What follows belongs to an exercise in optimizing a design on an open flow for small area; a production flow would make more cautious choices. RTL that was checked went through simulation tests only; none was proved equivalent to the original. Some runs may be left out. An edit can pass the tests and still lose a function that they never use. For runs 4, 9 and 10, only the layout was checked, not whether the RTL still works. Power and IR drop assume default switching activity.

[design/flow/design.v]
module NV_soDLA_CACC_calculator_for_check(
  input           nvdla_core_clk,
  input           nvdla_core_rstn,
  input  [1087:0] abuf_rd_data,
  output          abuf_wr_en,
  output [5:0]    abuf_wr_addr,
  output [1087:0] abuf_wr_data,
  output          dlv_valid,
  output          dlv_mask,
  output [1023:0] dlv_data,
  output [1:0]    dlv_pd,
  input           accu_ctrl_valid,
  input  [12:0]   accu_ctrl_pd,
  input           accu_ctrl_ram_valid,
  input  [4:0]    cfg_truncate,
  input  [21:0]   mac_a2accu_data0,
  input  [21:0]   mac_a2accu_data1,
  input  [21:0]   mac_a2accu_data2,
  input  [21:0]   mac_a2accu_data3,
  input  [21:0]   mac_a2accu_data4,
  input  [21:0]   mac_a2accu_data5,
  input  [21:0]   mac_a2accu_data6,
  input  [21:0]   mac_a2accu_data7,
  input  [21:0]   mac_a2accu_data8,
  input  [21:0]   mac_a2accu_data9,
  input  [21:0]   mac_a2accu_data10,
  input  [21:0]   mac_a2accu_data11,
  input  [21:0]   mac_a2accu_data12,
  input  [21:0]   mac_a2accu_data13,
  input  [21:0]   mac_a2accu_data14,
  input  [21:0]   mac_a2accu_data15,
  input  [15:0]   mac_a2accu_mask,
  input           mac_a2accu_mode,
  input           mac_a2accu_pvld,
  input  [21:0]   mac_b2accu_data0,
  input  [21:0]   mac_b2accu_data1,
  input  [21:0]   mac_b2accu_data2,
  input  [21:0]   mac_b2accu_data3,
  input  [21:0]   mac_b2accu_data4,
  input  [21:0]   mac_b2accu_data5,
  input  [21:0]   mac_b2accu_data6,
  input  [21:0]   mac_b2accu_data7,
  input  [21:0]   mac_b2accu_data8,
  input  [21:0]   mac_b2accu_data9,
  input  [21:0]   mac_b2accu_data10,
  input  [21:0]   mac_b2accu_data11,
  input  [21:0]   mac_b2accu_data12,
  input  [21:0]   mac_b2accu_data13,
  input  [21:0]   mac_b2accu_data14,
  input  [21:0]   mac_b2accu_data15,
  input  [15:0]   mac_b2accu_mask,
  input           mac_b2accu_mode,
  input           mac_b2accu_pvld,
  output [31:0]   dp2reg_sat_count
);
  wire [703:0] in_data = {mac_b2accu_data15,mac_b2accu_data14,mac_b2accu_data13,mac_b2accu_data12,mac_b2accu_data11,mac_b2accu_data10,mac_b2accu_data9,mac_b2accu_data8,mac_b2accu_data7,mac_b2accu_data6,mac_b2accu_data5,mac_b2accu_data4,mac_b2accu_data3,mac_b2accu_data2,mac_b2accu_data1,mac_b2accu_data0,mac_a2accu_data15,mac_a2accu_data14,mac_a2accu_data13,mac_a2accu_data12,mac_a2accu_data11,mac_a2accu_data10,mac_a2accu_data9,mac_a2accu_data8,mac_a2accu_data7,mac_a2accu_data6,mac_a2accu_data5,mac_a2accu_data4,mac_a2accu_data3,mac_a2accu_data2,mac_a2accu_data1,mac_a2accu_data0};
  wire [31:0] in_mask = {mac_b2accu_mask, mac_a2accu_mask};
  wire        rst = ~nvdla_core_rstn;
  reg  [5:0]  ctl_addr;
  reg         ctl_stripe_end, ctl_channel_end, ctl_layer_end;
  always @(posedge nvdla_core_clk) begin
    if (rst) begin
      ctl_addr <= 6'h0; ctl_stripe_end <= 1'b0; ctl_channel_end <= 1'b0; ctl_layer_end <= 1'b0;
    end else if (accu_ctrl_valid) begin
      ctl_addr <= accu_ctrl_pd[5:0];
      ctl_stripe_end <= accu_ctrl_pd[9];
      ctl_channel_end <= accu_ctrl_pd[10];
      ctl_layer_end <= accu_ctrl_pd[11];
    end
  end
  reg v1, v2, calc_valid;
  reg wr1, wr2, wr3, dl1, dl2, dl3;
  always @(posedge nvdla_core_clk) begin
    if (rst) begin
      v1 <= 1'b0; v2 <= 1'b0; calc_valid <= 1'b0;
      wr1 <= 1'b0; wr2 <= 1'b0; wr3 <= 1'b0;
      dl1 <= 1'b0; dl2 <= 1'b0; dl3 <= 1'b0;
    end else begin
      v1 <= mac_a2accu_pvld | mac_b2accu_pvld;
      v2 <= v1;
      calc_valid <= v2;
      wr1 <= calc_valid & ~ctl_channel_end;
      wr2 <= wr1;
      wr3 <= wr2;
      dl1 <= calc_valid & ctl_channel_end;
      dl2 <= dl1;
      dl3 <= dl2;
    end
  end
  reg [5:0] f1, f2, f3;
  always @(posedge nvdla_core_clk) begin
    f1 <= {ctl_addr[5:2], ctl_channel_end ? {ctl_layer_end, ctl_stripe_end} : ctl_addr[1:0]};
    f2 <= f1;
    f3 <= f2;
  end
  reg [4:0] t2, t3;
  always @(posedge nvdla_core_clk) begin
    t2 <= cfg_truncate;
    t3 <= t2;
  end
  reg [8:0] dsel;   
  always @(posedge nvdla_core_clk) begin
    case (t2)
      5'd0: dsel <= 9'b001000000;
      5'd1: dsel <= 9'b010010000;
      5'd2: dsel <= 9'b100100000;
      5'd3: dsel <= 9'b000000100;
      5'd4: dsel <= 9'b000010100;
      5'd5: dsel <= 9'b000100100;
      5'd6: dsel <= 9'b000001000;
      5'd7: dsel <= 9'b000011000;
      5'd8: dsel <= 9'b000101000;
      5'd9: dsel <= 9'b000000010;
      5'd10: dsel <= 9'b000010010;
      5'd11: dsel <= 9'b000100010;
      5'd12: dsel <= 9'b000000110;
      5'd13: dsel <= 9'b000010110;
      5'd14: dsel <= 9'b000100110;
      5'd15: dsel <= 9'b000001010;
      5'd16: dsel <= 9'b000011010;
      5'd17: dsel <= 9'b000101010;
      5'd18: dsel <= 9'b000000001;
      5'd19: dsel <= 9'b000010001;
      5'd20: dsel <= 9'b000100001;
      5'd21: dsel <= 9'b000000101;
      5'd22: dsel <= 9'b000010101;
      5'd23: dsel <= 9'b000100101;
      5'd24: dsel <= 9'b000001001;
      5'd25: dsel <= 9'b000011001;
      5'd26: dsel <= 9'b000101001;
      5'd27: dsel <= 9'b000000011;
      5'd28: dsel <= 9'b000010011;
      5'd29: dsel <= 9'b000100011;
      5'd30: dsel <= 9'b000000111;
      5'd31: dsel <= 9'b000010111;
    endcase
  end
  wire a1s = dsel[0], b1s = dsel[1], c1s = dsel[2], c2s = dsel[3], e1s = dsel[4], e2s = dsel[5];
  wire sa0 = ~a1s, sa1 = a1s, sb0 = ~b1s, sb1 = b1s;
  wire sc0 = ~(c1s | c2s), sc1 = c1s, sc2 = c2s, sc0n = c1s | c2s;
  wire se0n = e1s | e2s, se1n = ~e1s, se2n = ~e2s;
  wire st0 = dsel[6], st1 = dsel[7], st2 = dsel[8];
  wire [29:0] sw;
  genvar gw;
  generate for (gw = 0; gw < 30; gw = gw + 1) begin : swin
    assign sw[gw] = ({1'b0, t3} >= gw + 2) && ({1'b0, t3} <= gw + 16);
  end endgenerate
  reg  [1183:0] r1;
  reg  [1087:0] r2, r3;
  wire [1183:0] q0;
  wire [1087:0] q1;
  wire [1023:0] fdata;
  wire [31:0]   fsat;
  genvar gi;
  generate
    for (gi = 0; gi < 32; gi = gi + 1) begin : lane
      cacc_lane_in  u_in  (.d(in_data[22*gi +: 22]), .op(abuf_rd_data[34*gi +: 34]), .m(in_mask[gi]),
                           .mr(in_mask[gi] & accu_ctrl_ram_valid), .q(q0[37*gi +: 37]));
      cacc_lane_s2  u_s2  (.q(r1[37*gi +: 37]), .y(q1[34*gi +: 34]));
      cacc_lane_fin u_fin (.x(r3[34*gi +: 34]), .a0(sa0), .a1(sa1), .b0(sb0), .b1(sb1),
                           .c0(sc0), .c1(sc1), .c2(sc2), .c0n(sc0n), .e0n(se0n), .e1n(se1n), .e2n(se2n),
                           .t0(st0), .t1(st1), .t2(st2), .w(sw), .f(fdata[32*gi +: 32]), .ns(fsat[gi]));
    end
  endgenerate
  always @(posedge nvdla_core_clk) begin
    r1 <= q0;
    r2 <= q1;
    r3 <= r2;
  end
  reg        prev_end;
  reg [31:0] sat_count;
  wire       cur_end = f3[1] & f3[0];
  wire       sat_clr = ~cur_end & prev_end;
  reg  [5:0] sat_sum;
  integer k;
  always @(*) begin
    sat_sum = 6'h0;
    for (k = 0; k < 32; k = k + 1) sat_sum = sat_sum + {5'h0, fsat[k]};
  end
  wire [32:0] sat_add = {1'b0, sat_count} + {27'h0, sat_sum};
  always @(posedge nvdla_core_clk) begin
    if (rst) begin
      prev_end <= 1'b1;
      sat_count <= 32'h0;
    end else if (dl3) begin
      prev_end <= cur_end;
      sat_count <= sat_clr ? {26'h0, sat_sum} : (sat_add[32] ? 32'hffffffff : sat_add[31:0]);
    end
  end
  assign abuf_wr_en = wr3;
  assign abuf_wr_addr = f3;
  assign abuf_wr_data = r3;
  assign dlv_valid = dl3;
  assign dlv_mask = dl3;
  assign dlv_data = fdata;
  assign dlv_pd = f3[1:0];
  assign dp2reg_sat_count = sat_count;
endmodule
module cacc_lane_in (
  input [21:0] d,
  input [33:0] op,
  input m,
  input mr,
  output [36:0] q
);
  wire [20:0] dn;
  wire [21:0] on;
  wire [9:0] cn0;
  wire [9:0] cn11;
  k_nand2 u1 (.a(m), .b(d[0]), .y(dn[0]));
  k_nand2 u2 (.a(m), .b(d[1]), .y(dn[1]));
  k_nand2 u3 (.a(m), .b(d[2]), .y(dn[2]));
  k_nand2 u4 (.a(m), .b(d[3]), .y(dn[3]));
  k_nand2 u5 (.a(m), .b(d[4]), .y(dn[4]));
  k_nand2 u6 (.a(m), .b(d[5]), .y(dn[5]));
  k_nand2 u7 (.a(m), .b(d[6]), .y(dn[6]));
  k_nand2 u8 (.a(m), .b(d[7]), .y(dn[7]));
  k_nand2 u9 (.a(m), .b(d[8]), .y(dn[8]));
  k_nand2 u10 (.a(m), .b(d[9]), .y(dn[9]));
  k_nand2 u11 (.a(m), .b(d[10]), .y(dn[10]));
  k_nand2 u12 (.a(m), .b(d[11]), .y(dn[11]));
  k_nand2 u13 (.a(m), .b(d[12]), .y(dn[12]));
  k_nand2 u14 (.a(m), .b(d[13]), .y(dn[13]));
  k_nand2 u15 (.a(m), .b(d[14]), .y(dn[14]));
  k_nand2 u16 (.a(m), .b(d[15]), .y(dn[15]));
  k_nand2 u17 (.a(m), .b(d[16]), .y(dn[16]));
  k_nand2 u18 (.a(m), .b(d[17]), .y(dn[17]));
  k_nand2 u19 (.a(m), .b(d[18]), .y(dn[18]));
  k_nand2 u20 (.a(m), .b(d[19]), .y(dn[19]));
  k_nand2 u21 (.a(m), .b(d[20]), .y(dn[20]));
  k_nand2 u22 (.a(m), .b(d[21]), .y(q[36]));
  k_nand2 u23 (.a(mr), .b(op[0]), .y(on[0]));
  k_nand2 u24 (.a(mr), .b(op[1]), .y(on[1]));
  k_nand2 u25 (.a(mr), .b(op[2]), .y(on[2]));
  k_nand2 u26 (.a(mr), .b(op[3]), .y(on[3]));
  k_nand2 u27 (.a(mr), .b(op[4]), .y(on[4]));
  k_nand2 u28 (.a(mr), .b(op[5]), .y(on[5]));
  k_nand2 u29 (.a(mr), .b(op[6]), .y(on[6]));
  k_nand2 u30 (.a(mr), .b(op[7]), .y(on[7]));
  k_nand2 u31 (.a(mr), .b(op[8]), .y(on[8]));
  k_nand2 u32 (.a(mr), .b(op[9]), .y(on[9]));
  k_nand2 u33 (.a(mr), .b(op[10]), .y(on[10]));
  k_nand2 u34 (.a(mr), .b(op[11]), .y(on[11]));
  k_nand2 u35 (.a(mr), .b(op[12]), .y(on[12]));
  k_nand2 u36 (.a(mr), .b(op[13]), .y(on[13]));
  k_nand2 u37 (.a(mr), .b(op[14]), .y(on[14]));
  k_nand2 u38 (.a(mr), .b(op[15]), .y(on[15]));
  k_nand2 u39 (.a(mr), .b(op[16]), .y(on[16]));
  k_nand2 u40 (.a(mr), .b(op[17]), .y(on[17]));
  k_nand2 u41 (.a(mr), .b(op[18]), .y(on[18]));
  k_nand2 u42 (.a(mr), .b(op[19]), .y(on[19]));
  k_nand2 u43 (.a(mr), .b(op[20]), .y(on[20]));
  k_nand2 u44 (.a(mr), .b(op[21]), .y(on[21]));
  k_nand2 u45 (.a(mr), .b(op[22]), .y(q[24]));
  k_nand2 u46 (.a(mr), .b(op[23]), .y(q[25]));
  k_nand2 u47 (.a(mr), .b(op[24]), .y(q[26]));
  k_nand2 u48 (.a(mr), .b(op[25]), .y(q[27]));
  k_nand2 u49 (.a(mr), .b(op[26]), .y(q[28]));
  k_nand2 u50 (.a(mr), .b(op[27]), .y(q[29]));
  k_nand2 u51 (.a(mr), .b(op[28]), .y(q[30]));
  k_nand2 u52 (.a(mr), .b(op[29]), .y(q[31]));
  k_nand2 u53 (.a(mr), .b(op[30]), .y(q[32]));
  k_nand2 u54 (.a(mr), .b(op[31]), .y(q[33]));
  k_nand2 u55 (.a(mr), .b(op[32]), .y(q[34]));
  k_nand2 u56 (.a(mr), .b(op[33]), .y(q[35]));
  k_xnor2 u57 (.a(dn[0]), .b(on[0]), .y(q[0]));
  k_or2 u58 (.a(dn[0]), .b(on[0]), .y(cn0[0]));
  k_fa u59 (.a(dn[1]), .b(on[1]), .ci(cn0[0]), .s(q[1]), .co(cn0[1]));
  k_fa u60 (.a(dn[2]), .b(on[2]), .ci(cn0[1]), .s(q[2]), .co(cn0[2]));
  k_fa u61 (.a(dn[3]), .b(on[3]), .ci(cn0[2]), .s(q[3]), .co(cn0[3]));
  k_fa u62 (.a(dn[4]), .b(on[4]), .ci(cn0[3]), .s(q[4]), .co(cn0[4]));
  k_fa u63 (.a(dn[5]), .b(on[5]), .ci(cn0[4]), .s(q[5]), .co(cn0[5]));
  k_fa u64 (.a(dn[6]), .b(on[6]), .ci(cn0[5]), .s(q[6]), .co(cn0[6]));
  k_fa u65 (.a(dn[7]), .b(on[7]), .ci(cn0[6]), .s(q[7]), .co(cn0[7]));
  k_fa u66 (.a(dn[8]), .b(on[8]), .ci(cn0[7]), .s(q[8]), .co(cn0[8]));
  k_fa u67 (.a(dn[9]), .b(on[9]), .ci(cn0[8]), .s(q[9]), .co(cn0[9]));
  k_fa u68 (.a(dn[10]), .b(on[10]), .ci(cn0[9]), .s(q[10]), .co(q[11]));
  k_xnor2 u69 (.a(dn[11]), .b(on[11]), .y(q[12]));
  k_or2 u70 (.a(dn[11]), .b(on[11]), .y(cn11[0]));
  k_fa u71 (.a(dn[12]), .b(on[12]), .ci(cn11[0]), .s(q[13]), .co(cn11[1]));
  k_fa u72 (.a(dn[13]), .b(on[13]), .ci(cn11[1]), .s(q[14]), .co(cn11[2]));
  k_fa u73 (.a(dn[14]), .b(on[14]), .ci(cn11[2]), .s(q[15]), .co(cn11[3]));
  k_fa u74 (.a(dn[15]), .b(on[15]), .ci(cn11[3]), .s(q[16]), .co(cn11[4]));
  k_fa u75 (.a(dn[16]), .b(on[16]), .ci(cn11[4]), .s(q[17]), .co(cn11[5]));
  k_fa u76 (.a(dn[17]), .b(on[17]), .ci(cn11[5]), .s(q[18]), .co(cn11[6]));
  k_fa u77 (.a(dn[18]), .b(on[18]), .ci(cn11[6]), .s(q[19]), .co(cn11[7]));
  k_fa u78 (.a(dn[19]), .b(on[19]), .ci(cn11[7]), .s(q[20]), .co(cn11[8]));
  k_fa u79 (.a(dn[20]), .b(on[20]), .ci(cn11[8]), .s(q[21]), .co(cn11[9]));
  k_fa u80 (.a(q[36]), .b(on[21]), .ci(cn11[9]), .s(q[22]), .co(q[23]));
endmodule
module cacc_lane_s2 (
  input [36:0] q,
  output [33:0] y
);
  wire [11:0] kn;
  wire [10:0] mn;
  wire u;
  wire usn;
  wire decn;
  wire [12:0] hn;
  wire [12:0] hc;
  wire ovf;
  wire qs;
  assign kn[0] = q[11];
  k_xnor2 u1 (.a(q[12]), .b(kn[0]), .y(mn[0]));
  k_or2 u2 (.a(q[12]), .b(kn[0]), .y(kn[1]));
  k_xnor2 u3 (.a(q[13]), .b(kn[1]), .y(mn[1]));
  k_or2 u4 (.a(q[13]), .b(kn[1]), .y(kn[2]));
  k_xnor2 u5 (.a(q[14]), .b(kn[2]), .y(mn[2]));
  k_or2 u6 (.a(q[14]), .b(kn[2]), .y(kn[3]));
  k_xnor2 u7 (.a(q[15]), .b(kn[3]), .y(mn[3]));
  k_or2 u8 (.a(q[15]), .b(kn[3]), .y(kn[4]));
  k_xnor2 u9 (.a(q[16]), .b(kn[4]), .y(mn[4]));
  k_or2 u10 (.a(q[16]), .b(kn[4]), .y(kn[5]));
  k_xnor2 u11 (.a(q[17]), .b(kn[5]), .y(mn[5]));
  k_or2 u12 (.a(q[17]), .b(kn[5]), .y(kn[6]));
  k_xnor2 u13 (.a(q[18]), .b(kn[6]), .y(mn[6]));
  k_or2 u14 (.a(q[18]), .b(kn[6]), .y(kn[7]));
  k_xnor2 u15 (.a(q[19]), .b(kn[7]), .y(mn[7]));
  k_or2 u16 (.a(q[19]), .b(kn[7]), .y(kn[8]));
  k_xnor2 u17 (.a(q[20]), .b(kn[8]), .y(mn[8]));
  k_or2 u18 (.a(q[20]), .b(kn[8]), .y(kn[9]));
  k_xnor2 u19 (.a(q[21]), .b(kn[9]), .y(mn[9]));
  k_or2 u20 (.a(q[21]), .b(kn[9]), .y(kn[10]));
  k_xnor2 u21 (.a(q[22]), .b(kn[10]), .y(mn[10]));
  k_or2 u22 (.a(q[22]), .b(kn[10]), .y(kn[11]));
  k_nand2 u23 (.a(q[23]), .b(kn[11]), .y(u));
  k_xor2 u24 (.a(u), .b(q[36]), .y(usn));
  k_or2 u25 (.a(u), .b(q[36]), .y(decn));
  k_xnor2 u26 (.a(q[24]), .b(usn), .y(hn[0]));
  k_or2 u27 (.a(q[24]), .b(usn), .y(hc[1]));
  k_fa u28 (.a(q[25]), .b(decn), .ci(hc[1]), .s(hn[1]), .co(hc[2]));
  k_fa u29 (.a(q[26]), .b(decn), .ci(hc[2]), .s(hn[2]), .co(hc[3]));
  k_fa u30 (.a(q[27]), .b(decn), .ci(hc[3]), .s(hn[3]), .co(hc[4]));
  k_fa u31 (.a(q[28]), .b(decn), .ci(hc[4]), .s(hn[4]), .co(hc[5]));
  k_fa u32 (.a(q[29]), .b(decn), .ci(hc[5]), .s(hn[5]), .co(hc[6]));
  k_fa u33 (.a(q[30]), .b(decn), .ci(hc[6]), .s(hn[6]), .co(hc[7]));
  k_fa u34 (.a(q[31]), .b(decn), .ci(hc[7]), .s(hn[7]), .co(hc[8]));
  k_fa u35 (.a(q[32]), .b(decn), .ci(hc[8]), .s(hn[8]), .co(hc[9]));
  k_fa u36 (.a(q[33]), .b(decn), .ci(hc[9]), .s(hn[9]), .co(hc[10]));
  k_fa u37 (.a(q[34]), .b(decn), .ci(hc[10]), .s(hn[10]), .co(hc[11]));
  k_fa u38 (.a(q[35]), .b(decn), .ci(hc[11]), .s(hn[11]), .co(hc[12]));
  k_xor3 u39 (.a(q[35]), .b(decn), .c(hc[12]), .y(hn[12]));
  k_xor2 u40 (.a(hn[12]), .b(hn[11]), .y(ovf));
  k_nand2 u41 (.a(ovf), .b(hn[12]), .y(qs));
  k_o21ai u42 (.a1(ovf), .a2(q[0]), .b1(qs), .y(y[0]));
  k_o21ai u43 (.a1(ovf), .a2(q[1]), .b1(qs), .y(y[1]));
  k_o21ai u44 (.a1(ovf), .a2(q[2]), .b1(qs), .y(y[2]));
  k_o21ai u45 (.a1(ovf), .a2(q[3]), .b1(qs), .y(y[3]));
  k_o21ai u46 (.a1(ovf), .a2(q[4]), .b1(qs), .y(y[4]));
  k_o21ai u47 (.a1(ovf), .a2(q[5]), .b1(qs), .y(y[5]));
  k_o21ai u48 (.a1(ovf), .a2(q[6]), .b1(qs), .y(y[6]));
  k_o21ai u49 (.a1(ovf), .a2(q[7]), .b1(qs), .y(y[7]));
  k_o21ai u50 (.a1(ovf), .a2(q[8]), .b1(qs), .y(y[8]));
  k_o21ai u51 (.a1(ovf), .a2(q[9]), .b1(qs), .y(y[9]));
  k_o21ai u52 (.a1(ovf), .a2(q[10]), .b1(qs), .y(y[10]));
  k_o21ai u53 (.a1(ovf), .a2(mn[0]), .b1(qs), .y(y[11]));
  k_o21ai u54 (.a1(ovf), .a2(mn[1]), .b1(qs), .y(y[12]));
  k_o21ai u55 (.a1(ovf), .a2(mn[2]), .b1(qs), .y(y[13]));
  k_o21ai u56 (.a1(ovf), .a2(mn[3]), .b1(qs), .y(y[14]));
  k_o21ai u57 (.a1(ovf), .a2(mn[4]), .b1(qs), .y(y[15]));
  k_o21ai u58 (.a1(ovf), .a2(mn[5]), .b1(qs), .y(y[16]));
  k_o21ai u59 (.a1(ovf), .a2(mn[6]), .b1(qs), .y(y[17]));
  k_o21ai u60 (.a1(ovf), .a2(mn[7]), .b1(qs), .y(y[18]));
  k_o21ai u61 (.a1(ovf), .a2(mn[8]), .b1(qs), .y(y[19]));
  k_o21ai u62 (.a1(ovf), .a2(mn[9]), .b1(qs), .y(y[20]));
  k_o21ai u63 (.a1(ovf), .a2(mn[10]), .b1(qs), .y(y[21]));
  k_o21ai u64 (.a1(ovf), .a2(hn[0]), .b1(qs), .y(y[22]));
  k_o21ai u65 (.a1(ovf), .a2(hn[1]), .b1(qs), .y(y[23]));
  k_o21ai u66 (.a1(ovf), .a2(hn[2]), .b1(qs), .y(y[24]));
  k_o21ai u67 (.a1(ovf), .a2(hn[3]), .b1(qs), .y(y[25]));
  k_o21ai u68 (.a1(ovf), .a2(hn[4]), .b1(qs), .y(y[26]));
  k_o21ai u69 (.a1(ovf), .a2(hn[5]), .b1(qs), .y(y[27]));
  k_o21ai u70 (.a1(ovf), .a2(hn[6]), .b1(qs), .y(y[28]));
  k_o21ai u71 (.a1(ovf), .a2(hn[7]), .b1(qs), .y(y[29]));
  k_o21ai u72 (.a1(ovf), .a2(hn[8]), .b1(qs), .y(y[30]));
  k_o21ai u73 (.a1(ovf), .a2(hn[9]), .b1(qs), .y(y[31]));
  k_o21ai u74 (.a1(ovf), .a2(hn[10]), .b1(qs), .y(y[32]));
  k_inv u75 (.a(hn[12]), .y(y[33]));
endmodule
module cacc_lane_fin (
  input [33:0] x,
  input a0,
  input a1,
  input b0,
  input b1,
  input c0,
  input c1,
  input c2,
  input c0n,
  input e0n,
  input e1n,
  input e2n,
  input t0,
  input t1,
  input t2,
  input [29:0] w,
  output [31:0] f,
  output ns
);
  wire sn;
  wire k1;
  wire k2;
  wire k3;
  wire e0g;
  wire e1g;
  wire e2g;
  wire p5;
  wire cy0;
  wire nns;
  wire y31g;
  wire [34:0] z1n;
  wire [34:0] z2;
  wire [34:0] z3n;
  wire [32:0] y;
  wire [9:0] sq;
  wire [2:0] sp;
  wire [32:0] cy;
  wire [2:0] pk;
  k_inv u1 (.a(x[33]), .y(sn));
  k_nand2 u2 (.a(a1), .b(sn), .y(k1));
  k_nand2 u3 (.a(b1), .b(x[33]), .y(k2));
  k_or2 u4 (.a(c0), .b(x[33]), .y(k3));
  k_nand2 u5 (.a(a1), .b(x[17]), .y(z1n[0]));
  k_o22ai u6 (.a1(a1), .a2(x[0]), .b1(a0), .b2(x[18]), .y(z1n[1]));
  k_o22ai u7 (.a1(a1), .a2(x[1]), .b1(a0), .b2(x[19]), .y(z1n[2]));
  k_o22ai u8 (.a1(a1), .a2(x[2]), .b1(a0), .b2(x[20]), .y(z1n[3]));
  k_o22ai u9 (.a1(a1), .a2(x[3]), .b1(a0), .b2(x[21]), .y(z1n[4]));
  k_o22ai u10 (.a1(a1), .a2(x[4]), .b1(a0), .b2(x[22]), .y(z1n[5]));
  k_o22ai u11 (.a1(a1), .a2(x[5]), .b1(a0), .b2(x[23]), .y(z1n[6]));
  k_o22ai u12 (.a1(a1), .a2(x[6]), .b1(a0), .b2(x[24]), .y(z1n[7]));
  k_o22ai u13 (.a1(a1), .a2(x[7]), .b1(a0), .b2(x[25]), .y(z1n[8]));
  k_o22ai u14 (.a1(a1), .a2(x[8]), .b1(a0), .b2(x[26]), .y(z1n[9]));
  k_o22ai u15 (.a1(a1), .a2(x[9]), .b1(a0), .b2(x[27]), .y(z1n[10]));
  k_o22ai u16 (.a1(a1), .a2(x[10]), .b1(a0), .b2(x[28]), .y(z1n[11]));
  k_o22ai u17 (.a1(a1), .a2(x[11]), .b1(a0), .b2(x[29]), .y(z1n[12]));
  k_o22ai u18 (.a1(a1), .a2(x[12]), .b1(a0), .b2(x[30]), .y(z1n[13]));
  k_o22ai u19 (.a1(a1), .a2(x[13]), .b1(a0), .b2(x[31]), .y(z1n[14]));
  k_o22ai u20 (.a1(a1), .a2(x[14]), .b1(a0), .b2(x[32]), .y(z1n[15]));
  k_o22ai u21 (.a1(a1), .a2(x[15]), .b1(a0), .b2(x[33]), .y(z1n[16]));
  k_o21ai u22 (.a1(a1), .a2(x[16]), .b1(k1), .y(z1n[17]));
  k_o21ai u23 (.a1(a1), .a2(x[17]), .b1(k1), .y(z1n[18]));
  k_o21ai u24 (.a1(a1), .a2(x[18]), .b1(k1), .y(z1n[19]));
  k_o21ai u25 (.a1(a1), .a2(x[19]), .b1(k1), .y(z1n[20]));
  k_o21ai u26 (.a1(a1), .a2(x[20]), .b1(k1), .y(z1n[21]));
  k_o21ai u27 (.a1(a1), .a2(x[21]), .b1(k1), .y(z1n[22]));
  k_o21ai u28 (.a1(a1), .a2(x[22]), .b1(k1), .y(z1n[23]));
  k_o21ai u29 (.a1(a1), .a2(x[23]), .b1(k1), .y(z1n[24]));
  k_o21ai u30 (.a1(a1), .a2(x[24]), .b1(k1), .y(z1n[25]));
  k_o21ai u31 (.a1(a1), .a2(x[25]), .b1(k1), .y(z1n[26]));
  k_o21ai u32 (.a1(a1), .a2(x[26]), .b1(k1), .y(z1n[27]));
  k_o21ai u33 (.a1(a1), .a2(x[27]), .b1(k1), .y(z1n[28]));
  k_o21ai u34 (.a1(a1), .a2(x[28]), .b1(k1), .y(z1n[29]));
  k_o21ai u35 (.a1(a1), .a2(x[29]), .b1(k1), .y(z1n[30]));
  k_o21ai u36 (.a1(a1), .a2(x[30]), .b1(k1), .y(z1n[31]));
  k_o21ai u37 (.a1(a1), .a2(x[31]), .b1(k1), .y(z1n[32]));
  k_o21ai u38 (.a1(a1), .a2(x[32]), .b1(k1), .y(z1n[33]));
  k_o21ai u39 (.a1(a1), .a2(x[33]), .b1(k1), .y(z1n[34]));
  k_o22ai u40 (.a1(b1), .a2(z1n[0]), .b1(b0), .b2(z1n[9]), .y(z2[0]));
  k_o22ai u41 (.a1(b1), .a2(z1n[1]), .b1(b0), .b2(z1n[10]), .y(z2[1]));
  k_o22ai u42 (.a1(b1), .a2(z1n[2]), .b1(b0), .b2(z1n[11]), .y(z2[2]));
  k_o22ai u43 (.a1(b1), .a2(z1n[3]), .b1(b0), .b2(z1n[12]), .y(z2[3]));
  k_o22ai u44 (.a1(b1), .a2(z1n[4]), .b1(b0), .b2(z1n[13]), .y(z2[4]));
  k_o22ai u45 (.a1(b1), .a2(z1n[5]), .b1(b0), .b2(z1n[14]), .y(z2[5]));
  k_o22ai u46 (.a1(b1), .a2(z1n[6]), .b1(b0), .b2(z1n[15]), .y(z2[6]));
  k_o22ai u47 (.a1(b1), .a2(z1n[7]), .b1(b0), .b2(z1n[16]), .y(z2[7]));
  k_o22ai u48 (.a1(b1), .a2(z1n[8]), .b1(b0), .b2(z1n[17]), .y(z2[8]));
  k_o22ai u49 (.a1(b1), .a2(z1n[9]), .b1(b0), .b2(z1n[18]), .y(z2[9]));
  k_o22ai u50 (.a1(b1), .a2(z1n[10]), .b1(b0), .b2(z1n[19]), .y(z2[10]));
  k_o22ai u51 (.a1(b1), .a2(z1n[11]), .b1(b0), .b2(z1n[20]), .y(z2[11]));
  k_o22ai u52 (.a1(b1), .a2(z1n[12]), .b1(b0), .b2(z1n[21]), .y(z2[12]));
  k_o22ai u53 (.a1(b1), .a2(z1n[13]), .b1(b0), .b2(z1n[22]), .y(z2[13]));
  k_o22ai u54 (.a1(b1), .a2(z1n[14]), .b1(b0), .b2(z1n[23]), .y(z2[14]));
  k_o22ai u55 (.a1(b1), .a2(z1n[15]), .b1(b0), .b2(z1n[24]), .y(z2[15]));
  k_o22ai u56 (.a1(b1), .a2(z1n[16]), .b1(b0), .b2(z1n[25]), .y(z2[16]));
  k_o22ai u57 (.a1(b1), .a2(z1n[17]), .b1(b0), .b2(z1n[26]), .y(z2[17]));
  k_o22ai u58 (.a1(b1), .a2(z1n[18]), .b1(b0), .b2(z1n[27]), .y(z2[18]));
  k_o22ai u59 (.a1(b1), .a2(z1n[19]), .b1(b0), .b2(z1n[28]), .y(z2[19]));
  k_o22ai u60 (.a1(b1), .a2(z1n[20]), .b1(b0), .b2(z1n[29]), .y(z2[20]));
  k_o22ai u61 (.a1(b1), .a2(z1n[21]), .b1(b0), .b2(z1n[30]), .y(z2[21]));
  k_o22ai u62 (.a1(b1), .a2(z1n[22]), .b1(b0), .b2(z1n[31]), .y(z2[22]));
  k_o22ai u63 (.a1(b1), .a2(z1n[23]), .b1(b0), .b2(z1n[32]), .y(z2[23]));
  k_o22ai u64 (.a1(b1), .a2(z1n[24]), .b1(b0), .b2(z1n[33]), .y(z2[24]));
  k_o22ai u65 (.a1(b1), .a2(z1n[25]), .b1(b0), .b2(z1n[34]), .y(z2[25]));
  k_o21ai u66 (.a1(b1), .a2(z1n[26]), .b1(k2), .y(z2[26]));
  k_o21ai u67 (.a1(b1), .a2(z1n[27]), .b1(k2), .y(z2[27]));
  k_o21ai u68 (.a1(b1), .a2(z1n[28]), .b1(k2), .y(z2[28]));
  k_o21ai u69 (.a1(b1), .a2(z1n[29]), .b1(k2), .y(z2[29]));
  k_o21ai u70 (.a1(b1), .a2(z1n[30]), .b1(k2), .y(z2[30]));
  k_o21ai u71 (.a1(b1), .a2(z1n[31]), .b1(k2), .y(z2[31]));
  k_o21ai u72 (.a1(b1), .a2(z1n[32]), .b1(k2), .y(z2[32]));
  k_o21ai u73 (.a1(b1), .a2(z1n[33]), .b1(k2), .y(z2[33]));
  k_o21ai u74 (.a1(b1), .a2(z1n[34]), .b1(k2), .y(z2[34]));
  k_a222oi u75 (.a1(c0), .a2(z2[0]), .b1(c1), .b2(z2[3]), .c1(c2), .c2(z2[6]), .y(z3n[0]));
  k_a222oi u76 (.a1(c0), .a2(z2[1]), .b1(c1), .b2(z2[4]), .c1(c2), .c2(z2[7]), .y(z3n[1]));
  k_a222oi u77 (.a1(c0), .a2(z2[2]), .b1(c1), .b2(z2[5]), .c1(c2), .c2(z2[8]), .y(z3n[2]));
  k_a222oi u78 (.a1(c0), .a2(z2[3]), .b1(c1), .b2(z2[6]), .c1(c2), .c2(z2[9]), .y(z3n[3]));
  k_a222oi u79 (.a1(c0), .a2(z2[4]), .b1(c1), .b2(z2[7]), .c1(c2), .c2(z2[10]), .y(z3n[4]));
  k_a222oi u80 (.a1(c0), .a2(z2[5]), .b1(c1), .b2(z2[8]), .c1(c2), .c2(z2[11]), .y(z3n[5]));
  k_a222oi u81 (.a1(c0), .a2(z2[6]), .b1(c1), .b2(z2[9]), .c1(c2), .c2(z2[12]), .y(z3n[6]));
  k_a222oi u82 (.a1(c0), .a2(z2[7]), .b1(c1), .b2(z2[10]), .c1(c2), .c2(z2[13]), .y(z3n[7]));
  k_a222oi u83 (.a1(c0), .a2(z2[8]), .b1(c1), .b2(z2[11]), .c1(c2), .c2(z2[14]), .y(z3n[8]));
  k_a222oi u84 (.a1(c0), .a2(z2[9]), .b1(c1), .b2(z2[12]), .c1(c2), .c2(z2[15]), .y(z3n[9]));
  k_a222oi u85 (.a1(c0), .a2(z2[10]), .b1(c1), .b2(z2[13]), .c1(c2), .c2(z2[16]), .y(z3n[10]));
  k_a222oi u86 (.a1(c0), .a2(z2[11]), .b1(c1), .b2(z2[14]), .c1(c2), .c2(z2[17]), .y(z3n[11]));
  k_a222oi u87 (.a1(c0), .a2(z2[12]), .b1(c1), .b2(z2[15]), .c1(c2), .c2(z2[18]), .y(z3n[12]));
  k_a222oi u88 (.a1(c0), .a2(z2[13]), .b1(c1), .b2(z2[16]), .c1(c2), .c2(z2[19]), .y(z3n[13]));
  k_a222oi u89 (.a1(c0), .a2(z2[14]), .b1(c1), .b2(z2[17]), .c1(c2), .c2(z2[20]), .y(z3n[14]));
  k_a222oi u90 (.a1(c0), .a2(z2[15]), .b1(c1), .b2(z2[18]), .c1(c2), .c2(z2[21]), .y(z3n[15]));
  k_a222oi u91 (.a1(c0), .a2(z2[16]), .b1(c1), .b2(z2[19]), .c1(c2), .c2(z2[22]), .y(z3n[16]));
  k_a222oi u92 (.a1(c0), .a2(z2[17]), .b1(c1), .b2(z2[20]), .c1(c2), .c2(z2[23]), .y(z3n[17]));
  k_a222oi u93 (.a1(c0), .a2(z2[18]), .b1(c1), .b2(z2[21]), .c1(c2), .c2(z2[24]), .y(z3n[18]));
  k_a222oi u94 (.a1(c0), .a2(z2[19]), .b1(c1), .b2(z2[22]), .c1(c2), .c2(z2[25]), .y(z3n[19]));
  k_a222oi u95 (.a1(c0), .a2(z2[20]), .b1(c1), .b2(z2[23]), .c1(c2), .c2(z2[26]), .y(z3n[20]));
  k_a222oi u96 (.a1(c0), .a2(z2[21]), .b1(c1), .b2(z2[24]), .c1(c2), .c2(z2[27]), .y(z3n[21]));
  k_a222oi u97 (.a1(c0), .a2(z2[22]), .b1(c1), .b2(z2[25]), .c1(c2), .c2(z2[28]), .y(z3n[22]));
  k_a222oi u98 (.a1(c0), .a2(z2[23]), .b1(c1), .b2(z2[26]), .c1(c2), .c2(z2[29]), .y(z3n[23]));
  k_a222oi u99 (.a1(c0), .a2(z2[24]), .b1(c1), .b2(z2[27]), .c1(c2), .c2(z2[30]), .y(z3n[24]));
  k_a222oi u100 (.a1(c0), .a2(z2[25]), .b1(c1), .b2(z2[28]), .c1(c2), .c2(z2[31]), .y(z3n[25]));
  k_a222oi u101 (.a1(c0), .a2(z2[26]), .b1(c1), .b2(z2[29]), .c1(c2), .c2(z2[32]), .y(z3n[26]));
  k_a222oi u102 (.a1(c0), .a2(z2[27]), .b1(c1), .b2(z2[30]), .c1(c2), .c2(z2[33]), .y(z3n[27]));
  k_a222oi u103 (.a1(c0), .a2(z2[28]), .b1(c1), .b2(z2[31]), .c1(c2), .c2(z2[34]), .y(z3n[28]));
  k_a222oi u104 (.a1(c0), .a2(z2[29]), .b1(c1), .b2(z2[32]), .c1(c2), .c2(x[33]), .y(z3n[29]));
  k_a222oi u105 (.a1(c0), .a2(z2[30]), .b1(c1), .b2(z2[33]), .c1(c2), .c2(x[33]), .y(z3n[30]));
  k_a222oi u106 (.a1(c0), .a2(z2[31]), .b1(c1), .b2(z2[34]), .c1(c2), .c2(x[33]), .y(z3n[31]));
  k_o21ai u107 (.a1(c0n), .a2(z2[32]), .b1(k3), .y(z3n[32]));
  k_o21ai u108 (.a1(c0n), .a2(z2[33]), .b1(k3), .y(z3n[33]));
  k_o21ai u109 (.a1(c0n), .a2(z2[34]), .b1(k3), .y(z3n[34]));
  k_nor2 u110 (.a(e0n), .b(ns), .y(e0g));
  k_nor2 u111 (.a(e1n), .b(ns), .y(e1g));
  k_nor2 u112 (.a(e2n), .b(ns), .y(e2g));
  k_a222oi u113 (.a1(e0g), .a2(z3n[0]), .b1(e1g), .b2(z3n[1]), .c1(e2g), .c2(z3n[2]), .y(y[0]));
  k_a222oi u114 (.a1(e0g), .a2(z3n[1]), .b1(e1g), .b2(z3n[2]), .c1(e2g), .c2(z3n[3]), .y(y[1]));
  k_a222oi u115 (.a1(e0g), .a2(z3n[2]), .b1(e1g), .b2(z3n[3]), .c1(e2g), .c2(z3n[4]), .y(y[2]));
  k_a222oi u116 (.a1(e0g), .a2(z3n[3]), .b1(e1g), .b2(z3n[4]), .c1(e2g), .c2(z3n[5]), .y(y[3]));
  k_a222oi u117 (.a1(e0g), .a2(z3n[4]), .b1(e1g), .b2(z3n[5]), .c1(e2g), .c2(z3n[6]), .y(y[4]));
  k_a222oi u118 (.a1(e0g), .a2(z3n[5]), .b1(e1g), .b2(z3n[6]), .c1(e2g), .c2(z3n[7]), .y(y[5]));
  k_a222oi u119 (.a1(e0g), .a2(z3n[6]), .b1(e1g), .b2(z3n[7]), .c1(e2g), .c2(z3n[8]), .y(y[6]));
  k_a222oi u120 (.a1(e0g), .a2(z3n[7]), .b1(e1g), .b2(z3n[8]), .c1(e2g), .c2(z3n[9]), .y(y[7]));
  k_a222oi u121 (.a1(e0g), .a2(z3n[8]), .b1(e1g), .b2(z3n[9]), .c1(e2g), .c2(z3n[10]), .y(y[8]));
  k_a222oi u122 (.a1(e0g), .a2(z3n[9]), .b1(e1g), .b2(z3n[10]), .c1(e2g), .c2(z3n[11]), .y(y[9]));
  k_a222oi u123 (.a1(e0g), .a2(z3n[10]), .b1(e1g), .b2(z3n[11]), .c1(e2g), .c2(z3n[12]), .y(y[10]));
  k_a222oi u124 (.a1(e0g), .a2(z3n[11]), .b1(e1g), .b2(z3n[12]), .c1(e2g), .c2(z3n[13]), .y(y[11]));
  k_a222oi u125 (.a1(e0g), .a2(z3n[12]), .b1(e1g), .b2(z3n[13]), .c1(e2g), .c2(z3n[14]), .y(y[12]));
  k_a222oi u126 (.a1(e0g), .a2(z3n[13]), .b1(e1g), .b2(z3n[14]), .c1(e2g), .c2(z3n[15]), .y(y[13]));
  k_a222oi u127 (.a1(e0g), .a2(z3n[14]), .b1(e1g), .b2(z3n[15]), .c1(e2g), .c2(z3n[16]), .y(y[14]));
  k_a222oi u128 (.a1(e0g), .a2(z3n[15]), .b1(e1g), .b2(z3n[16]), .c1(e2g), .c2(z3n[17]), .y(y[15]));
  k_a222oi u129 (.a1(e0g), .a2(z3n[16]), .b1(e1g), .b2(z3n[17]), .c1(e2g), .c2(z3n[18]), .y(y[16]));
  k_a222oi u130 (.a1(e0g), .a2(z3n[17]), .b1(e1g), .b2(z3n[18]), .c1(e2g), .c2(z3n[19]), .y(y[17]));
  k_a222oi u131 (.a1(e0g), .a2(z3n[18]), .b1(e1g), .b2(z3n[19]), .c1(e2g), .c2(z3n[20]), .y(y[18]));
  k_a222oi u132 (.a1(e0g), .a2(z3n[19]), .b1(e1g), .b2(z3n[20]), .c1(e2g), .c2(z3n[21]), .y(y[19]));
  k_a222oi u133 (.a1(e0g), .a2(z3n[20]), .b1(e1g), .b2(z3n[21]), .c1(e2g), .c2(z3n[22]), .y(y[20]));
  k_a222oi u134 (.a1(e0g), .a2(z3n[21]), .b1(e1g), .b2(z3n[22]), .c1(e2g), .c2(z3n[23]), .y(y[21]));
  k_a222oi u135 (.a1(e0g), .a2(z3n[22]), .b1(e1g), .b2(z3n[23]), .c1(e2g), .c2(z3n[24]), .y(y[22]));
  k_a222oi u136 (.a1(e0g), .a2(z3n[23]), .b1(e1g), .b2(z3n[24]), .c1(e2g), .c2(z3n[25]), .y(y[23]));
  k_a222oi u137 (.a1(e0g), .a2(z3n[24]), .b1(e1g), .b2(z3n[25]), .c1(e2g), .c2(z3n[26]), .y(y[24]));
  k_a222oi u138 (.a1(e0g), .a2(z3n[25]), .b1(e1g), .b2(z3n[26]), .c1(e2g), .c2(z3n[27]), .y(y[25]));
  k_a222oi u139 (.a1(e0g), .a2(z3n[26]), .b1(e1g), .b2(z3n[27]), .c1(e2g), .c2(z3n[28]), .y(y[26]));
  k_a222oi u140 (.a1(e0g), .a2(z3n[27]), .b1(e1g), .b2(z3n[28]), .c1(e2g), .c2(z3n[29]), .y(y[27]));
  k_a222oi u141 (.a1(e0g), .a2(z3n[28]), .b1(e1g), .b2(z3n[29]), .c1(e2g), .c2(z3n[30]), .y(y[28]));
  k_a222oi u142 (.a1(e0g), .a2(z3n[29]), .b1(e1g), .b2(z3n[30]), .c1(e2g), .c2(z3n[31]), .y(y[29]));
  k_a222oi u143 (.a1(e0g), .a2(z3n[30]), .b1(e1g), .b2(z3n[31]), .c1(e2g), .c2(z3n[32]), .y(y[30]));
  k_a222oi u144 (.a1(e0g), .a2(z3n[31]), .b1(e1g), .b2(z3n[32]), .c1(e2g), .c2(z3n[33]), .y(y[31]));
  k_a222oi u145 (.a1(e0g), .a2(z3n[32]), .b1(e1g), .b2(z3n[33]), .c1(e2g), .c2(z3n[34]), .y(y[32]));
  k_a222oi u146 (.a1(x[0]), .a2(w[0]), .b1(x[1]), .b2(w[1]), .c1(x[2]), .c2(w[2]), .y(sq[0]));
  k_a222oi u147 (.a1(x[3]), .a2(w[3]), .b1(x[4]), .b2(w[4]), .c1(x[5]), .c2(w[5]), .y(sq[1]));
  k_a222oi u148 (.a1(x[6]), .a2(w[6]), .b1(x[7]), .b2(w[7]), .c1(x[8]), .c2(w[8]), .y(sq[2]));
  k_a222oi u149 (.a1(x[9]), .a2(w[9]), .b1(x[10]), .b2(w[10]), .c1(x[11]), .c2(w[11]), .y(sq[3]));
  k_a222oi u150 (.a1(x[12]), .a2(w[12]), .b1(x[13]), .b2(w[13]), .c1(x[14]), .c2(w[14]), .y(sq[4]));
  k_a222oi u151 (.a1(x[15]), .a2(w[15]), .b1(x[16]), .b2(w[16]), .c1(x[17]), .c2(w[17]), .y(sq[5]));
  k_a222oi u152 (.a1(x[18]), .a2(w[18]), .b1(x[19]), .b2(w[19]), .c1(x[20]), .c2(w[20]), .y(sq[6]));
  k_a222oi u153 (.a1(x[21]), .a2(w[21]), .b1(x[22]), .b2(w[22]), .c1(x[23]), .c2(w[23]), .y(sq[7]));
  k_a222oi u154 (.a1(x[24]), .a2(w[24]), .b1(x[25]), .b2(w[25]), .c1(x[26]), .c2(w[26]), .y(sq[8]));
  k_a222oi u155 (.a1(x[27]), .a2(w[27]), .b1(x[28]), .b2(w[28]), .c1(x[29]), .c2(w[29]), .y(sq[9]));
  k_nand4 u156 (.a(sq[0]), .b(sq[1]), .c(sq[2]), .d(sq[3]), .y(sp[0]));
  k_nand4 u157 (.a(sq[4]), .b(sq[5]), .c(sq[6]), .d(sq[7]), .y(sp[1]));
  k_nand3 u158 (.a(sq[8]), .b(sq[9]), .c(x[33]), .y(sp[2]));
  k_o31a u159 (.a1(sp[0]), .a2(sp[1]), .a3(sp[2]), .b1(y[0]), .y(p5));
  cacc_lane_fg u160 (.x(x), .t0(t0), .t1(t1), .t2(t2), .p5(p5), .ns(ns), .cy0(cy0));
  k_inv u161 (.a(ns), .y(nns));
  assign cy[0] = cy0;
  k_ha u162 (.a(y[1]), .b(cy[0]), .s(f[0]), .co(cy[1]));
  k_ha u163 (.a(y[2]), .b(cy[1]), .s(f[1]), .co(cy[2]));
  k_ha u164 (.a(y[3]), .b(cy[2]), .s(f[2]), .co(cy[3]));
  k_ha u165 (.a(y[4]), .b(cy[3]), .s(f[3]), .co(cy[4]));
  k_ha u166 (.a(y[5]), .b(cy[4]), .s(f[4]), .co(cy[5]));
  k_ha u167 (.a(y[6]), .b(cy[5]), .s(f[5]), .co(cy[6]));
  k_ha u168 (.a(y[7]), .b(cy[6]), .s(f[6]), .co(cy[7]));
  k_xor2 u169 (.a(y[8]), .b(cy[7]), .y(f[7]));
  k_ha u170 (.a(y[9]), .b(cy[8]), .s(f[8]), .co(cy[9]));
  k_ha u171 (.a(y[10]), .b(cy[9]), .s(f[9]), .co(cy[10]));
  k_ha u172 (.a(y[11]), .b(cy[10]), .s(f[10]), .co(cy[11]));
  k_ha u173 (.a(y[12]), .b(cy[11]), .s(f[11]), .co(cy[12]));
  k_ha u174 (.a(y[13]), .b(cy[12]), .s(f[12]), .co(cy[13]));
  k_ha u175 (.a(y[14]), .b(cy[13]), .s(f[13]), .co(cy[14]));
  k_ha u176 (.a(y[15]), .b(cy[14]), .s(f[14]), .co(cy[15]));
  k_xor2 u177 (.a(y[16]), .b(cy[15]), .y(f[15]));
  k_ha u178 (.a(y[17]), .b(cy[16]), .s(f[16]), .co(cy[17]));
  k_ha u179 (.a(y[18]), .b(cy[17]), .s(f[17]), .co(cy[18]));
  k_ha u180 (.a(y[19]), .b(cy[18]), .s(f[18]), .co(cy[19]));
  k_ha u181 (.a(y[20]), .b(cy[19]), .s(f[19]), .co(cy[20]));
  k_ha u182 (.a(y[21]), .b(cy[20]), .s(f[20]), .co(cy[21]));
  k_ha u183 (.a(y[22]), .b(cy[21]), .s(f[21]), .co(cy[22]));
  k_ha u184 (.a(y[23]), .b(cy[22]), .s(f[22]), .co(cy[23]));
  k_xor2 u185 (.a(y[24]), .b(cy[23]), .y(f[23]));
  k_ha u186 (.a(y[25]), .b(cy[24]), .s(f[24]), .co(cy[25]));
  k_ha u187 (.a(y[26]), .b(cy[25]), .s(f[25]), .co(cy[26]));
  k_ha u188 (.a(y[27]), .b(cy[26]), .s(f[26]), .co(cy[27]));
  k_ha u189 (.a(y[28]), .b(cy[27]), .s(f[27]), .co(cy[28]));
  k_ha u190 (.a(y[29]), .b(cy[28]), .s(f[28]), .co(cy[29]));
  k_ha u191 (.a(y[30]), .b(cy[29]), .s(f[29]), .co(cy[30]));
  k_ha u192 (.a(y[31]), .b(cy[30]), .s(f[30]), .co(cy[31]));
  k_and2 u193 (.a(y[32]), .b(nns), .y(y31g));
  k_xor2 u194 (.a(y31g), .b(cy[31]), .y(f[31]));
  cacc_and8 u195 (.a(y[8:1]), .y(pk[0]));
  k_and2 u196 (.a(cy[0]), .b(pk[0]), .y(cy[8]));
  cacc_and8 u197 (.a(y[16:9]), .y(pk[1]));
  k_and2 u198 (.a(cy[8]), .b(pk[1]), .y(cy[16]));
  cacc_and8 u199 (.a(y[24:17]), .y(pk[2]));
  k_and2 u200 (.a(cy[16]), .b(pk[2]), .y(cy[24]));
endmodule
module cacc_lane_fg (input [33:0] x, input t0, input t1, input t2, input p5, output ns, output cy0);
  wire s = x[33];
  wire ovf = (t0 & ~((x[33] == x[32]) & (x[32] == x[31]))) | (t1 & (x[33] ^ x[32]));
  wire a31 = &x[31:1];
  wire cc = ~s & ((t1 & a31 & x[0]) | (t2 & a31 & x[32]));
  assign ns = ovf | cc;
  assign cy0 = ns ? s : p5;
endmodule
module cacc_and8 (input [7:0] a, output y); assign y = &a; endmodule
module k_inv (input a, output y); assign y = ~a; endmodule
module k_nand2 (input a, input b, output y); assign y = ~(a & b); endmodule
module k_nor2 (input a, input b, output y); assign y = ~(a | b); endmodule
module k_or2 (input a, input b, output y); assign y = a | b; endmodule
module k_and2 (input a, input b, output y); assign y = a & b; endmodule
module k_xor2 (input a, input b, output y); assign y = a ^ b; endmodule
module k_xnor2 (input a, input b, output y); assign y = ~(a ^ b); endmodule
module k_nand3 (input a, input b, input c, output y); assign y = ~(a & b & c); endmodule
module k_nand4 (input a, input b, input c, input d, output y); assign y = ~(a & b & c & d); endmodule
module k_o21ai (input a1, input a2, input b1, output y); assign y = ~((a1 | a2) & b1); endmodule
module k_o22ai (input a1, input a2, input b1, input b2, output y); assign y = ~((a1 | a2) & (b1 | b2)); endmodule
module k_o31a (input a1, input a2, input a3, input b1, output y); assign y = (a1 | a2 | a3) & b1; endmodule
module k_a222oi (input a1, input a2, input b1, input b2, input c1, input c2, output y); assign y = ~((a1 & a2) | (b1 & b2) | (c1 & c2)); endmodule
module k_ha (input a, input b, output s, output co); assign s = a ^ b; assign co = a & b; endmodule
module k_fa (input a, input b, input ci, output s, output co); assign s = a ^ b ^ ci; assign co = (a & b) | (ci & (a ^ b)); endmodule
module k_xor3 (input a, input b, input c, output y); assign y = a ^ b ^ c; endmodule
[design/flow/flow/run.sh]
#!/bin/bash
# Layout flow: the standard ORFS flow (standard.sh, unchanged synthesis, floorplan, power grid
# and tap cells), with these changes to how the layout is made:
#  - no timing-driven upsizing at floorplan (the netlist has no wires yet, so it only grows cells)
#  - port buffers use the smallest buffer cell (repair_design upsizes where a port needs more drive)
#  - pins one routing track apart (the default is two), so that a compact die holds all 4005 ports
#  - clock tree: larger sink clusters (25 flip-flops per leaf buffer) and no dummy loads
#  - power/area recovery (downsizing of non-critical cells) after global routing
# Every tool's output goes to a log in this folder (make's output here, each ORFS step's full
# log under orfs/logs/).
set -euo pipefail
W=$(pwd)
EXTRA=(
  "REMOVE_ABC_BUFFERS=1"
  "BUFFER_PORTS_ARGS=-buffer_cell sky130_fd_sc_hd__buf_1"
  "RECOVER_POWER=100"
  "PLACE_PINS_ARGS=-min_distance 1 -min_distance_in_tracks"
  "CTS_ARGS=-sink_clustering_enable -repair_clock_nets -dont_use_dummy_load -sink_clustering_size 25 -sink_clustering_max_diameter 100"
)
bash "$W/standard.sh" "${EXTRA[@]}" finish > "$W/flow_make.log" 2>&1
[design/flow/standard.sh]
#!/bin/bash
# synth_recipe.tcl (not shown) runs the flow's synth.tcl, then flattens the netlist and writes it again
# the make line also repeats each setting of config.mk as NAME=value (left out here)
make -C /OpenROAD-flow-scripts/flow DESIGN_CONFIG=/design/flow/config.mk WORK_HOME=/design/flow/orfs CLKGATE_MAP_FILE= SYNTH_SCRIPT=/design/flow/synth_recipe.tcl "${@:-finish}"
[design/flow/config.mk]
export PLATFORM = sky130hd
export DESIGN_NAME = NV_soDLA_CACC_calculator_for_check
export DESIGN_NICKNAME = NV_soDLA_CACC_calculator_for_check
export VERILOG_FILES = /design/flow/design.v
export SDC_FILE = /design/flow/constraint.sdc
export NUM_CORES = 8
export LEC_CHECK = 0
export CAP_MARGIN = 20
export CELL_PAD_IN_SITES_DETAIL_PLACEMENT = 1
export CELL_PAD_IN_SITES_GLOBAL_PLACEMENT = 1
export CORE_AREA = 10 10 810 810
export DIE_AREA = 0 0 820 820
export PLACE_DENSITY = 0.5
export SLEW_MARGIN = 20
export SYNTH_HIERARCHICAL = 1
[design/flow/constraint.sdc]
create_clock -name core_clock -period 10.0 [get_ports {nvdla_core_clk}]
set_input_delay 2.0000 -clock core_clock [delete_from_list [all_inputs] [get_ports {nvdla_core_clk}]]
set_output_delay 2.0000 -clock core_clock [all_outputs]
set_load 0.01 [all_outputs]
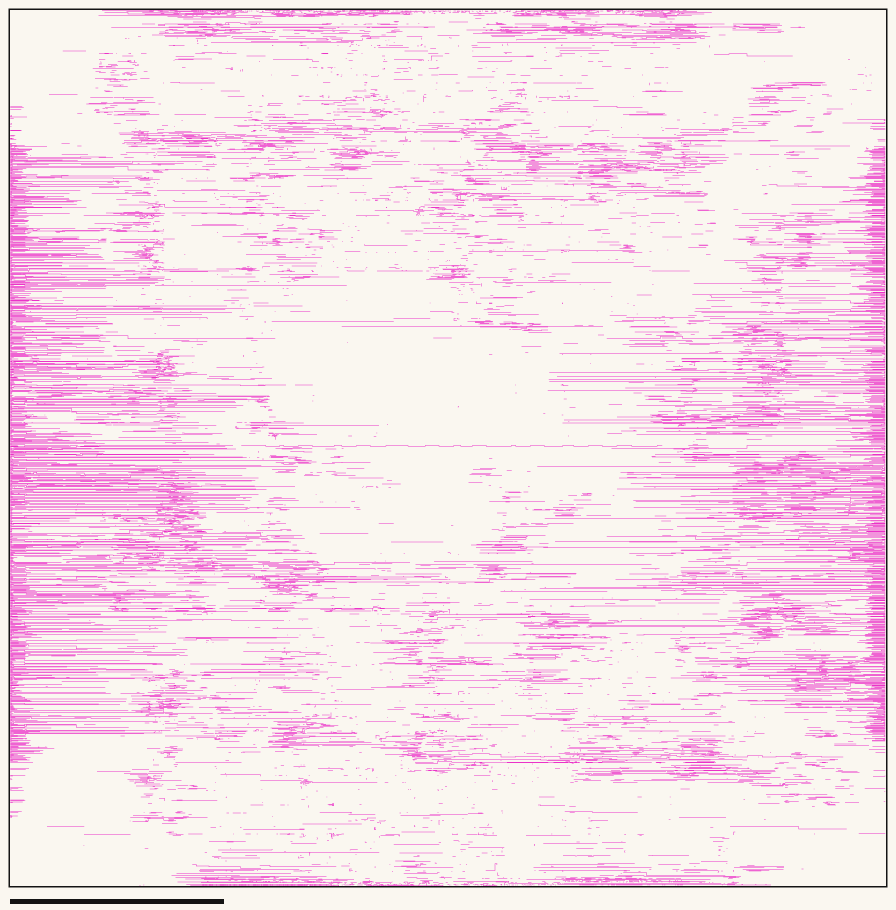
Fig. 1. Met3 routing (run 1).
Bar = 200 µm.
wire length on this layer	155 mm
nets with wire on the layer	5033
met3 Use GR: 0.149
overall routed net length: 1320000 µm
via count: 185000

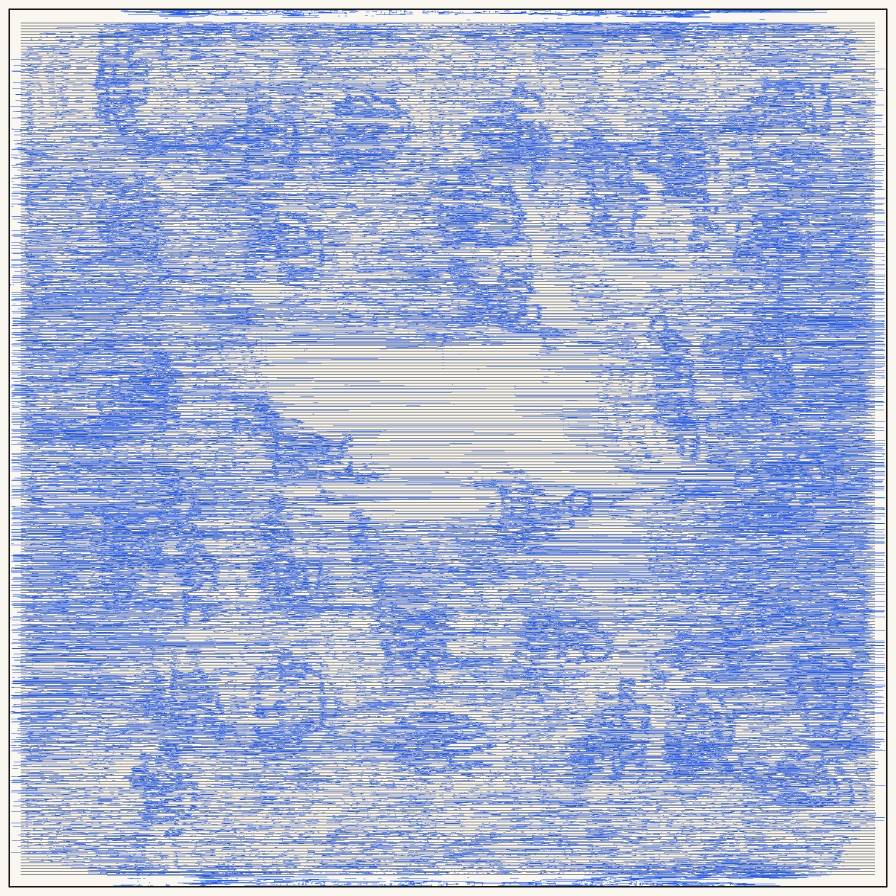
Fig. 2. The metal 1 layer (run 1).
Supply wires on this layer in grey.
share of all routed wire	34%
main direction	horizontal
wire length on this layer	453 mm
global routing met1 resource utilization: 0.405

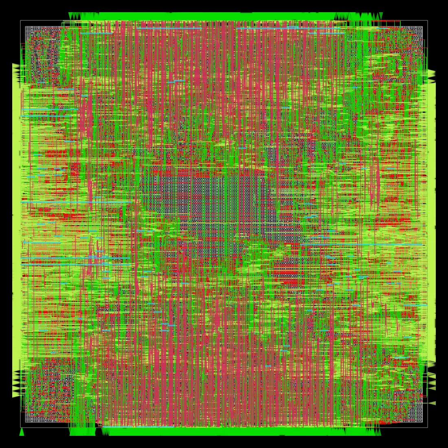
Fig. 3. Signal routing as the flow saved it (run 1).
WL/cell: 44.3 µm
routed length on met2: 552000 µm
met3 wire len: 155000 µm
highest metal used: met5
WL met1: 453000 µm

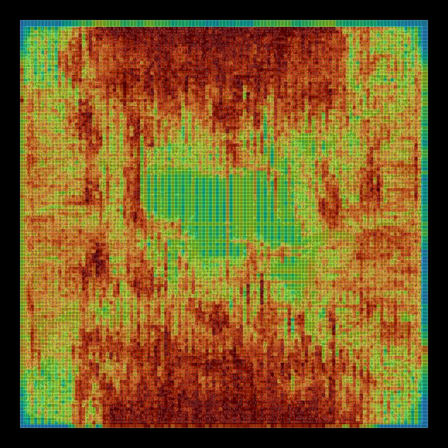
Fig. 4. Track usage over the die (run 1).
fin util: 0.325
grt met2 use: 0.544
GRT busiest layer: met2

==> results.py, run 1 <==
metrics = {
    "outcome": {
        "outcome": "finished with violations",
        "violations": "antenna rules, capacitance limit, slew limit",
    },
    "global_route": {
        "track_usage": 0.371,
        "grt_overflow_total": 0,
        "antenna_found_initial": 604,
        "grt_pass1_vias": 177000,
        "grt_max_degree": 181,
        "grt_pass1_wl_um": 1710000,
    },
    "synthesis": {
        "syn_inst": 16100,
        "synth.area.top_cells": "dfxtp_1 40%, a222oi_1 14%, fa_1 12%, ha_1 6.7%, o21ai_1 5.9%",
        "synth-xor-area-share": 0.0377,
        "yosysWarnings": 7,
        "synth_cell_types": 69,
        "yosys.area_share.adder": 0.186,
        "synth-compound-area-share": 0.261,
        "seq_area_frac_synth": 0.404,
        "yosys.area.top_type": "dfxtp_1",
        "synth_top_family_by_area": "compound AO/OA/AOI/OAI gates",
        "synthArstFlopShare": 0,
        "synth.avg_cell_area_um2": 10.6,
        "synthSimpleGateAreaFrac": 0.105,
        "synth.area.mux_share": 0.000952,
        "synth_edf_count": 0,
        "syn-cell-area_um2": 171000,
        "ys.flop_type": "dfxtp_1",
        "synth_top_area_frac": 0.404,
        "ys_ff_latch": 3448,
    },
    "setup_path": {
        "worstSetupEndpoint": "dlv_data[183]",
        "start_kind": "register",
        "crit_start": "t3[1]",
        "path_cells": "and2_0 > nand2_1 > nand3_1 > nand2_4 > clkbuf_1 > a222oi_1 > nand4_1 > o31a_1 > a31o_1 > and2_1 > and2_1 > ha_1 > ha_1 > ha_1 > ha_1 > ha_1 > ha_1 > ha_1 > xor2_1 > clkbuf_1",
        "slowest_delay_ns": 0.85,
        "cp.arrival_ns": 7.91,
        "r2r-end": "r2[46]",
        "crit_fanout": 16,
        "critPathKind": "reg2out",
        "worst-r2r-cell-count": 29,
        "r2r_start": "r1[48]",
        "critPathSlowestCell": "clkbuf_1",
        "cpMostUsedCell": "ha_1",
        "crit_path_end_kind": "primary output",
        "reg2reg_setup_slack_ns": 0.35,
        "crit_required_ns": 8.00,
    },
    "power_and_ir_drop": {
        "combinationalPowerShare": 0.445,
        "swShare": 0.494,
        "p_int_uw": 26100,
        "leakage_uw": 0.0698,
        "sequentialPowerShare": 0.398,
        "clock_power_share": 0.158,
        "p_switching_uw": 25500,
        "power_uw": 51500,
        "vdd_drop_max_mv": 0.137,
        "powerDensity_nw_per_um2": 249,
    },
    "timing": {
        "finalSetupViolations": 0,
        "finClkSkew_ns": 0.125,
        "finalCritPeriodShare": 0.991,
        "fmax_mhz": 101,
        "maxSlewViolCount": 212,
        "tightestPinTransition_ns": 3.16,
        "final-hold-violation-count": 0,
        "period_minus_slack_ns": 9.91,
        "slew-limit-headroom": -1.11,
    },
    "cts": {
        "htreeDepth": 4,
        "cts_root_buf": "clkbuf_16",
        "hold_buffers": 0,
        "clock_path_buffers": 4,
        "cts-resized-gates": 0,
        "cts_tree": "done",
        "cts.reportedPaths.clkPinSlew_ns": 0.10,
        "clock_latency_ns": 1.03,
        "cts.sinks": 3448,
        "cts_made_buffers": 191,
        "post_cts_buffers": 0,
    },
    "final_layout": {
        "regArea_um2": 69100,
        "syn_to_final_growth_pct": 21.2,
        "drive_gt1_frac": 0.0348,
        "nNetsFinal": 24500,
        "multi_input_area_um2": 102000,
        "nFillCells": 73700,
    },
    "detailed_routing": {
        "drt_iter0_drc": 37300,
        "viasPerCell": 6.24,
        "first_pass_iters": 17,
        "final_antenna_net_count": 2,
        "drc": 0,
    },
    "floorplan": {
        "core_area_um2": 637000,
        "io-pin-count": 4005,
        "row_count": 293,
        "die_area_um2": 672000,
        "die_w_um": 820,
        "start_util": 0.268,
        "die_y_um": 820,
    },
    "placement": {
        "place.gp.congestion": 1.02,
        "hpwl_um": 1040000,
        "port_buffers": 3998,
    },
    "flow_run": {
        "cap_violations": 11,
    },
    "hold_path": {
        "hp-class": "reg2reg",
    },
}
[run 1: worst max-delay path: cells and delay by family (launching register included)]
family                   cells  cell delay, ns
adder cells (fa/ha/maj)      7            1.29
AO/OA/AOI/OAI                3            1.19
XOR/XNOR                     1            0.18
AND/OR/NAND/NOR              7            1.97
buffers and inverters        2            1.51
flip-flops                   1            0.71
[run 1: cells in the final DEF, fill, tap and decap left out, drive strengths merged, types with 3 or more instances in the layout]
cell    Yosys  routed
a211o       3       3
a211oi     38      38
a21oi      20      20
a222oi   2400    2400
a22o        3       3
a22oi      34      34
a311o      32      32
a31o       33      33
a31oi      11      11
a41oi       4       4
and2      177     177
and3       13      13
and4        4       4
buf         6    3192
clkbuf     27    1417
dfxtp    3448    3448
diode       0     535
fa       1017    1017
ha        913     913
inv       197     197
mux2i      14      14
nand2    2027    2027
nand2b     33      33
nand3      84      84
nand4     494     494
nand4b     32      32
nor2      336     336
nor3       48      48
nor4       34      34
nor4b       5       5
o211ai      3       3
o21ai    2043    2043
o22ai    1349    1349
o311ai      3       3
o31a       35      35
o31ai       5       5
or2       516     516
xnor2     452     452
xor2      196     196
xor3       32      32
[run 1: per-layer routing]
layer  wire length, µm  up-vias  GRT usage
met5              2870        -     0.0221
met4            153000      192      0.350
met3            155000     3735      0.149
met2            552000    13100      0.544
met1            453000    92400      0.405
li1                  -    75600          -
[run 1: cell usage after synthesis, drive strengths merged (3+ instances only)]
library cell,number
and4,4
clkbuf,27
a22oi,34
o211ai,3
nor4,34
o31ai,5
xnor2,452
a22o,3
a41oi,4
fa,1017
o21ai,2043
and3,13
nor4b,5
o31a,35
nor2,336
a31o,33
ha,913
nand4b,32
nand4,494
a211o,3
buf,6
nor3,48
xor3,32
nand2b,33
a211oi,38
nand2,2027
inv,197
mux2i,14
and2,177
a21oi,20
a311o,32
o22ai,1349
a222oi,2400
or2,516
xor2,196
dfxtp,3448
o311ai,3
nand3,84
a31oi,11
[run 1: through the flow]
step,TNS [ns],setup WS [ns],cell area (µm²),cells,hold WS (ns)
after global placement,0,0.626,201000,28900,0.310
final,0,0.0933,207000,29700,0.240
after CTS,0,0.176,206000,29100,0.246
after floorplan,-,-81.03,171000,16100,0.310
after global routing,-0.0112,-0.0112,207000,29400,0.243
after detailed placement,0,0.553,201000,28900,0.313
[run 1: modules after synthesis (local to each module, per instance), excerpt]
module                              flip-flops and latches  cells  copies in the design  cell area (µm²)
k_xor3                                                   0      1                    32             23.8
k_nand3                                                  0      1                    32             5.00
cacc_lane_fg                                             0     21                    32              128
k_xor2                                                   0      1                   192             8.76
k_inv                                                    0      1                    96             3.75
k_and2                                                   0      1                   128             6.26
k_xnor2                                                  0      1                   448             8.76
NV_soDLA_CACC_calculator_for_check                    3448   3957                     1            72400
k_o22ai                                                  0      1                  1344             6.26
cacc_and8                                                0      3                    96             16.3
[run 1: power groups by stage]
stage               clock network (µW)  logic [µW]  registers, µW
global route                      8790       23400          20600
floorplan                            0       10400          19400
detailed placement                   0       21800          20600
global placement                     0       21800          20600
finish                            8130       22900          20500
CTS                               8340       22000          20300
[run 1: area by class of cell]
class | count | area share
Timing Repair Buffer | 4418 | 0.0902
Antenna cell | 535 | 0.00647
Multi-Input combinational cell | 12500 | 0.492
Tap cell | 8407 | 0.0508
Inverter | 197 | 0.00375
Clock buffer | 191 | 0.0231
Sequential cell | 3448 | 0.333
[run 1: registers in the layout, indices dropped and copies added, names as in the netlist, 6 cells and up]
register	cells
f1	6
ctl_addr	6
sat_count	32
f3	6
dsel	9
r3	1088
f2	6
r2	1088
r1	1184
[run 1: how the worst min path moves through the flow]
stage          depth (start not counted)  slack (ns)    start       to
2_1_floorplan                          0        0.31    f1[0]    f2[0]
3_3_place_gp                           0        0.31  r2[419]  r3[419]
3_5_place_dp                           0        0.31  r2[226]  r3[226]
4_1_cts                                0        0.25  r2[715]  r3[715]
5_1_grt                                0        0.24  r2[715]  r3[715]
6_report                               0        0.24  r2[715]  r3[715]
[run 1: cell families (layout without fill, tap and decap cells)]
group | after synthesis | in the layout
other | 0 | 535
adders and majority gates | 1930 | 1930
AOI/OAI and AO/OA | 6035 | 6035
buffers and inverters | 230 | 4806
and+or+nand+nor | 3810 | 3810
xor gates and xnor gates | 680 | 680
muxes | 16 | 16
DFF | 3448 | 3448
--- run 2 (diff from run 1) ---
--- a/design/flow/flow/run.sh
+++ b/design/flow/flow/run.sh
@@ -7,3 +7,2 @@
 #  - clock tree: larger sink clusters (25 flip-flops per leaf buffer) and no dummy loads
-#  - power/area recovery (downsizing of non-critical cells) after global routing
 # Every tool's output goes to a log in this folder (make's output here, each ORFS step's full
@@ -15,3 +14,2 @@
   "BUFFER_PORTS_ARGS=-buffer_cell sky130_fd_sc_hd__buf_1"
-  "RECOVER_POWER=100"
   "PLACE_PINS_ARGS=-min_distance 1 -min_distance_in_tracks"
==> run 2 against run 1 <==
Net effect:
- the run now finishes clean
- clock power about the same
- largest cell class unchanged
- core utilization up 0.056 points
- sequential power about the same
- sequential share of layout area down 0.058 points
==> results.py, run 2 <==
metrics = {
    "synthesis": {
        "yosys.cell_count.top_type": "dfxtp_1",
        "synth.area.top_cells": "dfxtp_1 40%, a222oi_1 14%, fa_1 12%, ha_1 6.7%, o21ai_1 5.9%",
        "syn_inst": 16100,
        "synthArstFlopShare": 0,
        "yosysWarnings": 7,
        "syn-cell-area_um2": 171000,
        "synth.avg_cell_area_um2": 10.6,
        "synth_edf_count": 0,
        "yosys.area.top_type": "dfxtp_1",
        "synth_top_area_frac": 0.404,
        "ys_ff_latch": 3448,
        "ys.flop_type": "dfxtp_1",
        "synth_cell_types": 69,
        "seq_area_frac_synth": 0.404,
        "synthTopCellsByCount": "3448 x dfxtp_1, 2400 x a222oi_1, 2027 x nand2_1, 2017 x o21ai_1, 1349 x o22ai_1",
    },
    "cts": {
        "cts-resized-gates": 0,
        "post_cts_buffers": 0,
        "clock_latency_ns": 1.01,
        "cts_made_buffers": 191,
        "clock_path_buffers": 4,
        "cts_root_buf": "clkbuf_16",
        "htreeDepth": 4,
        "hold_buffers": 0,
        "cts.reportedPaths.clkPinSlew_ns": 0.08,
        "cts.sinks": 3448,
        "cts_tree": "done",
    },
    "floorplan": {
        "die_w_um": 820,
        "io-pin-count": 4005,
        "die_y_um": 820,
        "row_count": 293,
        "die_area_um2": 672000,
        "start_util": 0.268,
        "core_area_um2": 637000,
    },
    "setup_path": {
        "cp.arrival_ns": 7.71,
        "slowest_delay_ns": 1.00,
        "path_cells": "inv_8 > buf_12 > o22ai_1 > o22ai_1 > a222oi_1 > a222oi_1 > nand4_1 > nor2_1 > and2_1 > and2_1 > ha_1 > ha_1 > ha_1 > ha_1 > ha_1 > ha_1 > ha_1 > buf_1",
        "crit_path_end_kind": "primary output",
        "crit_fanout": 111,
        "critPathKind": "reg2out",
        "crit_required_ns": 8.00,
        "cpMostUsedCell": "ha_1",
        "start_kind": "register",
        "critPathSlowestCell": "dfxtp_4",
    },
    "timing": {
        "slew-limit-headroom": 0.0934,
        "finClkSkew_ns": 0.119,
        "timing.setup.tns_ns": 0,
        "final-hold-violation-count": 0,
        "fmax_mhz": 103,
        "finalSetupViolations": 0,
        "finalCritPeriodShare": 0.971,
        "maxSlewViolCount": 0,
        "rsz0062_at_grt": "false",
        "tightestPinTransition_ns": 1.37,
        "period_minus_slack_ns": 9.71,
    },
    "final_layout": {
        "reg.largest.list": "r1: 1184 flops, r2: 1088 flops, r3: 1088 flops",
        "syn_to_final_growth_pct": 21.4,
        "mostFrequentLayoutCell": "buf_1",
        "final_cell_mix": "3991 x buf_1, 3441 x dfxtp_1, 2400 x a222oi_1, 2025 x nand2_1, 2017 x o21ai_1",
        "largest_reg_flops": 1184,
        "final_area_um2": 207000,
        "regMostFlops": "r1",
        "nNetsFinal": 24500,
        "drive_gt1_frac": 0.0391,
    },
    "placement": {
        "place.gp.congestion": 1.02,
        "hpwl_um": 1040000,
        "port_buffers": 3998,
        "place_area_um2": 201000,
    },
    "detailed_routing": {
        "final_antenna_net_count": 0,
        "drc": 0,
        "first_pass_iters": 20,
        "viasPerCell": 6.26,
        "drt_iter0_drc": 37600,
    },
    "hold_path": {
        "hp-class": "reg2reg",
    },
    "outcome": {
        "outcome": "timing/DRC/antenna clean",
    },
    "global_route": {
        "antenna_found_initial": 604,
        "grt_pass1_vias": 177000,
        "grt_pass1_wl_um": 1710000,
        "grt_max_degree": 181,
        "grt_overflow_total": 0,
    },
    "power_and_ir_drop": {
        "vdd_drop_max_mv": 0.137,
        "powerDensity_nw_per_um2": 250,
        "leakage_uw": 0.0702,
    },
    "flow_run": {
        "cap_violations": 0,
    },
}
run 2: cell counts after synthesis:
Identical to the previous run, type by type.
run 2: cells by family (layout without fill, tap and decap cells):
family,after synthesis,in the layout,share of synthesized area
xor+xnor,680,680,0.0377
mux,16,16,0.000952
fa+ha+maj,1930,1930,0.186
simple gates,3810,3810,0.105
other cells,0,506,0
buf+inv,230,4806,0.00515
flops,3448,3448,0.404
compound gates,6035,6035,0.261
run 2: final timing paths:
check | start | to | slack (ns) | depth (start not counted)
worst max-delay path | dsel[0] | dlv_data[926] | 0.29 | 18
worst min-delay path | r2[715] | r3[715] | 0.24 | 0
worst max register to register | r1[233] | r2[206] | 0.60 | 30
worst min register to register | r2[715] | r3[715] | 0.24 | 0
run 2: modules after synthesis (local to each module, per instance), excerpt:
module | cells | cell area [µm²] | flops+latches | times used
k_a222oi | 1 | 10.0 | 0 | 2400
k_xor3 | 1 | 23.8 | 0 | 32
k_fa | 1 | 20.0 | 0 | 992
k_nor2 | 1 | 3.75 | 0 | 96
k_xor2 | 1 | 8.76 | 0 | 192
cacc_and8 | 3 | 16.3 | 0 | 96
k_or2 | 1 | 6.26 | 0 | 512
k_o22ai | 1 | 6.26 | 0 | 1344
k_and2 | 1 | 6.26 | 0 | 128
k_ha | 1 | 12.5 | 0 | 896
run 2: cell type report:
cell class              instances  area, µm²
multi-input cells           12500     102000
inverters                     197        777
well taps                    8407      10500
clock buffers                 191       4780
flip-flops and latches       3448      69100
diodes                        506       1270
fillers                     73600     430000
repair buffers               4418      19000
run 2: worst max-delay path: cells and delay by family, from the launching register on:
kind            cells  cell delay [ns]
simple gates        4             0.70
fa+ha+maj           7             1.36
flops               1             1.00
buf+inv             3             1.70
compound gates      4             1.87
run 2: metal layers:
| layer | wire, µm | part of all wire | vias up | global-route usage |
|---|---|---|---|---|
| met5 | 2750 | 0.0021 | - | 0.0221 |
| met4 | 152000 | 0.12 | 196 | 0.350 |
| met3 | 154000 | 0.12 | 3784 | 0.149 |
| met2 | 553000 | 0.42 | 13200 | 0.544 |
| met1 | 455000 | 0.35 | 92600 | 0.405 |
| li1 | - | - | 75700 | - |
run 2: through the flow:
| stage | total power (µW) | worst slack [ns] | cells | hold WS [ns] |
|---|---|---|---|---|
| floorplan | 29800 | -81.03 | 16100 | 0.310 |
| finish | 51800 | 0.294 | 29600 | 0.241 |
| global route | 53000 | 0.0429 | 29500 | 0.243 |
| detailed placement | 42400 | 0.553 | 28900 | 0.313 |
| global placement | 42400 | 0.626 | 28900 | 0.310 |
| CTS | 50600 | 0.176 | 29100 | 0.246 |
run 2: report_power, final:
part	switching, µW	internal [µW]	total [µW]
Sequential	3820	16700	20500
Clock	4750	3390	8140
Combinational	17000	6120	23200
Total	25600	26200	51800
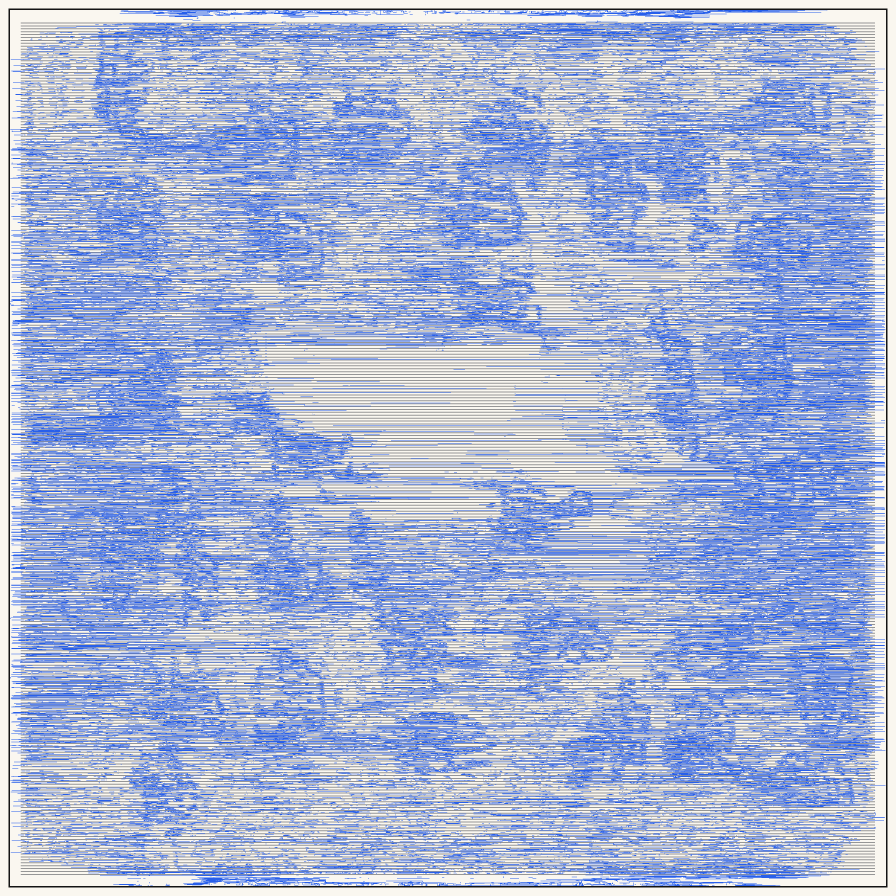
Fig. 5. The metal 1 layer (run 2).
Supply wires on this layer in grey.
wire length on this layer	455 mm
longest straight run	302 µm
nets with wire on the layer	22898
via count: 185000
overall routed net length: 1320000 µm

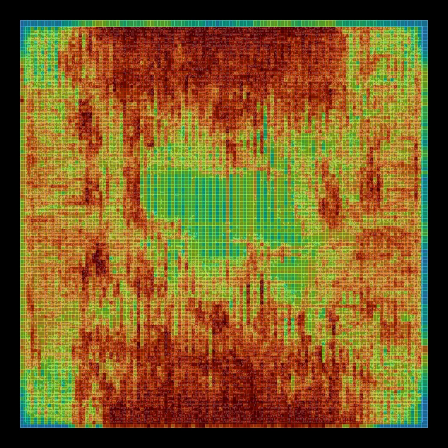
Fig. 6. Track usage over the die (run 2).
fin util: 0.326
total track usage: 0.371
WL/cell: 44.4 µm

--- run 3 (diff from run 2) ---
--- a/design/flow/flow/run.sh
+++ b/design/flow/flow/run.sh
@@ -7,2 +7,4 @@
 #  - clock tree: larger sink clusters (25 flip-flops per leaf buffer) and no dummy loads
+#  - global routing may finish with a little overflow (detailed routing clears it), and
+#    more rounds of antenna repair after detailed routing
 # Every tool's output goes to a log in this folder (make's output here, each ORFS step's full
@@ -15,2 +17,4 @@
   "PLACE_PINS_ARGS=-min_distance 1 -min_distance_in_tracks"
+  "GLOBAL_ROUTE_ARGS=-congestion_iterations 100 -congestion_report_iter_step 5 -verbose -allow_congestion"
+  "MAX_REPAIR_ANTENNAS_ITER_DRT=10"
   "CTS_ARGS=-sink_clustering_enable -repair_clock_nets -dont_use_dummy_load -sink_clustering_size 25 -sink_clustering_max_diameter 100"
--- a/design/flow/config.mk
+++ b/design/flow/config.mk
@@ -10,5 +10,5 @@
 export CELL_PAD_IN_SITES_GLOBAL_PLACEMENT = 1
-export CORE_AREA = 10 10 810 810
-export DIE_AREA = 0 0 820 820
-export PLACE_DENSITY = 0.5
+export CORE_AREA = 10 10 730 730
+export DIE_AREA = 0 0 740 740
+export PLACE_DENSITY = 0.55
 export SLEW_MARGIN = 20
==> run 3 against run 2 <==
Net effect:
- final area fell by 1.2%
- sequential share of layout area rose by 0.41 points
- wire length rose by 2.0%
- largest cell class unchanged
==> results.py, run 3 <==
metrics = {
    "timing": {
        "fmax_mhz": 102,
        "finClkSkew_ns": 0.122,
        "maxSlewViolCount": 0,
        "slew-limit-headroom": 0.0390,
    },
    "final_layout": {
        "largest_reg_flops": 1184,
        "drive_gt1_frac": 0.0397,
        "nNetsFinal": 24500,
        "final-instance-count-excl-fill": 28100,
    },
    "setup_path": {
        "cp.arrival_ns": 7.81,
        "critPathSlowestCell": "dfxtp_2",
        "crit_required_ns": 8.00,
        "critPathKind": "reg2out",
        "worst-r2r-cell-count": 24,
        "slowest_delay_ns": 0.71,
        "r2r-end": "sat_count[23]",
        "cpMostUsedCell": "ha_1",
    },
    "synthesis": {
        "synthArstFlopShare": 0,
        "seq_area_frac_synth": 0.404,
        "syn-cell-area_um2": 171000,
        "syn_inst": 16100,
        "synth_top_area_frac": 0.404,
    },
    "floorplan": {
        "io-pin-count": 4005,
        "die_area_um2": 548000,
        "start_util": 0.331,
        "die_w_um": 740,
        "die_y_um": 740,
    },
    "global_route": {
        "track_usage": 0.468,
        "grt_max_degree": 183,
        "antenna_found_initial": 729,
    },
    "detailed_routing": {
        "first_pass_iters": 17,
        "drt_iter0_drc": 39600,
    },
    "cts": {
        "htreeDepth": 4,
        "clock_path_buffers": 4,
        "post_cts_buffers": 0,
    },
    "hold_path": {
        "hp-class": "reg2reg",
        "holdPathEnd": "r3[1033]",
        "hold_path_depth": 0,
    },
    "outcome": {
        "outcome": "timing/DRC/antenna clean",
    },
    "power_and_ir_drop": {
        "vdd_drop_max_mv": 0.160,
        "powerDensity_nw_per_um2": 255,
        "leakage_uw": 0.0700,
    },
    "flow_run": {
        "cap_violations": 0,
    },
    "placement": {
        "place.gp.congestion": 1.09,
    },
}
## run 3: final cells by class
cell class,instances,area (µm²),share of cell area
Tap cell,6916,8650,0.0422
Sequential cell,3448,69100,0.337
Timing Repair Buffer,4376,18400,0.0899
Antenna cell,539,1350,0.00658
Inverter,197,777,0.00379
Clock buffer,182,4550,0.0222
Multi-Input combinational cell,12500,102000,0.498
## run 3: worst max-delay path, delay by kind of cell (launching register included)
family / cells / cell delay (ns)
AOI/OAI and AO/OA: 3 / 1.01
xor gates and xnor gates: 1 / 0.65
adders and majority gates: 7 / 1.36
DFF: 1 / 0.71
buffers and inverters: 3 / 1.09
and+or+nand+nor: 7 / 1.89
## run 3: cells by family (layout without fill, tap and decap cells)
group | Yosys count | count (layout) | synth area share
AO/OA/AOI/OAI | 6035 | 6035 | 0.261
AND/OR/NAND/NOR | 3810 | 3810 | 0.105
flip-flops | 3448 | 3448 | 0.404
adder cells (fa/ha/maj) | 1930 | 1930 | 0.186
XOR/XNOR | 680 | 680 | 0.0377
buffers and inverters | 230 | 4755 | 0.00515
multiplexers | 16 | 16 | 0.000952
other | 0 | 539 | 0
## run 3: metal layers
layer	wire, µm	track usage	vias up
met2	559000	0.671	14900
li1	-	-	75600
met5	4010	0.0495	-
met1	432000	0.477	94200
met4	170000	0.483	246
met3	179000	0.234	4645
## run 3: metrics by stage
stage          instance area, µm²  total power [µW]
5_1_grt                    204000             53000
3_3_place_gp               198000             42000
4_1_cts                    203000             49900
3_5_place_dp               199000             42100
6_report                   205000             52300
2_1_floorplan              171000             29800
## run 3: where the power goes
| group | leakage, µW | internal [µW] | switching, µW |
|---|---|---|---|
| logic | 0.0388 | 6070 | 18000 |
| registers | 0.0289 | 16700 | 3640 |
| clock network | 0.00225 | 3240 | 4650 |
## run 3: how the worst max path moves through the flow
stage	start	endpoint	depth (start not counted)
2_1_floorplan	dsel[1]	dlv_data[1023]	17
3_3_place_gp	r1[159]	r2[137]	29
3_5_place_dp	r1[492]	r2[445]	30
4_1_cts	t3[4]	dlv_data[895]	21
5_1_grt	t3[4]	dlv_data[895]	21
6_report	t3[4]	dlv_data[895]	21
## run 3: what timing repair did
action | CTS | global route
gates resized for setup | 1 | 0
hold endpoints to repair | 0 | 0
setup endpoints to repair | 9 | 0
## run 3: Yosys stat by module, one instance, submodules excluded, a selection
module / flops+latches / area, µm² / cells / copies in the design
k_o31a: 0 / 8.76 / 1 / 32
k_fa: 0 / 20.0 / 1 / 992
k_nand2: 0 / 3.75 / 1 / 1952
k_xnor2: 0 / 8.76 / 1 / 448
k_nand3: 0 / 5.00 / 1 / 32
cacc_lane_fg: 0 / 128 / 21 / 32
cacc_and8: 0 / 16.3 / 3 / 96
k_xor2: 0 / 8.76 / 1 / 192
k_inv: 0 / 3.75 / 1 / 96
k_and2: 0 / 6.26 / 1 / 128
k_o22ai: 0 / 6.26 / 1 / 1344
k_a222oi: 0 / 10.0 / 1 / 2400
k_nor2: 0 / 3.75 / 1 / 96
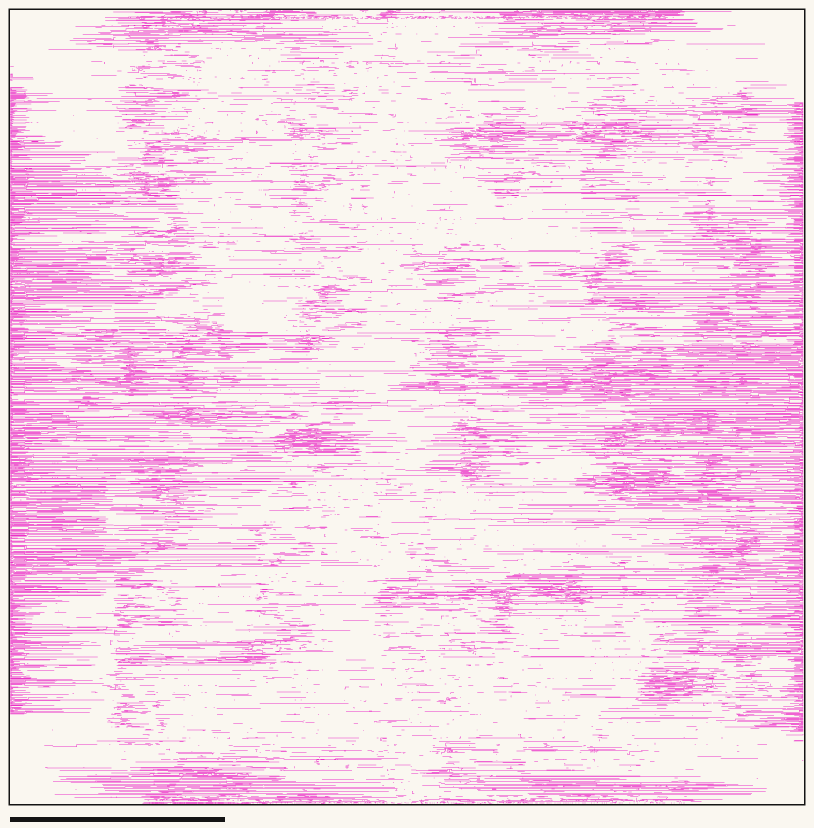
Fig. 7. Met3 routing (run 3).
Bar = 200 µm.
share of all routed wire	13%
wire length on this layer	179 mm
via count: 190000
met3 Use GR: 0.234
overall routed net length: 1340000 µm

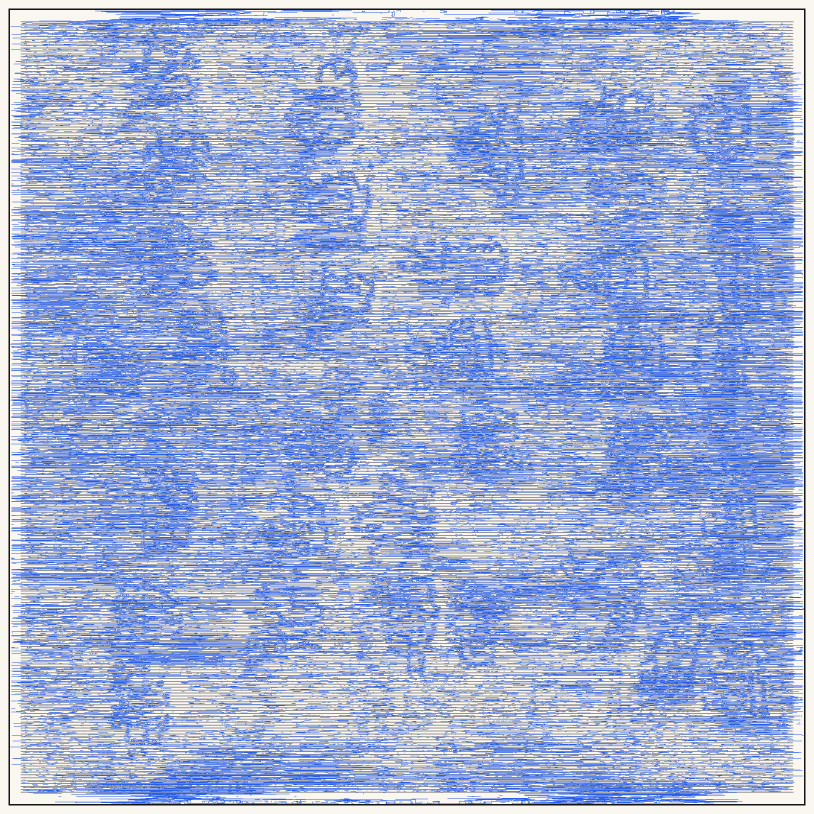
Fig. 8. The metal 1 layer (run 3).
Supply wires on this layer in grey.
nets with wire on the layer	22925
longest straight run	256 µm
main direction	horizontal
wire length on this layer	432 mm
share of all routed wire	32%

--- run 4 (diff from run 3) ---
--- a/design/flow/design.v
+++ b/design/flow/design.v
@@ -100,40 +100,13 @@
   end
-  reg [8:0] dsel;   
-  always @(posedge nvdla_core_clk) begin
-    case (t2)
-      5'd0: dsel <= 9'b001000000;
-      5'd1: dsel <= 9'b010010000;
-      5'd2: dsel <= 9'b100100000;
-      5'd3: dsel <= 9'b000000100;
-      5'd4: dsel <= 9'b000010100;
-      5'd5: dsel <= 9'b000100100;
-      5'd6: dsel <= 9'b000001000;
-      5'd7: dsel <= 9'b000011000;
-      5'd8: dsel <= 9'b000101000;
-      5'd9: dsel <= 9'b000000010;
-      5'd10: dsel <= 9'b000010010;
-      5'd11: dsel <= 9'b000100010;
-      5'd12: dsel <= 9'b000000110;
-      5'd13: dsel <= 9'b000010110;
-      5'd14: dsel <= 9'b000100110;
-      5'd15: dsel <= 9'b000001010;
-      5'd16: dsel <= 9'b000011010;
-      5'd17: dsel <= 9'b000101010;
-      5'd18: dsel <= 9'b000000001;
-      5'd19: dsel <= 9'b000010001;
-      5'd20: dsel <= 9'b000100001;
-      5'd21: dsel <= 9'b000000101;
-      5'd22: dsel <= 9'b000010101;
-      5'd23: dsel <= 9'b000100101;
-      5'd24: dsel <= 9'b000001001;
-      5'd25: dsel <= 9'b000011001;
-      5'd26: dsel <= 9'b000101001;
-      5'd27: dsel <= 9'b000000011;
-      5'd28: dsel <= 9'b000010011;
-      5'd29: dsel <= 9'b000100011;
-      5'd30: dsel <= 9'b000000111;
-      5'd31: dsel <= 9'b000010111;
-    endcase
+  reg a1s, b1s, c1s, c2s, e1s, e2s;
+  integer ti;
+  always @(*) begin
+    ti = t3;
+    a1s = (ti >= 18); if (a1s) ti = ti - 18;
+    b1s = (ti >= 9);  if (b1s) ti = ti - 9;
+    c1s = (ti >= 3) && (ti < 6);
+    c2s = (ti >= 6);
+    e1s = (ti % 3) == 1;
+    e2s = (ti % 3) == 2;
   end
-  wire a1s = dsel[0], b1s = dsel[1], c1s = dsel[2], c2s = dsel[3], e1s = dsel[4], e2s = dsel[5];
   wire sa0 = ~a1s, sa1 = a1s, sb0 = ~b1s, sb1 = b1s;
@@ -141,3 +114,3 @@
   wire se0n = e1s | e2s, se1n = ~e1s, se2n = ~e2s;
-  wire st0 = dsel[6], st1 = dsel[7], st2 = dsel[8];
+  wire st0 = (t3 == 5'd0), st1 = (t3 == 5'd1), st2 = (t3 == 5'd2);
   wire [29:0] sw;
@@ -411,2 +384,3 @@
   wire y31g;
+  wire pk0;
   wire [34:0] z1n;
@@ -418,3 +392,2 @@
   wire [32:0] cy;
-  wire [2:0] pk;
   k_inv u1 (.a(x[33]), .y(sn));
@@ -588,3 +561,3 @@
   k_ha u168 (.a(y[7]), .b(cy[6]), .s(f[6]), .co(cy[7]));
-  k_xor2 u169 (.a(y[8]), .b(cy[7]), .y(f[7]));
+  k_ha u169 (.a(y[8]), .b(cy[7]), .s(f[7]), .co(cy[8]));
   k_ha u170 (.a(y[9]), .b(cy[8]), .s(f[8]), .co(cy[9]));
@@ -604,3 +577,3 @@
   k_ha u184 (.a(y[23]), .b(cy[22]), .s(f[22]), .co(cy[23]));
-  k_xor2 u185 (.a(y[24]), .b(cy[23]), .y(f[23]));
+  k_ha u185 (.a(y[24]), .b(cy[23]), .s(f[23]), .co(cy[24]));
   k_ha u186 (.a(y[25]), .b(cy[24]), .s(f[24]), .co(cy[25]));
@@ -614,8 +587,4 @@
   k_xor2 u194 (.a(y31g), .b(cy[31]), .y(f[31]));
-  cacc_and8 u195 (.a(y[8:1]), .y(pk[0]));
-  k_and2 u196 (.a(cy[0]), .b(pk[0]), .y(cy[8]));
-  cacc_and8 u197 (.a(y[16:9]), .y(pk[1]));
-  k_and2 u198 (.a(cy[8]), .b(pk[1]), .y(cy[16]));
-  cacc_and8 u199 (.a(y[24:17]), .y(pk[2]));
-  k_and2 u200 (.a(cy[16]), .b(pk[2]), .y(cy[24]));
+  cacc_and16 u195 (.a(y[16:1]), .y(pk0));
+  k_and2 u196 (.a(cy0), .b(pk0), .y(cy[16]));
 endmodule
@@ -629,3 +598,3 @@
 endmodule
-module cacc_and8 (input [7:0] a, output y); assign y = &a; endmodule
+module cacc_and16 (input [15:0] a, output y); assign y = &a; endmodule
 module k_inv (input a, output y); assign y = ~a; endmodule
==> design/flow/run.sh (new file) <==
#!/bin/bash
# synth_recipe.tcl (not shown) runs the flow's synth.tcl, then flattens the netlist and writes it again
# the make line also repeats each setting of config.mk as NAME=value (left out here)
make -C /OpenROAD-flow-scripts/flow DESIGN_CONFIG=/design/flow/config.mk WORK_HOME=/design/flow/orfs CLKGATE_MAP_FILE= SYNTH_SCRIPT=/design/flow/synth_recipe.tcl finish
--- a/design/flow/config.mk
+++ b/design/flow/config.mk
@@ -8,7 +8,5 @@
 export CAP_MARGIN = 20
-export CELL_PAD_IN_SITES_DETAIL_PLACEMENT = 1
-export CELL_PAD_IN_SITES_GLOBAL_PLACEMENT = 1
-export CORE_AREA = 10 10 730 730
-export DIE_AREA = 0 0 740 740
-export PLACE_DENSITY = 0.55
+export CORE_AREA = 10 10 1890 250
+export DIE_AREA = 0 0 1900 260
+export PLACE_DENSITY = 0.62
 export SLEW_MARGIN = 20
removed: design/flow/flow/run.sh
removed: design/flow/standard.sh
==> run 4 against run 3 <==
Net effect:
- the run now fails in global routing
- synthesized area grew 2.1%
- synthesized cell count rose by 2.8%
==> results.py, run 4 <==
metrics = {
    "outcome": {
        "outcome": "aborted with a tool error",
        "haltStage": "global routing",
        "error": "[ERROR GRT-0116] Global routing finished with congestion. Check the congestion regions in the DRC Viewer.",
    },
    "cts": {
        "hold_buffers": 0,
        "cts_root_buf": "clkbuf_16",
        "cts_made_buffers": 225,
        "cts.sinks": 3439,
        "clock_path_buffers": 5,
        "htreeDepth": 4,
    },
    "synthesis": {
        "yosys.area.top_type": "dfxtp_1",
        "syn-cell-area_um2": 174000,
        "yosysWarnings": 7,
        "ys_ff_latch": 3439,
        "yosys.cell_count.top_type": "dfxtp_1",
        "syn_inst": 16600,
        "synth-xor-area-share": 0.0357,
        "seq_area_frac_synth": 0.395,
        "ys.flop_type": "dfxtp_1",
        "synth.area.mux_share": 0.00159,
        "synth_top_family_by_area": "compound AO/OA/AOI/OAI gates",
        "synthSimpleGateAreaFrac": 0.107,
        "synth_top_area_frac": 0.395,
        "synthTopCellsByCount": "3439 x dfxtp_1, 2400 x a222oi_1, 2103 x nand2_1, 2023 x o21ai_1, 1355 x o22ai_1",
        "synth-compound-area-share": 0.268,
        "yosys.area_share.adder": 0.188,
        "synth_cell_types": 114,
        "synth.area.top_cells": "dfxtp_1 39%, a222oi_1 14%, fa_1 12%, ha_1 7.1%, o21ai_1 5.8%",
        "synth_edf_count": 0,
        "synth.avg_cell_area_um2": 10.5,
        "synthArstFlopShare": 0,
    },
    "global_route": {
        "grt_max_degree": 133,
        "grt_overflow_total": 164,
        "track_usage": 0.630,
        "grt_pass1_wl_um": 2090000,
        "grt_pass1_vias": 206000,
    },
    "floorplan": {
        "start_util": 0.392,
        "die_w_um": 1900,
        "io-pin-count": 4005,
        "die_y_um": 260,
        "row_count": 87,
    },
    "placement": {
        "port_buffers": 3998,
        "place_area_um2": 256000,
        "place.gp.congestion": 1.51,
        "hpwl_um": 1350000,
    },
}
run 4: repair_timing:
| item | in CTS |
|---|---|
| cloned | 14 |
| gates resized for setup | 669 |
| setup endpoints to repair | 1056 |
| pin swaps | 258 |
| buffers inserted | 124 |
run 4: modules after synthesis (local to each module, per instance), excerpt:
| module | cell area (µm²) | cells | times used |
|---|---|---|---|
| cacc_lane_fg | 128 | 21 | 32 |
| k_xor3 | 23.8 | 1 | 32 |
| k_a222oi | 10.0 | 1 | 2400 |
| k_o31a | 8.76 | 1 | 32 |
| k_and2 | 6.26 | 1 | 64 |
| k_nand3 | 5.00 | 1 | 32 |
| k_nand2 | 3.75 | 1 | 1952 |
run 4: power by group through the flow:
stage / clock (µW) / sequential, µW / combinational (µW)
after floorplan: 0 / 19100 / 39000
after detailed placement: 0 / 20600 / 103000
after CTS: 10900 / 20300 / 107000
after global placement: 0 / 20600 / 103000
run 4: per-stage QoR:
step / instances / setup slack, ns
CTS: 30400 / -8.57
detailed placement: 29900 / -8.77
global placement: 29900 / -8.87
floorplan: 16600 / -45.62
run 4: cells by family after synthesis:
family	Yosys count
AO/OA/AOI/OAI	6308
XOR/XNOR	656
adder cells (fa/ha/maj)	2013
buffers and inverters	253
multiplexers	26
AND/OR/NAND/NOR	3905
flip-flops	3439
run 4: worst max-delay path by stage:
stage | start | to | slack [ns] | cells after the start
after floorplan | t3[1] | dlv_data[31] | -45.62 | 27
after global placement | t3[2] | dlv_data[479] | -8.87 | 81
after detailed placement | t3[2] | dlv_data[303] | -8.77 | 77
after CTS | t3[2] | dlv_data[446] | -8.57 | 81
run 4: per-layer routing:
layer	overflow	global-route usage
met5	7	0.461
met4	0	0.285
met3	96	0.630
met2	0	0.673
met1	61	0.736
--- run 5 (diff from run 4) ---
--- a/design/flow/design.v
+++ b/design/flow/design.v
@@ -95,18 +95,45 @@
   end
-  reg [4:0] t2, t3;
+  reg [4:0] t2;
   always @(posedge nvdla_core_clk) begin
     t2 <= cfg_truncate;
-    t3 <= t2;
   end
-  reg a1s, b1s, c1s, c2s, e1s, e2s;
-  integer ti;
-  always @(*) begin
-    ti = t3;
-    a1s = (ti >= 18); if (a1s) ti = ti - 18;
-    b1s = (ti >= 9);  if (b1s) ti = ti - 9;
-    c1s = (ti >= 3) && (ti < 6);
-    c2s = (ti >= 6);
-    e1s = (ti % 3) == 1;
-    e2s = (ti % 3) == 2;
+  reg [8:0] dsel;   
+  always @(posedge nvdla_core_clk) begin
+    if (!dl1) dsel <= 9'b0;
+    else case (cfg_truncate)
+      5'd0: dsel <= 9'b001000000;
+      5'd1: dsel <= 9'b010010000;
+      5'd2: dsel <= 9'b100100000;
+      5'd3: dsel <= 9'b000000100;
+      5'd4: dsel <= 9'b000010100;
+      5'd5: dsel <= 9'b000100100;
+      5'd6: dsel <= 9'b000001000;
+      5'd7: dsel <= 9'b000011000;
+      5'd8: dsel <= 9'b000101000;
+      5'd9: dsel <= 9'b000000010;
+      5'd10: dsel <= 9'b000010010;
+      5'd11: dsel <= 9'b000100010;
+      5'd12: dsel <= 9'b000000110;
+      5'd13: dsel <= 9'b000010110;
+      5'd14: dsel <= 9'b000100110;
+      5'd15: dsel <= 9'b000001010;
+      5'd16: dsel <= 9'b000011010;
+      5'd17: dsel <= 9'b000101010;
+      5'd18: dsel <= 9'b000000001;
+      5'd19: dsel <= 9'b000010001;
+      5'd20: dsel <= 9'b000100001;
+      5'd21: dsel <= 9'b000000101;
+      5'd22: dsel <= 9'b000010101;
+      5'd23: dsel <= 9'b000100101;
+      5'd24: dsel <= 9'b000001001;
+      5'd25: dsel <= 9'b000011001;
+      5'd26: dsel <= 9'b000101001;
+      5'd27: dsel <= 9'b000000011;
+      5'd28: dsel <= 9'b000010011;
+      5'd29: dsel <= 9'b000100011;
+      5'd30: dsel <= 9'b000000111;
+      5'd31: dsel <= 9'b000010111;
+    endcase
   end
+  wire a1s = dsel[0], b1s = dsel[1], c1s = dsel[2], c2s = dsel[3], e1s = dsel[4], e2s = dsel[5];
   wire sa0 = ~a1s, sa1 = a1s, sb0 = ~b1s, sb1 = b1s;
@@ -114,3 +141,3 @@
   wire se0n = e1s | e2s, se1n = ~e1s, se2n = ~e2s;
-  wire st0 = (t3 == 5'd0), st1 = (t3 == 5'd1), st2 = (t3 == 5'd2);
+  wire st0 = dsel[6], st1 = dsel[7], st2 = dsel[8];
   wire [29:0] sw;
@@ -118,3 +145,3 @@
   generate for (gw = 0; gw < 30; gw = gw + 1) begin : swin
-    assign sw[gw] = ({1'b0, t3} >= gw + 2) && ({1'b0, t3} <= gw + 16);
+    assign sw[gw] = ({1'b0, t2} >= gw + 2) && ({1'b0, t2} <= gw + 16);
   end endgenerate
@@ -123,3 +150,3 @@
   wire [1183:0] q0;
-  wire [1087:0] q1;
+  wire [1087:0] q1, q2;
   wire [1023:0] fdata;
@@ -132,5 +159,7 @@
       cacc_lane_s2  u_s2  (.q(r1[37*gi +: 37]), .y(q1[34*gi +: 34]));
-      cacc_lane_fin u_fin (.x(r3[34*gi +: 34]), .a0(sa0), .a1(sa1), .b0(sb0), .b1(sb1),
+      cacc_lane_sh  u_sh  (.x(r2[34*gi +: 34]), .dl(dl2), .a0(sa0), .a1(sa1), .b0(sb0), .b1(sb1),
                            .c0(sc0), .c1(sc1), .c2(sc2), .c0n(sc0n), .e0n(se0n), .e1n(se1n), .e2n(se2n),
-                           .t0(st0), .t1(st1), .t2(st2), .w(sw), .f(fdata[32*gi +: 32]), .ns(fsat[gi]));
+                           .t0(st0), .t1(st1), .t2(st2), .w(sw), .q(q2[34*gi +: 34]));
+      cacc_lane_out u_out (.x(r3[34*gi +: 34]), .f(fdata[32*gi +: 32]));
+      assign fsat[gi] = r3[34*gi + 33];
     end
@@ -140,3 +169,3 @@
     r2 <= q1;
-    r3 <= r2;
+    r3 <= q2;
   end
@@ -353,4 +382,5 @@
 endmodule
-module cacc_lane_fin (
+module cacc_lane_sh (
   input [33:0] x,
+  input dl,
   input a0,
@@ -370,4 +400,3 @@
   input [29:0] w,
-  output [31:0] f,
-  output ns
+  output [33:0] q
 );
@@ -381,6 +410,3 @@
   wire p5;
-  wire cy0;
-  wire nns;
-  wire y31g;
-  wire pk0;
+  wire ns;
   wire [34:0] z1n;
@@ -391,3 +417,2 @@
   wire [2:0] sp;
-  wire [32:0] cy;
   k_inv u1 (.a(x[33]), .y(sn));
@@ -505,34 +530,34 @@
   k_a222oi u113 (.a1(e0g), .a2(z3n[0]), .b1(e1g), .b2(z3n[1]), .c1(e2g), .c2(z3n[2]), .y(y[0]));
-  k_a222oi u114 (.a1(e0g), .a2(z3n[1]), .b1(e1g), .b2(z3n[2]), .c1(e2g), .c2(z3n[3]), .y(y[1]));
-  k_a222oi u115 (.a1(e0g), .a2(z3n[2]), .b1(e1g), .b2(z3n[3]), .c1(e2g), .c2(z3n[4]), .y(y[2]));
-  k_a222oi u116 (.a1(e0g), .a2(z3n[3]), .b1(e1g), .b2(z3n[4]), .c1(e2g), .c2(z3n[5]), .y(y[3]));
-  k_a222oi u117 (.a1(e0g), .a2(z3n[4]), .b1(e1g), .b2(z3n[5]), .c1(e2g), .c2(z3n[6]), .y(y[4]));
-  k_a222oi u118 (.a1(e0g), .a2(z3n[5]), .b1(e1g), .b2(z3n[6]), .c1(e2g), .c2(z3n[7]), .y(y[5]));
-  k_a222oi u119 (.a1(e0g), .a2(z3n[6]), .b1(e1g), .b2(z3n[7]), .c1(e2g), .c2(z3n[8]), .y(y[6]));
-  k_a222oi u120 (.a1(e0g), .a2(z3n[7]), .b1(e1g), .b2(z3n[8]), .c1(e2g), .c2(z3n[9]), .y(y[7]));
-  k_a222oi u121 (.a1(e0g), .a2(z3n[8]), .b1(e1g), .b2(z3n[9]), .c1(e2g), .c2(z3n[10]), .y(y[8]));
-  k_a222oi u122 (.a1(e0g), .a2(z3n[9]), .b1(e1g), .b2(z3n[10]), .c1(e2g), .c2(z3n[11]), .y(y[9]));
-  k_a222oi u123 (.a1(e0g), .a2(z3n[10]), .b1(e1g), .b2(z3n[11]), .c1(e2g), .c2(z3n[12]), .y(y[10]));
-  k_a222oi u124 (.a1(e0g), .a2(z3n[11]), .b1(e1g), .b2(z3n[12]), .c1(e2g), .c2(z3n[13]), .y(y[11]));
-  k_a222oi u125 (.a1(e0g), .a2(z3n[12]), .b1(e1g), .b2(z3n[13]), .c1(e2g), .c2(z3n[14]), .y(y[12]));
-  k_a222oi u126 (.a1(e0g), .a2(z3n[13]), .b1(e1g), .b2(z3n[14]), .c1(e2g), .c2(z3n[15]), .y(y[13]));
-  k_a222oi u127 (.a1(e0g), .a2(z3n[14]), .b1(e1g), .b2(z3n[15]), .c1(e2g), .c2(z3n[16]), .y(y[14]));
-  k_a222oi u128 (.a1(e0g), .a2(z3n[15]), .b1(e1g), .b2(z3n[16]), .c1(e2g), .c2(z3n[17]), .y(y[15]));
-  k_a222oi u129 (.a1(e0g), .a2(z3n[16]), .b1(e1g), .b2(z3n[17]), .c1(e2g), .c2(z3n[18]), .y(y[16]));
-  k_a222oi u130 (.a1(e0g), .a2(z3n[17]), .b1(e1g), .b2(z3n[18]), .c1(e2g), .c2(z3n[19]), .y(y[17]));
-  k_a222oi u131 (.a1(e0g), .a2(z3n[18]), .b1(e1g), .b2(z3n[19]), .c1(e2g), .c2(z3n[20]), .y(y[18]));
-  k_a222oi u132 (.a1(e0g), .a2(z3n[19]), .b1(e1g), .b2(z3n[20]), .c1(e2g), .c2(z3n[21]), .y(y[19]));
-  k_a222oi u133 (.a1(e0g), .a2(z3n[20]), .b1(e1g), .b2(z3n[21]), .c1(e2g), .c2(z3n[22]), .y(y[20]));
-  k_a222oi u134 (.a1(e0g), .a2(z3n[21]), .b1(e1g), .b2(z3n[22]), .c1(e2g), .c2(z3n[23]), .y(y[21]));
-  k_a222oi u135 (.a1(e0g), .a2(z3n[22]), .b1(e1g), .b2(z3n[23]), .c1(e2g), .c2(z3n[24]), .y(y[22]));
-  k_a222oi u136 (.a1(e0g), .a2(z3n[23]), .b1(e1g), .b2(z3n[24]), .c1(e2g), .c2(z3n[25]), .y(y[23]));
-  k_a222oi u137 (.a1(e0g), .a2(z3n[24]), .b1(e1g), .b2(z3n[25]), .c1(e2g), .c2(z3n[26]), .y(y[24]));
-  k_a222oi u138 (.a1(e0g), .a2(z3n[25]), .b1(e1g), .b2(z3n[26]), .c1(e2g), .c2(z3n[27]), .y(y[25]));
-  k_a222oi u139 (.a1(e0g), .a2(z3n[26]), .b1(e1g), .b2(z3n[27]), .c1(e2g), .c2(z3n[28]), .y(y[26]));
-  k_a222oi u140 (.a1(e0g), .a2(z3n[27]), .b1(e1g), .b2(z3n[28]), .c1(e2g), .c2(z3n[29]), .y(y[27]));
-  k_a222oi u141 (.a1(e0g), .a2(z3n[28]), .b1(e1g), .b2(z3n[29]), .c1(e2g), .c2(z3n[30]), .y(y[28]));
-  k_a222oi u142 (.a1(e0g), .a2(z3n[29]), .b1(e1g), .b2(z3n[30]), .c1(e2g), .c2(z3n[31]), .y(y[29]));
-  k_a222oi u143 (.a1(e0g), .a2(z3n[30]), .b1(e1g), .b2(z3n[31]), .c1(e2g), .c2(z3n[32]), .y(y[30]));
-  k_a222oi u144 (.a1(e0g), .a2(z3n[31]), .b1(e1g), .b2(z3n[32]), .c1(e2g), .c2(z3n[33]), .y(y[31]));
-  k_a222oi u145 (.a1(e0g), .a2(z3n[32]), .b1(e1g), .b2(z3n[33]), .c1(e2g), .c2(z3n[34]), .y(y[32]));
+  k_a222oi u114 (.a1(e0g), .a2(z3n[1]), .b1(e1g), .b2(z3n[2]), .c1(e2g), .c2(z3n[3]), .y(q[0]));
+  k_a222oi u115 (.a1(e0g), .a2(z3n[2]), .b1(e1g), .b2(z3n[3]), .c1(e2g), .c2(z3n[4]), .y(q[1]));
+  k_a222oi u116 (.a1(e0g), .a2(z3n[3]), .b1(e1g), .b2(z3n[4]), .c1(e2g), .c2(z3n[5]), .y(q[2]));
+  k_a222oi u117 (.a1(e0g), .a2(z3n[4]), .b1(e1g), .b2(z3n[5]), .c1(e2g), .c2(z3n[6]), .y(q[3]));
+  k_a222oi u118 (.a1(e0g), .a2(z3n[5]), .b1(e1g), .b2(z3n[6]), .c1(e2g), .c2(z3n[7]), .y(q[4]));
+  k_a222oi u119 (.a1(e0g), .a2(z3n[6]), .b1(e1g), .b2(z3n[7]), .c1(e2g), .c2(z3n[8]), .y(q[5]));
+  k_a222oi u120 (.a1(e0g), .a2(z3n[7]), .b1(e1g), .b2(z3n[8]), .c1(e2g), .c2(z3n[9]), .y(q[6]));
+  k_a222oi u121 (.a1(e0g), .a2(z3n[8]), .b1(e1g), .b2(z3n[9]), .c1(e2g), .c2(z3n[10]), .y(q[7]));
+  k_a222oi u122 (.a1(e0g), .a2(z3n[9]), .b1(e1g), .b2(z3n[10]), .c1(e2g), .c2(z3n[11]), .y(q[8]));
+  k_a222oi u123 (.a1(e0g), .a2(z3n[10]), .b1(e1g), .b2(z3n[11]), .c1(e2g), .c2(z3n[12]), .y(q[9]));
+  k_a222oi u124 (.a1(e0g), .a2(z3n[11]), .b1(e1g), .b2(z3n[12]), .c1(e2g), .c2(z3n[13]), .y(q[10]));
+  k_a222oi u125 (.a1(e0g), .a2(z3n[12]), .b1(e1g), .b2(z3n[13]), .c1(e2g), .c2(z3n[14]), .y(q[11]));
+  k_a222oi u126 (.a1(e0g), .a2(z3n[13]), .b1(e1g), .b2(z3n[14]), .c1(e2g), .c2(z3n[15]), .y(q[12]));
+  k_a222oi u127 (.a1(e0g), .a2(z3n[14]), .b1(e1g), .b2(z3n[15]), .c1(e2g), .c2(z3n[16]), .y(q[13]));
+  k_a222oi u128 (.a1(e0g), .a2(z3n[15]), .b1(e1g), .b2(z3n[16]), .c1(e2g), .c2(z3n[17]), .y(q[14]));
+  k_a222oi u129 (.a1(e0g), .a2(z3n[16]), .b1(e1g), .b2(z3n[17]), .c1(e2g), .c2(z3n[18]), .y(q[15]));
+  k_a222oi u130 (.a1(e0g), .a2(z3n[17]), .b1(e1g), .b2(z3n[18]), .c1(e2g), .c2(z3n[19]), .y(q[16]));
+  k_a222oi u131 (.a1(e0g), .a2(z3n[18]), .b1(e1g), .b2(z3n[19]), .c1(e2g), .c2(z3n[20]), .y(q[17]));
+  k_a222oi u132 (.a1(e0g), .a2(z3n[19]), .b1(e1g), .b2(z3n[20]), .c1(e2g), .c2(z3n[21]), .y(q[18]));
+  k_a222oi u133 (.a1(e0g), .a2(z3n[20]), .b1(e1g), .b2(z3n[21]), .c1(e2g), .c2(z3n[22]), .y(q[19]));
+  k_a222oi u134 (.a1(e0g), .a2(z3n[21]), .b1(e1g), .b2(z3n[22]), .c1(e2g), .c2(z3n[23]), .y(q[20]));
+  k_a222oi u135 (.a1(e0g), .a2(z3n[22]), .b1(e1g), .b2(z3n[23]), .c1(e2g), .c2(z3n[24]), .y(q[21]));
+  k_a222oi u136 (.a1(e0g), .a2(z3n[23]), .b1(e1g), .b2(z3n[24]), .c1(e2g), .c2(z3n[25]), .y(q[22]));
+  k_a222oi u137 (.a1(e0g), .a2(z3n[24]), .b1(e1g), .b2(z3n[25]), .c1(e2g), .c2(z3n[26]), .y(q[23]));
+  k_a222oi u138 (.a1(e0g), .a2(z3n[25]), .b1(e1g), .b2(z3n[26]), .c1(e2g), .c2(z3n[27]), .y(q[24]));
+  k_a222oi u139 (.a1(e0g), .a2(z3n[26]), .b1(e1g), .b2(z3n[27]), .c1(e2g), .c2(z3n[28]), .y(q[25]));
+  k_a222oi u140 (.a1(e0g), .a2(z3n[27]), .b1(e1g), .b2(z3n[28]), .c1(e2g), .c2(z3n[29]), .y(q[26]));
+  k_a222oi u141 (.a1(e0g), .a2(z3n[28]), .b1(e1g), .b2(z3n[29]), .c1(e2g), .c2(z3n[30]), .y(q[27]));
+  k_a222oi u142 (.a1(e0g), .a2(z3n[29]), .b1(e1g), .b2(z3n[30]), .c1(e2g), .c2(z3n[31]), .y(q[28]));
+  k_a222oi u143 (.a1(e0g), .a2(z3n[30]), .b1(e1g), .b2(z3n[31]), .c1(e2g), .c2(z3n[32]), .y(q[29]));
+  k_a222oi u144 (.a1(e0g), .a2(z3n[31]), .b1(e1g), .b2(z3n[32]), .c1(e2g), .c2(z3n[33]), .y(q[30]));
+  k_a222oi u145 (.a1(e0g), .a2(z3n[32]), .b1(e1g), .b2(z3n[33]), .c1(e2g), .c2(z3n[34]), .y(q[31]));
   k_a222oi u146 (.a1(x[0]), .a2(w[0]), .b1(x[1]), .b2(w[1]), .c1(x[2]), .c2(w[2]), .y(sq[0]));
@@ -551,42 +576,51 @@
   k_o31a u159 (.a1(sp[0]), .a2(sp[1]), .a3(sp[2]), .b1(y[0]), .y(p5));
-  cacc_lane_fg u160 (.x(x), .t0(t0), .t1(t1), .t2(t2), .p5(p5), .ns(ns), .cy0(cy0));
-  k_inv u161 (.a(ns), .y(nns));
-  assign cy[0] = cy0;
-  k_ha u162 (.a(y[1]), .b(cy[0]), .s(f[0]), .co(cy[1]));
-  k_ha u163 (.a(y[2]), .b(cy[1]), .s(f[1]), .co(cy[2]));
-  k_ha u164 (.a(y[3]), .b(cy[2]), .s(f[2]), .co(cy[3]));
-  k_ha u165 (.a(y[4]), .b(cy[3]), .s(f[3]), .co(cy[4]));
-  k_ha u166 (.a(y[5]), .b(cy[4]), .s(f[4]), .co(cy[5]));
-  k_ha u167 (.a(y[6]), .b(cy[5]), .s(f[5]), .co(cy[6]));
-  k_ha u168 (.a(y[7]), .b(cy[6]), .s(f[6]), .co(cy[7]));
-  k_ha u169 (.a(y[8]), .b(cy[7]), .s(f[7]), .co(cy[8]));
-  k_ha u170 (.a(y[9]), .b(cy[8]), .s(f[8]), .co(cy[9]));
-  k_ha u171 (.a(y[10]), .b(cy[9]), .s(f[9]), .co(cy[10]));
-  k_ha u172 (.a(y[11]), .b(cy[10]), .s(f[10]), .co(cy[11]));
-  k_ha u173 (.a(y[12]), .b(cy[11]), .s(f[11]), .co(cy[12]));
-  k_ha u174 (.a(y[13]), .b(cy[12]), .s(f[12]), .co(cy[13]));
-  k_ha u175 (.a(y[14]), .b(cy[13]), .s(f[13]), .co(cy[14]));
-  k_ha u176 (.a(y[15]), .b(cy[14]), .s(f[14]), .co(cy[15]));
-  k_xor2 u177 (.a(y[16]), .b(cy[15]), .y(f[15]));
-  k_ha u178 (.a(y[17]), .b(cy[16]), .s(f[16]), .co(cy[17]));
-  k_ha u179 (.a(y[18]), .b(cy[17]), .s(f[17]), .co(cy[18]));
-  k_ha u180 (.a(y[19]), .b(cy[18]), .s(f[18]), .co(cy[19]));
-  k_ha u181 (.a(y[20]), .b(cy[19]), .s(f[19]), .co(cy[20]));
-  k_ha u182 (.a(y[21]), .b(cy[20]), .s(f[20]), .co(cy[21]));
-  k_ha u183 (.a(y[22]), .b(cy[21]), .s(f[21]), .co(cy[22]));
-  k_ha u184 (.a(y[23]), .b(cy[22]), .s(f[22]), .co(cy[23]));
-  k_ha u185 (.a(y[24]), .b(cy[23]), .s(f[23]), .co(cy[24]));
-  k_ha u186 (.a(y[25]), .b(cy[24]), .s(f[24]), .co(cy[25]));
-  k_ha u187 (.a(y[26]), .b(cy[25]), .s(f[25]), .co(cy[26]));
-  k_ha u188 (.a(y[27]), .b(cy[26]), .s(f[26]), .co(cy[27]));
-  k_ha u189 (.a(y[28]), .b(cy[27]), .s(f[27]), .co(cy[28]));
-  k_ha u190 (.a(y[29]), .b(cy[28]), .s(f[28]), .co(cy[29]));
-  k_ha u191 (.a(y[30]), .b(cy[29]), .s(f[29]), .co(cy[30]));
-  k_ha u192 (.a(y[31]), .b(cy[30]), .s(f[30]), .co(cy[31]));
-  k_and2 u193 (.a(y[32]), .b(nns), .y(y31g));
-  k_xor2 u194 (.a(y31g), .b(cy[31]), .y(f[31]));
-  cacc_and16 u195 (.a(y[16:1]), .y(pk0));
-  k_and2 u196 (.a(cy0), .b(pk0), .y(cy[16]));
+  cacc_lane_fg u160 (.x(x), .dl(dl), .t0(t0), .t1(t1), .t2(t2), .p5(p5), .ns(ns), .q32(q[32]), .q33(q[33]));
+endmodule
+module cacc_lane_out (
+  input [33:0] x,
+  output [31:0] f
+);
+  wire [32:0] cy;
+  wire pk0;
+  wire nns;
+  wire y31g;
+  assign cy[0] = x[32];
+  k_inv u1 (.a(x[33]), .y(nns));
+  k_ha u2 (.a(x[0]), .b(cy[0]), .s(f[0]), .co(cy[1]));
+  k_ha u3 (.a(x[1]), .b(cy[1]), .s(f[1]), .co(cy[2]));
+  k_ha u4 (.a(x[2]), .b(cy[2]), .s(f[2]), .co(cy[3]));
+  k_ha u5 (.a(x[3]), .b(cy[3]), .s(f[3]), .co(cy[4]));
+  k_ha u6 (.a(x[4]), .b(cy[4]), .s(f[4]), .co(cy[5]));
+  k_ha u7 (.a(x[5]), .b(cy[5]), .s(f[5]), .co(cy[6]));
+  k_ha u8 (.a(x[6]), .b(cy[6]), .s(f[6]), .co(cy[7]));
+  k_ha u9 (.a(x[7]), .b(cy[7]), .s(f[7]), .co(cy[8]));
+  k_ha u10 (.a(x[8]), .b(cy[8]), .s(f[8]), .co(cy[9]));
+  k_ha u11 (.a(x[9]), .b(cy[9]), .s(f[9]), .co(cy[10]));
+  k_ha u12 (.a(x[10]), .b(cy[10]), .s(f[10]), .co(cy[11]));
+  k_ha u13 (.a(x[11]), .b(cy[11]), .s(f[11]), .co(cy[12]));
+  k_ha u14 (.a(x[12]), .b(cy[12]), .s(f[12]), .co(cy[13]));
+  k_ha u15 (.a(x[13]), .b(cy[13]), .s(f[13]), .co(cy[14]));
+  k_ha u16 (.a(x[14]), .b(cy[14]), .s(f[14]), .co(cy[15]));
+  k_xor2 u17 (.a(x[15]), .b(cy[15]), .y(f[15]));
+  k_ha u18 (.a(x[16]), .b(cy[16]), .s(f[16]), .co(cy[17]));
+  k_ha u19 (.a(x[17]), .b(cy[17]), .s(f[17]), .co(cy[18]));
+  k_ha u20 (.a(x[18]), .b(cy[18]), .s(f[18]), .co(cy[19]));
+  k_ha u21 (.a(x[19]), .b(cy[19]), .s(f[19]), .co(cy[20]));
+  k_ha u22 (.a(x[20]), .b(cy[20]), .s(f[20]), .co(cy[21]));
+  k_ha u23 (.a(x[21]), .b(cy[21]), .s(f[21]), .co(cy[22]));
+  k_ha u24 (.a(x[22]), .b(cy[22]), .s(f[22]), .co(cy[23]));
+  k_ha u25 (.a(x[23]), .b(cy[23]), .s(f[23]), .co(cy[24]));
+  k_ha u26 (.a(x[24]), .b(cy[24]), .s(f[24]), .co(cy[25]));
+  k_ha u27 (.a(x[25]), .b(cy[25]), .s(f[25]), .co(cy[26]));
+  k_ha u28 (.a(x[26]), .b(cy[26]), .s(f[26]), .co(cy[27]));
+  k_ha u29 (.a(x[27]), .b(cy[27]), .s(f[27]), .co(cy[28]));
+  k_ha u30 (.a(x[28]), .b(cy[28]), .s(f[28]), .co(cy[29]));
+  k_ha u31 (.a(x[29]), .b(cy[29]), .s(f[29]), .co(cy[30]));
+  k_ha u32 (.a(x[30]), .b(cy[30]), .s(f[30]), .co(cy[31]));
+  k_and2 u33 (.a(x[31]), .b(nns), .y(y31g));
+  k_xor2 u34 (.a(y31g), .b(cy[31]), .y(f[31]));
+  cacc_and16 u35 (.a(x[15:0]), .y(pk0));
+  k_and2 u36 (.a(x[32]), .b(pk0), .y(cy[16]));
 endmodule
-module cacc_lane_fg (input [33:0] x, input t0, input t1, input t2, input p5, output ns, output cy0);
+module cacc_lane_fg (input [33:0] x, input dl, input t0, input t1, input t2, input p5, output ns, output q32, output q33);
   wire s = x[33];
@@ -596,3 +630,4 @@
   assign ns = ovf | cc;
-  assign cy0 = ns ? s : p5;
+  assign q32 = dl ? (ns ? s : p5) : x[32];
+  assign q33 = dl ? ns : x[33];
 endmodule
==> design/flow/flow/run.sh (new file) <==
#!/bin/bash
# Layout flow: the standard ORFS flow (standard.sh, unchanged synthesis, floorplan, power grid
# and tap cells), with these changes to how the layout is made:
#  - no timing-driven upsizing at floorplan (the netlist has no wires yet, so it only grows cells)
#  - port buffers use the smallest buffer cell (repair_design upsizes where a port needs more drive)
#  - pins one routing track apart (the default is two), so that a compact die holds all 4005 ports
#  - clock tree: larger sink clusters (25 flip-flops per leaf buffer) and no dummy loads
# Every tool's output goes to a log in this folder (make's output here, each ORFS step's full
# log under orfs/logs/).
set -euo pipefail
W=$(pwd)
EXTRA=(
  "REMOVE_ABC_BUFFERS=1"
  "BUFFER_PORTS_ARGS=-buffer_cell sky130_fd_sc_hd__buf_1"
  "PLACE_PINS_ARGS=-min_distance 1 -min_distance_in_tracks"
  "CTS_ARGS=-sink_clustering_enable -repair_clock_nets -dont_use_dummy_load -sink_clustering_size 25 -sink_clustering_max_diameter 100"
)
bash "$W/standard.sh" "${EXTRA[@]}" finish > "$W/flow_make.log" 2>&1
==> design/flow/standard.sh (new file) <==
#!/bin/bash
# synth_recipe.tcl (not shown) runs the flow's synth.tcl, then flattens the netlist and writes it again
# the make line also repeats each setting of config.mk as NAME=value (left out here)
make -C /OpenROAD-flow-scripts/flow DESIGN_CONFIG=/design/flow/config.mk WORK_HOME=/design/flow/orfs CLKGATE_MAP_FILE= SYNTH_SCRIPT=/design/flow/synth_recipe.tcl "${@:-finish}"
--- a/design/flow/config.mk
+++ b/design/flow/config.mk
@@ -8,5 +8,7 @@
 export CAP_MARGIN = 20
-export CORE_AREA = 10 10 1890 250
-export DIE_AREA = 0 0 1900 260
-export PLACE_DENSITY = 0.62
+export CELL_PAD_IN_SITES_DETAIL_PLACEMENT = 1
+export CELL_PAD_IN_SITES_GLOBAL_PLACEMENT = 1
+export CORE_AREA = 10 10 810 810
+export DIE_AREA = 0 0 820 820
+export PLACE_DENSITY = 0.5
 export SLEW_MARGIN = 20
removed: design/flow/run.sh
==> run 5 against run 4 <==
Net effect:
- the flow again stops in global routing
- synthesized cell count down 3.2%
- synthesized area decreased by 1.7%
==> results.py, run 5 <==
metrics = {
    "cts": {
        "cts_root_buf": "clkbuf_16",
        "cts_made_buffers": 191,
        "cts-resized-gates": 0,
        "hold_buffers": 0,
        "htreeDepth": 4,
        "clock_path_buffers": 4,
        "post_cts_buffers": 0,
        "cts.sinks": 3443,
    },
    "global_route": {
        "grt_pass1_wl_um": 1540000,
        "grt_overflow_total": 25,
        "grt_max_degree": 174,
        "track_usage": 0.326,
        "grt_pass1_vias": 186000,
    },
    "synthesis": {
        "synth-xor-area-share": 0.0342,
        "synth_cell_types": 64,
        "synth.avg_cell_area_um2": 10.7,
        "synth_edf_count": 0,
        "synth.area.mux_share": 0.00264,
        "synth_top_area_frac": 0.402,
        "yosys.cell_count.top_type": "dfxtp_1",
        "yosysWarnings": 7,
        "syn-cell-area_um2": 172000,
        "synthTopCellsByCount": "3443 x dfxtp_1, 2400 x a222oi_1, 2018 x o21ai_1, 2009 x nand2_1, 1347 x o22ai_1",
        "synthSimpleGateAreaFrac": 0.104,
        "ys_ff_latch": 3443,
        "ys.flop_type": "dfxtp_1",
        "syn_inst": 16100,
        "synthArstFlopShare": 0,
        "yosys.area_share.adder": 0.190,
        "yosys.area.top_type": "dfxtp_1",
        "synth-compound-area-share": 0.262,
        "synth_top_family_by_area": "compound AO/OA/AOI/OAI gates",
        "seq_area_frac_synth": 0.402,
        "synth.area.top_cells": "dfxtp_1 40%, a222oi_1 14%, fa_1 12%, ha_1 7.1%, o21ai_1 5.9%",
    },
    "outcome": {
        "outcome": "aborted with a tool error",
        "error": "[ERROR GRT-0116] Global routing finished with congestion. Check the congestion regions in the DRC Viewer.",
        "haltStage": "global routing",
    },
    "placement": {
        "place.gp.congestion": 0.984,
        "port_buffers": 3998,
        "place_area_um2": 201000,
        "hpwl_um": 922000,
        "pre_cts_ws_ns": 0.842,
    },
    "floorplan": {
        "io-pin-count": 4005,
        "start_util": 0.269,
        "die_w_um": 820,
        "die_y_um": 820,
        "row_count": 293,
    },
}
[run 5: logic make-up after synthesis]
group                    count (synthesis)
AO/OA/AOI/OAI                         6134
XOR/XNOR                               616
adder cells (fa/ha/maj)               1994
buffers and inverters                  224
flip-flops                            3443
multiplexers                            45
AND/OR/NAND/NOR                       3607
[run 5: through the flow]
step	std cells	util
3_3_place_gp	28800	0.315
2_1_floorplan	16000	-
3_5_place_dp	28800	0.315
4_1_cts	29000	0.323
[run 5: layer usage]
metal	global-route usage	overflow
met5	0.0160	0
met4	0.268	7
met3	0.0970	0
met2	0.503	18
met1	0.373	0
[run 5: worst max path at each step]
stage / depth (start not counted) / start / slack (ns) / to
2_1_floorplan: 7 / dsel[1] / -77.52 / r3[100]
3_3_place_gp: 31 / r1[936] / 0.99 / r2[882]
3_5_place_dp: 30 / r1[751] / 0.84 / r2[694]
4_1_cts: 31 / r1[936] / 0.85 / r2[861]
[run 5: Yosys stat by module, one instance, submodules excluded, excerpt]
module                              area, µm²  flip-flops and latches
k_o21ai                                  5.00                       0
k_xor2                                   8.76                       0
k_xor3                                   23.8                       0
cacc_lane_fg                              169                       0
NV_soDLA_CACC_calculator_for_check      72300                    3443
k_ha                                     12.5                       0
k_nand3                                  5.00                       0
k_xnor2                                  8.76                       0
[run 5: power groups by stage]
stage          registers [µW]  clock network (µW)  logic, µW
4_1_cts                 21600                8420      17200
3_5_place_dp            21900                   0      17000
3_3_place_gp            22000                   0      16900
2_1_floorplan           19500                   0       9970
--- run 6 (diff from run 5) ---
--- a/design/flow/flow/run.sh
+++ b/design/flow/flow/run.sh
@@ -7,2 +7,4 @@
 #  - clock tree: larger sink clusters (25 flip-flops per leaf buffer) and no dummy loads
+#  - global routing may finish with a little overflow (detailed routing clears it), and
+#    more rounds of antenna repair after detailed routing
 # Every tool's output goes to a log in this folder (make's output here, each ORFS step's full
@@ -15,2 +17,4 @@
   "PLACE_PINS_ARGS=-min_distance 1 -min_distance_in_tracks"
+  "GLOBAL_ROUTE_ARGS=-congestion_iterations 100 -congestion_report_iter_step 5 -verbose -allow_congestion"
+  "MAX_REPAIR_ANTENNAS_ITER_DRT=10"
   "CTS_ARGS=-sink_clustering_enable -repair_clock_nets -dont_use_dummy_load -sink_clustering_size 25 -sink_clustering_max_diameter 100"
==> run 6 against run 5 <==
Net effect:
- the flow again stops in global routing
- synthesized area did not move
- synthesized cell count did not move
==> results.py, run 6 <==
metrics = {
    "synthesis": {
        "ys.flop_type": "dfxtp_1",
        "synth.area.top_cells": "dfxtp_1 40%, a222oi_1 14%, fa_1 12%, ha_1 7.1%, o21ai_1 5.9%",
        "ys_ff_latch": 3443,
        "yosysWarnings": 7,
        "seq_area_frac_synth": 0.402,
        "synth_top_area_frac": 0.402,
        "synthTopCellsByCount": "3443 x dfxtp_1, 2400 x a222oi_1, 2018 x o21ai_1, 2009 x nand2_1, 1347 x o22ai_1",
        "yosys.cell_count.top_type": "dfxtp_1",
        "yosys.area.top_type": "dfxtp_1",
        "synth.avg_cell_area_um2": 10.7,
        "syn-cell-area_um2": 172000,
        "synthArstFlopShare": 0,
        "synth_cell_types": 64,
        "synth_edf_count": 0,
        "syn_inst": 16100,
    },
    "placement": {
        "hpwl_um": 922000,
        "port_buffers": 3998,
        "dp.cells": 28800,
        "place.gp.congestion": 0.984,
    },
    "floorplan": {
        "die_w_um": 820,
        "row_count": 293,
        "die_y_um": 820,
        "io-pin-count": 4005,
        "start_util": 0.269,
    },
    "outcome": {
        "error": "[ERROR GRT-0232] Routing congestion too high. Check the congestion heatmap in the GUI.",
        "haltStage": "global routing",
        "outcome": "aborted with a tool error",
    },
    "cts": {
        "cts-resized-gates": 0,
        "cts_made_buffers": 191,
        "clock_path_buffers": 4,
        "cts_root_buf": "clkbuf_16",
        "post_cts_buffers": 0,
        "cts.sinks": 3443,
        "hold_buffers": 0,
        "htreeDepth": 4,
    },
    "global_route": {
        "grt_max_degree": 174,
        "grt_overflow_total": 19,
        "track_usage": 0.328,
    },
}
-- run 6: cell counts after synthesis --
Identical to the previous run, type by type.
-- run 6: power groups by stage --
stage	registers (µW)	clock network [µW]	logic (µW)
after floorplan	19500	0	9970
after global placement	22000	0	16900
after detailed placement	21900	0	17000
after CTS	21600	8420	17200
-- run 6: routing by layer --
metal,track usage,GRT overflow
met1,0.377,0
met2,0.505,11
met3,0.100,1
met4,0.264,6
met5,0.0198,1
-- run 6: cells by family after synthesis --
family	Yosys count	share of synthesized area
muxes	45	0.00264
AOI/OAI and AO/OA	6134	0.262
DFF	3443	0.402
buffers and inverters	224	0.00497
and+or+nand+nor	3607	0.104
adders and majority gates	1994	0.190
xor gates and xnor gates	616	0.0342
-- run 6: worst max path at each step --
stage            start       to  slack, ns  depth (start not counted)
2_1_floorplan  dsel[1]  r3[100]     -77.52                          7
3_3_place_gp   r1[936]  r2[882]       0.99                         31
3_5_place_dp   r1[751]  r2[694]       0.84                         30
4_1_cts        r1[936]  r2[861]       0.85                         31
-- run 6: stage by stage --
stage | util | hold WS [ns] | area (µm²) | worst slack [ns]
CTS | 0.323 | 0.322 | 206000 | 0.851
detailed placement | 0.315 | 0.314 | 201000 | 0.842
global placement | 0.315 | 0.310 | 201000 | 0.985
floorplan | - | 0.310 | 171000 | -77.52
-- run 6: modules after synthesis (local to each module, per instance), excerpt --
module | area, µm² | times used
NV_soDLA_CACC_calculator_for_check | 72300 | 1
cacc_and16 | 37.5 | 32
cacc_lane_fg | 169 | 32
k_a222oi | 10.0 | 2400
k_and2 | 6.26 | 64
k_fa | 20.0 | 992
k_inv | 3.75 | 96
k_o21ai | 5.00 | 2016
k_o22ai | 6.26 | 1344
k_xor2 | 8.76 | 128
--- run 7 (diff from run 6) ---
--- a/design/flow/config.mk
+++ b/design/flow/config.mk
@@ -10,5 +10,5 @@
 export CELL_PAD_IN_SITES_GLOBAL_PLACEMENT = 1
-export CORE_AREA = 10 10 810 810
-export DIE_AREA = 0 0 820 820
-export PLACE_DENSITY = 0.5
+export CORE_AREA = 10 10 730 730
+export DIE_AREA = 0 0 740 740
+export PLACE_DENSITY = 0.55
 export SLEW_MARGIN = 20
==> run 7 against run 6 <==
Net effect:
- the run again fails in global routing
- synthesized cell count unchanged
- synthesized area did not move
==> results.py, run 7 <==
metrics = {
    "cts": {
        "clock_path_buffers": 4,
        "hold_buffers": 0,
        "post_cts_buffers": 0,
        "cts.sinks": 3443,
        "cts-resized-gates": 0,
        "htreeDepth": 4,
        "cts_made_buffers": 184,
        "cts_root_buf": "clkbuf_16",
    },
    "synthesis": {
        "yosys.cell_count.top_type": "dfxtp_1",
        "syn_inst": 16100,
        "synth.area.mux_share": 0.00264,
        "synthSimpleGateAreaFrac": 0.104,
        "synth_top_family_by_area": "compound AO/OA/AOI/OAI gates",
        "yosysWarnings": 7,
        "seq_area_frac_synth": 0.402,
        "synth.avg_cell_area_um2": 10.7,
        "synth-compound-area-share": 0.262,
        "yosys.area.top_type": "dfxtp_1",
        "ys.flop_type": "dfxtp_1",
        "yosys.area_share.adder": 0.190,
        "synth_edf_count": 0,
        "syn-cell-area_um2": 172000,
        "synth_cell_types": 64,
        "synthTopCellsByCount": "3443 x dfxtp_1, 2400 x a222oi_1, 2018 x o21ai_1, 2009 x nand2_1, 1347 x o22ai_1",
        "synthArstFlopShare": 0,
        "synth.area.top_cells": "dfxtp_1 40%, a222oi_1 14%, fa_1 12%, ha_1 7.1%, o21ai_1 5.9%",
        "ys_ff_latch": 3443,
        "synth-xor-area-share": 0.0342,
        "synth_top_area_frac": 0.402,
    },
    "floorplan": {
        "start_util": 0.332,
        "die_y_um": 740,
        "row_count": 264,
        "io-pin-count": 4005,
        "die_w_um": 740,
    },
    "global_route": {
        "grt_overflow_total": 87,
        "grt_max_degree": 168,
        "track_usage": 0.418,
    },
    "placement": {
        "port_buffers": 3998,
        "hpwl_um": 905000,
        "place.gp.congestion": 1.02,
    },
    "outcome": {
        "error": "[ERROR GRT-0232] Routing congestion too high. Check the congestion heatmap in the GUI.",
        "outcome": "aborted with a tool error",
        "haltStage": "global routing",
    },
}
run 7: Yosys stat by module (local to each module, per instance), excerpt:
module	cells	times used	cell area [µm²]	flip-flops and latches
k_or2	1	512	6.26	0
k_ha	1	960	12.5	0
k_nor2	1	96	3.75	0
k_a222oi	1	2400	10.0	0
cacc_and16	5	32	37.5	0
k_o21ai	1	2016	5.00	0
k_nand2	1	1952	3.75	0
k_fa	1	992	20.0	0
k_inv	1	96	3.75	0
k_xor2	1	128	8.76	0
k_o22ai	1	1344	6.26	0
k_xnor2	1	448	8.76	0
run 7: how the worst min path moves through the flow:
stage,start,to,slack [ns],cells past startpoint
after CTS,f2[5],f3[5],0.33,0
after global placement,f2[5],f3[5],0.31,0
after floorplan,f1[0],f2[0],0.31,0
after detailed placement,f2[5],f3[5],0.31,0
run 7: layer usage:
layer / overflow / GRT usage
met3: 0 / 0.147
met1: 4 / 0.477
met5: 0 / 0.0481
met4: 18 / 0.336
met2: 65 / 0.628
run 7: power groups by stage:
stage	clock network (µW)	logic, µW	registers [µW]
floorplan	0	9970	19500
global placement	0	16700	22000
detailed placement	0	16800	22000
CTS	8120	16900	21700
run 7: logic make-up after synthesis:
logic type	count (synthesis)
flops	3443
xor+xnor	616
mux	45
buf+inv	224
simple gates	3607
compound gates	6134
fa+ha+maj	1994
run 7: per-stage QoR:
| step | worst slack [ns] | instance area [µm²] | hold slack (ns) | instances |
|---|---|---|---|---|
| floorplan | -77.52 | 171000 | 0.310 | 16000 |
| global placement | 0.832 | 199000 | 0.310 | 27300 |
| detailed placement | 0.725 | 199000 | 0.315 | 27300 |
| CTS | 0.662 | 203000 | 0.332 | 27500 |
--- run 8 (diff from run 7) ---
--- a/design/flow/design.v
+++ b/design/flow/design.v
@@ -95,5 +95,6 @@
   end
-  reg [4:0] t2;
+  reg [4:0] t2, t3;
   always @(posedge nvdla_core_clk) begin
     t2 <= cfg_truncate;
+    t3 <= t2;
   end
@@ -101,4 +102,3 @@
   always @(posedge nvdla_core_clk) begin
-    if (!dl1) dsel <= 9'b0;
-    else case (cfg_truncate)
+    case (t2)
       5'd0: dsel <= 9'b001000000;
@@ -145,3 +145,3 @@
   generate for (gw = 0; gw < 30; gw = gw + 1) begin : swin
-    assign sw[gw] = ({1'b0, t2} >= gw + 2) && ({1'b0, t2} <= gw + 16);
+    assign sw[gw] = ({1'b0, t3} >= gw + 2) && ({1'b0, t3} <= gw + 16);
   end endgenerate
@@ -150,3 +150,3 @@
   wire [1183:0] q0;
-  wire [1087:0] q1, q2;
+  wire [1087:0] q1;
   wire [1023:0] fdata;
@@ -159,7 +159,5 @@
       cacc_lane_s2  u_s2  (.q(r1[37*gi +: 37]), .y(q1[34*gi +: 34]));
-      cacc_lane_sh  u_sh  (.x(r2[34*gi +: 34]), .dl(dl2), .a0(sa0), .a1(sa1), .b0(sb0), .b1(sb1),
+      cacc_lane_fin u_fin (.x(r3[34*gi +: 34]), .a0(sa0), .a1(sa1), .b0(sb0), .b1(sb1),
                            .c0(sc0), .c1(sc1), .c2(sc2), .c0n(sc0n), .e0n(se0n), .e1n(se1n), .e2n(se2n),
-                           .t0(st0), .t1(st1), .t2(st2), .w(sw), .q(q2[34*gi +: 34]));
-      cacc_lane_out u_out (.x(r3[34*gi +: 34]), .f(fdata[32*gi +: 32]));
-      assign fsat[gi] = r3[34*gi + 33];
+                           .t0(st0), .t1(st1), .t2(st2), .w(sw), .f(fdata[32*gi +: 32]), .ns(fsat[gi]));
     end
@@ -169,3 +167,3 @@
     r2 <= q1;
-    r3 <= q2;
+    r3 <= r2;
   end
@@ -382,5 +380,4 @@
 endmodule
-module cacc_lane_sh (
+module cacc_lane_fin (
   input [33:0] x,
-  input dl,
   input a0,
@@ -400,3 +397,4 @@
   input [29:0] w,
-  output [33:0] q
+  output [31:0] f,
+  output ns
 );
@@ -406,7 +404,6 @@
   wire k3;
-  wire e0g;
-  wire e1g;
-  wire e2g;
   wire p5;
-  wire ns;
+  wire cy0;
+  wire nns;
+  wire y31g;
   wire [34:0] z1n;
@@ -415,4 +412,12 @@
   wire [32:0] y;
+  wire e0ga;
+  wire e1ga;
+  wire e2ga;
+  wire e0gb;
+  wire e1gb;
+  wire e2gb;
   wire [9:0] sq;
   wire [2:0] sp;
+  wire [32:0] cy;
+  wire [2:0] pk;
   k_inv u1 (.a(x[33]), .y(sn));
@@ -526,101 +531,99 @@
   k_o21ai u109 (.a1(c0n), .a2(z2[34]), .b1(k3), .y(z3n[34]));
-  k_nor2 u110 (.a(e0n), .b(ns), .y(e0g));
-  k_nor2 u111 (.a(e1n), .b(ns), .y(e1g));
-  k_nor2 u112 (.a(e2n), .b(ns), .y(e2g));
-  k_a222oi u113 (.a1(e0g), .a2(z3n[0]), .b1(e1g), .b2(z3n[1]), .c1(e2g), .c2(z3n[2]), .y(y[0]));
-  k_a222oi u114 (.a1(e0g), .a2(z3n[1]), .b1(e1g), .b2(z3n[2]), .c1(e2g), .c2(z3n[3]), .y(q[0]));
-  k_a222oi u115 (.a1(e0g), .a2(z3n[2]), .b1(e1g), .b2(z3n[3]), .c1(e2g), .c2(z3n[4]), .y(q[1]));
-  k_a222oi u116 (.a1(e0g), .a2(z3n[3]), .b1(e1g), .b2(z3n[4]), .c1(e2g), .c2(z3n[5]), .y(q[2]));
-  k_a222oi u117 (.a1(e0g), .a2(z3n[4]), .b1(e1g), .b2(z3n[5]), .c1(e2g), .c2(z3n[6]), .y(q[3]));
-  k_a222oi u118 (.a1(e0g), .a2(z3n[5]), .b1(e1g), .b2(z3n[6]), .c1(e2g), .c2(z3n[7]), .y(q[4]));
-  k_a222oi u119 (.a1(e0g), .a2(z3n[6]), .b1(e1g), .b2(z3n[7]), .c1(e2g), .c2(z3n[8]), .y(q[5]));
-  k_a222oi u120 (.a1(e0g), .a2(z3n[7]), .b1(e1g), .b2(z3n[8]), .c1(e2g), .c2(z3n[9]), .y(q[6]));
-  k_a222oi u121 (.a1(e0g), .a2(z3n[8]), .b1(e1g), .b2(z3n[9]), .c1(e2g), .c2(z3n[10]), .y(q[7]));
-  k_a222oi u122 (.a1(e0g), .a2(z3n[9]), .b1(e1g), .b2(z3n[10]), .c1(e2g), .c2(z3n[11]), .y(q[8]));
-  k_a222oi u123 (.a1(e0g), .a2(z3n[10]), .b1(e1g), .b2(z3n[11]), .c1(e2g), .c2(z3n[12]), .y(q[9]));
-  k_a222oi u124 (.a1(e0g), .a2(z3n[11]), .b1(e1g), .b2(z3n[12]), .c1(e2g), .c2(z3n[13]), .y(q[10]));
-  k_a222oi u125 (.a1(e0g), .a2(z3n[12]), .b1(e1g), .b2(z3n[13]), .c1(e2g), .c2(z3n[14]), .y(q[11]));
-  k_a222oi u126 (.a1(e0g), .a2(z3n[13]), .b1(e1g), .b2(z3n[14]), .c1(e2g), .c2(z3n[15]), .y(q[12]));
-  k_a222oi u127 (.a1(e0g), .a2(z3n[14]), .b1(e1g), .b2(z3n[15]), .c1(e2g), .c2(z3n[16]), .y(q[13]));
-  k_a222oi u128 (.a1(e0g), .a2(z3n[15]), .b1(e1g), .b2(z3n[16]), .c1(e2g), .c2(z3n[17]), .y(q[14]));
-  k_a222oi u129 (.a1(e0g), .a2(z3n[16]), .b1(e1g), .b2(z3n[17]), .c1(e2g), .c2(z3n[18]), .y(q[15]));
-  k_a222oi u130 (.a1(e0g), .a2(z3n[17]), .b1(e1g), .b2(z3n[18]), .c1(e2g), .c2(z3n[19]), .y(q[16]));
-  k_a222oi u131 (.a1(e0g), .a2(z3n[18]), .b1(e1g), .b2(z3n[19]), .c1(e2g), .c2(z3n[20]), .y(q[17]));
-  k_a222oi u132 (.a1(e0g), .a2(z3n[19]), .b1(e1g), .b2(z3n[20]), .c1(e2g), .c2(z3n[21]), .y(q[18]));
-  k_a222oi u133 (.a1(e0g), .a2(z3n[20]), .b1(e1g), .b2(z3n[21]), .c1(e2g), .c2(z3n[22]), .y(q[19]));
-  k_a222oi u134 (.a1(e0g), .a2(z3n[21]), .b1(e1g), .b2(z3n[22]), .c1(e2g), .c2(z3n[23]), .y(q[20]));
-  k_a222oi u135 (.a1(e0g), .a2(z3n[22]), .b1(e1g), .b2(z3n[23]), .c1(e2g), .c2(z3n[24]), .y(q[21]));
-  k_a222oi u136 (.a1(e0g), .a2(z3n[23]), .b1(e1g), .b2(z3n[24]), .c1(e2g), .c2(z3n[25]), .y(q[22]));
-  k_a222oi u137 (.a1(e0g), .a2(z3n[24]), .b1(e1g), .b2(z3n[25]), .c1(e2g), .c2(z3n[26]), .y(q[23]));
-  k_a222oi u138 (.a1(e0g), .a2(z3n[25]), .b1(e1g), .b2(z3n[26]), .c1(e2g), .c2(z3n[27]), .y(q[24]));
-  k_a222oi u139 (.a1(e0g), .a2(z3n[26]), .b1(e1g), .b2(z3n[27]), .c1(e2g), .c2(z3n[28]), .y(q[25]));
-  k_a222oi u140 (.a1(e0g), .a2(z3n[27]), .b1(e1g), .b2(z3n[28]), .c1(e2g), .c2(z3n[29]), .y(q[26]));
-  k_a222oi u141 (.a1(e0g), .a2(z3n[28]), .b1(e1g), .b2(z3n[29]), .c1(e2g), .c2(z3n[30]), .y(q[27]));
-  k_a222oi u142 (.a1(e0g), .a2(z3n[29]), .b1(e1g), .b2(z3n[30]), .c1(e2g), .c2(z3n[31]), .y(q[28]));
-  k_a222oi u143 (.a1(e0g), .a2(z3n[30]), .b1(e1g), .b2(z3n[31]), .c1(e2g), .c2(z3n[32]), .y(q[29]));
-  k_a222oi u144 (.a1(e0g), .a2(z3n[31]), .b1(e1g), .b2(z3n[32]), .c1(e2g), .c2(z3n[33]), .y(q[30]));
-  k_a222oi u145 (.a1(e0g), .a2(z3n[32]), .b1(e1g), .b2(z3n[33]), .c1(e2g), .c2(z3n[34]), .y(q[31]));
-  k_a222oi u146 (.a1(x[0]), .a2(w[0]), .b1(x[1]), .b2(w[1]), .c1(x[2]), .c2(w[2]), .y(sq[0]));
-  k_a222oi u147 (.a1(x[3]), .a2(w[3]), .b1(x[4]), .b2(w[4]), .c1(x[5]), .c2(w[5]), .y(sq[1]));
-  k_a222oi u148 (.a1(x[6]), .a2(w[6]), .b1(x[7]), .b2(w[7]), .c1(x[8]), .c2(w[8]), .y(sq[2]));
-  k_a222oi u149 (.a1(x[9]), .a2(w[9]), .b1(x[10]), .b2(w[10]), .c1(x[11]), .c2(w[11]), .y(sq[3]));
-  k_a222oi u150 (.a1(x[12]), .a2(w[12]), .b1(x[13]), .b2(w[13]), .c1(x[14]), .c2(w[14]), .y(sq[4]));
-  k_a222oi u151 (.a1(x[15]), .a2(w[15]), .b1(x[16]), .b2(w[16]), .c1(x[17]), .c2(w[17]), .y(sq[5]));
-  k_a222oi u152 (.a1(x[18]), .a2(w[18]), .b1(x[19]), .b2(w[19]), .c1(x[20]), .c2(w[20]), .y(sq[6]));
-  k_a222oi u153 (.a1(x[21]), .a2(w[21]), .b1(x[22]), .b2(w[22]), .c1(x[23]), .c2(w[23]), .y(sq[7]));
-  k_a222oi u154 (.a1(x[24]), .a2(w[24]), .b1(x[25]), .b2(w[25]), .c1(x[26]), .c2(w[26]), .y(sq[8]));
-  k_a222oi u155 (.a1(x[27]), .a2(w[27]), .b1(x[28]), .b2(w[28]), .c1(x[29]), .c2(w[29]), .y(sq[9]));
-  k_nand4 u156 (.a(sq[0]), .b(sq[1]), .c(sq[2]), .d(sq[3]), .y(sp[0]));
-  k_nand4 u157 (.a(sq[4]), .b(sq[5]), .c(sq[6]), .d(sq[7]), .y(sp[1]));
-  k_nand3 u158 (.a(sq[8]), .b(sq[9]), .c(x[33]), .y(sp[2]));
-  k_o31a u159 (.a1(sp[0]), .a2(sp[1]), .a3(sp[2]), .b1(y[0]), .y(p5));
-  cacc_lane_fg u160 (.x(x), .dl(dl), .t0(t0), .t1(t1), .t2(t2), .p5(p5), .ns(ns), .q32(q[32]), .q33(q[33]));
-endmodule
-module cacc_lane_out (
-  input [33:0] x,
-  output [31:0] f
-);
-  wire [32:0] cy;
-  wire pk0;
-  wire nns;
-  wire y31g;
-  assign cy[0] = x[32];
-  k_inv u1 (.a(x[33]), .y(nns));
-  k_ha u2 (.a(x[0]), .b(cy[0]), .s(f[0]), .co(cy[1]));
-  k_ha u3 (.a(x[1]), .b(cy[1]), .s(f[1]), .co(cy[2]));
-  k_ha u4 (.a(x[2]), .b(cy[2]), .s(f[2]), .co(cy[3]));
-  k_ha u5 (.a(x[3]), .b(cy[3]), .s(f[3]), .co(cy[4]));
-  k_ha u6 (.a(x[4]), .b(cy[4]), .s(f[4]), .co(cy[5]));
-  k_ha u7 (.a(x[5]), .b(cy[5]), .s(f[5]), .co(cy[6]));
-  k_ha u8 (.a(x[6]), .b(cy[6]), .s(f[6]), .co(cy[7]));
-  k_ha u9 (.a(x[7]), .b(cy[7]), .s(f[7]), .co(cy[8]));
-  k_ha u10 (.a(x[8]), .b(cy[8]), .s(f[8]), .co(cy[9]));
-  k_ha u11 (.a(x[9]), .b(cy[9]), .s(f[9]), .co(cy[10]));
-  k_ha u12 (.a(x[10]), .b(cy[10]), .s(f[10]), .co(cy[11]));
-  k_ha u13 (.a(x[11]), .b(cy[11]), .s(f[11]), .co(cy[12]));
-  k_ha u14 (.a(x[12]), .b(cy[12]), .s(f[12]), .co(cy[13]));
-  k_ha u15 (.a(x[13]), .b(cy[13]), .s(f[13]), .co(cy[14]));
-  k_ha u16 (.a(x[14]), .b(cy[14]), .s(f[14]), .co(cy[15]));
-  k_xor2 u17 (.a(x[15]), .b(cy[15]), .y(f[15]));
-  k_ha u18 (.a(x[16]), .b(cy[16]), .s(f[16]), .co(cy[17]));
-  k_ha u19 (.a(x[17]), .b(cy[17]), .s(f[17]), .co(cy[18]));
-  k_ha u20 (.a(x[18]), .b(cy[18]), .s(f[18]), .co(cy[19]));
-  k_ha u21 (.a(x[19]), .b(cy[19]), .s(f[19]), .co(cy[20]));
-  k_ha u22 (.a(x[20]), .b(cy[20]), .s(f[20]), .co(cy[21]));
-  k_ha u23 (.a(x[21]), .b(cy[21]), .s(f[21]), .co(cy[22]));
-  k_ha u24 (.a(x[22]), .b(cy[22]), .s(f[22]), .co(cy[23]));
-  k_ha u25 (.a(x[23]), .b(cy[23]), .s(f[23]), .co(cy[24]));
-  k_ha u26 (.a(x[24]), .b(cy[24]), .s(f[24]), .co(cy[25]));
-  k_ha u27 (.a(x[25]), .b(cy[25]), .s(f[25]), .co(cy[26]));
-  k_ha u28 (.a(x[26]), .b(cy[26]), .s(f[26]), .co(cy[27]));
-  k_ha u29 (.a(x[27]), .b(cy[27]), .s(f[27]), .co(cy[28]));
-  k_ha u30 (.a(x[28]), .b(cy[28]), .s(f[28]), .co(cy[29]));
-  k_ha u31 (.a(x[29]), .b(cy[29]), .s(f[29]), .co(cy[30]));
-  k_ha u32 (.a(x[30]), .b(cy[30]), .s(f[30]), .co(cy[31]));
-  k_and2 u33 (.a(x[31]), .b(nns), .y(y31g));
-  k_xor2 u34 (.a(y31g), .b(cy[31]), .y(f[31]));
-  cacc_and16 u35 (.a(x[15:0]), .y(pk0));
-  k_and2 u36 (.a(x[32]), .b(pk0), .y(cy[16]));
+  k_nor2 u110 (.a(e0n), .b(ns), .y(e0ga));
+  k_nor2 u111 (.a(e1n), .b(ns), .y(e1ga));
+  k_nor2 u112 (.a(e2n), .b(ns), .y(e2ga));
+  k_nor2 u113 (.a(e0n), .b(ns), .y(e0gb));
+  k_nor2 u114 (.a(e1n), .b(ns), .y(e1gb));
+  k_nor2 u115 (.a(e2n), .b(ns), .y(e2gb));
+  k_a222oi u116 (.a1(e0ga), .a2(z3n[0]), .b1(e1ga), .b2(z3n[1]), .c1(e2ga), .c2(z3n[2]), .y(y[0]));
+  k_a222oi u117 (.a1(e0ga), .a2(z3n[1]), .b1(e1ga), .b2(z3n[2]), .c1(e2ga), .c2(z3n[3]), .y(y[1]));
+  k_a222oi u118 (.a1(e0ga), .a2(z3n[2]), .b1(e1ga), .b2(z3n[3]), .c1(e2ga), .c2(z3n[4]), .y(y[2]));
+  k_a222oi u119 (.a1(e0ga), .a2(z3n[3]), .b1(e1ga), .b2(z3n[4]), .c1(e2ga), .c2(z3n[5]), .y(y[3]));
+  k_a222oi u120 (.a1(e0ga), .a2(z3n[4]), .b1(e1ga), .b2(z3n[5]), .c1(e2ga), .c2(z3n[6]), .y(y[4]));
+  k_a222oi u121 (.a1(e0ga), .a2(z3n[5]), .b1(e1ga), .b2(z3n[6]), .c1(e2ga), .c2(z3n[7]), .y(y[5]));
+  k_a222oi u122 (.a1(e0ga), .a2(z3n[6]), .b1(e1ga), .b2(z3n[7]), .c1(e2ga), .c2(z3n[8]), .y(y[6]));
+  k_a222oi u123 (.a1(e0ga), .a2(z3n[7]), .b1(e1ga), .b2(z3n[8]), .c1(e2ga), .c2(z3n[9]), .y(y[7]));
+  k_a222oi u124 (.a1(e0ga), .a2(z3n[8]), .b1(e1ga), .b2(z3n[9]), .c1(e2ga), .c2(z3n[10]), .y(y[8]));
+  k_a222oi u125 (.a1(e0ga), .a2(z3n[9]), .b1(e1ga), .b2(z3n[10]), .c1(e2ga), .c2(z3n[11]), .y(y[9]));
+  k_a222oi u126 (.a1(e0ga), .a2(z3n[10]), .b1(e1ga), .b2(z3n[11]), .c1(e2ga), .c2(z3n[12]), .y(y[10]));
+  k_a222oi u127 (.a1(e0ga), .a2(z3n[11]), .b1(e1ga), .b2(z3n[12]), .c1(e2ga), .c2(z3n[13]), .y(y[11]));
+  k_a222oi u128 (.a1(e0ga), .a2(z3n[12]), .b1(e1ga), .b2(z3n[13]), .c1(e2ga), .c2(z3n[14]), .y(y[12]));
+  k_a222oi u129 (.a1(e0ga), .a2(z3n[13]), .b1(e1ga), .b2(z3n[14]), .c1(e2ga), .c2(z3n[15]), .y(y[13]));
+  k_a222oi u130 (.a1(e0ga), .a2(z3n[14]), .b1(e1ga), .b2(z3n[15]), .c1(e2ga), .c2(z3n[16]), .y(y[14]));
+  k_a222oi u131 (.a1(e0ga), .a2(z3n[15]), .b1(e1ga), .b2(z3n[16]), .c1(e2ga), .c2(z3n[17]), .y(y[15]));
+  k_a222oi u132 (.a1(e0ga), .a2(z3n[16]), .b1(e1ga), .b2(z3n[17]), .c1(e2ga), .c2(z3n[18]), .y(y[16]));
+  k_a222oi u133 (.a1(e0gb), .a2(z3n[17]), .b1(e1gb), .b2(z3n[18]), .c1(e2gb), .c2(z3n[19]), .y(y[17]));
+  k_a222oi u134 (.a1(e0gb), .a2(z3n[18]), .b1(e1gb), .b2(z3n[19]), .c1(e2gb), .c2(z3n[20]), .y(y[18]));
+  k_a222oi u135 (.a1(e0gb), .a2(z3n[19]), .b1(e1gb), .b2(z3n[20]), .c1(e2gb), .c2(z3n[21]), .y(y[19]));
+  k_a222oi u136 (.a1(e0gb), .a2(z3n[20]), .b1(e1gb), .b2(z3n[21]), .c1(e2gb), .c2(z3n[22]), .y(y[20]));
+  k_a222oi u137 (.a1(e0gb), .a2(z3n[21]), .b1(e1gb), .b2(z3n[22]), .c1(e2gb), .c2(z3n[23]), .y(y[21]));
+  k_a222oi u138 (.a1(e0gb), .a2(z3n[22]), .b1(e1gb), .b2(z3n[23]), .c1(e2gb), .c2(z3n[24]), .y(y[22]));
+  k_a222oi u139 (.a1(e0gb), .a2(z3n[23]), .b1(e1gb), .b2(z3n[24]), .c1(e2gb), .c2(z3n[25]), .y(y[23]));
+  k_a222oi u140 (.a1(e0gb), .a2(z3n[24]), .b1(e1gb), .b2(z3n[25]), .c1(e2gb), .c2(z3n[26]), .y(y[24]));
+  k_a222oi u141 (.a1(e0gb), .a2(z3n[25]), .b1(e1gb), .b2(z3n[26]), .c1(e2gb), .c2(z3n[27]), .y(y[25]));
+  k_a222oi u142 (.a1(e0gb), .a2(z3n[26]), .b1(e1gb), .b2(z3n[27]), .c1(e2gb), .c2(z3n[28]), .y(y[26]));
+  k_a222oi u143 (.a1(e0gb), .a2(z3n[27]), .b1(e1gb), .b2(z3n[28]), .c1(e2gb), .c2(z3n[29]), .y(y[27]));
+  k_a222oi u144 (.a1(e0gb), .a2(z3n[28]), .b1(e1gb), .b2(z3n[29]), .c1(e2gb), .c2(z3n[30]), .y(y[28]));
+  k_a222oi u145 (.a1(e0gb), .a2(z3n[29]), .b1(e1gb), .b2(z3n[30]), .c1(e2gb), .c2(z3n[31]), .y(y[29]));
+  k_a222oi u146 (.a1(e0gb), .a2(z3n[30]), .b1(e1gb), .b2(z3n[31]), .c1(e2gb), .c2(z3n[32]), .y(y[30]));
+  k_a222oi u147 (.a1(e0gb), .a2(z3n[31]), .b1(e1gb), .b2(z3n[32]), .c1(e2gb), .c2(z3n[33]), .y(y[31]));
+  k_a222oi u148 (.a1(e0gb), .a2(z3n[32]), .b1(e1gb), .b2(z3n[33]), .c1(e2gb), .c2(z3n[34]), .y(y[32]));
+  k_a222oi u149 (.a1(x[0]), .a2(w[0]), .b1(x[1]), .b2(w[1]), .c1(x[2]), .c2(w[2]), .y(sq[0]));
+  k_a222oi u150 (.a1(x[3]), .a2(w[3]), .b1(x[4]), .b2(w[4]), .c1(x[5]), .c2(w[5]), .y(sq[1]));
+  k_a222oi u151 (.a1(x[6]), .a2(w[6]), .b1(x[7]), .b2(w[7]), .c1(x[8]), .c2(w[8]), .y(sq[2]));
+  k_a222oi u152 (.a1(x[9]), .a2(w[9]), .b1(x[10]), .b2(w[10]), .c1(x[11]), .c2(w[11]), .y(sq[3]));
+  k_a222oi u153 (.a1(x[12]), .a2(w[12]), .b1(x[13]), .b2(w[13]), .c1(x[14]), .c2(w[14]), .y(sq[4]));
+  k_a222oi u154 (.a1(x[15]), .a2(w[15]), .b1(x[16]), .b2(w[16]), .c1(x[17]), .c2(w[17]), .y(sq[5]));
+  k_a222oi u155 (.a1(x[18]), .a2(w[18]), .b1(x[19]), .b2(w[19]), .c1(x[20]), .c2(w[20]), .y(sq[6]));
+  k_a222oi u156 (.a1(x[21]), .a2(w[21]), .b1(x[22]), .b2(w[22]), .c1(x[23]), .c2(w[23]), .y(sq[7]));
+  k_a222oi u157 (.a1(x[24]), .a2(w[24]), .b1(x[25]), .b2(w[25]), .c1(x[26]), .c2(w[26]), .y(sq[8]));
+  k_a222oi u158 (.a1(x[27]), .a2(w[27]), .b1(x[28]), .b2(w[28]), .c1(x[29]), .c2(w[29]), .y(sq[9]));
+  k_nand4 u159 (.a(sq[0]), .b(sq[1]), .c(sq[2]), .d(sq[3]), .y(sp[0]));
+  k_nand4 u160 (.a(sq[4]), .b(sq[5]), .c(sq[6]), .d(sq[7]), .y(sp[1]));
+  k_nand3 u161 (.a(sq[8]), .b(sq[9]), .c(x[33]), .y(sp[2]));
+  k_o31a u162 (.a1(sp[0]), .a2(sp[1]), .a3(sp[2]), .b1(y[0]), .y(p5));
+  cacc_lane_fg u163 (.x(x), .t0(t0), .t1(t1), .t2(t2), .p5(p5), .ns(ns), .cy0(cy0));
+  k_inv u164 (.a(ns), .y(nns));
+  assign cy[0] = cy0;
+  k_ha u165 (.a(y[1]), .b(cy[0]), .s(f[0]), .co(cy[1]));
+  k_ha u166 (.a(y[2]), .b(cy[1]), .s(f[1]), .co(cy[2]));
+  k_ha u167 (.a(y[3]), .b(cy[2]), .s(f[2]), .co(cy[3]));
+  k_ha u168 (.a(y[4]), .b(cy[3]), .s(f[3]), .co(cy[4]));
+  k_ha u169 (.a(y[5]), .b(cy[4]), .s(f[4]), .co(cy[5]));
+  k_ha u170 (.a(y[6]), .b(cy[5]), .s(f[5]), .co(cy[6]));
+  k_ha u171 (.a(y[7]), .b(cy[6]), .s(f[6]), .co(cy[7]));
+  k_xor2 u172 (.a(y[8]), .b(cy[7]), .y(f[7]));
+  k_ha u173 (.a(y[9]), .b(cy[8]), .s(f[8]), .co(cy[9]));
+  k_ha u174 (.a(y[10]), .b(cy[9]), .s(f[9]), .co(cy[10]));
+  k_ha u175 (.a(y[11]), .b(cy[10]), .s(f[10]), .co(cy[11]));
+  k_ha u176 (.a(y[12]), .b(cy[11]), .s(f[11]), .co(cy[12]));
+  k_ha u177 (.a(y[13]), .b(cy[12]), .s(f[12]), .co(cy[13]));
+  k_ha u178 (.a(y[14]), .b(cy[13]), .s(f[13]), .co(cy[14]));
+  k_ha u179 (.a(y[15]), .b(cy[14]), .s(f[14]), .co(cy[15]));
+  k_xor2 u180 (.a(y[16]), .b(cy[15]), .y(f[15]));
+  k_ha u181 (.a(y[17]), .b(cy[16]), .s(f[16]), .co(cy[17]));
+  k_ha u182 (.a(y[18]), .b(cy[17]), .s(f[17]), .co(cy[18]));
+  k_ha u183 (.a(y[19]), .b(cy[18]), .s(f[18]), .co(cy[19]));
+  k_ha u184 (.a(y[20]), .b(cy[19]), .s(f[19]), .co(cy[20]));
+  k_ha u185 (.a(y[21]), .b(cy[20]), .s(f[20]), .co(cy[21]));
+  k_ha u186 (.a(y[22]), .b(cy[21]), .s(f[21]), .co(cy[22]));
+  k_ha u187 (.a(y[23]), .b(cy[22]), .s(f[22]), .co(cy[23]));
+  k_xor2 u188 (.a(y[24]), .b(cy[23]), .y(f[23]));
+  k_ha u189 (.a(y[25]), .b(cy[24]), .s(f[24]), .co(cy[25]));
+  k_ha u190 (.a(y[26]), .b(cy[25]), .s(f[25]), .co(cy[26]));
+  k_ha u191 (.a(y[27]), .b(cy[26]), .s(f[26]), .co(cy[27]));
+  k_ha u192 (.a(y[28]), .b(cy[27]), .s(f[27]), .co(cy[28]));
+  k_ha u193 (.a(y[29]), .b(cy[28]), .s(f[28]), .co(cy[29]));
+  k_ha u194 (.a(y[30]), .b(cy[29]), .s(f[29]), .co(cy[30]));
+  k_ha u195 (.a(y[31]), .b(cy[30]), .s(f[30]), .co(cy[31]));
+  k_and2 u196 (.a(y[32]), .b(nns), .y(y31g));
+  k_xor2 u197 (.a(y31g), .b(cy[31]), .y(f[31]));
+  cacc_and8 u198 (.a(y[8:1]), .y(pk[0]));
+  k_and2 u199 (.a(cy[0]), .b(pk[0]), .y(cy[8]));
+  cacc_and8 u200 (.a(y[16:9]), .y(pk[1]));
+  k_and2 u201 (.a(cy[8]), .b(pk[1]), .y(cy[16]));
+  cacc_and8 u202 (.a(y[24:17]), .y(pk[2]));
+  k_and2 u203 (.a(cy[16]), .b(pk[2]), .y(cy[24]));
 endmodule
-module cacc_lane_fg (input [33:0] x, input dl, input t0, input t1, input t2, input p5, output ns, output q32, output q33);
+module cacc_lane_fg (input [33:0] x, input t0, input t1, input t2, input p5, output ns, output cy0);
   wire s = x[33];
@@ -630,6 +633,5 @@
   assign ns = ovf | cc;
-  assign q32 = dl ? (ns ? s : p5) : x[32];
-  assign q33 = dl ? ns : x[33];
+  assign cy0 = ns ? s : p5;
 endmodule
-module cacc_and16 (input [15:0] a, output y); assign y = &a; endmodule
+module cacc_and8 (input [7:0] a, output y); assign y = &a; endmodule
 module k_inv (input a, output y); assign y = ~a; endmodule
==> run 8 against run 7 <==
Net effect:
- the run now finishes clean
- synthesized cell count up 1.1%
- synthesized area down 0.19%
==> results.py, run 8 <==
metrics = {
    "flow_run": {
        "cap_violations": 0,
    },
    "timing": {
        "finalSetupViolations": 0,
        "timing.setup.tns_ns": 0,
        "finalCritPeriodShare": 0.971,
        "slew-limit-headroom": 0.0616,
        "fmax_mhz": 103,
        "maxSlewViolCount": 0,
        "rsz0062_at_grt": "false",
        "tightestPinTransition_ns": 1.41,
        "finClkSkew_ns": 0.121,
    },
    "detailed_routing": {
        "first_pass_iters": 22,
        "final_antenna_net_count": 0,
        "wl_met1_um": 436000,
        "drt_iter0_drc": 41200,
        "viasPerCell": 6.73,
        "wl_met2_um": 535000,
        "drc": 0,
        "wl_met3_um": 182000,
    },
    "setup_path": {
        "crit_required_ns": 8.00,
        "worst-r2r-cell-count": 25,
        "crit_fanout": 20,
        "critPathSlowestCell": "buf_1",
        "start_kind": "register",
        "critPathKind": "reg2out",
        "crit_family": "buffers and inverters",
        "path_cells": "buf_12 > buf_4 > a22oi_1 > nor3_1 > nand3_1 > nand2_1 > nor2_1 > a222oi_1 > o31a_1 > a31o_1 > and2_1 > and2_1 > ha_1 > ha_1 > ha_1 > ha_1 > ha_1 > ha_1 > ha_1 > xor2_1 > buf_1",
        "worst-path-buf-inv": 3,
        "r2r-end": "sat_count[22]",
        "reg2reg_setup_slack_ns": 0.66,
        "crit_start": "dsel[7]",
        "cpMostUsedCell": "ha_1",
        "r2r_start": "dsel[7]",
        "slowest_delay_ns": 1.00,
        "crit_path_end_kind": "primary output",
    },
    "cts": {
        "cts_root_buf": "clkbuf_16",
        "cts.sinks": 3448,
        "post_cts_buffers": 0,
        "cts_tree": "done",
        "hold_buffers": 0,
        "clock_path_buffers": 4,
        "htreeDepth": 4,
        "cts_made_buffers": 186,
        "clock_latency_ns": 1.02,
    },
    "synthesis": {
        "synthArstFlopShare": 0,
        "synth_top_area_frac": 0.403,
        "synth_edf_count": 0,
        "synth.avg_cell_area_um2": 10.5,
        "synthTopCellsByCount": "3448 x dfxtp_1, 2400 x a222oi_1, 2027 x nand2_1, 2017 x o21ai_1, 1349 x o22ai_1",
        "syn-cell-area_um2": 171000,
        "yosysWarnings": 7,
        "synth_cell_types": 69,
        "yosys.cell_count.top_type": "dfxtp_1",
        "synth.area.top_cells": "dfxtp_1 40%, a222oi_1 14%, fa_1 12%, ha_1 6.7%, o21ai_1 5.9%",
        "syn_inst": 16200,
        "seq_area_frac_synth": 0.403,
        "ys.flop_type": "dfxtp_1",
        "yosys.area.top_type": "dfxtp_1",
    },
    "floorplan": {
        "row_count": 264,
        "io-pin-count": 4005,
        "core_area_um2": 517000,
        "start_util": 0.331,
        "die_y_um": 740,
        "die_area_um2": 548000,
    },
    "global_route": {
        "grt_overflow_total": 0,
        "grt_max_degree": 184,
        "grt_pass1_wl_um": 1720000,
        "track_usage": 0.460,
        "grt_pass1_vias": 178000,
        "antenna_found_initial": 545,
    },
    "final_layout": {
        "drive_gt1_frac": 0.0348,
        "final_area_um2": 205000,
        "reg.largest.list": "r1: 1184 flops, r2: 1088 flops, r3: 1088 flops",
        "nFillCells": 59900,
        "regArea_um2": 69100,
        "syn_to_final_growth_pct": 19.5,
        "mostFrequentLayoutCell": "buf_1",
        "multi_input_area_um2": 102000,
        "final_core_utilization": 0.396,
        "final_cell_mix": "3950 x buf_1, 3441 x dfxtp_1, 2400 x a222oi_1, 2025 x nand2_1, 2017 x o21ai_1",
        "nNetsFinal": 24600,
        "largest_reg_flops": 1184,
    },
    "hold_path": {
        "holdPathEnd": "r3[685]",
        "hp-class": "reg2reg",
        "hp-start": "r2[685]",
        "hold_path_depth": 0,
    },
    "power_and_ir_drop": {
        "leakage_uw": 0.0703,
        "vdd_drop_max_mv": 0.136,
    },
    "outcome": {
        "outcome": "timing/DRC/antenna clean",
    },
    "placement": {
        "port_buffers": 3998,
        "place.gp.congestion": 1.09,
        "hpwl_um": 1020000,
        "place_area_um2": 199000,
    },
}
run 8: changes by cell type after synthesis, sizes merged, moves of 33 or more:
cell | previous run | this run
xor2 | 131 | 196
nor2b | 42 | 0
nor4 | 74 | 34
a31o | 0 | 33
nand4 | 423 | 494
and2 | 113 | 177
nor2 | 231 | 432
a21oi | 126 | 20
ha | 977 | 913
run 8: stage by stage:
stage                     std cells  hold slack (ns)  worst slack, ns  total power [µW]
final                         28100            0.267            0.288             52500
after global routing          27900            0.271            0.180             53300
after CTS                     27700            0.255            0.547             50300
after detailed placement      27500            0.313            0.703             42300
after global placement        27500            0.310            0.838             42200
after floorplan               16200            0.310           -81.03             29800
run 8: worst reg2reg max path: stages, from the launching register on:
cell and delay, ns:
dfxtp_4 0.97, a22oi_1 0.26, nor3_1 0.23, nand3_1 0.14, nand2_1 0.40, inv_1 0.34
fa_1 1.02, fa_1 0.57, fa_1 0.53, fa_1 0.44, fa_1 0.53, fa_1 0.41
inv_1 0.06, ha_1 0.16, inv_1 0.06, fa_1 0.39, nand2b_1 0.16, a21oi_1 0.17
xor2_1 0.18, buf_4 0.25, ha_1 0.34, a211o_1 0.36, a31oi_1 0.32, nor2_1 0.30
a2111oi_0 0.49, a211oi_1 0.13
run 8: worst max path at each step:
stage                     endpoint  slack [ns]  cells after the start
finish               dlv_data[919]        0.29                     21
global placement           r2[284]        0.84                     30
global route         dlv_data[919]        0.18                     21
detailed placement         r2[296]        0.70                     30
CTS                  dlv_data[223]        0.55                     22
floorplan           dlv_data[1023]      -81.03                     17
run 8: modules after synthesis (local to each module, per instance), excerpt:
module    flops+latches  copies in the design
k_xor3                0                    32
k_or2                 0                   512
k_xnor2               0                   448
k_nand3               0                    32
k_nand2               0                  1952
k_fa                  0                   992
k_o31a                0                    32
k_o22ai               0                  1344
k_ha                  0                   896
k_xor2                0                   192
k_nand4               0                    64
k_and2                0                   128
k_a222oi              0                  2400
run 8: logic make-up (layout without fill, tap and decap cells):
group | after synthesis | in the layout | share of synthesized area
AO/OA/AOI/OAI | 6035 | 6035 | 0.261
buffers and inverters | 230 | 4760 | 0.00514
adder cells (fa/ha/maj) | 1930 | 1930 | 0.186
AND/OR/NAND/NOR | 3906 | 3906 | 0.107
other | 0 | 384 | 0
XOR/XNOR | 680 | 680 | 0.0376
multiplexers | 16 | 16 | 0.000950
flip-flops | 3448 | 3448 | 0.403
run 8: power by group:
| part | switching (µW) | internal (µW) |
|---|---|---|
| combinational | 18100 | 6030 |
| sequential | 3770 | 16700 |
| clock | 4680 | 3310 |
run 8: routing by layer:
layer / vias to the layer above / GRT usage
met5: - / 0.0530
met4: 202 / 0.458
met3: 4447 / 0.234
met2: 15000 / 0.646
met1: 93600 / 0.483
li1: 75800 / -
run 8: cell type report:
| cell class | count | share of cell area |
|---|---|---|
| Antenna cell | 384 | 0.00470 |
| Timing Repair Buffer | 4377 | 0.0910 |
| Sequential cell | 3448 | 0.337 |
| Inverter | 197 | 0.00378 |
| Clock buffer | 186 | 0.0227 |
| Multi-Input combinational cell | 12600 | 0.498 |
| Tap cell | 6916 | 0.0423 |
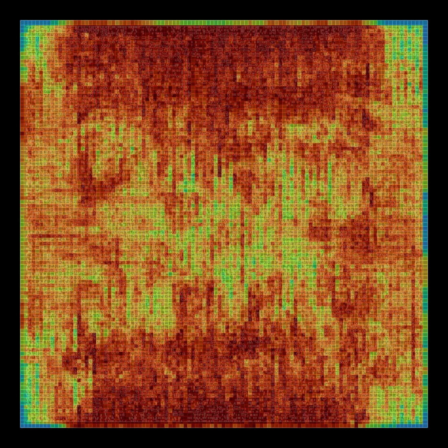
Fig. 9. Track usage over the die (run 8).
met3 Use GR: 0.234
global routing met1 resource utilization: 0.483
grt met2 use: 0.646
WL/cell: 47.1 µm

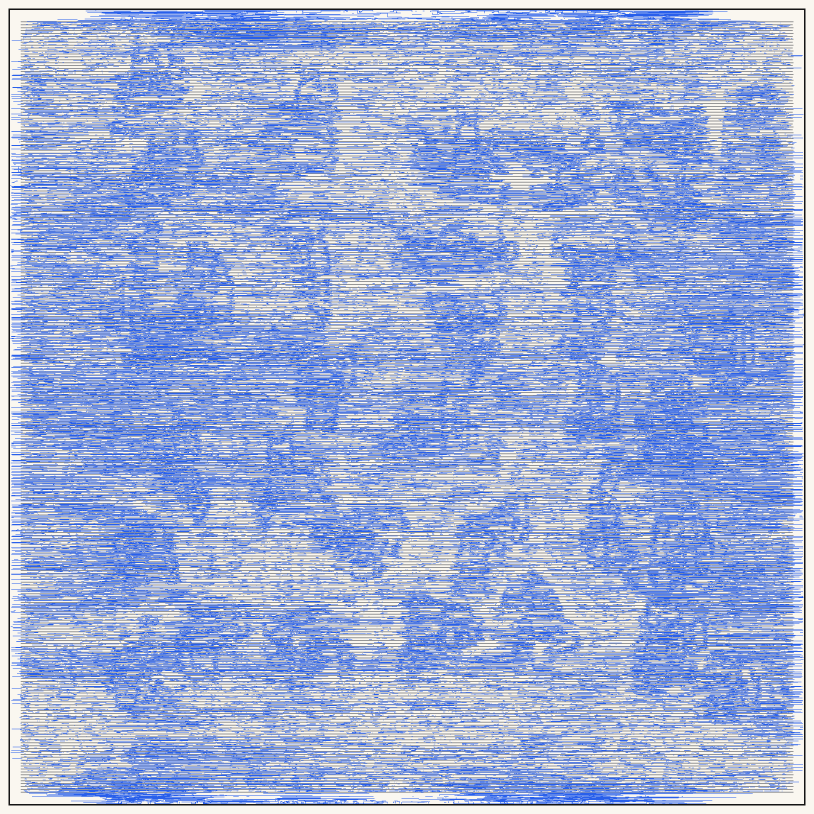
Fig. 10. The metal 1 layer (run 8).
Supply wires on this layer in grey.
nets with wire on the layer	22983
wire length on this layer	436 mm
overall routed net length: 1320000 µm
via count: 189000

## Run 9: files that changed since run 8, shown whole
removed: design/flow/flow/run.sh
removed: design/flow/standard.sh
==> design/flow/design.v <==
module NV_soDLA_CACC_calculator_for_check(
  input           nvdla_core_clk,
  input           nvdla_core_rstn,
  input  [1087:0] abuf_rd_data,
  output          abuf_wr_en,
  output [5:0]    abuf_wr_addr,
  output [1087:0] abuf_wr_data,
  output          dlv_valid,
  output          dlv_mask,
  output [1023:0] dlv_data,
  output [1:0]    dlv_pd,
  input           accu_ctrl_valid,
  input  [12:0]   accu_ctrl_pd,
  input           accu_ctrl_ram_valid,
  input  [4:0]    cfg_truncate,
  input  [21:0]   mac_a2accu_data0,
  input  [21:0]   mac_a2accu_data1,
  input  [21:0]   mac_a2accu_data2,
  input  [21:0]   mac_a2accu_data3,
  input  [21:0]   mac_a2accu_data4,
  input  [21:0]   mac_a2accu_data5,
  input  [21:0]   mac_a2accu_data6,
  input  [21:0]   mac_a2accu_data7,
  input  [21:0]   mac_a2accu_data8,
  input  [21:0]   mac_a2accu_data9,
  input  [21:0]   mac_a2accu_data10,
  input  [21:0]   mac_a2accu_data11,
  input  [21:0]   mac_a2accu_data12,
  input  [21:0]   mac_a2accu_data13,
  input  [21:0]   mac_a2accu_data14,
  input  [21:0]   mac_a2accu_data15,
  input  [15:0]   mac_a2accu_mask,
  input           mac_a2accu_mode,
  input           mac_a2accu_pvld,
  input  [21:0]   mac_b2accu_data0,
  input  [21:0]   mac_b2accu_data1,
  input  [21:0]   mac_b2accu_data2,
  input  [21:0]   mac_b2accu_data3,
  input  [21:0]   mac_b2accu_data4,
  input  [21:0]   mac_b2accu_data5,
  input  [21:0]   mac_b2accu_data6,
  input  [21:0]   mac_b2accu_data7,
  input  [21:0]   mac_b2accu_data8,
  input  [21:0]   mac_b2accu_data9,
  input  [21:0]   mac_b2accu_data10,
  input  [21:0]   mac_b2accu_data11,
  input  [21:0]   mac_b2accu_data12,
  input  [21:0]   mac_b2accu_data13,
  input  [21:0]   mac_b2accu_data14,
  input  [21:0]   mac_b2accu_data15,
  input  [15:0]   mac_b2accu_mask,
  input           mac_b2accu_mode,
  input           mac_b2accu_pvld,
  output [31:0]   dp2reg_sat_count
);
  wire [703:0] in_data = {mac_b2accu_data15,mac_b2accu_data14,mac_b2accu_data13,mac_b2accu_data12,mac_b2accu_data11,mac_b2accu_data10,mac_b2accu_data9,mac_b2accu_data8,mac_b2accu_data7,mac_b2accu_data6,mac_b2accu_data5,mac_b2accu_data4,mac_b2accu_data3,mac_b2accu_data2,mac_b2accu_data1,mac_b2accu_data0,mac_a2accu_data15,mac_a2accu_data14,mac_a2accu_data13,mac_a2accu_data12,mac_a2accu_data11,mac_a2accu_data10,mac_a2accu_data9,mac_a2accu_data8,mac_a2accu_data7,mac_a2accu_data6,mac_a2accu_data5,mac_a2accu_data4,mac_a2accu_data3,mac_a2accu_data2,mac_a2accu_data1,mac_a2accu_data0};
  wire [31:0] in_mask = {mac_b2accu_mask, mac_a2accu_mask};
  wire        rst = ~nvdla_core_rstn;
  reg  [5:0]  ctl_addr;
  reg         ctl_stripe_end, ctl_channel_end, ctl_layer_end;
  always @(posedge nvdla_core_clk) begin
    if (rst) begin
      ctl_addr <= 6'h0; ctl_stripe_end <= 1'b0; ctl_channel_end <= 1'b0; ctl_layer_end <= 1'b0;
    end else if (accu_ctrl_valid) begin
      ctl_addr <= accu_ctrl_pd[5:0];
      ctl_stripe_end <= accu_ctrl_pd[9];
      ctl_channel_end <= accu_ctrl_pd[10];
      ctl_layer_end <= accu_ctrl_pd[11];
    end
  end
  reg v1, v2, calc_valid;
  reg wr1, wr2, wr3, dl1, dl2, dl3;
  always @(posedge nvdla_core_clk) begin
    if (rst) begin
      v1 <= 1'b0; v2 <= 1'b0; calc_valid <= 1'b0;
      wr1 <= 1'b0; wr2 <= 1'b0; wr3 <= 1'b0;
      dl1 <= 1'b0; dl2 <= 1'b0; dl3 <= 1'b0;
    end else begin
      v1 <= mac_a2accu_pvld | mac_b2accu_pvld;
      v2 <= v1;
      calc_valid <= v2;
      wr1 <= calc_valid & ~ctl_channel_end;
      wr2 <= wr1;
      wr3 <= wr2;
      dl1 <= calc_valid & ctl_channel_end;
      dl2 <= dl1;
      dl3 <= dl2;
    end
  end
  reg [5:0] f1, f2, f3;
  always @(posedge nvdla_core_clk) begin
    f1 <= {ctl_addr[5:2], ctl_channel_end ? {ctl_layer_end, ctl_stripe_end} : ctl_addr[1:0]};
    f2 <= f1;
    f3 <= f2;
  end
  reg [4:0] t2, t3;
  always @(posedge nvdla_core_clk) begin
    t2 <= cfg_truncate;
    t3 <= t2;
  end
  reg  [1087:0] r1, r2, r3;
  wire [1087:0] s0;
  wire [1023:0] fdata;
  wire [31:0]   fsat;
  genvar gi;
  generate
    for (gi = 0; gi < 32; gi = gi + 1) begin : lane
      wire        m   = in_mask[gi];
      wire [21:0] d   = m ? in_data[22*gi +: 22] : 22'h0;
      wire [33:0] op  = (m & accu_ctrl_ram_valid) ? abuf_rd_data[34*gi +: 34] : 34'h0;
      wire [34:0] sum = {{13{d[21]}}, d} + {op[33], op};
      assign s0[34*gi +: 34] = (sum[34] ^ sum[33]) ? {sum[34], {33{~sum[34]}}} : sum[33:0];
      wire [33:0] x = r3[34*gi +: 34];
      wire        sg = x[33];
      wire [49:0] pre = $signed({x, 16'h0}) >>> t3;
      wire [33:0] sft = pre[49:16];
      wire        guide = pre[15];
      wire [14:0] stick = pre[14:0];
      wire        p5 = guide & (~sg | (stick != 15'h0));
      wire        ns = (sg & (sft[32:31] != 2'b11)) | (~sg & (sft[32:31] != 2'b00)) |
                       (~sg & ({sft[30:0], p5} == 32'hffffffff));
      wire [31:0] pos = sft[31:0] + {31'h0, p5};
      assign fdata[32*gi +: 32] = ns ? (sg ? 32'h80000000 : 32'h7fffffff) : pos;
      assign fsat[gi] = ns;
    end
  endgenerate
  always @(posedge nvdla_core_clk) begin
    r1 <= s0;
    r2 <= r1;
    r3 <= r2;
  end
  reg        prev_end;
  reg [31:0] sat_count;
  wire       cur_end = f3[1] & f3[0];
  wire       sat_clr = ~cur_end & prev_end;
  reg  [5:0] sat_sum;
  integer k;
  always @(*) begin
    sat_sum = 6'h0;
    for (k = 0; k < 32; k = k + 1) sat_sum = sat_sum + {5'h0, fsat[k]};
  end
  wire [32:0] sat_add = {1'b0, sat_count} + {27'h0, sat_sum};
  always @(posedge nvdla_core_clk) begin
    if (rst) begin
      prev_end <= 1'b1;
      sat_count <= 32'h0;
    end else if (dl3) begin
      prev_end <= cur_end;
      sat_count <= sat_clr ? {26'h0, sat_sum} : (sat_add[32] ? 32'hffffffff : sat_add[31:0]);
    end
  end
  assign abuf_wr_en = wr3;
  assign abuf_wr_addr = f3;
  assign abuf_wr_data = r3;
  assign dlv_valid = dl3;
  assign dlv_mask = dl3;
  assign dlv_data = fdata;
  assign dlv_pd = f3[1:0];
  assign dp2reg_sat_count = sat_count;
endmodule
==> design/flow/run.sh <==
#!/bin/bash
# synth_recipe.tcl (not shown) runs the flow's synth.tcl, then flattens the netlist and writes it again
# the make line also repeats each setting of config.mk as NAME=value (left out here)
make -C /OpenROAD-flow-scripts/flow DESIGN_CONFIG=/design/flow/config.mk WORK_HOME=/design/flow/orfs CLKGATE_MAP_FILE= SYNTH_SCRIPT=/design/flow/synth_recipe.tcl finish
==> design/flow/config.mk <==
export PLATFORM = sky130hd
export DESIGN_NAME = NV_soDLA_CACC_calculator_for_check
export DESIGN_NICKNAME = NV_soDLA_CACC_calculator_for_check
export VERILOG_FILES = /design/flow/design.v
export SDC_FILE = /design/flow/constraint.sdc
export NUM_CORES = 8
export LEC_CHECK = 0
export CAP_MARGIN = 20
export CORE_AREA = 10 10 750 750
export DIE_AREA = 0 0 760 760
export PLACE_DENSITY = 0.65
export SLEW_MARGIN = 20
==> run 9 against run 8 <==
Net effect:
- the run now fails in I/O pin placement
- synthesized area up 46%
- synthesized cell count up 72%
==> results.py, run 9 <==
metrics = {
    "synthesis": {
        "seq_area_frac_synth": 0.267,
        "synth_top_area_frac": 0.267,
        "synth_edf_count": 0,
        "syn_inst": 27900,
        "yosys.cell_count.top_type": "dfxtp_1",
        "yosysWarnings": 1,
        "ys_ff_latch": 3343,
        "synth_cell_types": 159,
        "synthArstFlopShare": 0,
        "synth.area.top_cells": "dfxtp_1 27%, mux4_2 11%, ha_1 5.8%, o21ai_0 4.9%, a21oi_1 4.1%",
        "synth.avg_cell_area_um2": 8.98,
        "ys.flop_type": "dfxtp_1",
        "syn-cell-area_um2": 251000,
        "yosys.area.top_type": "dfxtp_1",
        "synthTopCellsByCount": "3343 x dfxtp_1, 2472 x o21ai_0, 2397 x nand2_1, 2071 x a21oi_1, 1611 x nor2_1",
    },
    "outcome": {
        "error": "[ERROR PPL-0024] Number of IO pins (4005) exceeds maximum number of available positions (2758). Increase the die perimeter from 3040.00um to 5446.80um.",
        "outcome": "aborted with a tool error",
        "haltStage": "I/O pin placement",
    },
    "floorplan": {
        "start_util": 0.460,
        "die_w_um": 760,
        "die_y_um": 760,
        "row_count": 271,
    },
}
==> run 9: cell families after synthesis <==
kind of cell	Yosys count	synth area share
AND/OR/NAND/NOR	8657	0.176
buffers and inverters	2515	0.0564
flip-flops	3343	0.267
XOR/XNOR	1830	0.0640
adder cells (fa/ha/maj)	1431	0.0711
multiplexers	2606	0.182
AO/OA/AOI/OAI	7520	0.184
## Run 10: large edit since run 9, in outline
design/flow/design.v: 160 -> 2674 lines; modules unchanged: 0
  NV_soDLA_CACC_CALC_int8: new, 185 lines
  NV_soDLA_CACC_calculator_for_check: edited, 160 -> 2489 lines
==> module NV_soDLA_CACC_CALC_int8 as of run 10 <==
module NV_soDLA_CACC_CALC_int8(  
  input         reset,  
  input         nvdla_core_clk,  
  input  [4:0]  cfg_truncate,  
  input  [21:0] in_data,  
  input  [33:0] in_op,  
  input         in_op_valid,  
  input         in_sel,  
  input         in_valid,  
  output [31:0] out_final_data,  
  output        out_final_sat,  
  output        out_final_valid,  
  output [33:0] out_partial_data,  
  output        out_partial_valid  
);
  reg  i_sat_vld;  
  reg [31:0] _RAND_0;
  reg  i_sat_sel;  
  reg [31:0] _RAND_1;
  reg [34:0] i_sum_pd;  
  reg [63:0] _RAND_2;
  wire [21:0] _T_34;  
  wire [33:0] _T_36;  
  wire [33:0] _T_37;  
  wire [33:0] _GEN_5;  
  wire [34:0] _T_38;  
  wire [34:0] _T_39;  
  wire  _GEN_0;  
  wire  i_sum_sign;  
  wire  i_sum_msb;  
  wire  _T_42;  
  wire  _T_43;  
  wire [32:0] _T_47;  
  wire [32:0] _T_48;  
  wire [32:0] i_sat_bits;  
  wire [33:0] i_sat_pd;  
  wire [33:0] i_pre_sft_pd;  
  wire [49:0] _T_57;  
  wire [49:0] _T_58;  
  wire [49:0] i_pre_sft_pd_pack;  
  wire [49:0] _T_59;  
  wire [33:0] i_sft_pd;  
  wire  i_guide;  
  wire [14:0] i_stick;  
  wire [1:0] _T_62;  
  wire [1:0] _T_63;  
  wire  _T_65;  
  wire  _T_66;  
  wire  _T_67;  
  wire  _T_71;  
  wire  _T_72;  
  wire  _T_73;  
  wire [30:0] _T_75;  
  wire  _T_88;  
  wire  _T_91;  
  wire  _T_92;  
  wire  i_point5;  
  wire [31:0] _T_76;  
  wire [31:0] _T_77;  
  wire  _T_79;  
  wire  _T_80;  
  wire  i_sft_need_sat;  
  wire [31:0] i_sft_max;  
  wire [31:0] _T_94;  
  wire [31:0] _GEN_6;  
  wire [32:0] _T_95;  
  wire [31:0] i_pos_pd;  
  wire [31:0] i_final_result;  
  wire  _T_96;  
  wire  i_partial_vld;  
  wire  i_final_vld;  
  reg  _T_99;  
  reg [31:0] _RAND_3;
  reg [33:0] _T_101;  
  reg [63:0] _RAND_4;
  reg  _T_104;  
  reg [31:0] _RAND_5;
  wire  _T_105;  
  reg  _T_108;  
  reg [31:0] _RAND_6;
  reg [31:0] _T_110;  
  reg [31:0] _RAND_7;
  assign _T_34 = $signed(in_data);  
  assign _T_36 = in_op_valid ? in_op : 34'h0;  
  assign _T_37 = $signed(_T_36);  
  assign _GEN_5 = {{12{_T_34[21]}},_T_34};  
  assign _T_38 = $signed(_GEN_5) + $signed(_T_37);  
  assign _T_39 = $unsigned(_T_38);  
  assign _GEN_0 = in_valid ? in_sel : i_sat_sel;  
  assign i_sum_sign = i_sum_pd[34];  
  assign i_sum_msb = i_sum_pd[33];  
  assign _T_42 = i_sum_sign ^ i_sum_msb;  
  assign _T_43 = ~ i_sum_sign;  
  assign _T_47 = _T_43 ? 33'h1ffffffff : 33'h0;  
  assign _T_48 = i_sum_pd[32:0];  
  assign i_sat_bits = _T_42 ? _T_47 : _T_48;  
  assign i_sat_pd = {i_sum_sign,i_sat_bits};  
  assign i_pre_sft_pd = i_sat_sel ? i_sat_pd : 34'h0;  
  assign _T_57 = {i_pre_sft_pd,16'h0};  
  assign _T_58 = $signed(_T_57);  
  assign i_pre_sft_pd_pack = $signed(_T_58) >>> cfg_truncate;  
  assign _T_59 = $unsigned(i_pre_sft_pd_pack);  
  assign i_sft_pd = _T_59[49:16];  
  assign i_guide = _T_59[15];  
  assign i_stick = _T_59[14:0];  
  assign _T_62 = i_sft_pd[32:31];  
  assign _T_63 = ~ _T_62;  
  assign _T_65 = _T_63 == 2'h0;  
  assign _T_66 = ~ _T_65;  
  assign _T_67 = i_sum_sign & _T_66;  
  assign _T_71 = _T_62 != 2'h0;  
  assign _T_72 = _T_43 & _T_71;  
  assign _T_73 = _T_67 | _T_72;  
  assign _T_75 = i_sft_pd[30:0];  
  assign _T_88 = i_sat_sel & i_guide;  
  assign _T_91 = i_stick != 15'h0;  
  assign _T_92 = _T_43 | _T_91;  
  assign i_point5 = _T_88 & _T_92;  
  assign _T_76 = {_T_75,i_point5};  
  assign _T_77 = ~ _T_76;  
  assign _T_79 = _T_77 == 32'h0;  
  assign _T_80 = _T_43 & _T_79;  
  assign i_sft_need_sat = _T_73 | _T_80;  
  assign i_sft_max = i_sum_sign ? 32'h80000000 : 32'h7fffffff;  
  assign _T_94 = i_sft_pd[31:0];  
  assign _GEN_6 = {{31'd0}, i_point5};  
  assign _T_95 = _T_94 + _GEN_6;  
  assign i_pos_pd = _T_94 + _GEN_6;  
  assign i_final_result = i_sft_need_sat ? i_sft_max : i_pos_pd;  
  assign _T_96 = ~ i_sat_sel;  
  assign i_partial_vld = i_sat_vld & _T_96;  
  assign i_final_vld = i_sat_vld & i_sat_sel;  
  assign _T_105 = i_final_vld & i_sft_need_sat;  
  assign out_final_data = _T_110;  
  assign out_final_sat = _T_108;  
  assign out_final_valid = _T_104;  
  assign out_partial_data = _T_101;  
  assign out_partial_valid = _T_99;  
  always @(posedge nvdla_core_clk) begin
    if (reset) begin
      i_sat_vld <= 1'h0;
    end else begin
      i_sat_vld <= in_valid;
    end
    if (reset) begin
      i_sat_sel <= 1'h0;
    end else begin
      if (in_valid) begin
        i_sat_sel <= in_sel;
      end
    end
    if (in_valid) begin
      i_sum_pd <= _T_39;
    end
    if (reset) begin
      _T_99 <= 1'h0;
    end else begin
      _T_99 <= i_partial_vld;
    end
    if (i_partial_vld) begin
      _T_101 <= i_sat_pd;
    end
    if (reset) begin
      _T_104 <= 1'h0;
    end else begin
      _T_104 <= i_final_vld;
    end
    if (reset) begin
      _T_108 <= 1'h0;
    end else begin
      _T_108 <= _T_105;
    end
    if (i_final_vld) begin
      if (i_sft_need_sat) begin
        if (i_sum_sign) begin
          _T_110 <= 32'h80000000;
        end else begin
          _T_110 <= 32'h7fffffff;
        end
      end else begin
        _T_110 <= i_pos_pd;
      end
    end
  end
endmodule
--- a/design/flow/config.mk
+++ b/design/flow/config.mk
@@ -7,6 +7,6 @@
 export LEC_CHECK = 0
 export CAP_MARGIN = 20
-export CORE_AREA = 10 10 750 750
-export DIE_AREA = 0 0 760 760
-export PLACE_DENSITY = 0.65
+export CORE_AREA = 10 10 1390 1390
+export DIE_AREA = 0 0 1400 1400
+export PLACE_DENSITY = 0.35
 export SLEW_MARGIN = 20
==> run 10 against run 9 <==
Net effect:
- synthesized cell count rose by 27%
- synthesized area rose by 51%
- the run now finishes clean
==> results.py, run 10 <==
metrics = {
    "synthesis": {
        "synthArstFlopShare": 0,
        "ys.flop_type": "edfxtp_1",
        "synth_cell_types": 154,
        "synth.area.top_cells": "edfxtp_1 42%, mux4_2 5.4%, and2_1 4.0%, ha_1 3.9%, o21ai_0 3.5%",
        "yosys.cell_count.top_type": "edfxtp_1",
    },
    "setup_path": {
        "crit_required_ns": 10.89,
        "path_cells": "buf_4 > inv_2 > buf_4 > maj3_1 > nor2_1 > o41ai_1 > nor3_1 > o221ai_1 > a21oi_1 > o41ai_1 > ha_1 > inv_1 > a31oi_1 > o211ai_1 > or3_1 > or4b_2 > nor3_1 > o311a_1 > buf_4 > o21ai_0",
        "cp_num_cells": 20,
        "reg2reg_setup_slack_ns": 2.15,
        "start_kind": "register",
        "worst-path-buf-inv": 5,
        "cpMostUsedCell": "buf_4",
        "critPathSlowestCell": "or4b_2",
        "cp.arrival_ns": 8.74,
        "crit_family": "compound AO/OA/AOI/OAI gates",
    },
    "detailed_routing": {
        "drc": 0,
        "top_layer": "met5",
        "wl_met3_um": 243000,
    },
    "timing": {
        "timing.setup.tns_ns": 0,
        "final-hold-violation-count": 0,
        "fmax_mhz": 127,
        "finClkSkew_ns": 0.129,
    },
    "floorplan": {
        "core_area_um2": 1900000,
        "die_y_um": 1400,
        "io-pin-count": 4005,
        "row_count": 507,
        "die_area_um2": 1960000,
    },
    "final_layout": {
        "syn_to_final_growth_pct": 25.8,
        "regMostFlops": "_T_828",
        "largest_reg_flops": 1088,
        "nNetsFinal": 41800,
        "multi_input_area_um2": 197000,
    },
    "power_and_ir_drop": {
        "leakage_uw": 0.164,
        "power_uw": 73100,
        "vdd_drop_max_mv": 0.158,
    },
    "placement": {
        "place.gp.congestion": 0.979,
        "pre_cts_ws_ns": 1.06,
    },
    "flow_run": {
        "cap_violations": 0,
    },
    "hold_path": {
        "hold_path_depth": 1,
        "hp-class": "reg2reg",
    },
    "outcome": {
        "outcome": "timing/DRC/antenna clean",
    },
    "cts": {
        "cts_made_buffers": 741,
        "cts_tree": "done",
    },
    "global_route": {
        "grt_pass1_vias": 317000,
    },
}
run 10: routing by layer:
metal  vias up  GRT usage
met5         -          0
met1    174000      0.366
met4       340      0.178
met3      3325     0.0765
li1     143000          -
met2     16900      0.410
run 10: metrics by stage:
step           cell area [µm²]  utilization
3_3_place_gp            446000        0.235
3_5_place_dp            447000        0.235
6_report                476000        0.250
5_1_grt                 475000        0.250
2_1_floorplan           378000            -
4_1_cts                 472000        0.248
run 10: final cells by class:
type | count | area share
Sequential cell | 5613 | 0.349
Timing Repair Buffer | 5094 | 0.105
Inverter | 684 | 0.00547
Antenna cell | 1492 | 0.00784
Clock buffer | 890 | 0.0405
Tap cell | 25200 | 0.0662
Clock inverter | 467 | 0.0119
Multi-Input combinational cell | 26600 | 0.415
run 10: worst max-delay path by stage:
stage	end	slack, ns	from
3_3_place_gp	NV_soDLA_CACC_CALC_int8_7._T_110[22]	0.91	cfg_truncate[1]
3_5_place_dp	NV_soDLA_CACC_CALC_int8_11._T_110[28]	1.06	cfg_truncate[2]
2_1_floorplan	NV_soDLA_CACC_CALC_int8_17._T_110[10]	0.92	cfg_truncate[0]
4_1_cts	sat_count[9]	2.12	dlv_sat_bit_d1_0
6_report	NV_soDLA_CACC_CALC_int8_17._T_110[29]	2.15	NV_soDLA_CACC_CALC_int8_17.i_sum_pd[34]
5_1_grt	sat_count[20]	1.77	dlv_sat_bit_d1_0
run 10: cells by family (layout without fill, tap and decap cells):
| family | after synthesis | after routing | share of synthesized area |
|---|---|---|---|
| AOI/OAI and AO/OA | 8667 | 8667 | 0.147 |
| muxes | 2311 | 2311 | 0.0988 |
| buffers and inverters | 3302 | 7135 | 0.0422 |
| and+or+nand+nor | 11400 | 11400 | 0.157 |
| DFF | 5613 | 5613 | 0.439 |
| xor gates and xnor gates | 1781 | 1781 | 0.0412 |
| other | 0 | 1492 | 0 |
| adders and majority gates | 2463 | 2463 | 0.0744 |
run 10: power breakdown:
part | switching (µW) | internal, µW | leakage, µW
logic | 9930 | 5500 | 0.103
registers | 2320 | 27100 | 0.0489
clock network | 12100 | 16100 | 0.0120
total | 24400 | 48700 | 0.164
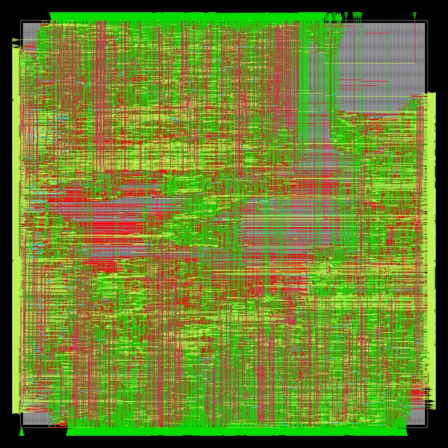
Fig. 11. Signal routing as the flow saved it (run 10).
WL/cell: 43.8 µm
overall routed net length: 2900000 µm

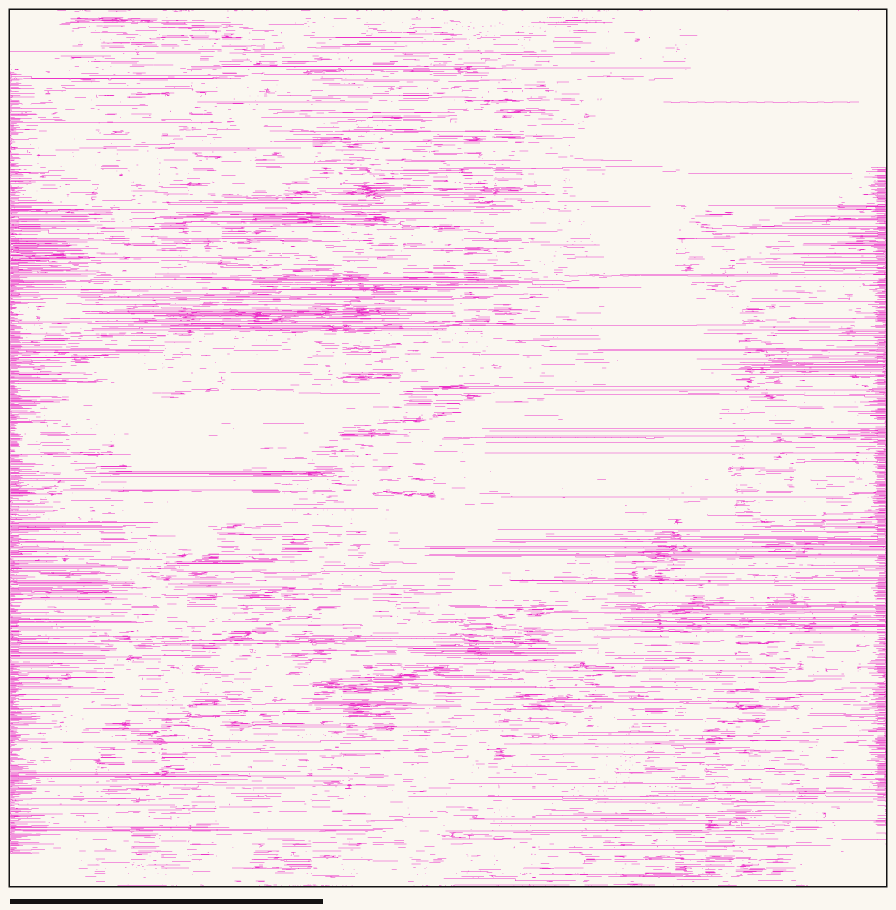
Fig. 12. Met3 routing (run 10).
Bar = 500 µm.
wire length on this layer	243 mm
share of all routed wire	8.4%
nets with wire on the layer	6513

## what the ideal ports hide
How much do the figures lean on ideal ports? The routed layouts below were timed once more, with nothing changed but the port constraints. Step 1 sets driving cells, clkbuf_16 on the clock port and buf_2 on the other inputs (assumed; they add their load-dependent delay and slew). Step 2 moves the port delays by t, midway between the first and last clock arrival at a register: inputs arrive t later, outputs are due t later. That takes back most of the time a late clock gives input paths. a / b / c = ideal / step 1 / step 2; a / b = the first two.
run	t, ns	setup slack, ns	hold slack, ns	worst setup path at the end
run 1	1.110	0.093 / -0.051 / -0.907	0.240 / 0.240 / 0.240	input to register
run 2	1.093	0.294 / 0.148 / 0.595	0.241 / 0.241 / 0.241	register to register
run 3	1.062	0.190 / 0.048 / 0.638	0.240 / 0.240 / 0.240	register to register
run 8	1.103	0.288 / 0.142 / 0.662	0.267 / 0.267 / 0.267	register to register
run 10	1.377	2.150 / 2.134 / 0.757	0.431 / 0.431 / 0.431	input to register
For run 10, which loses most, drivers alone change the setup slack by -0.016 ns; drivers and shift together by -1.393 ns.
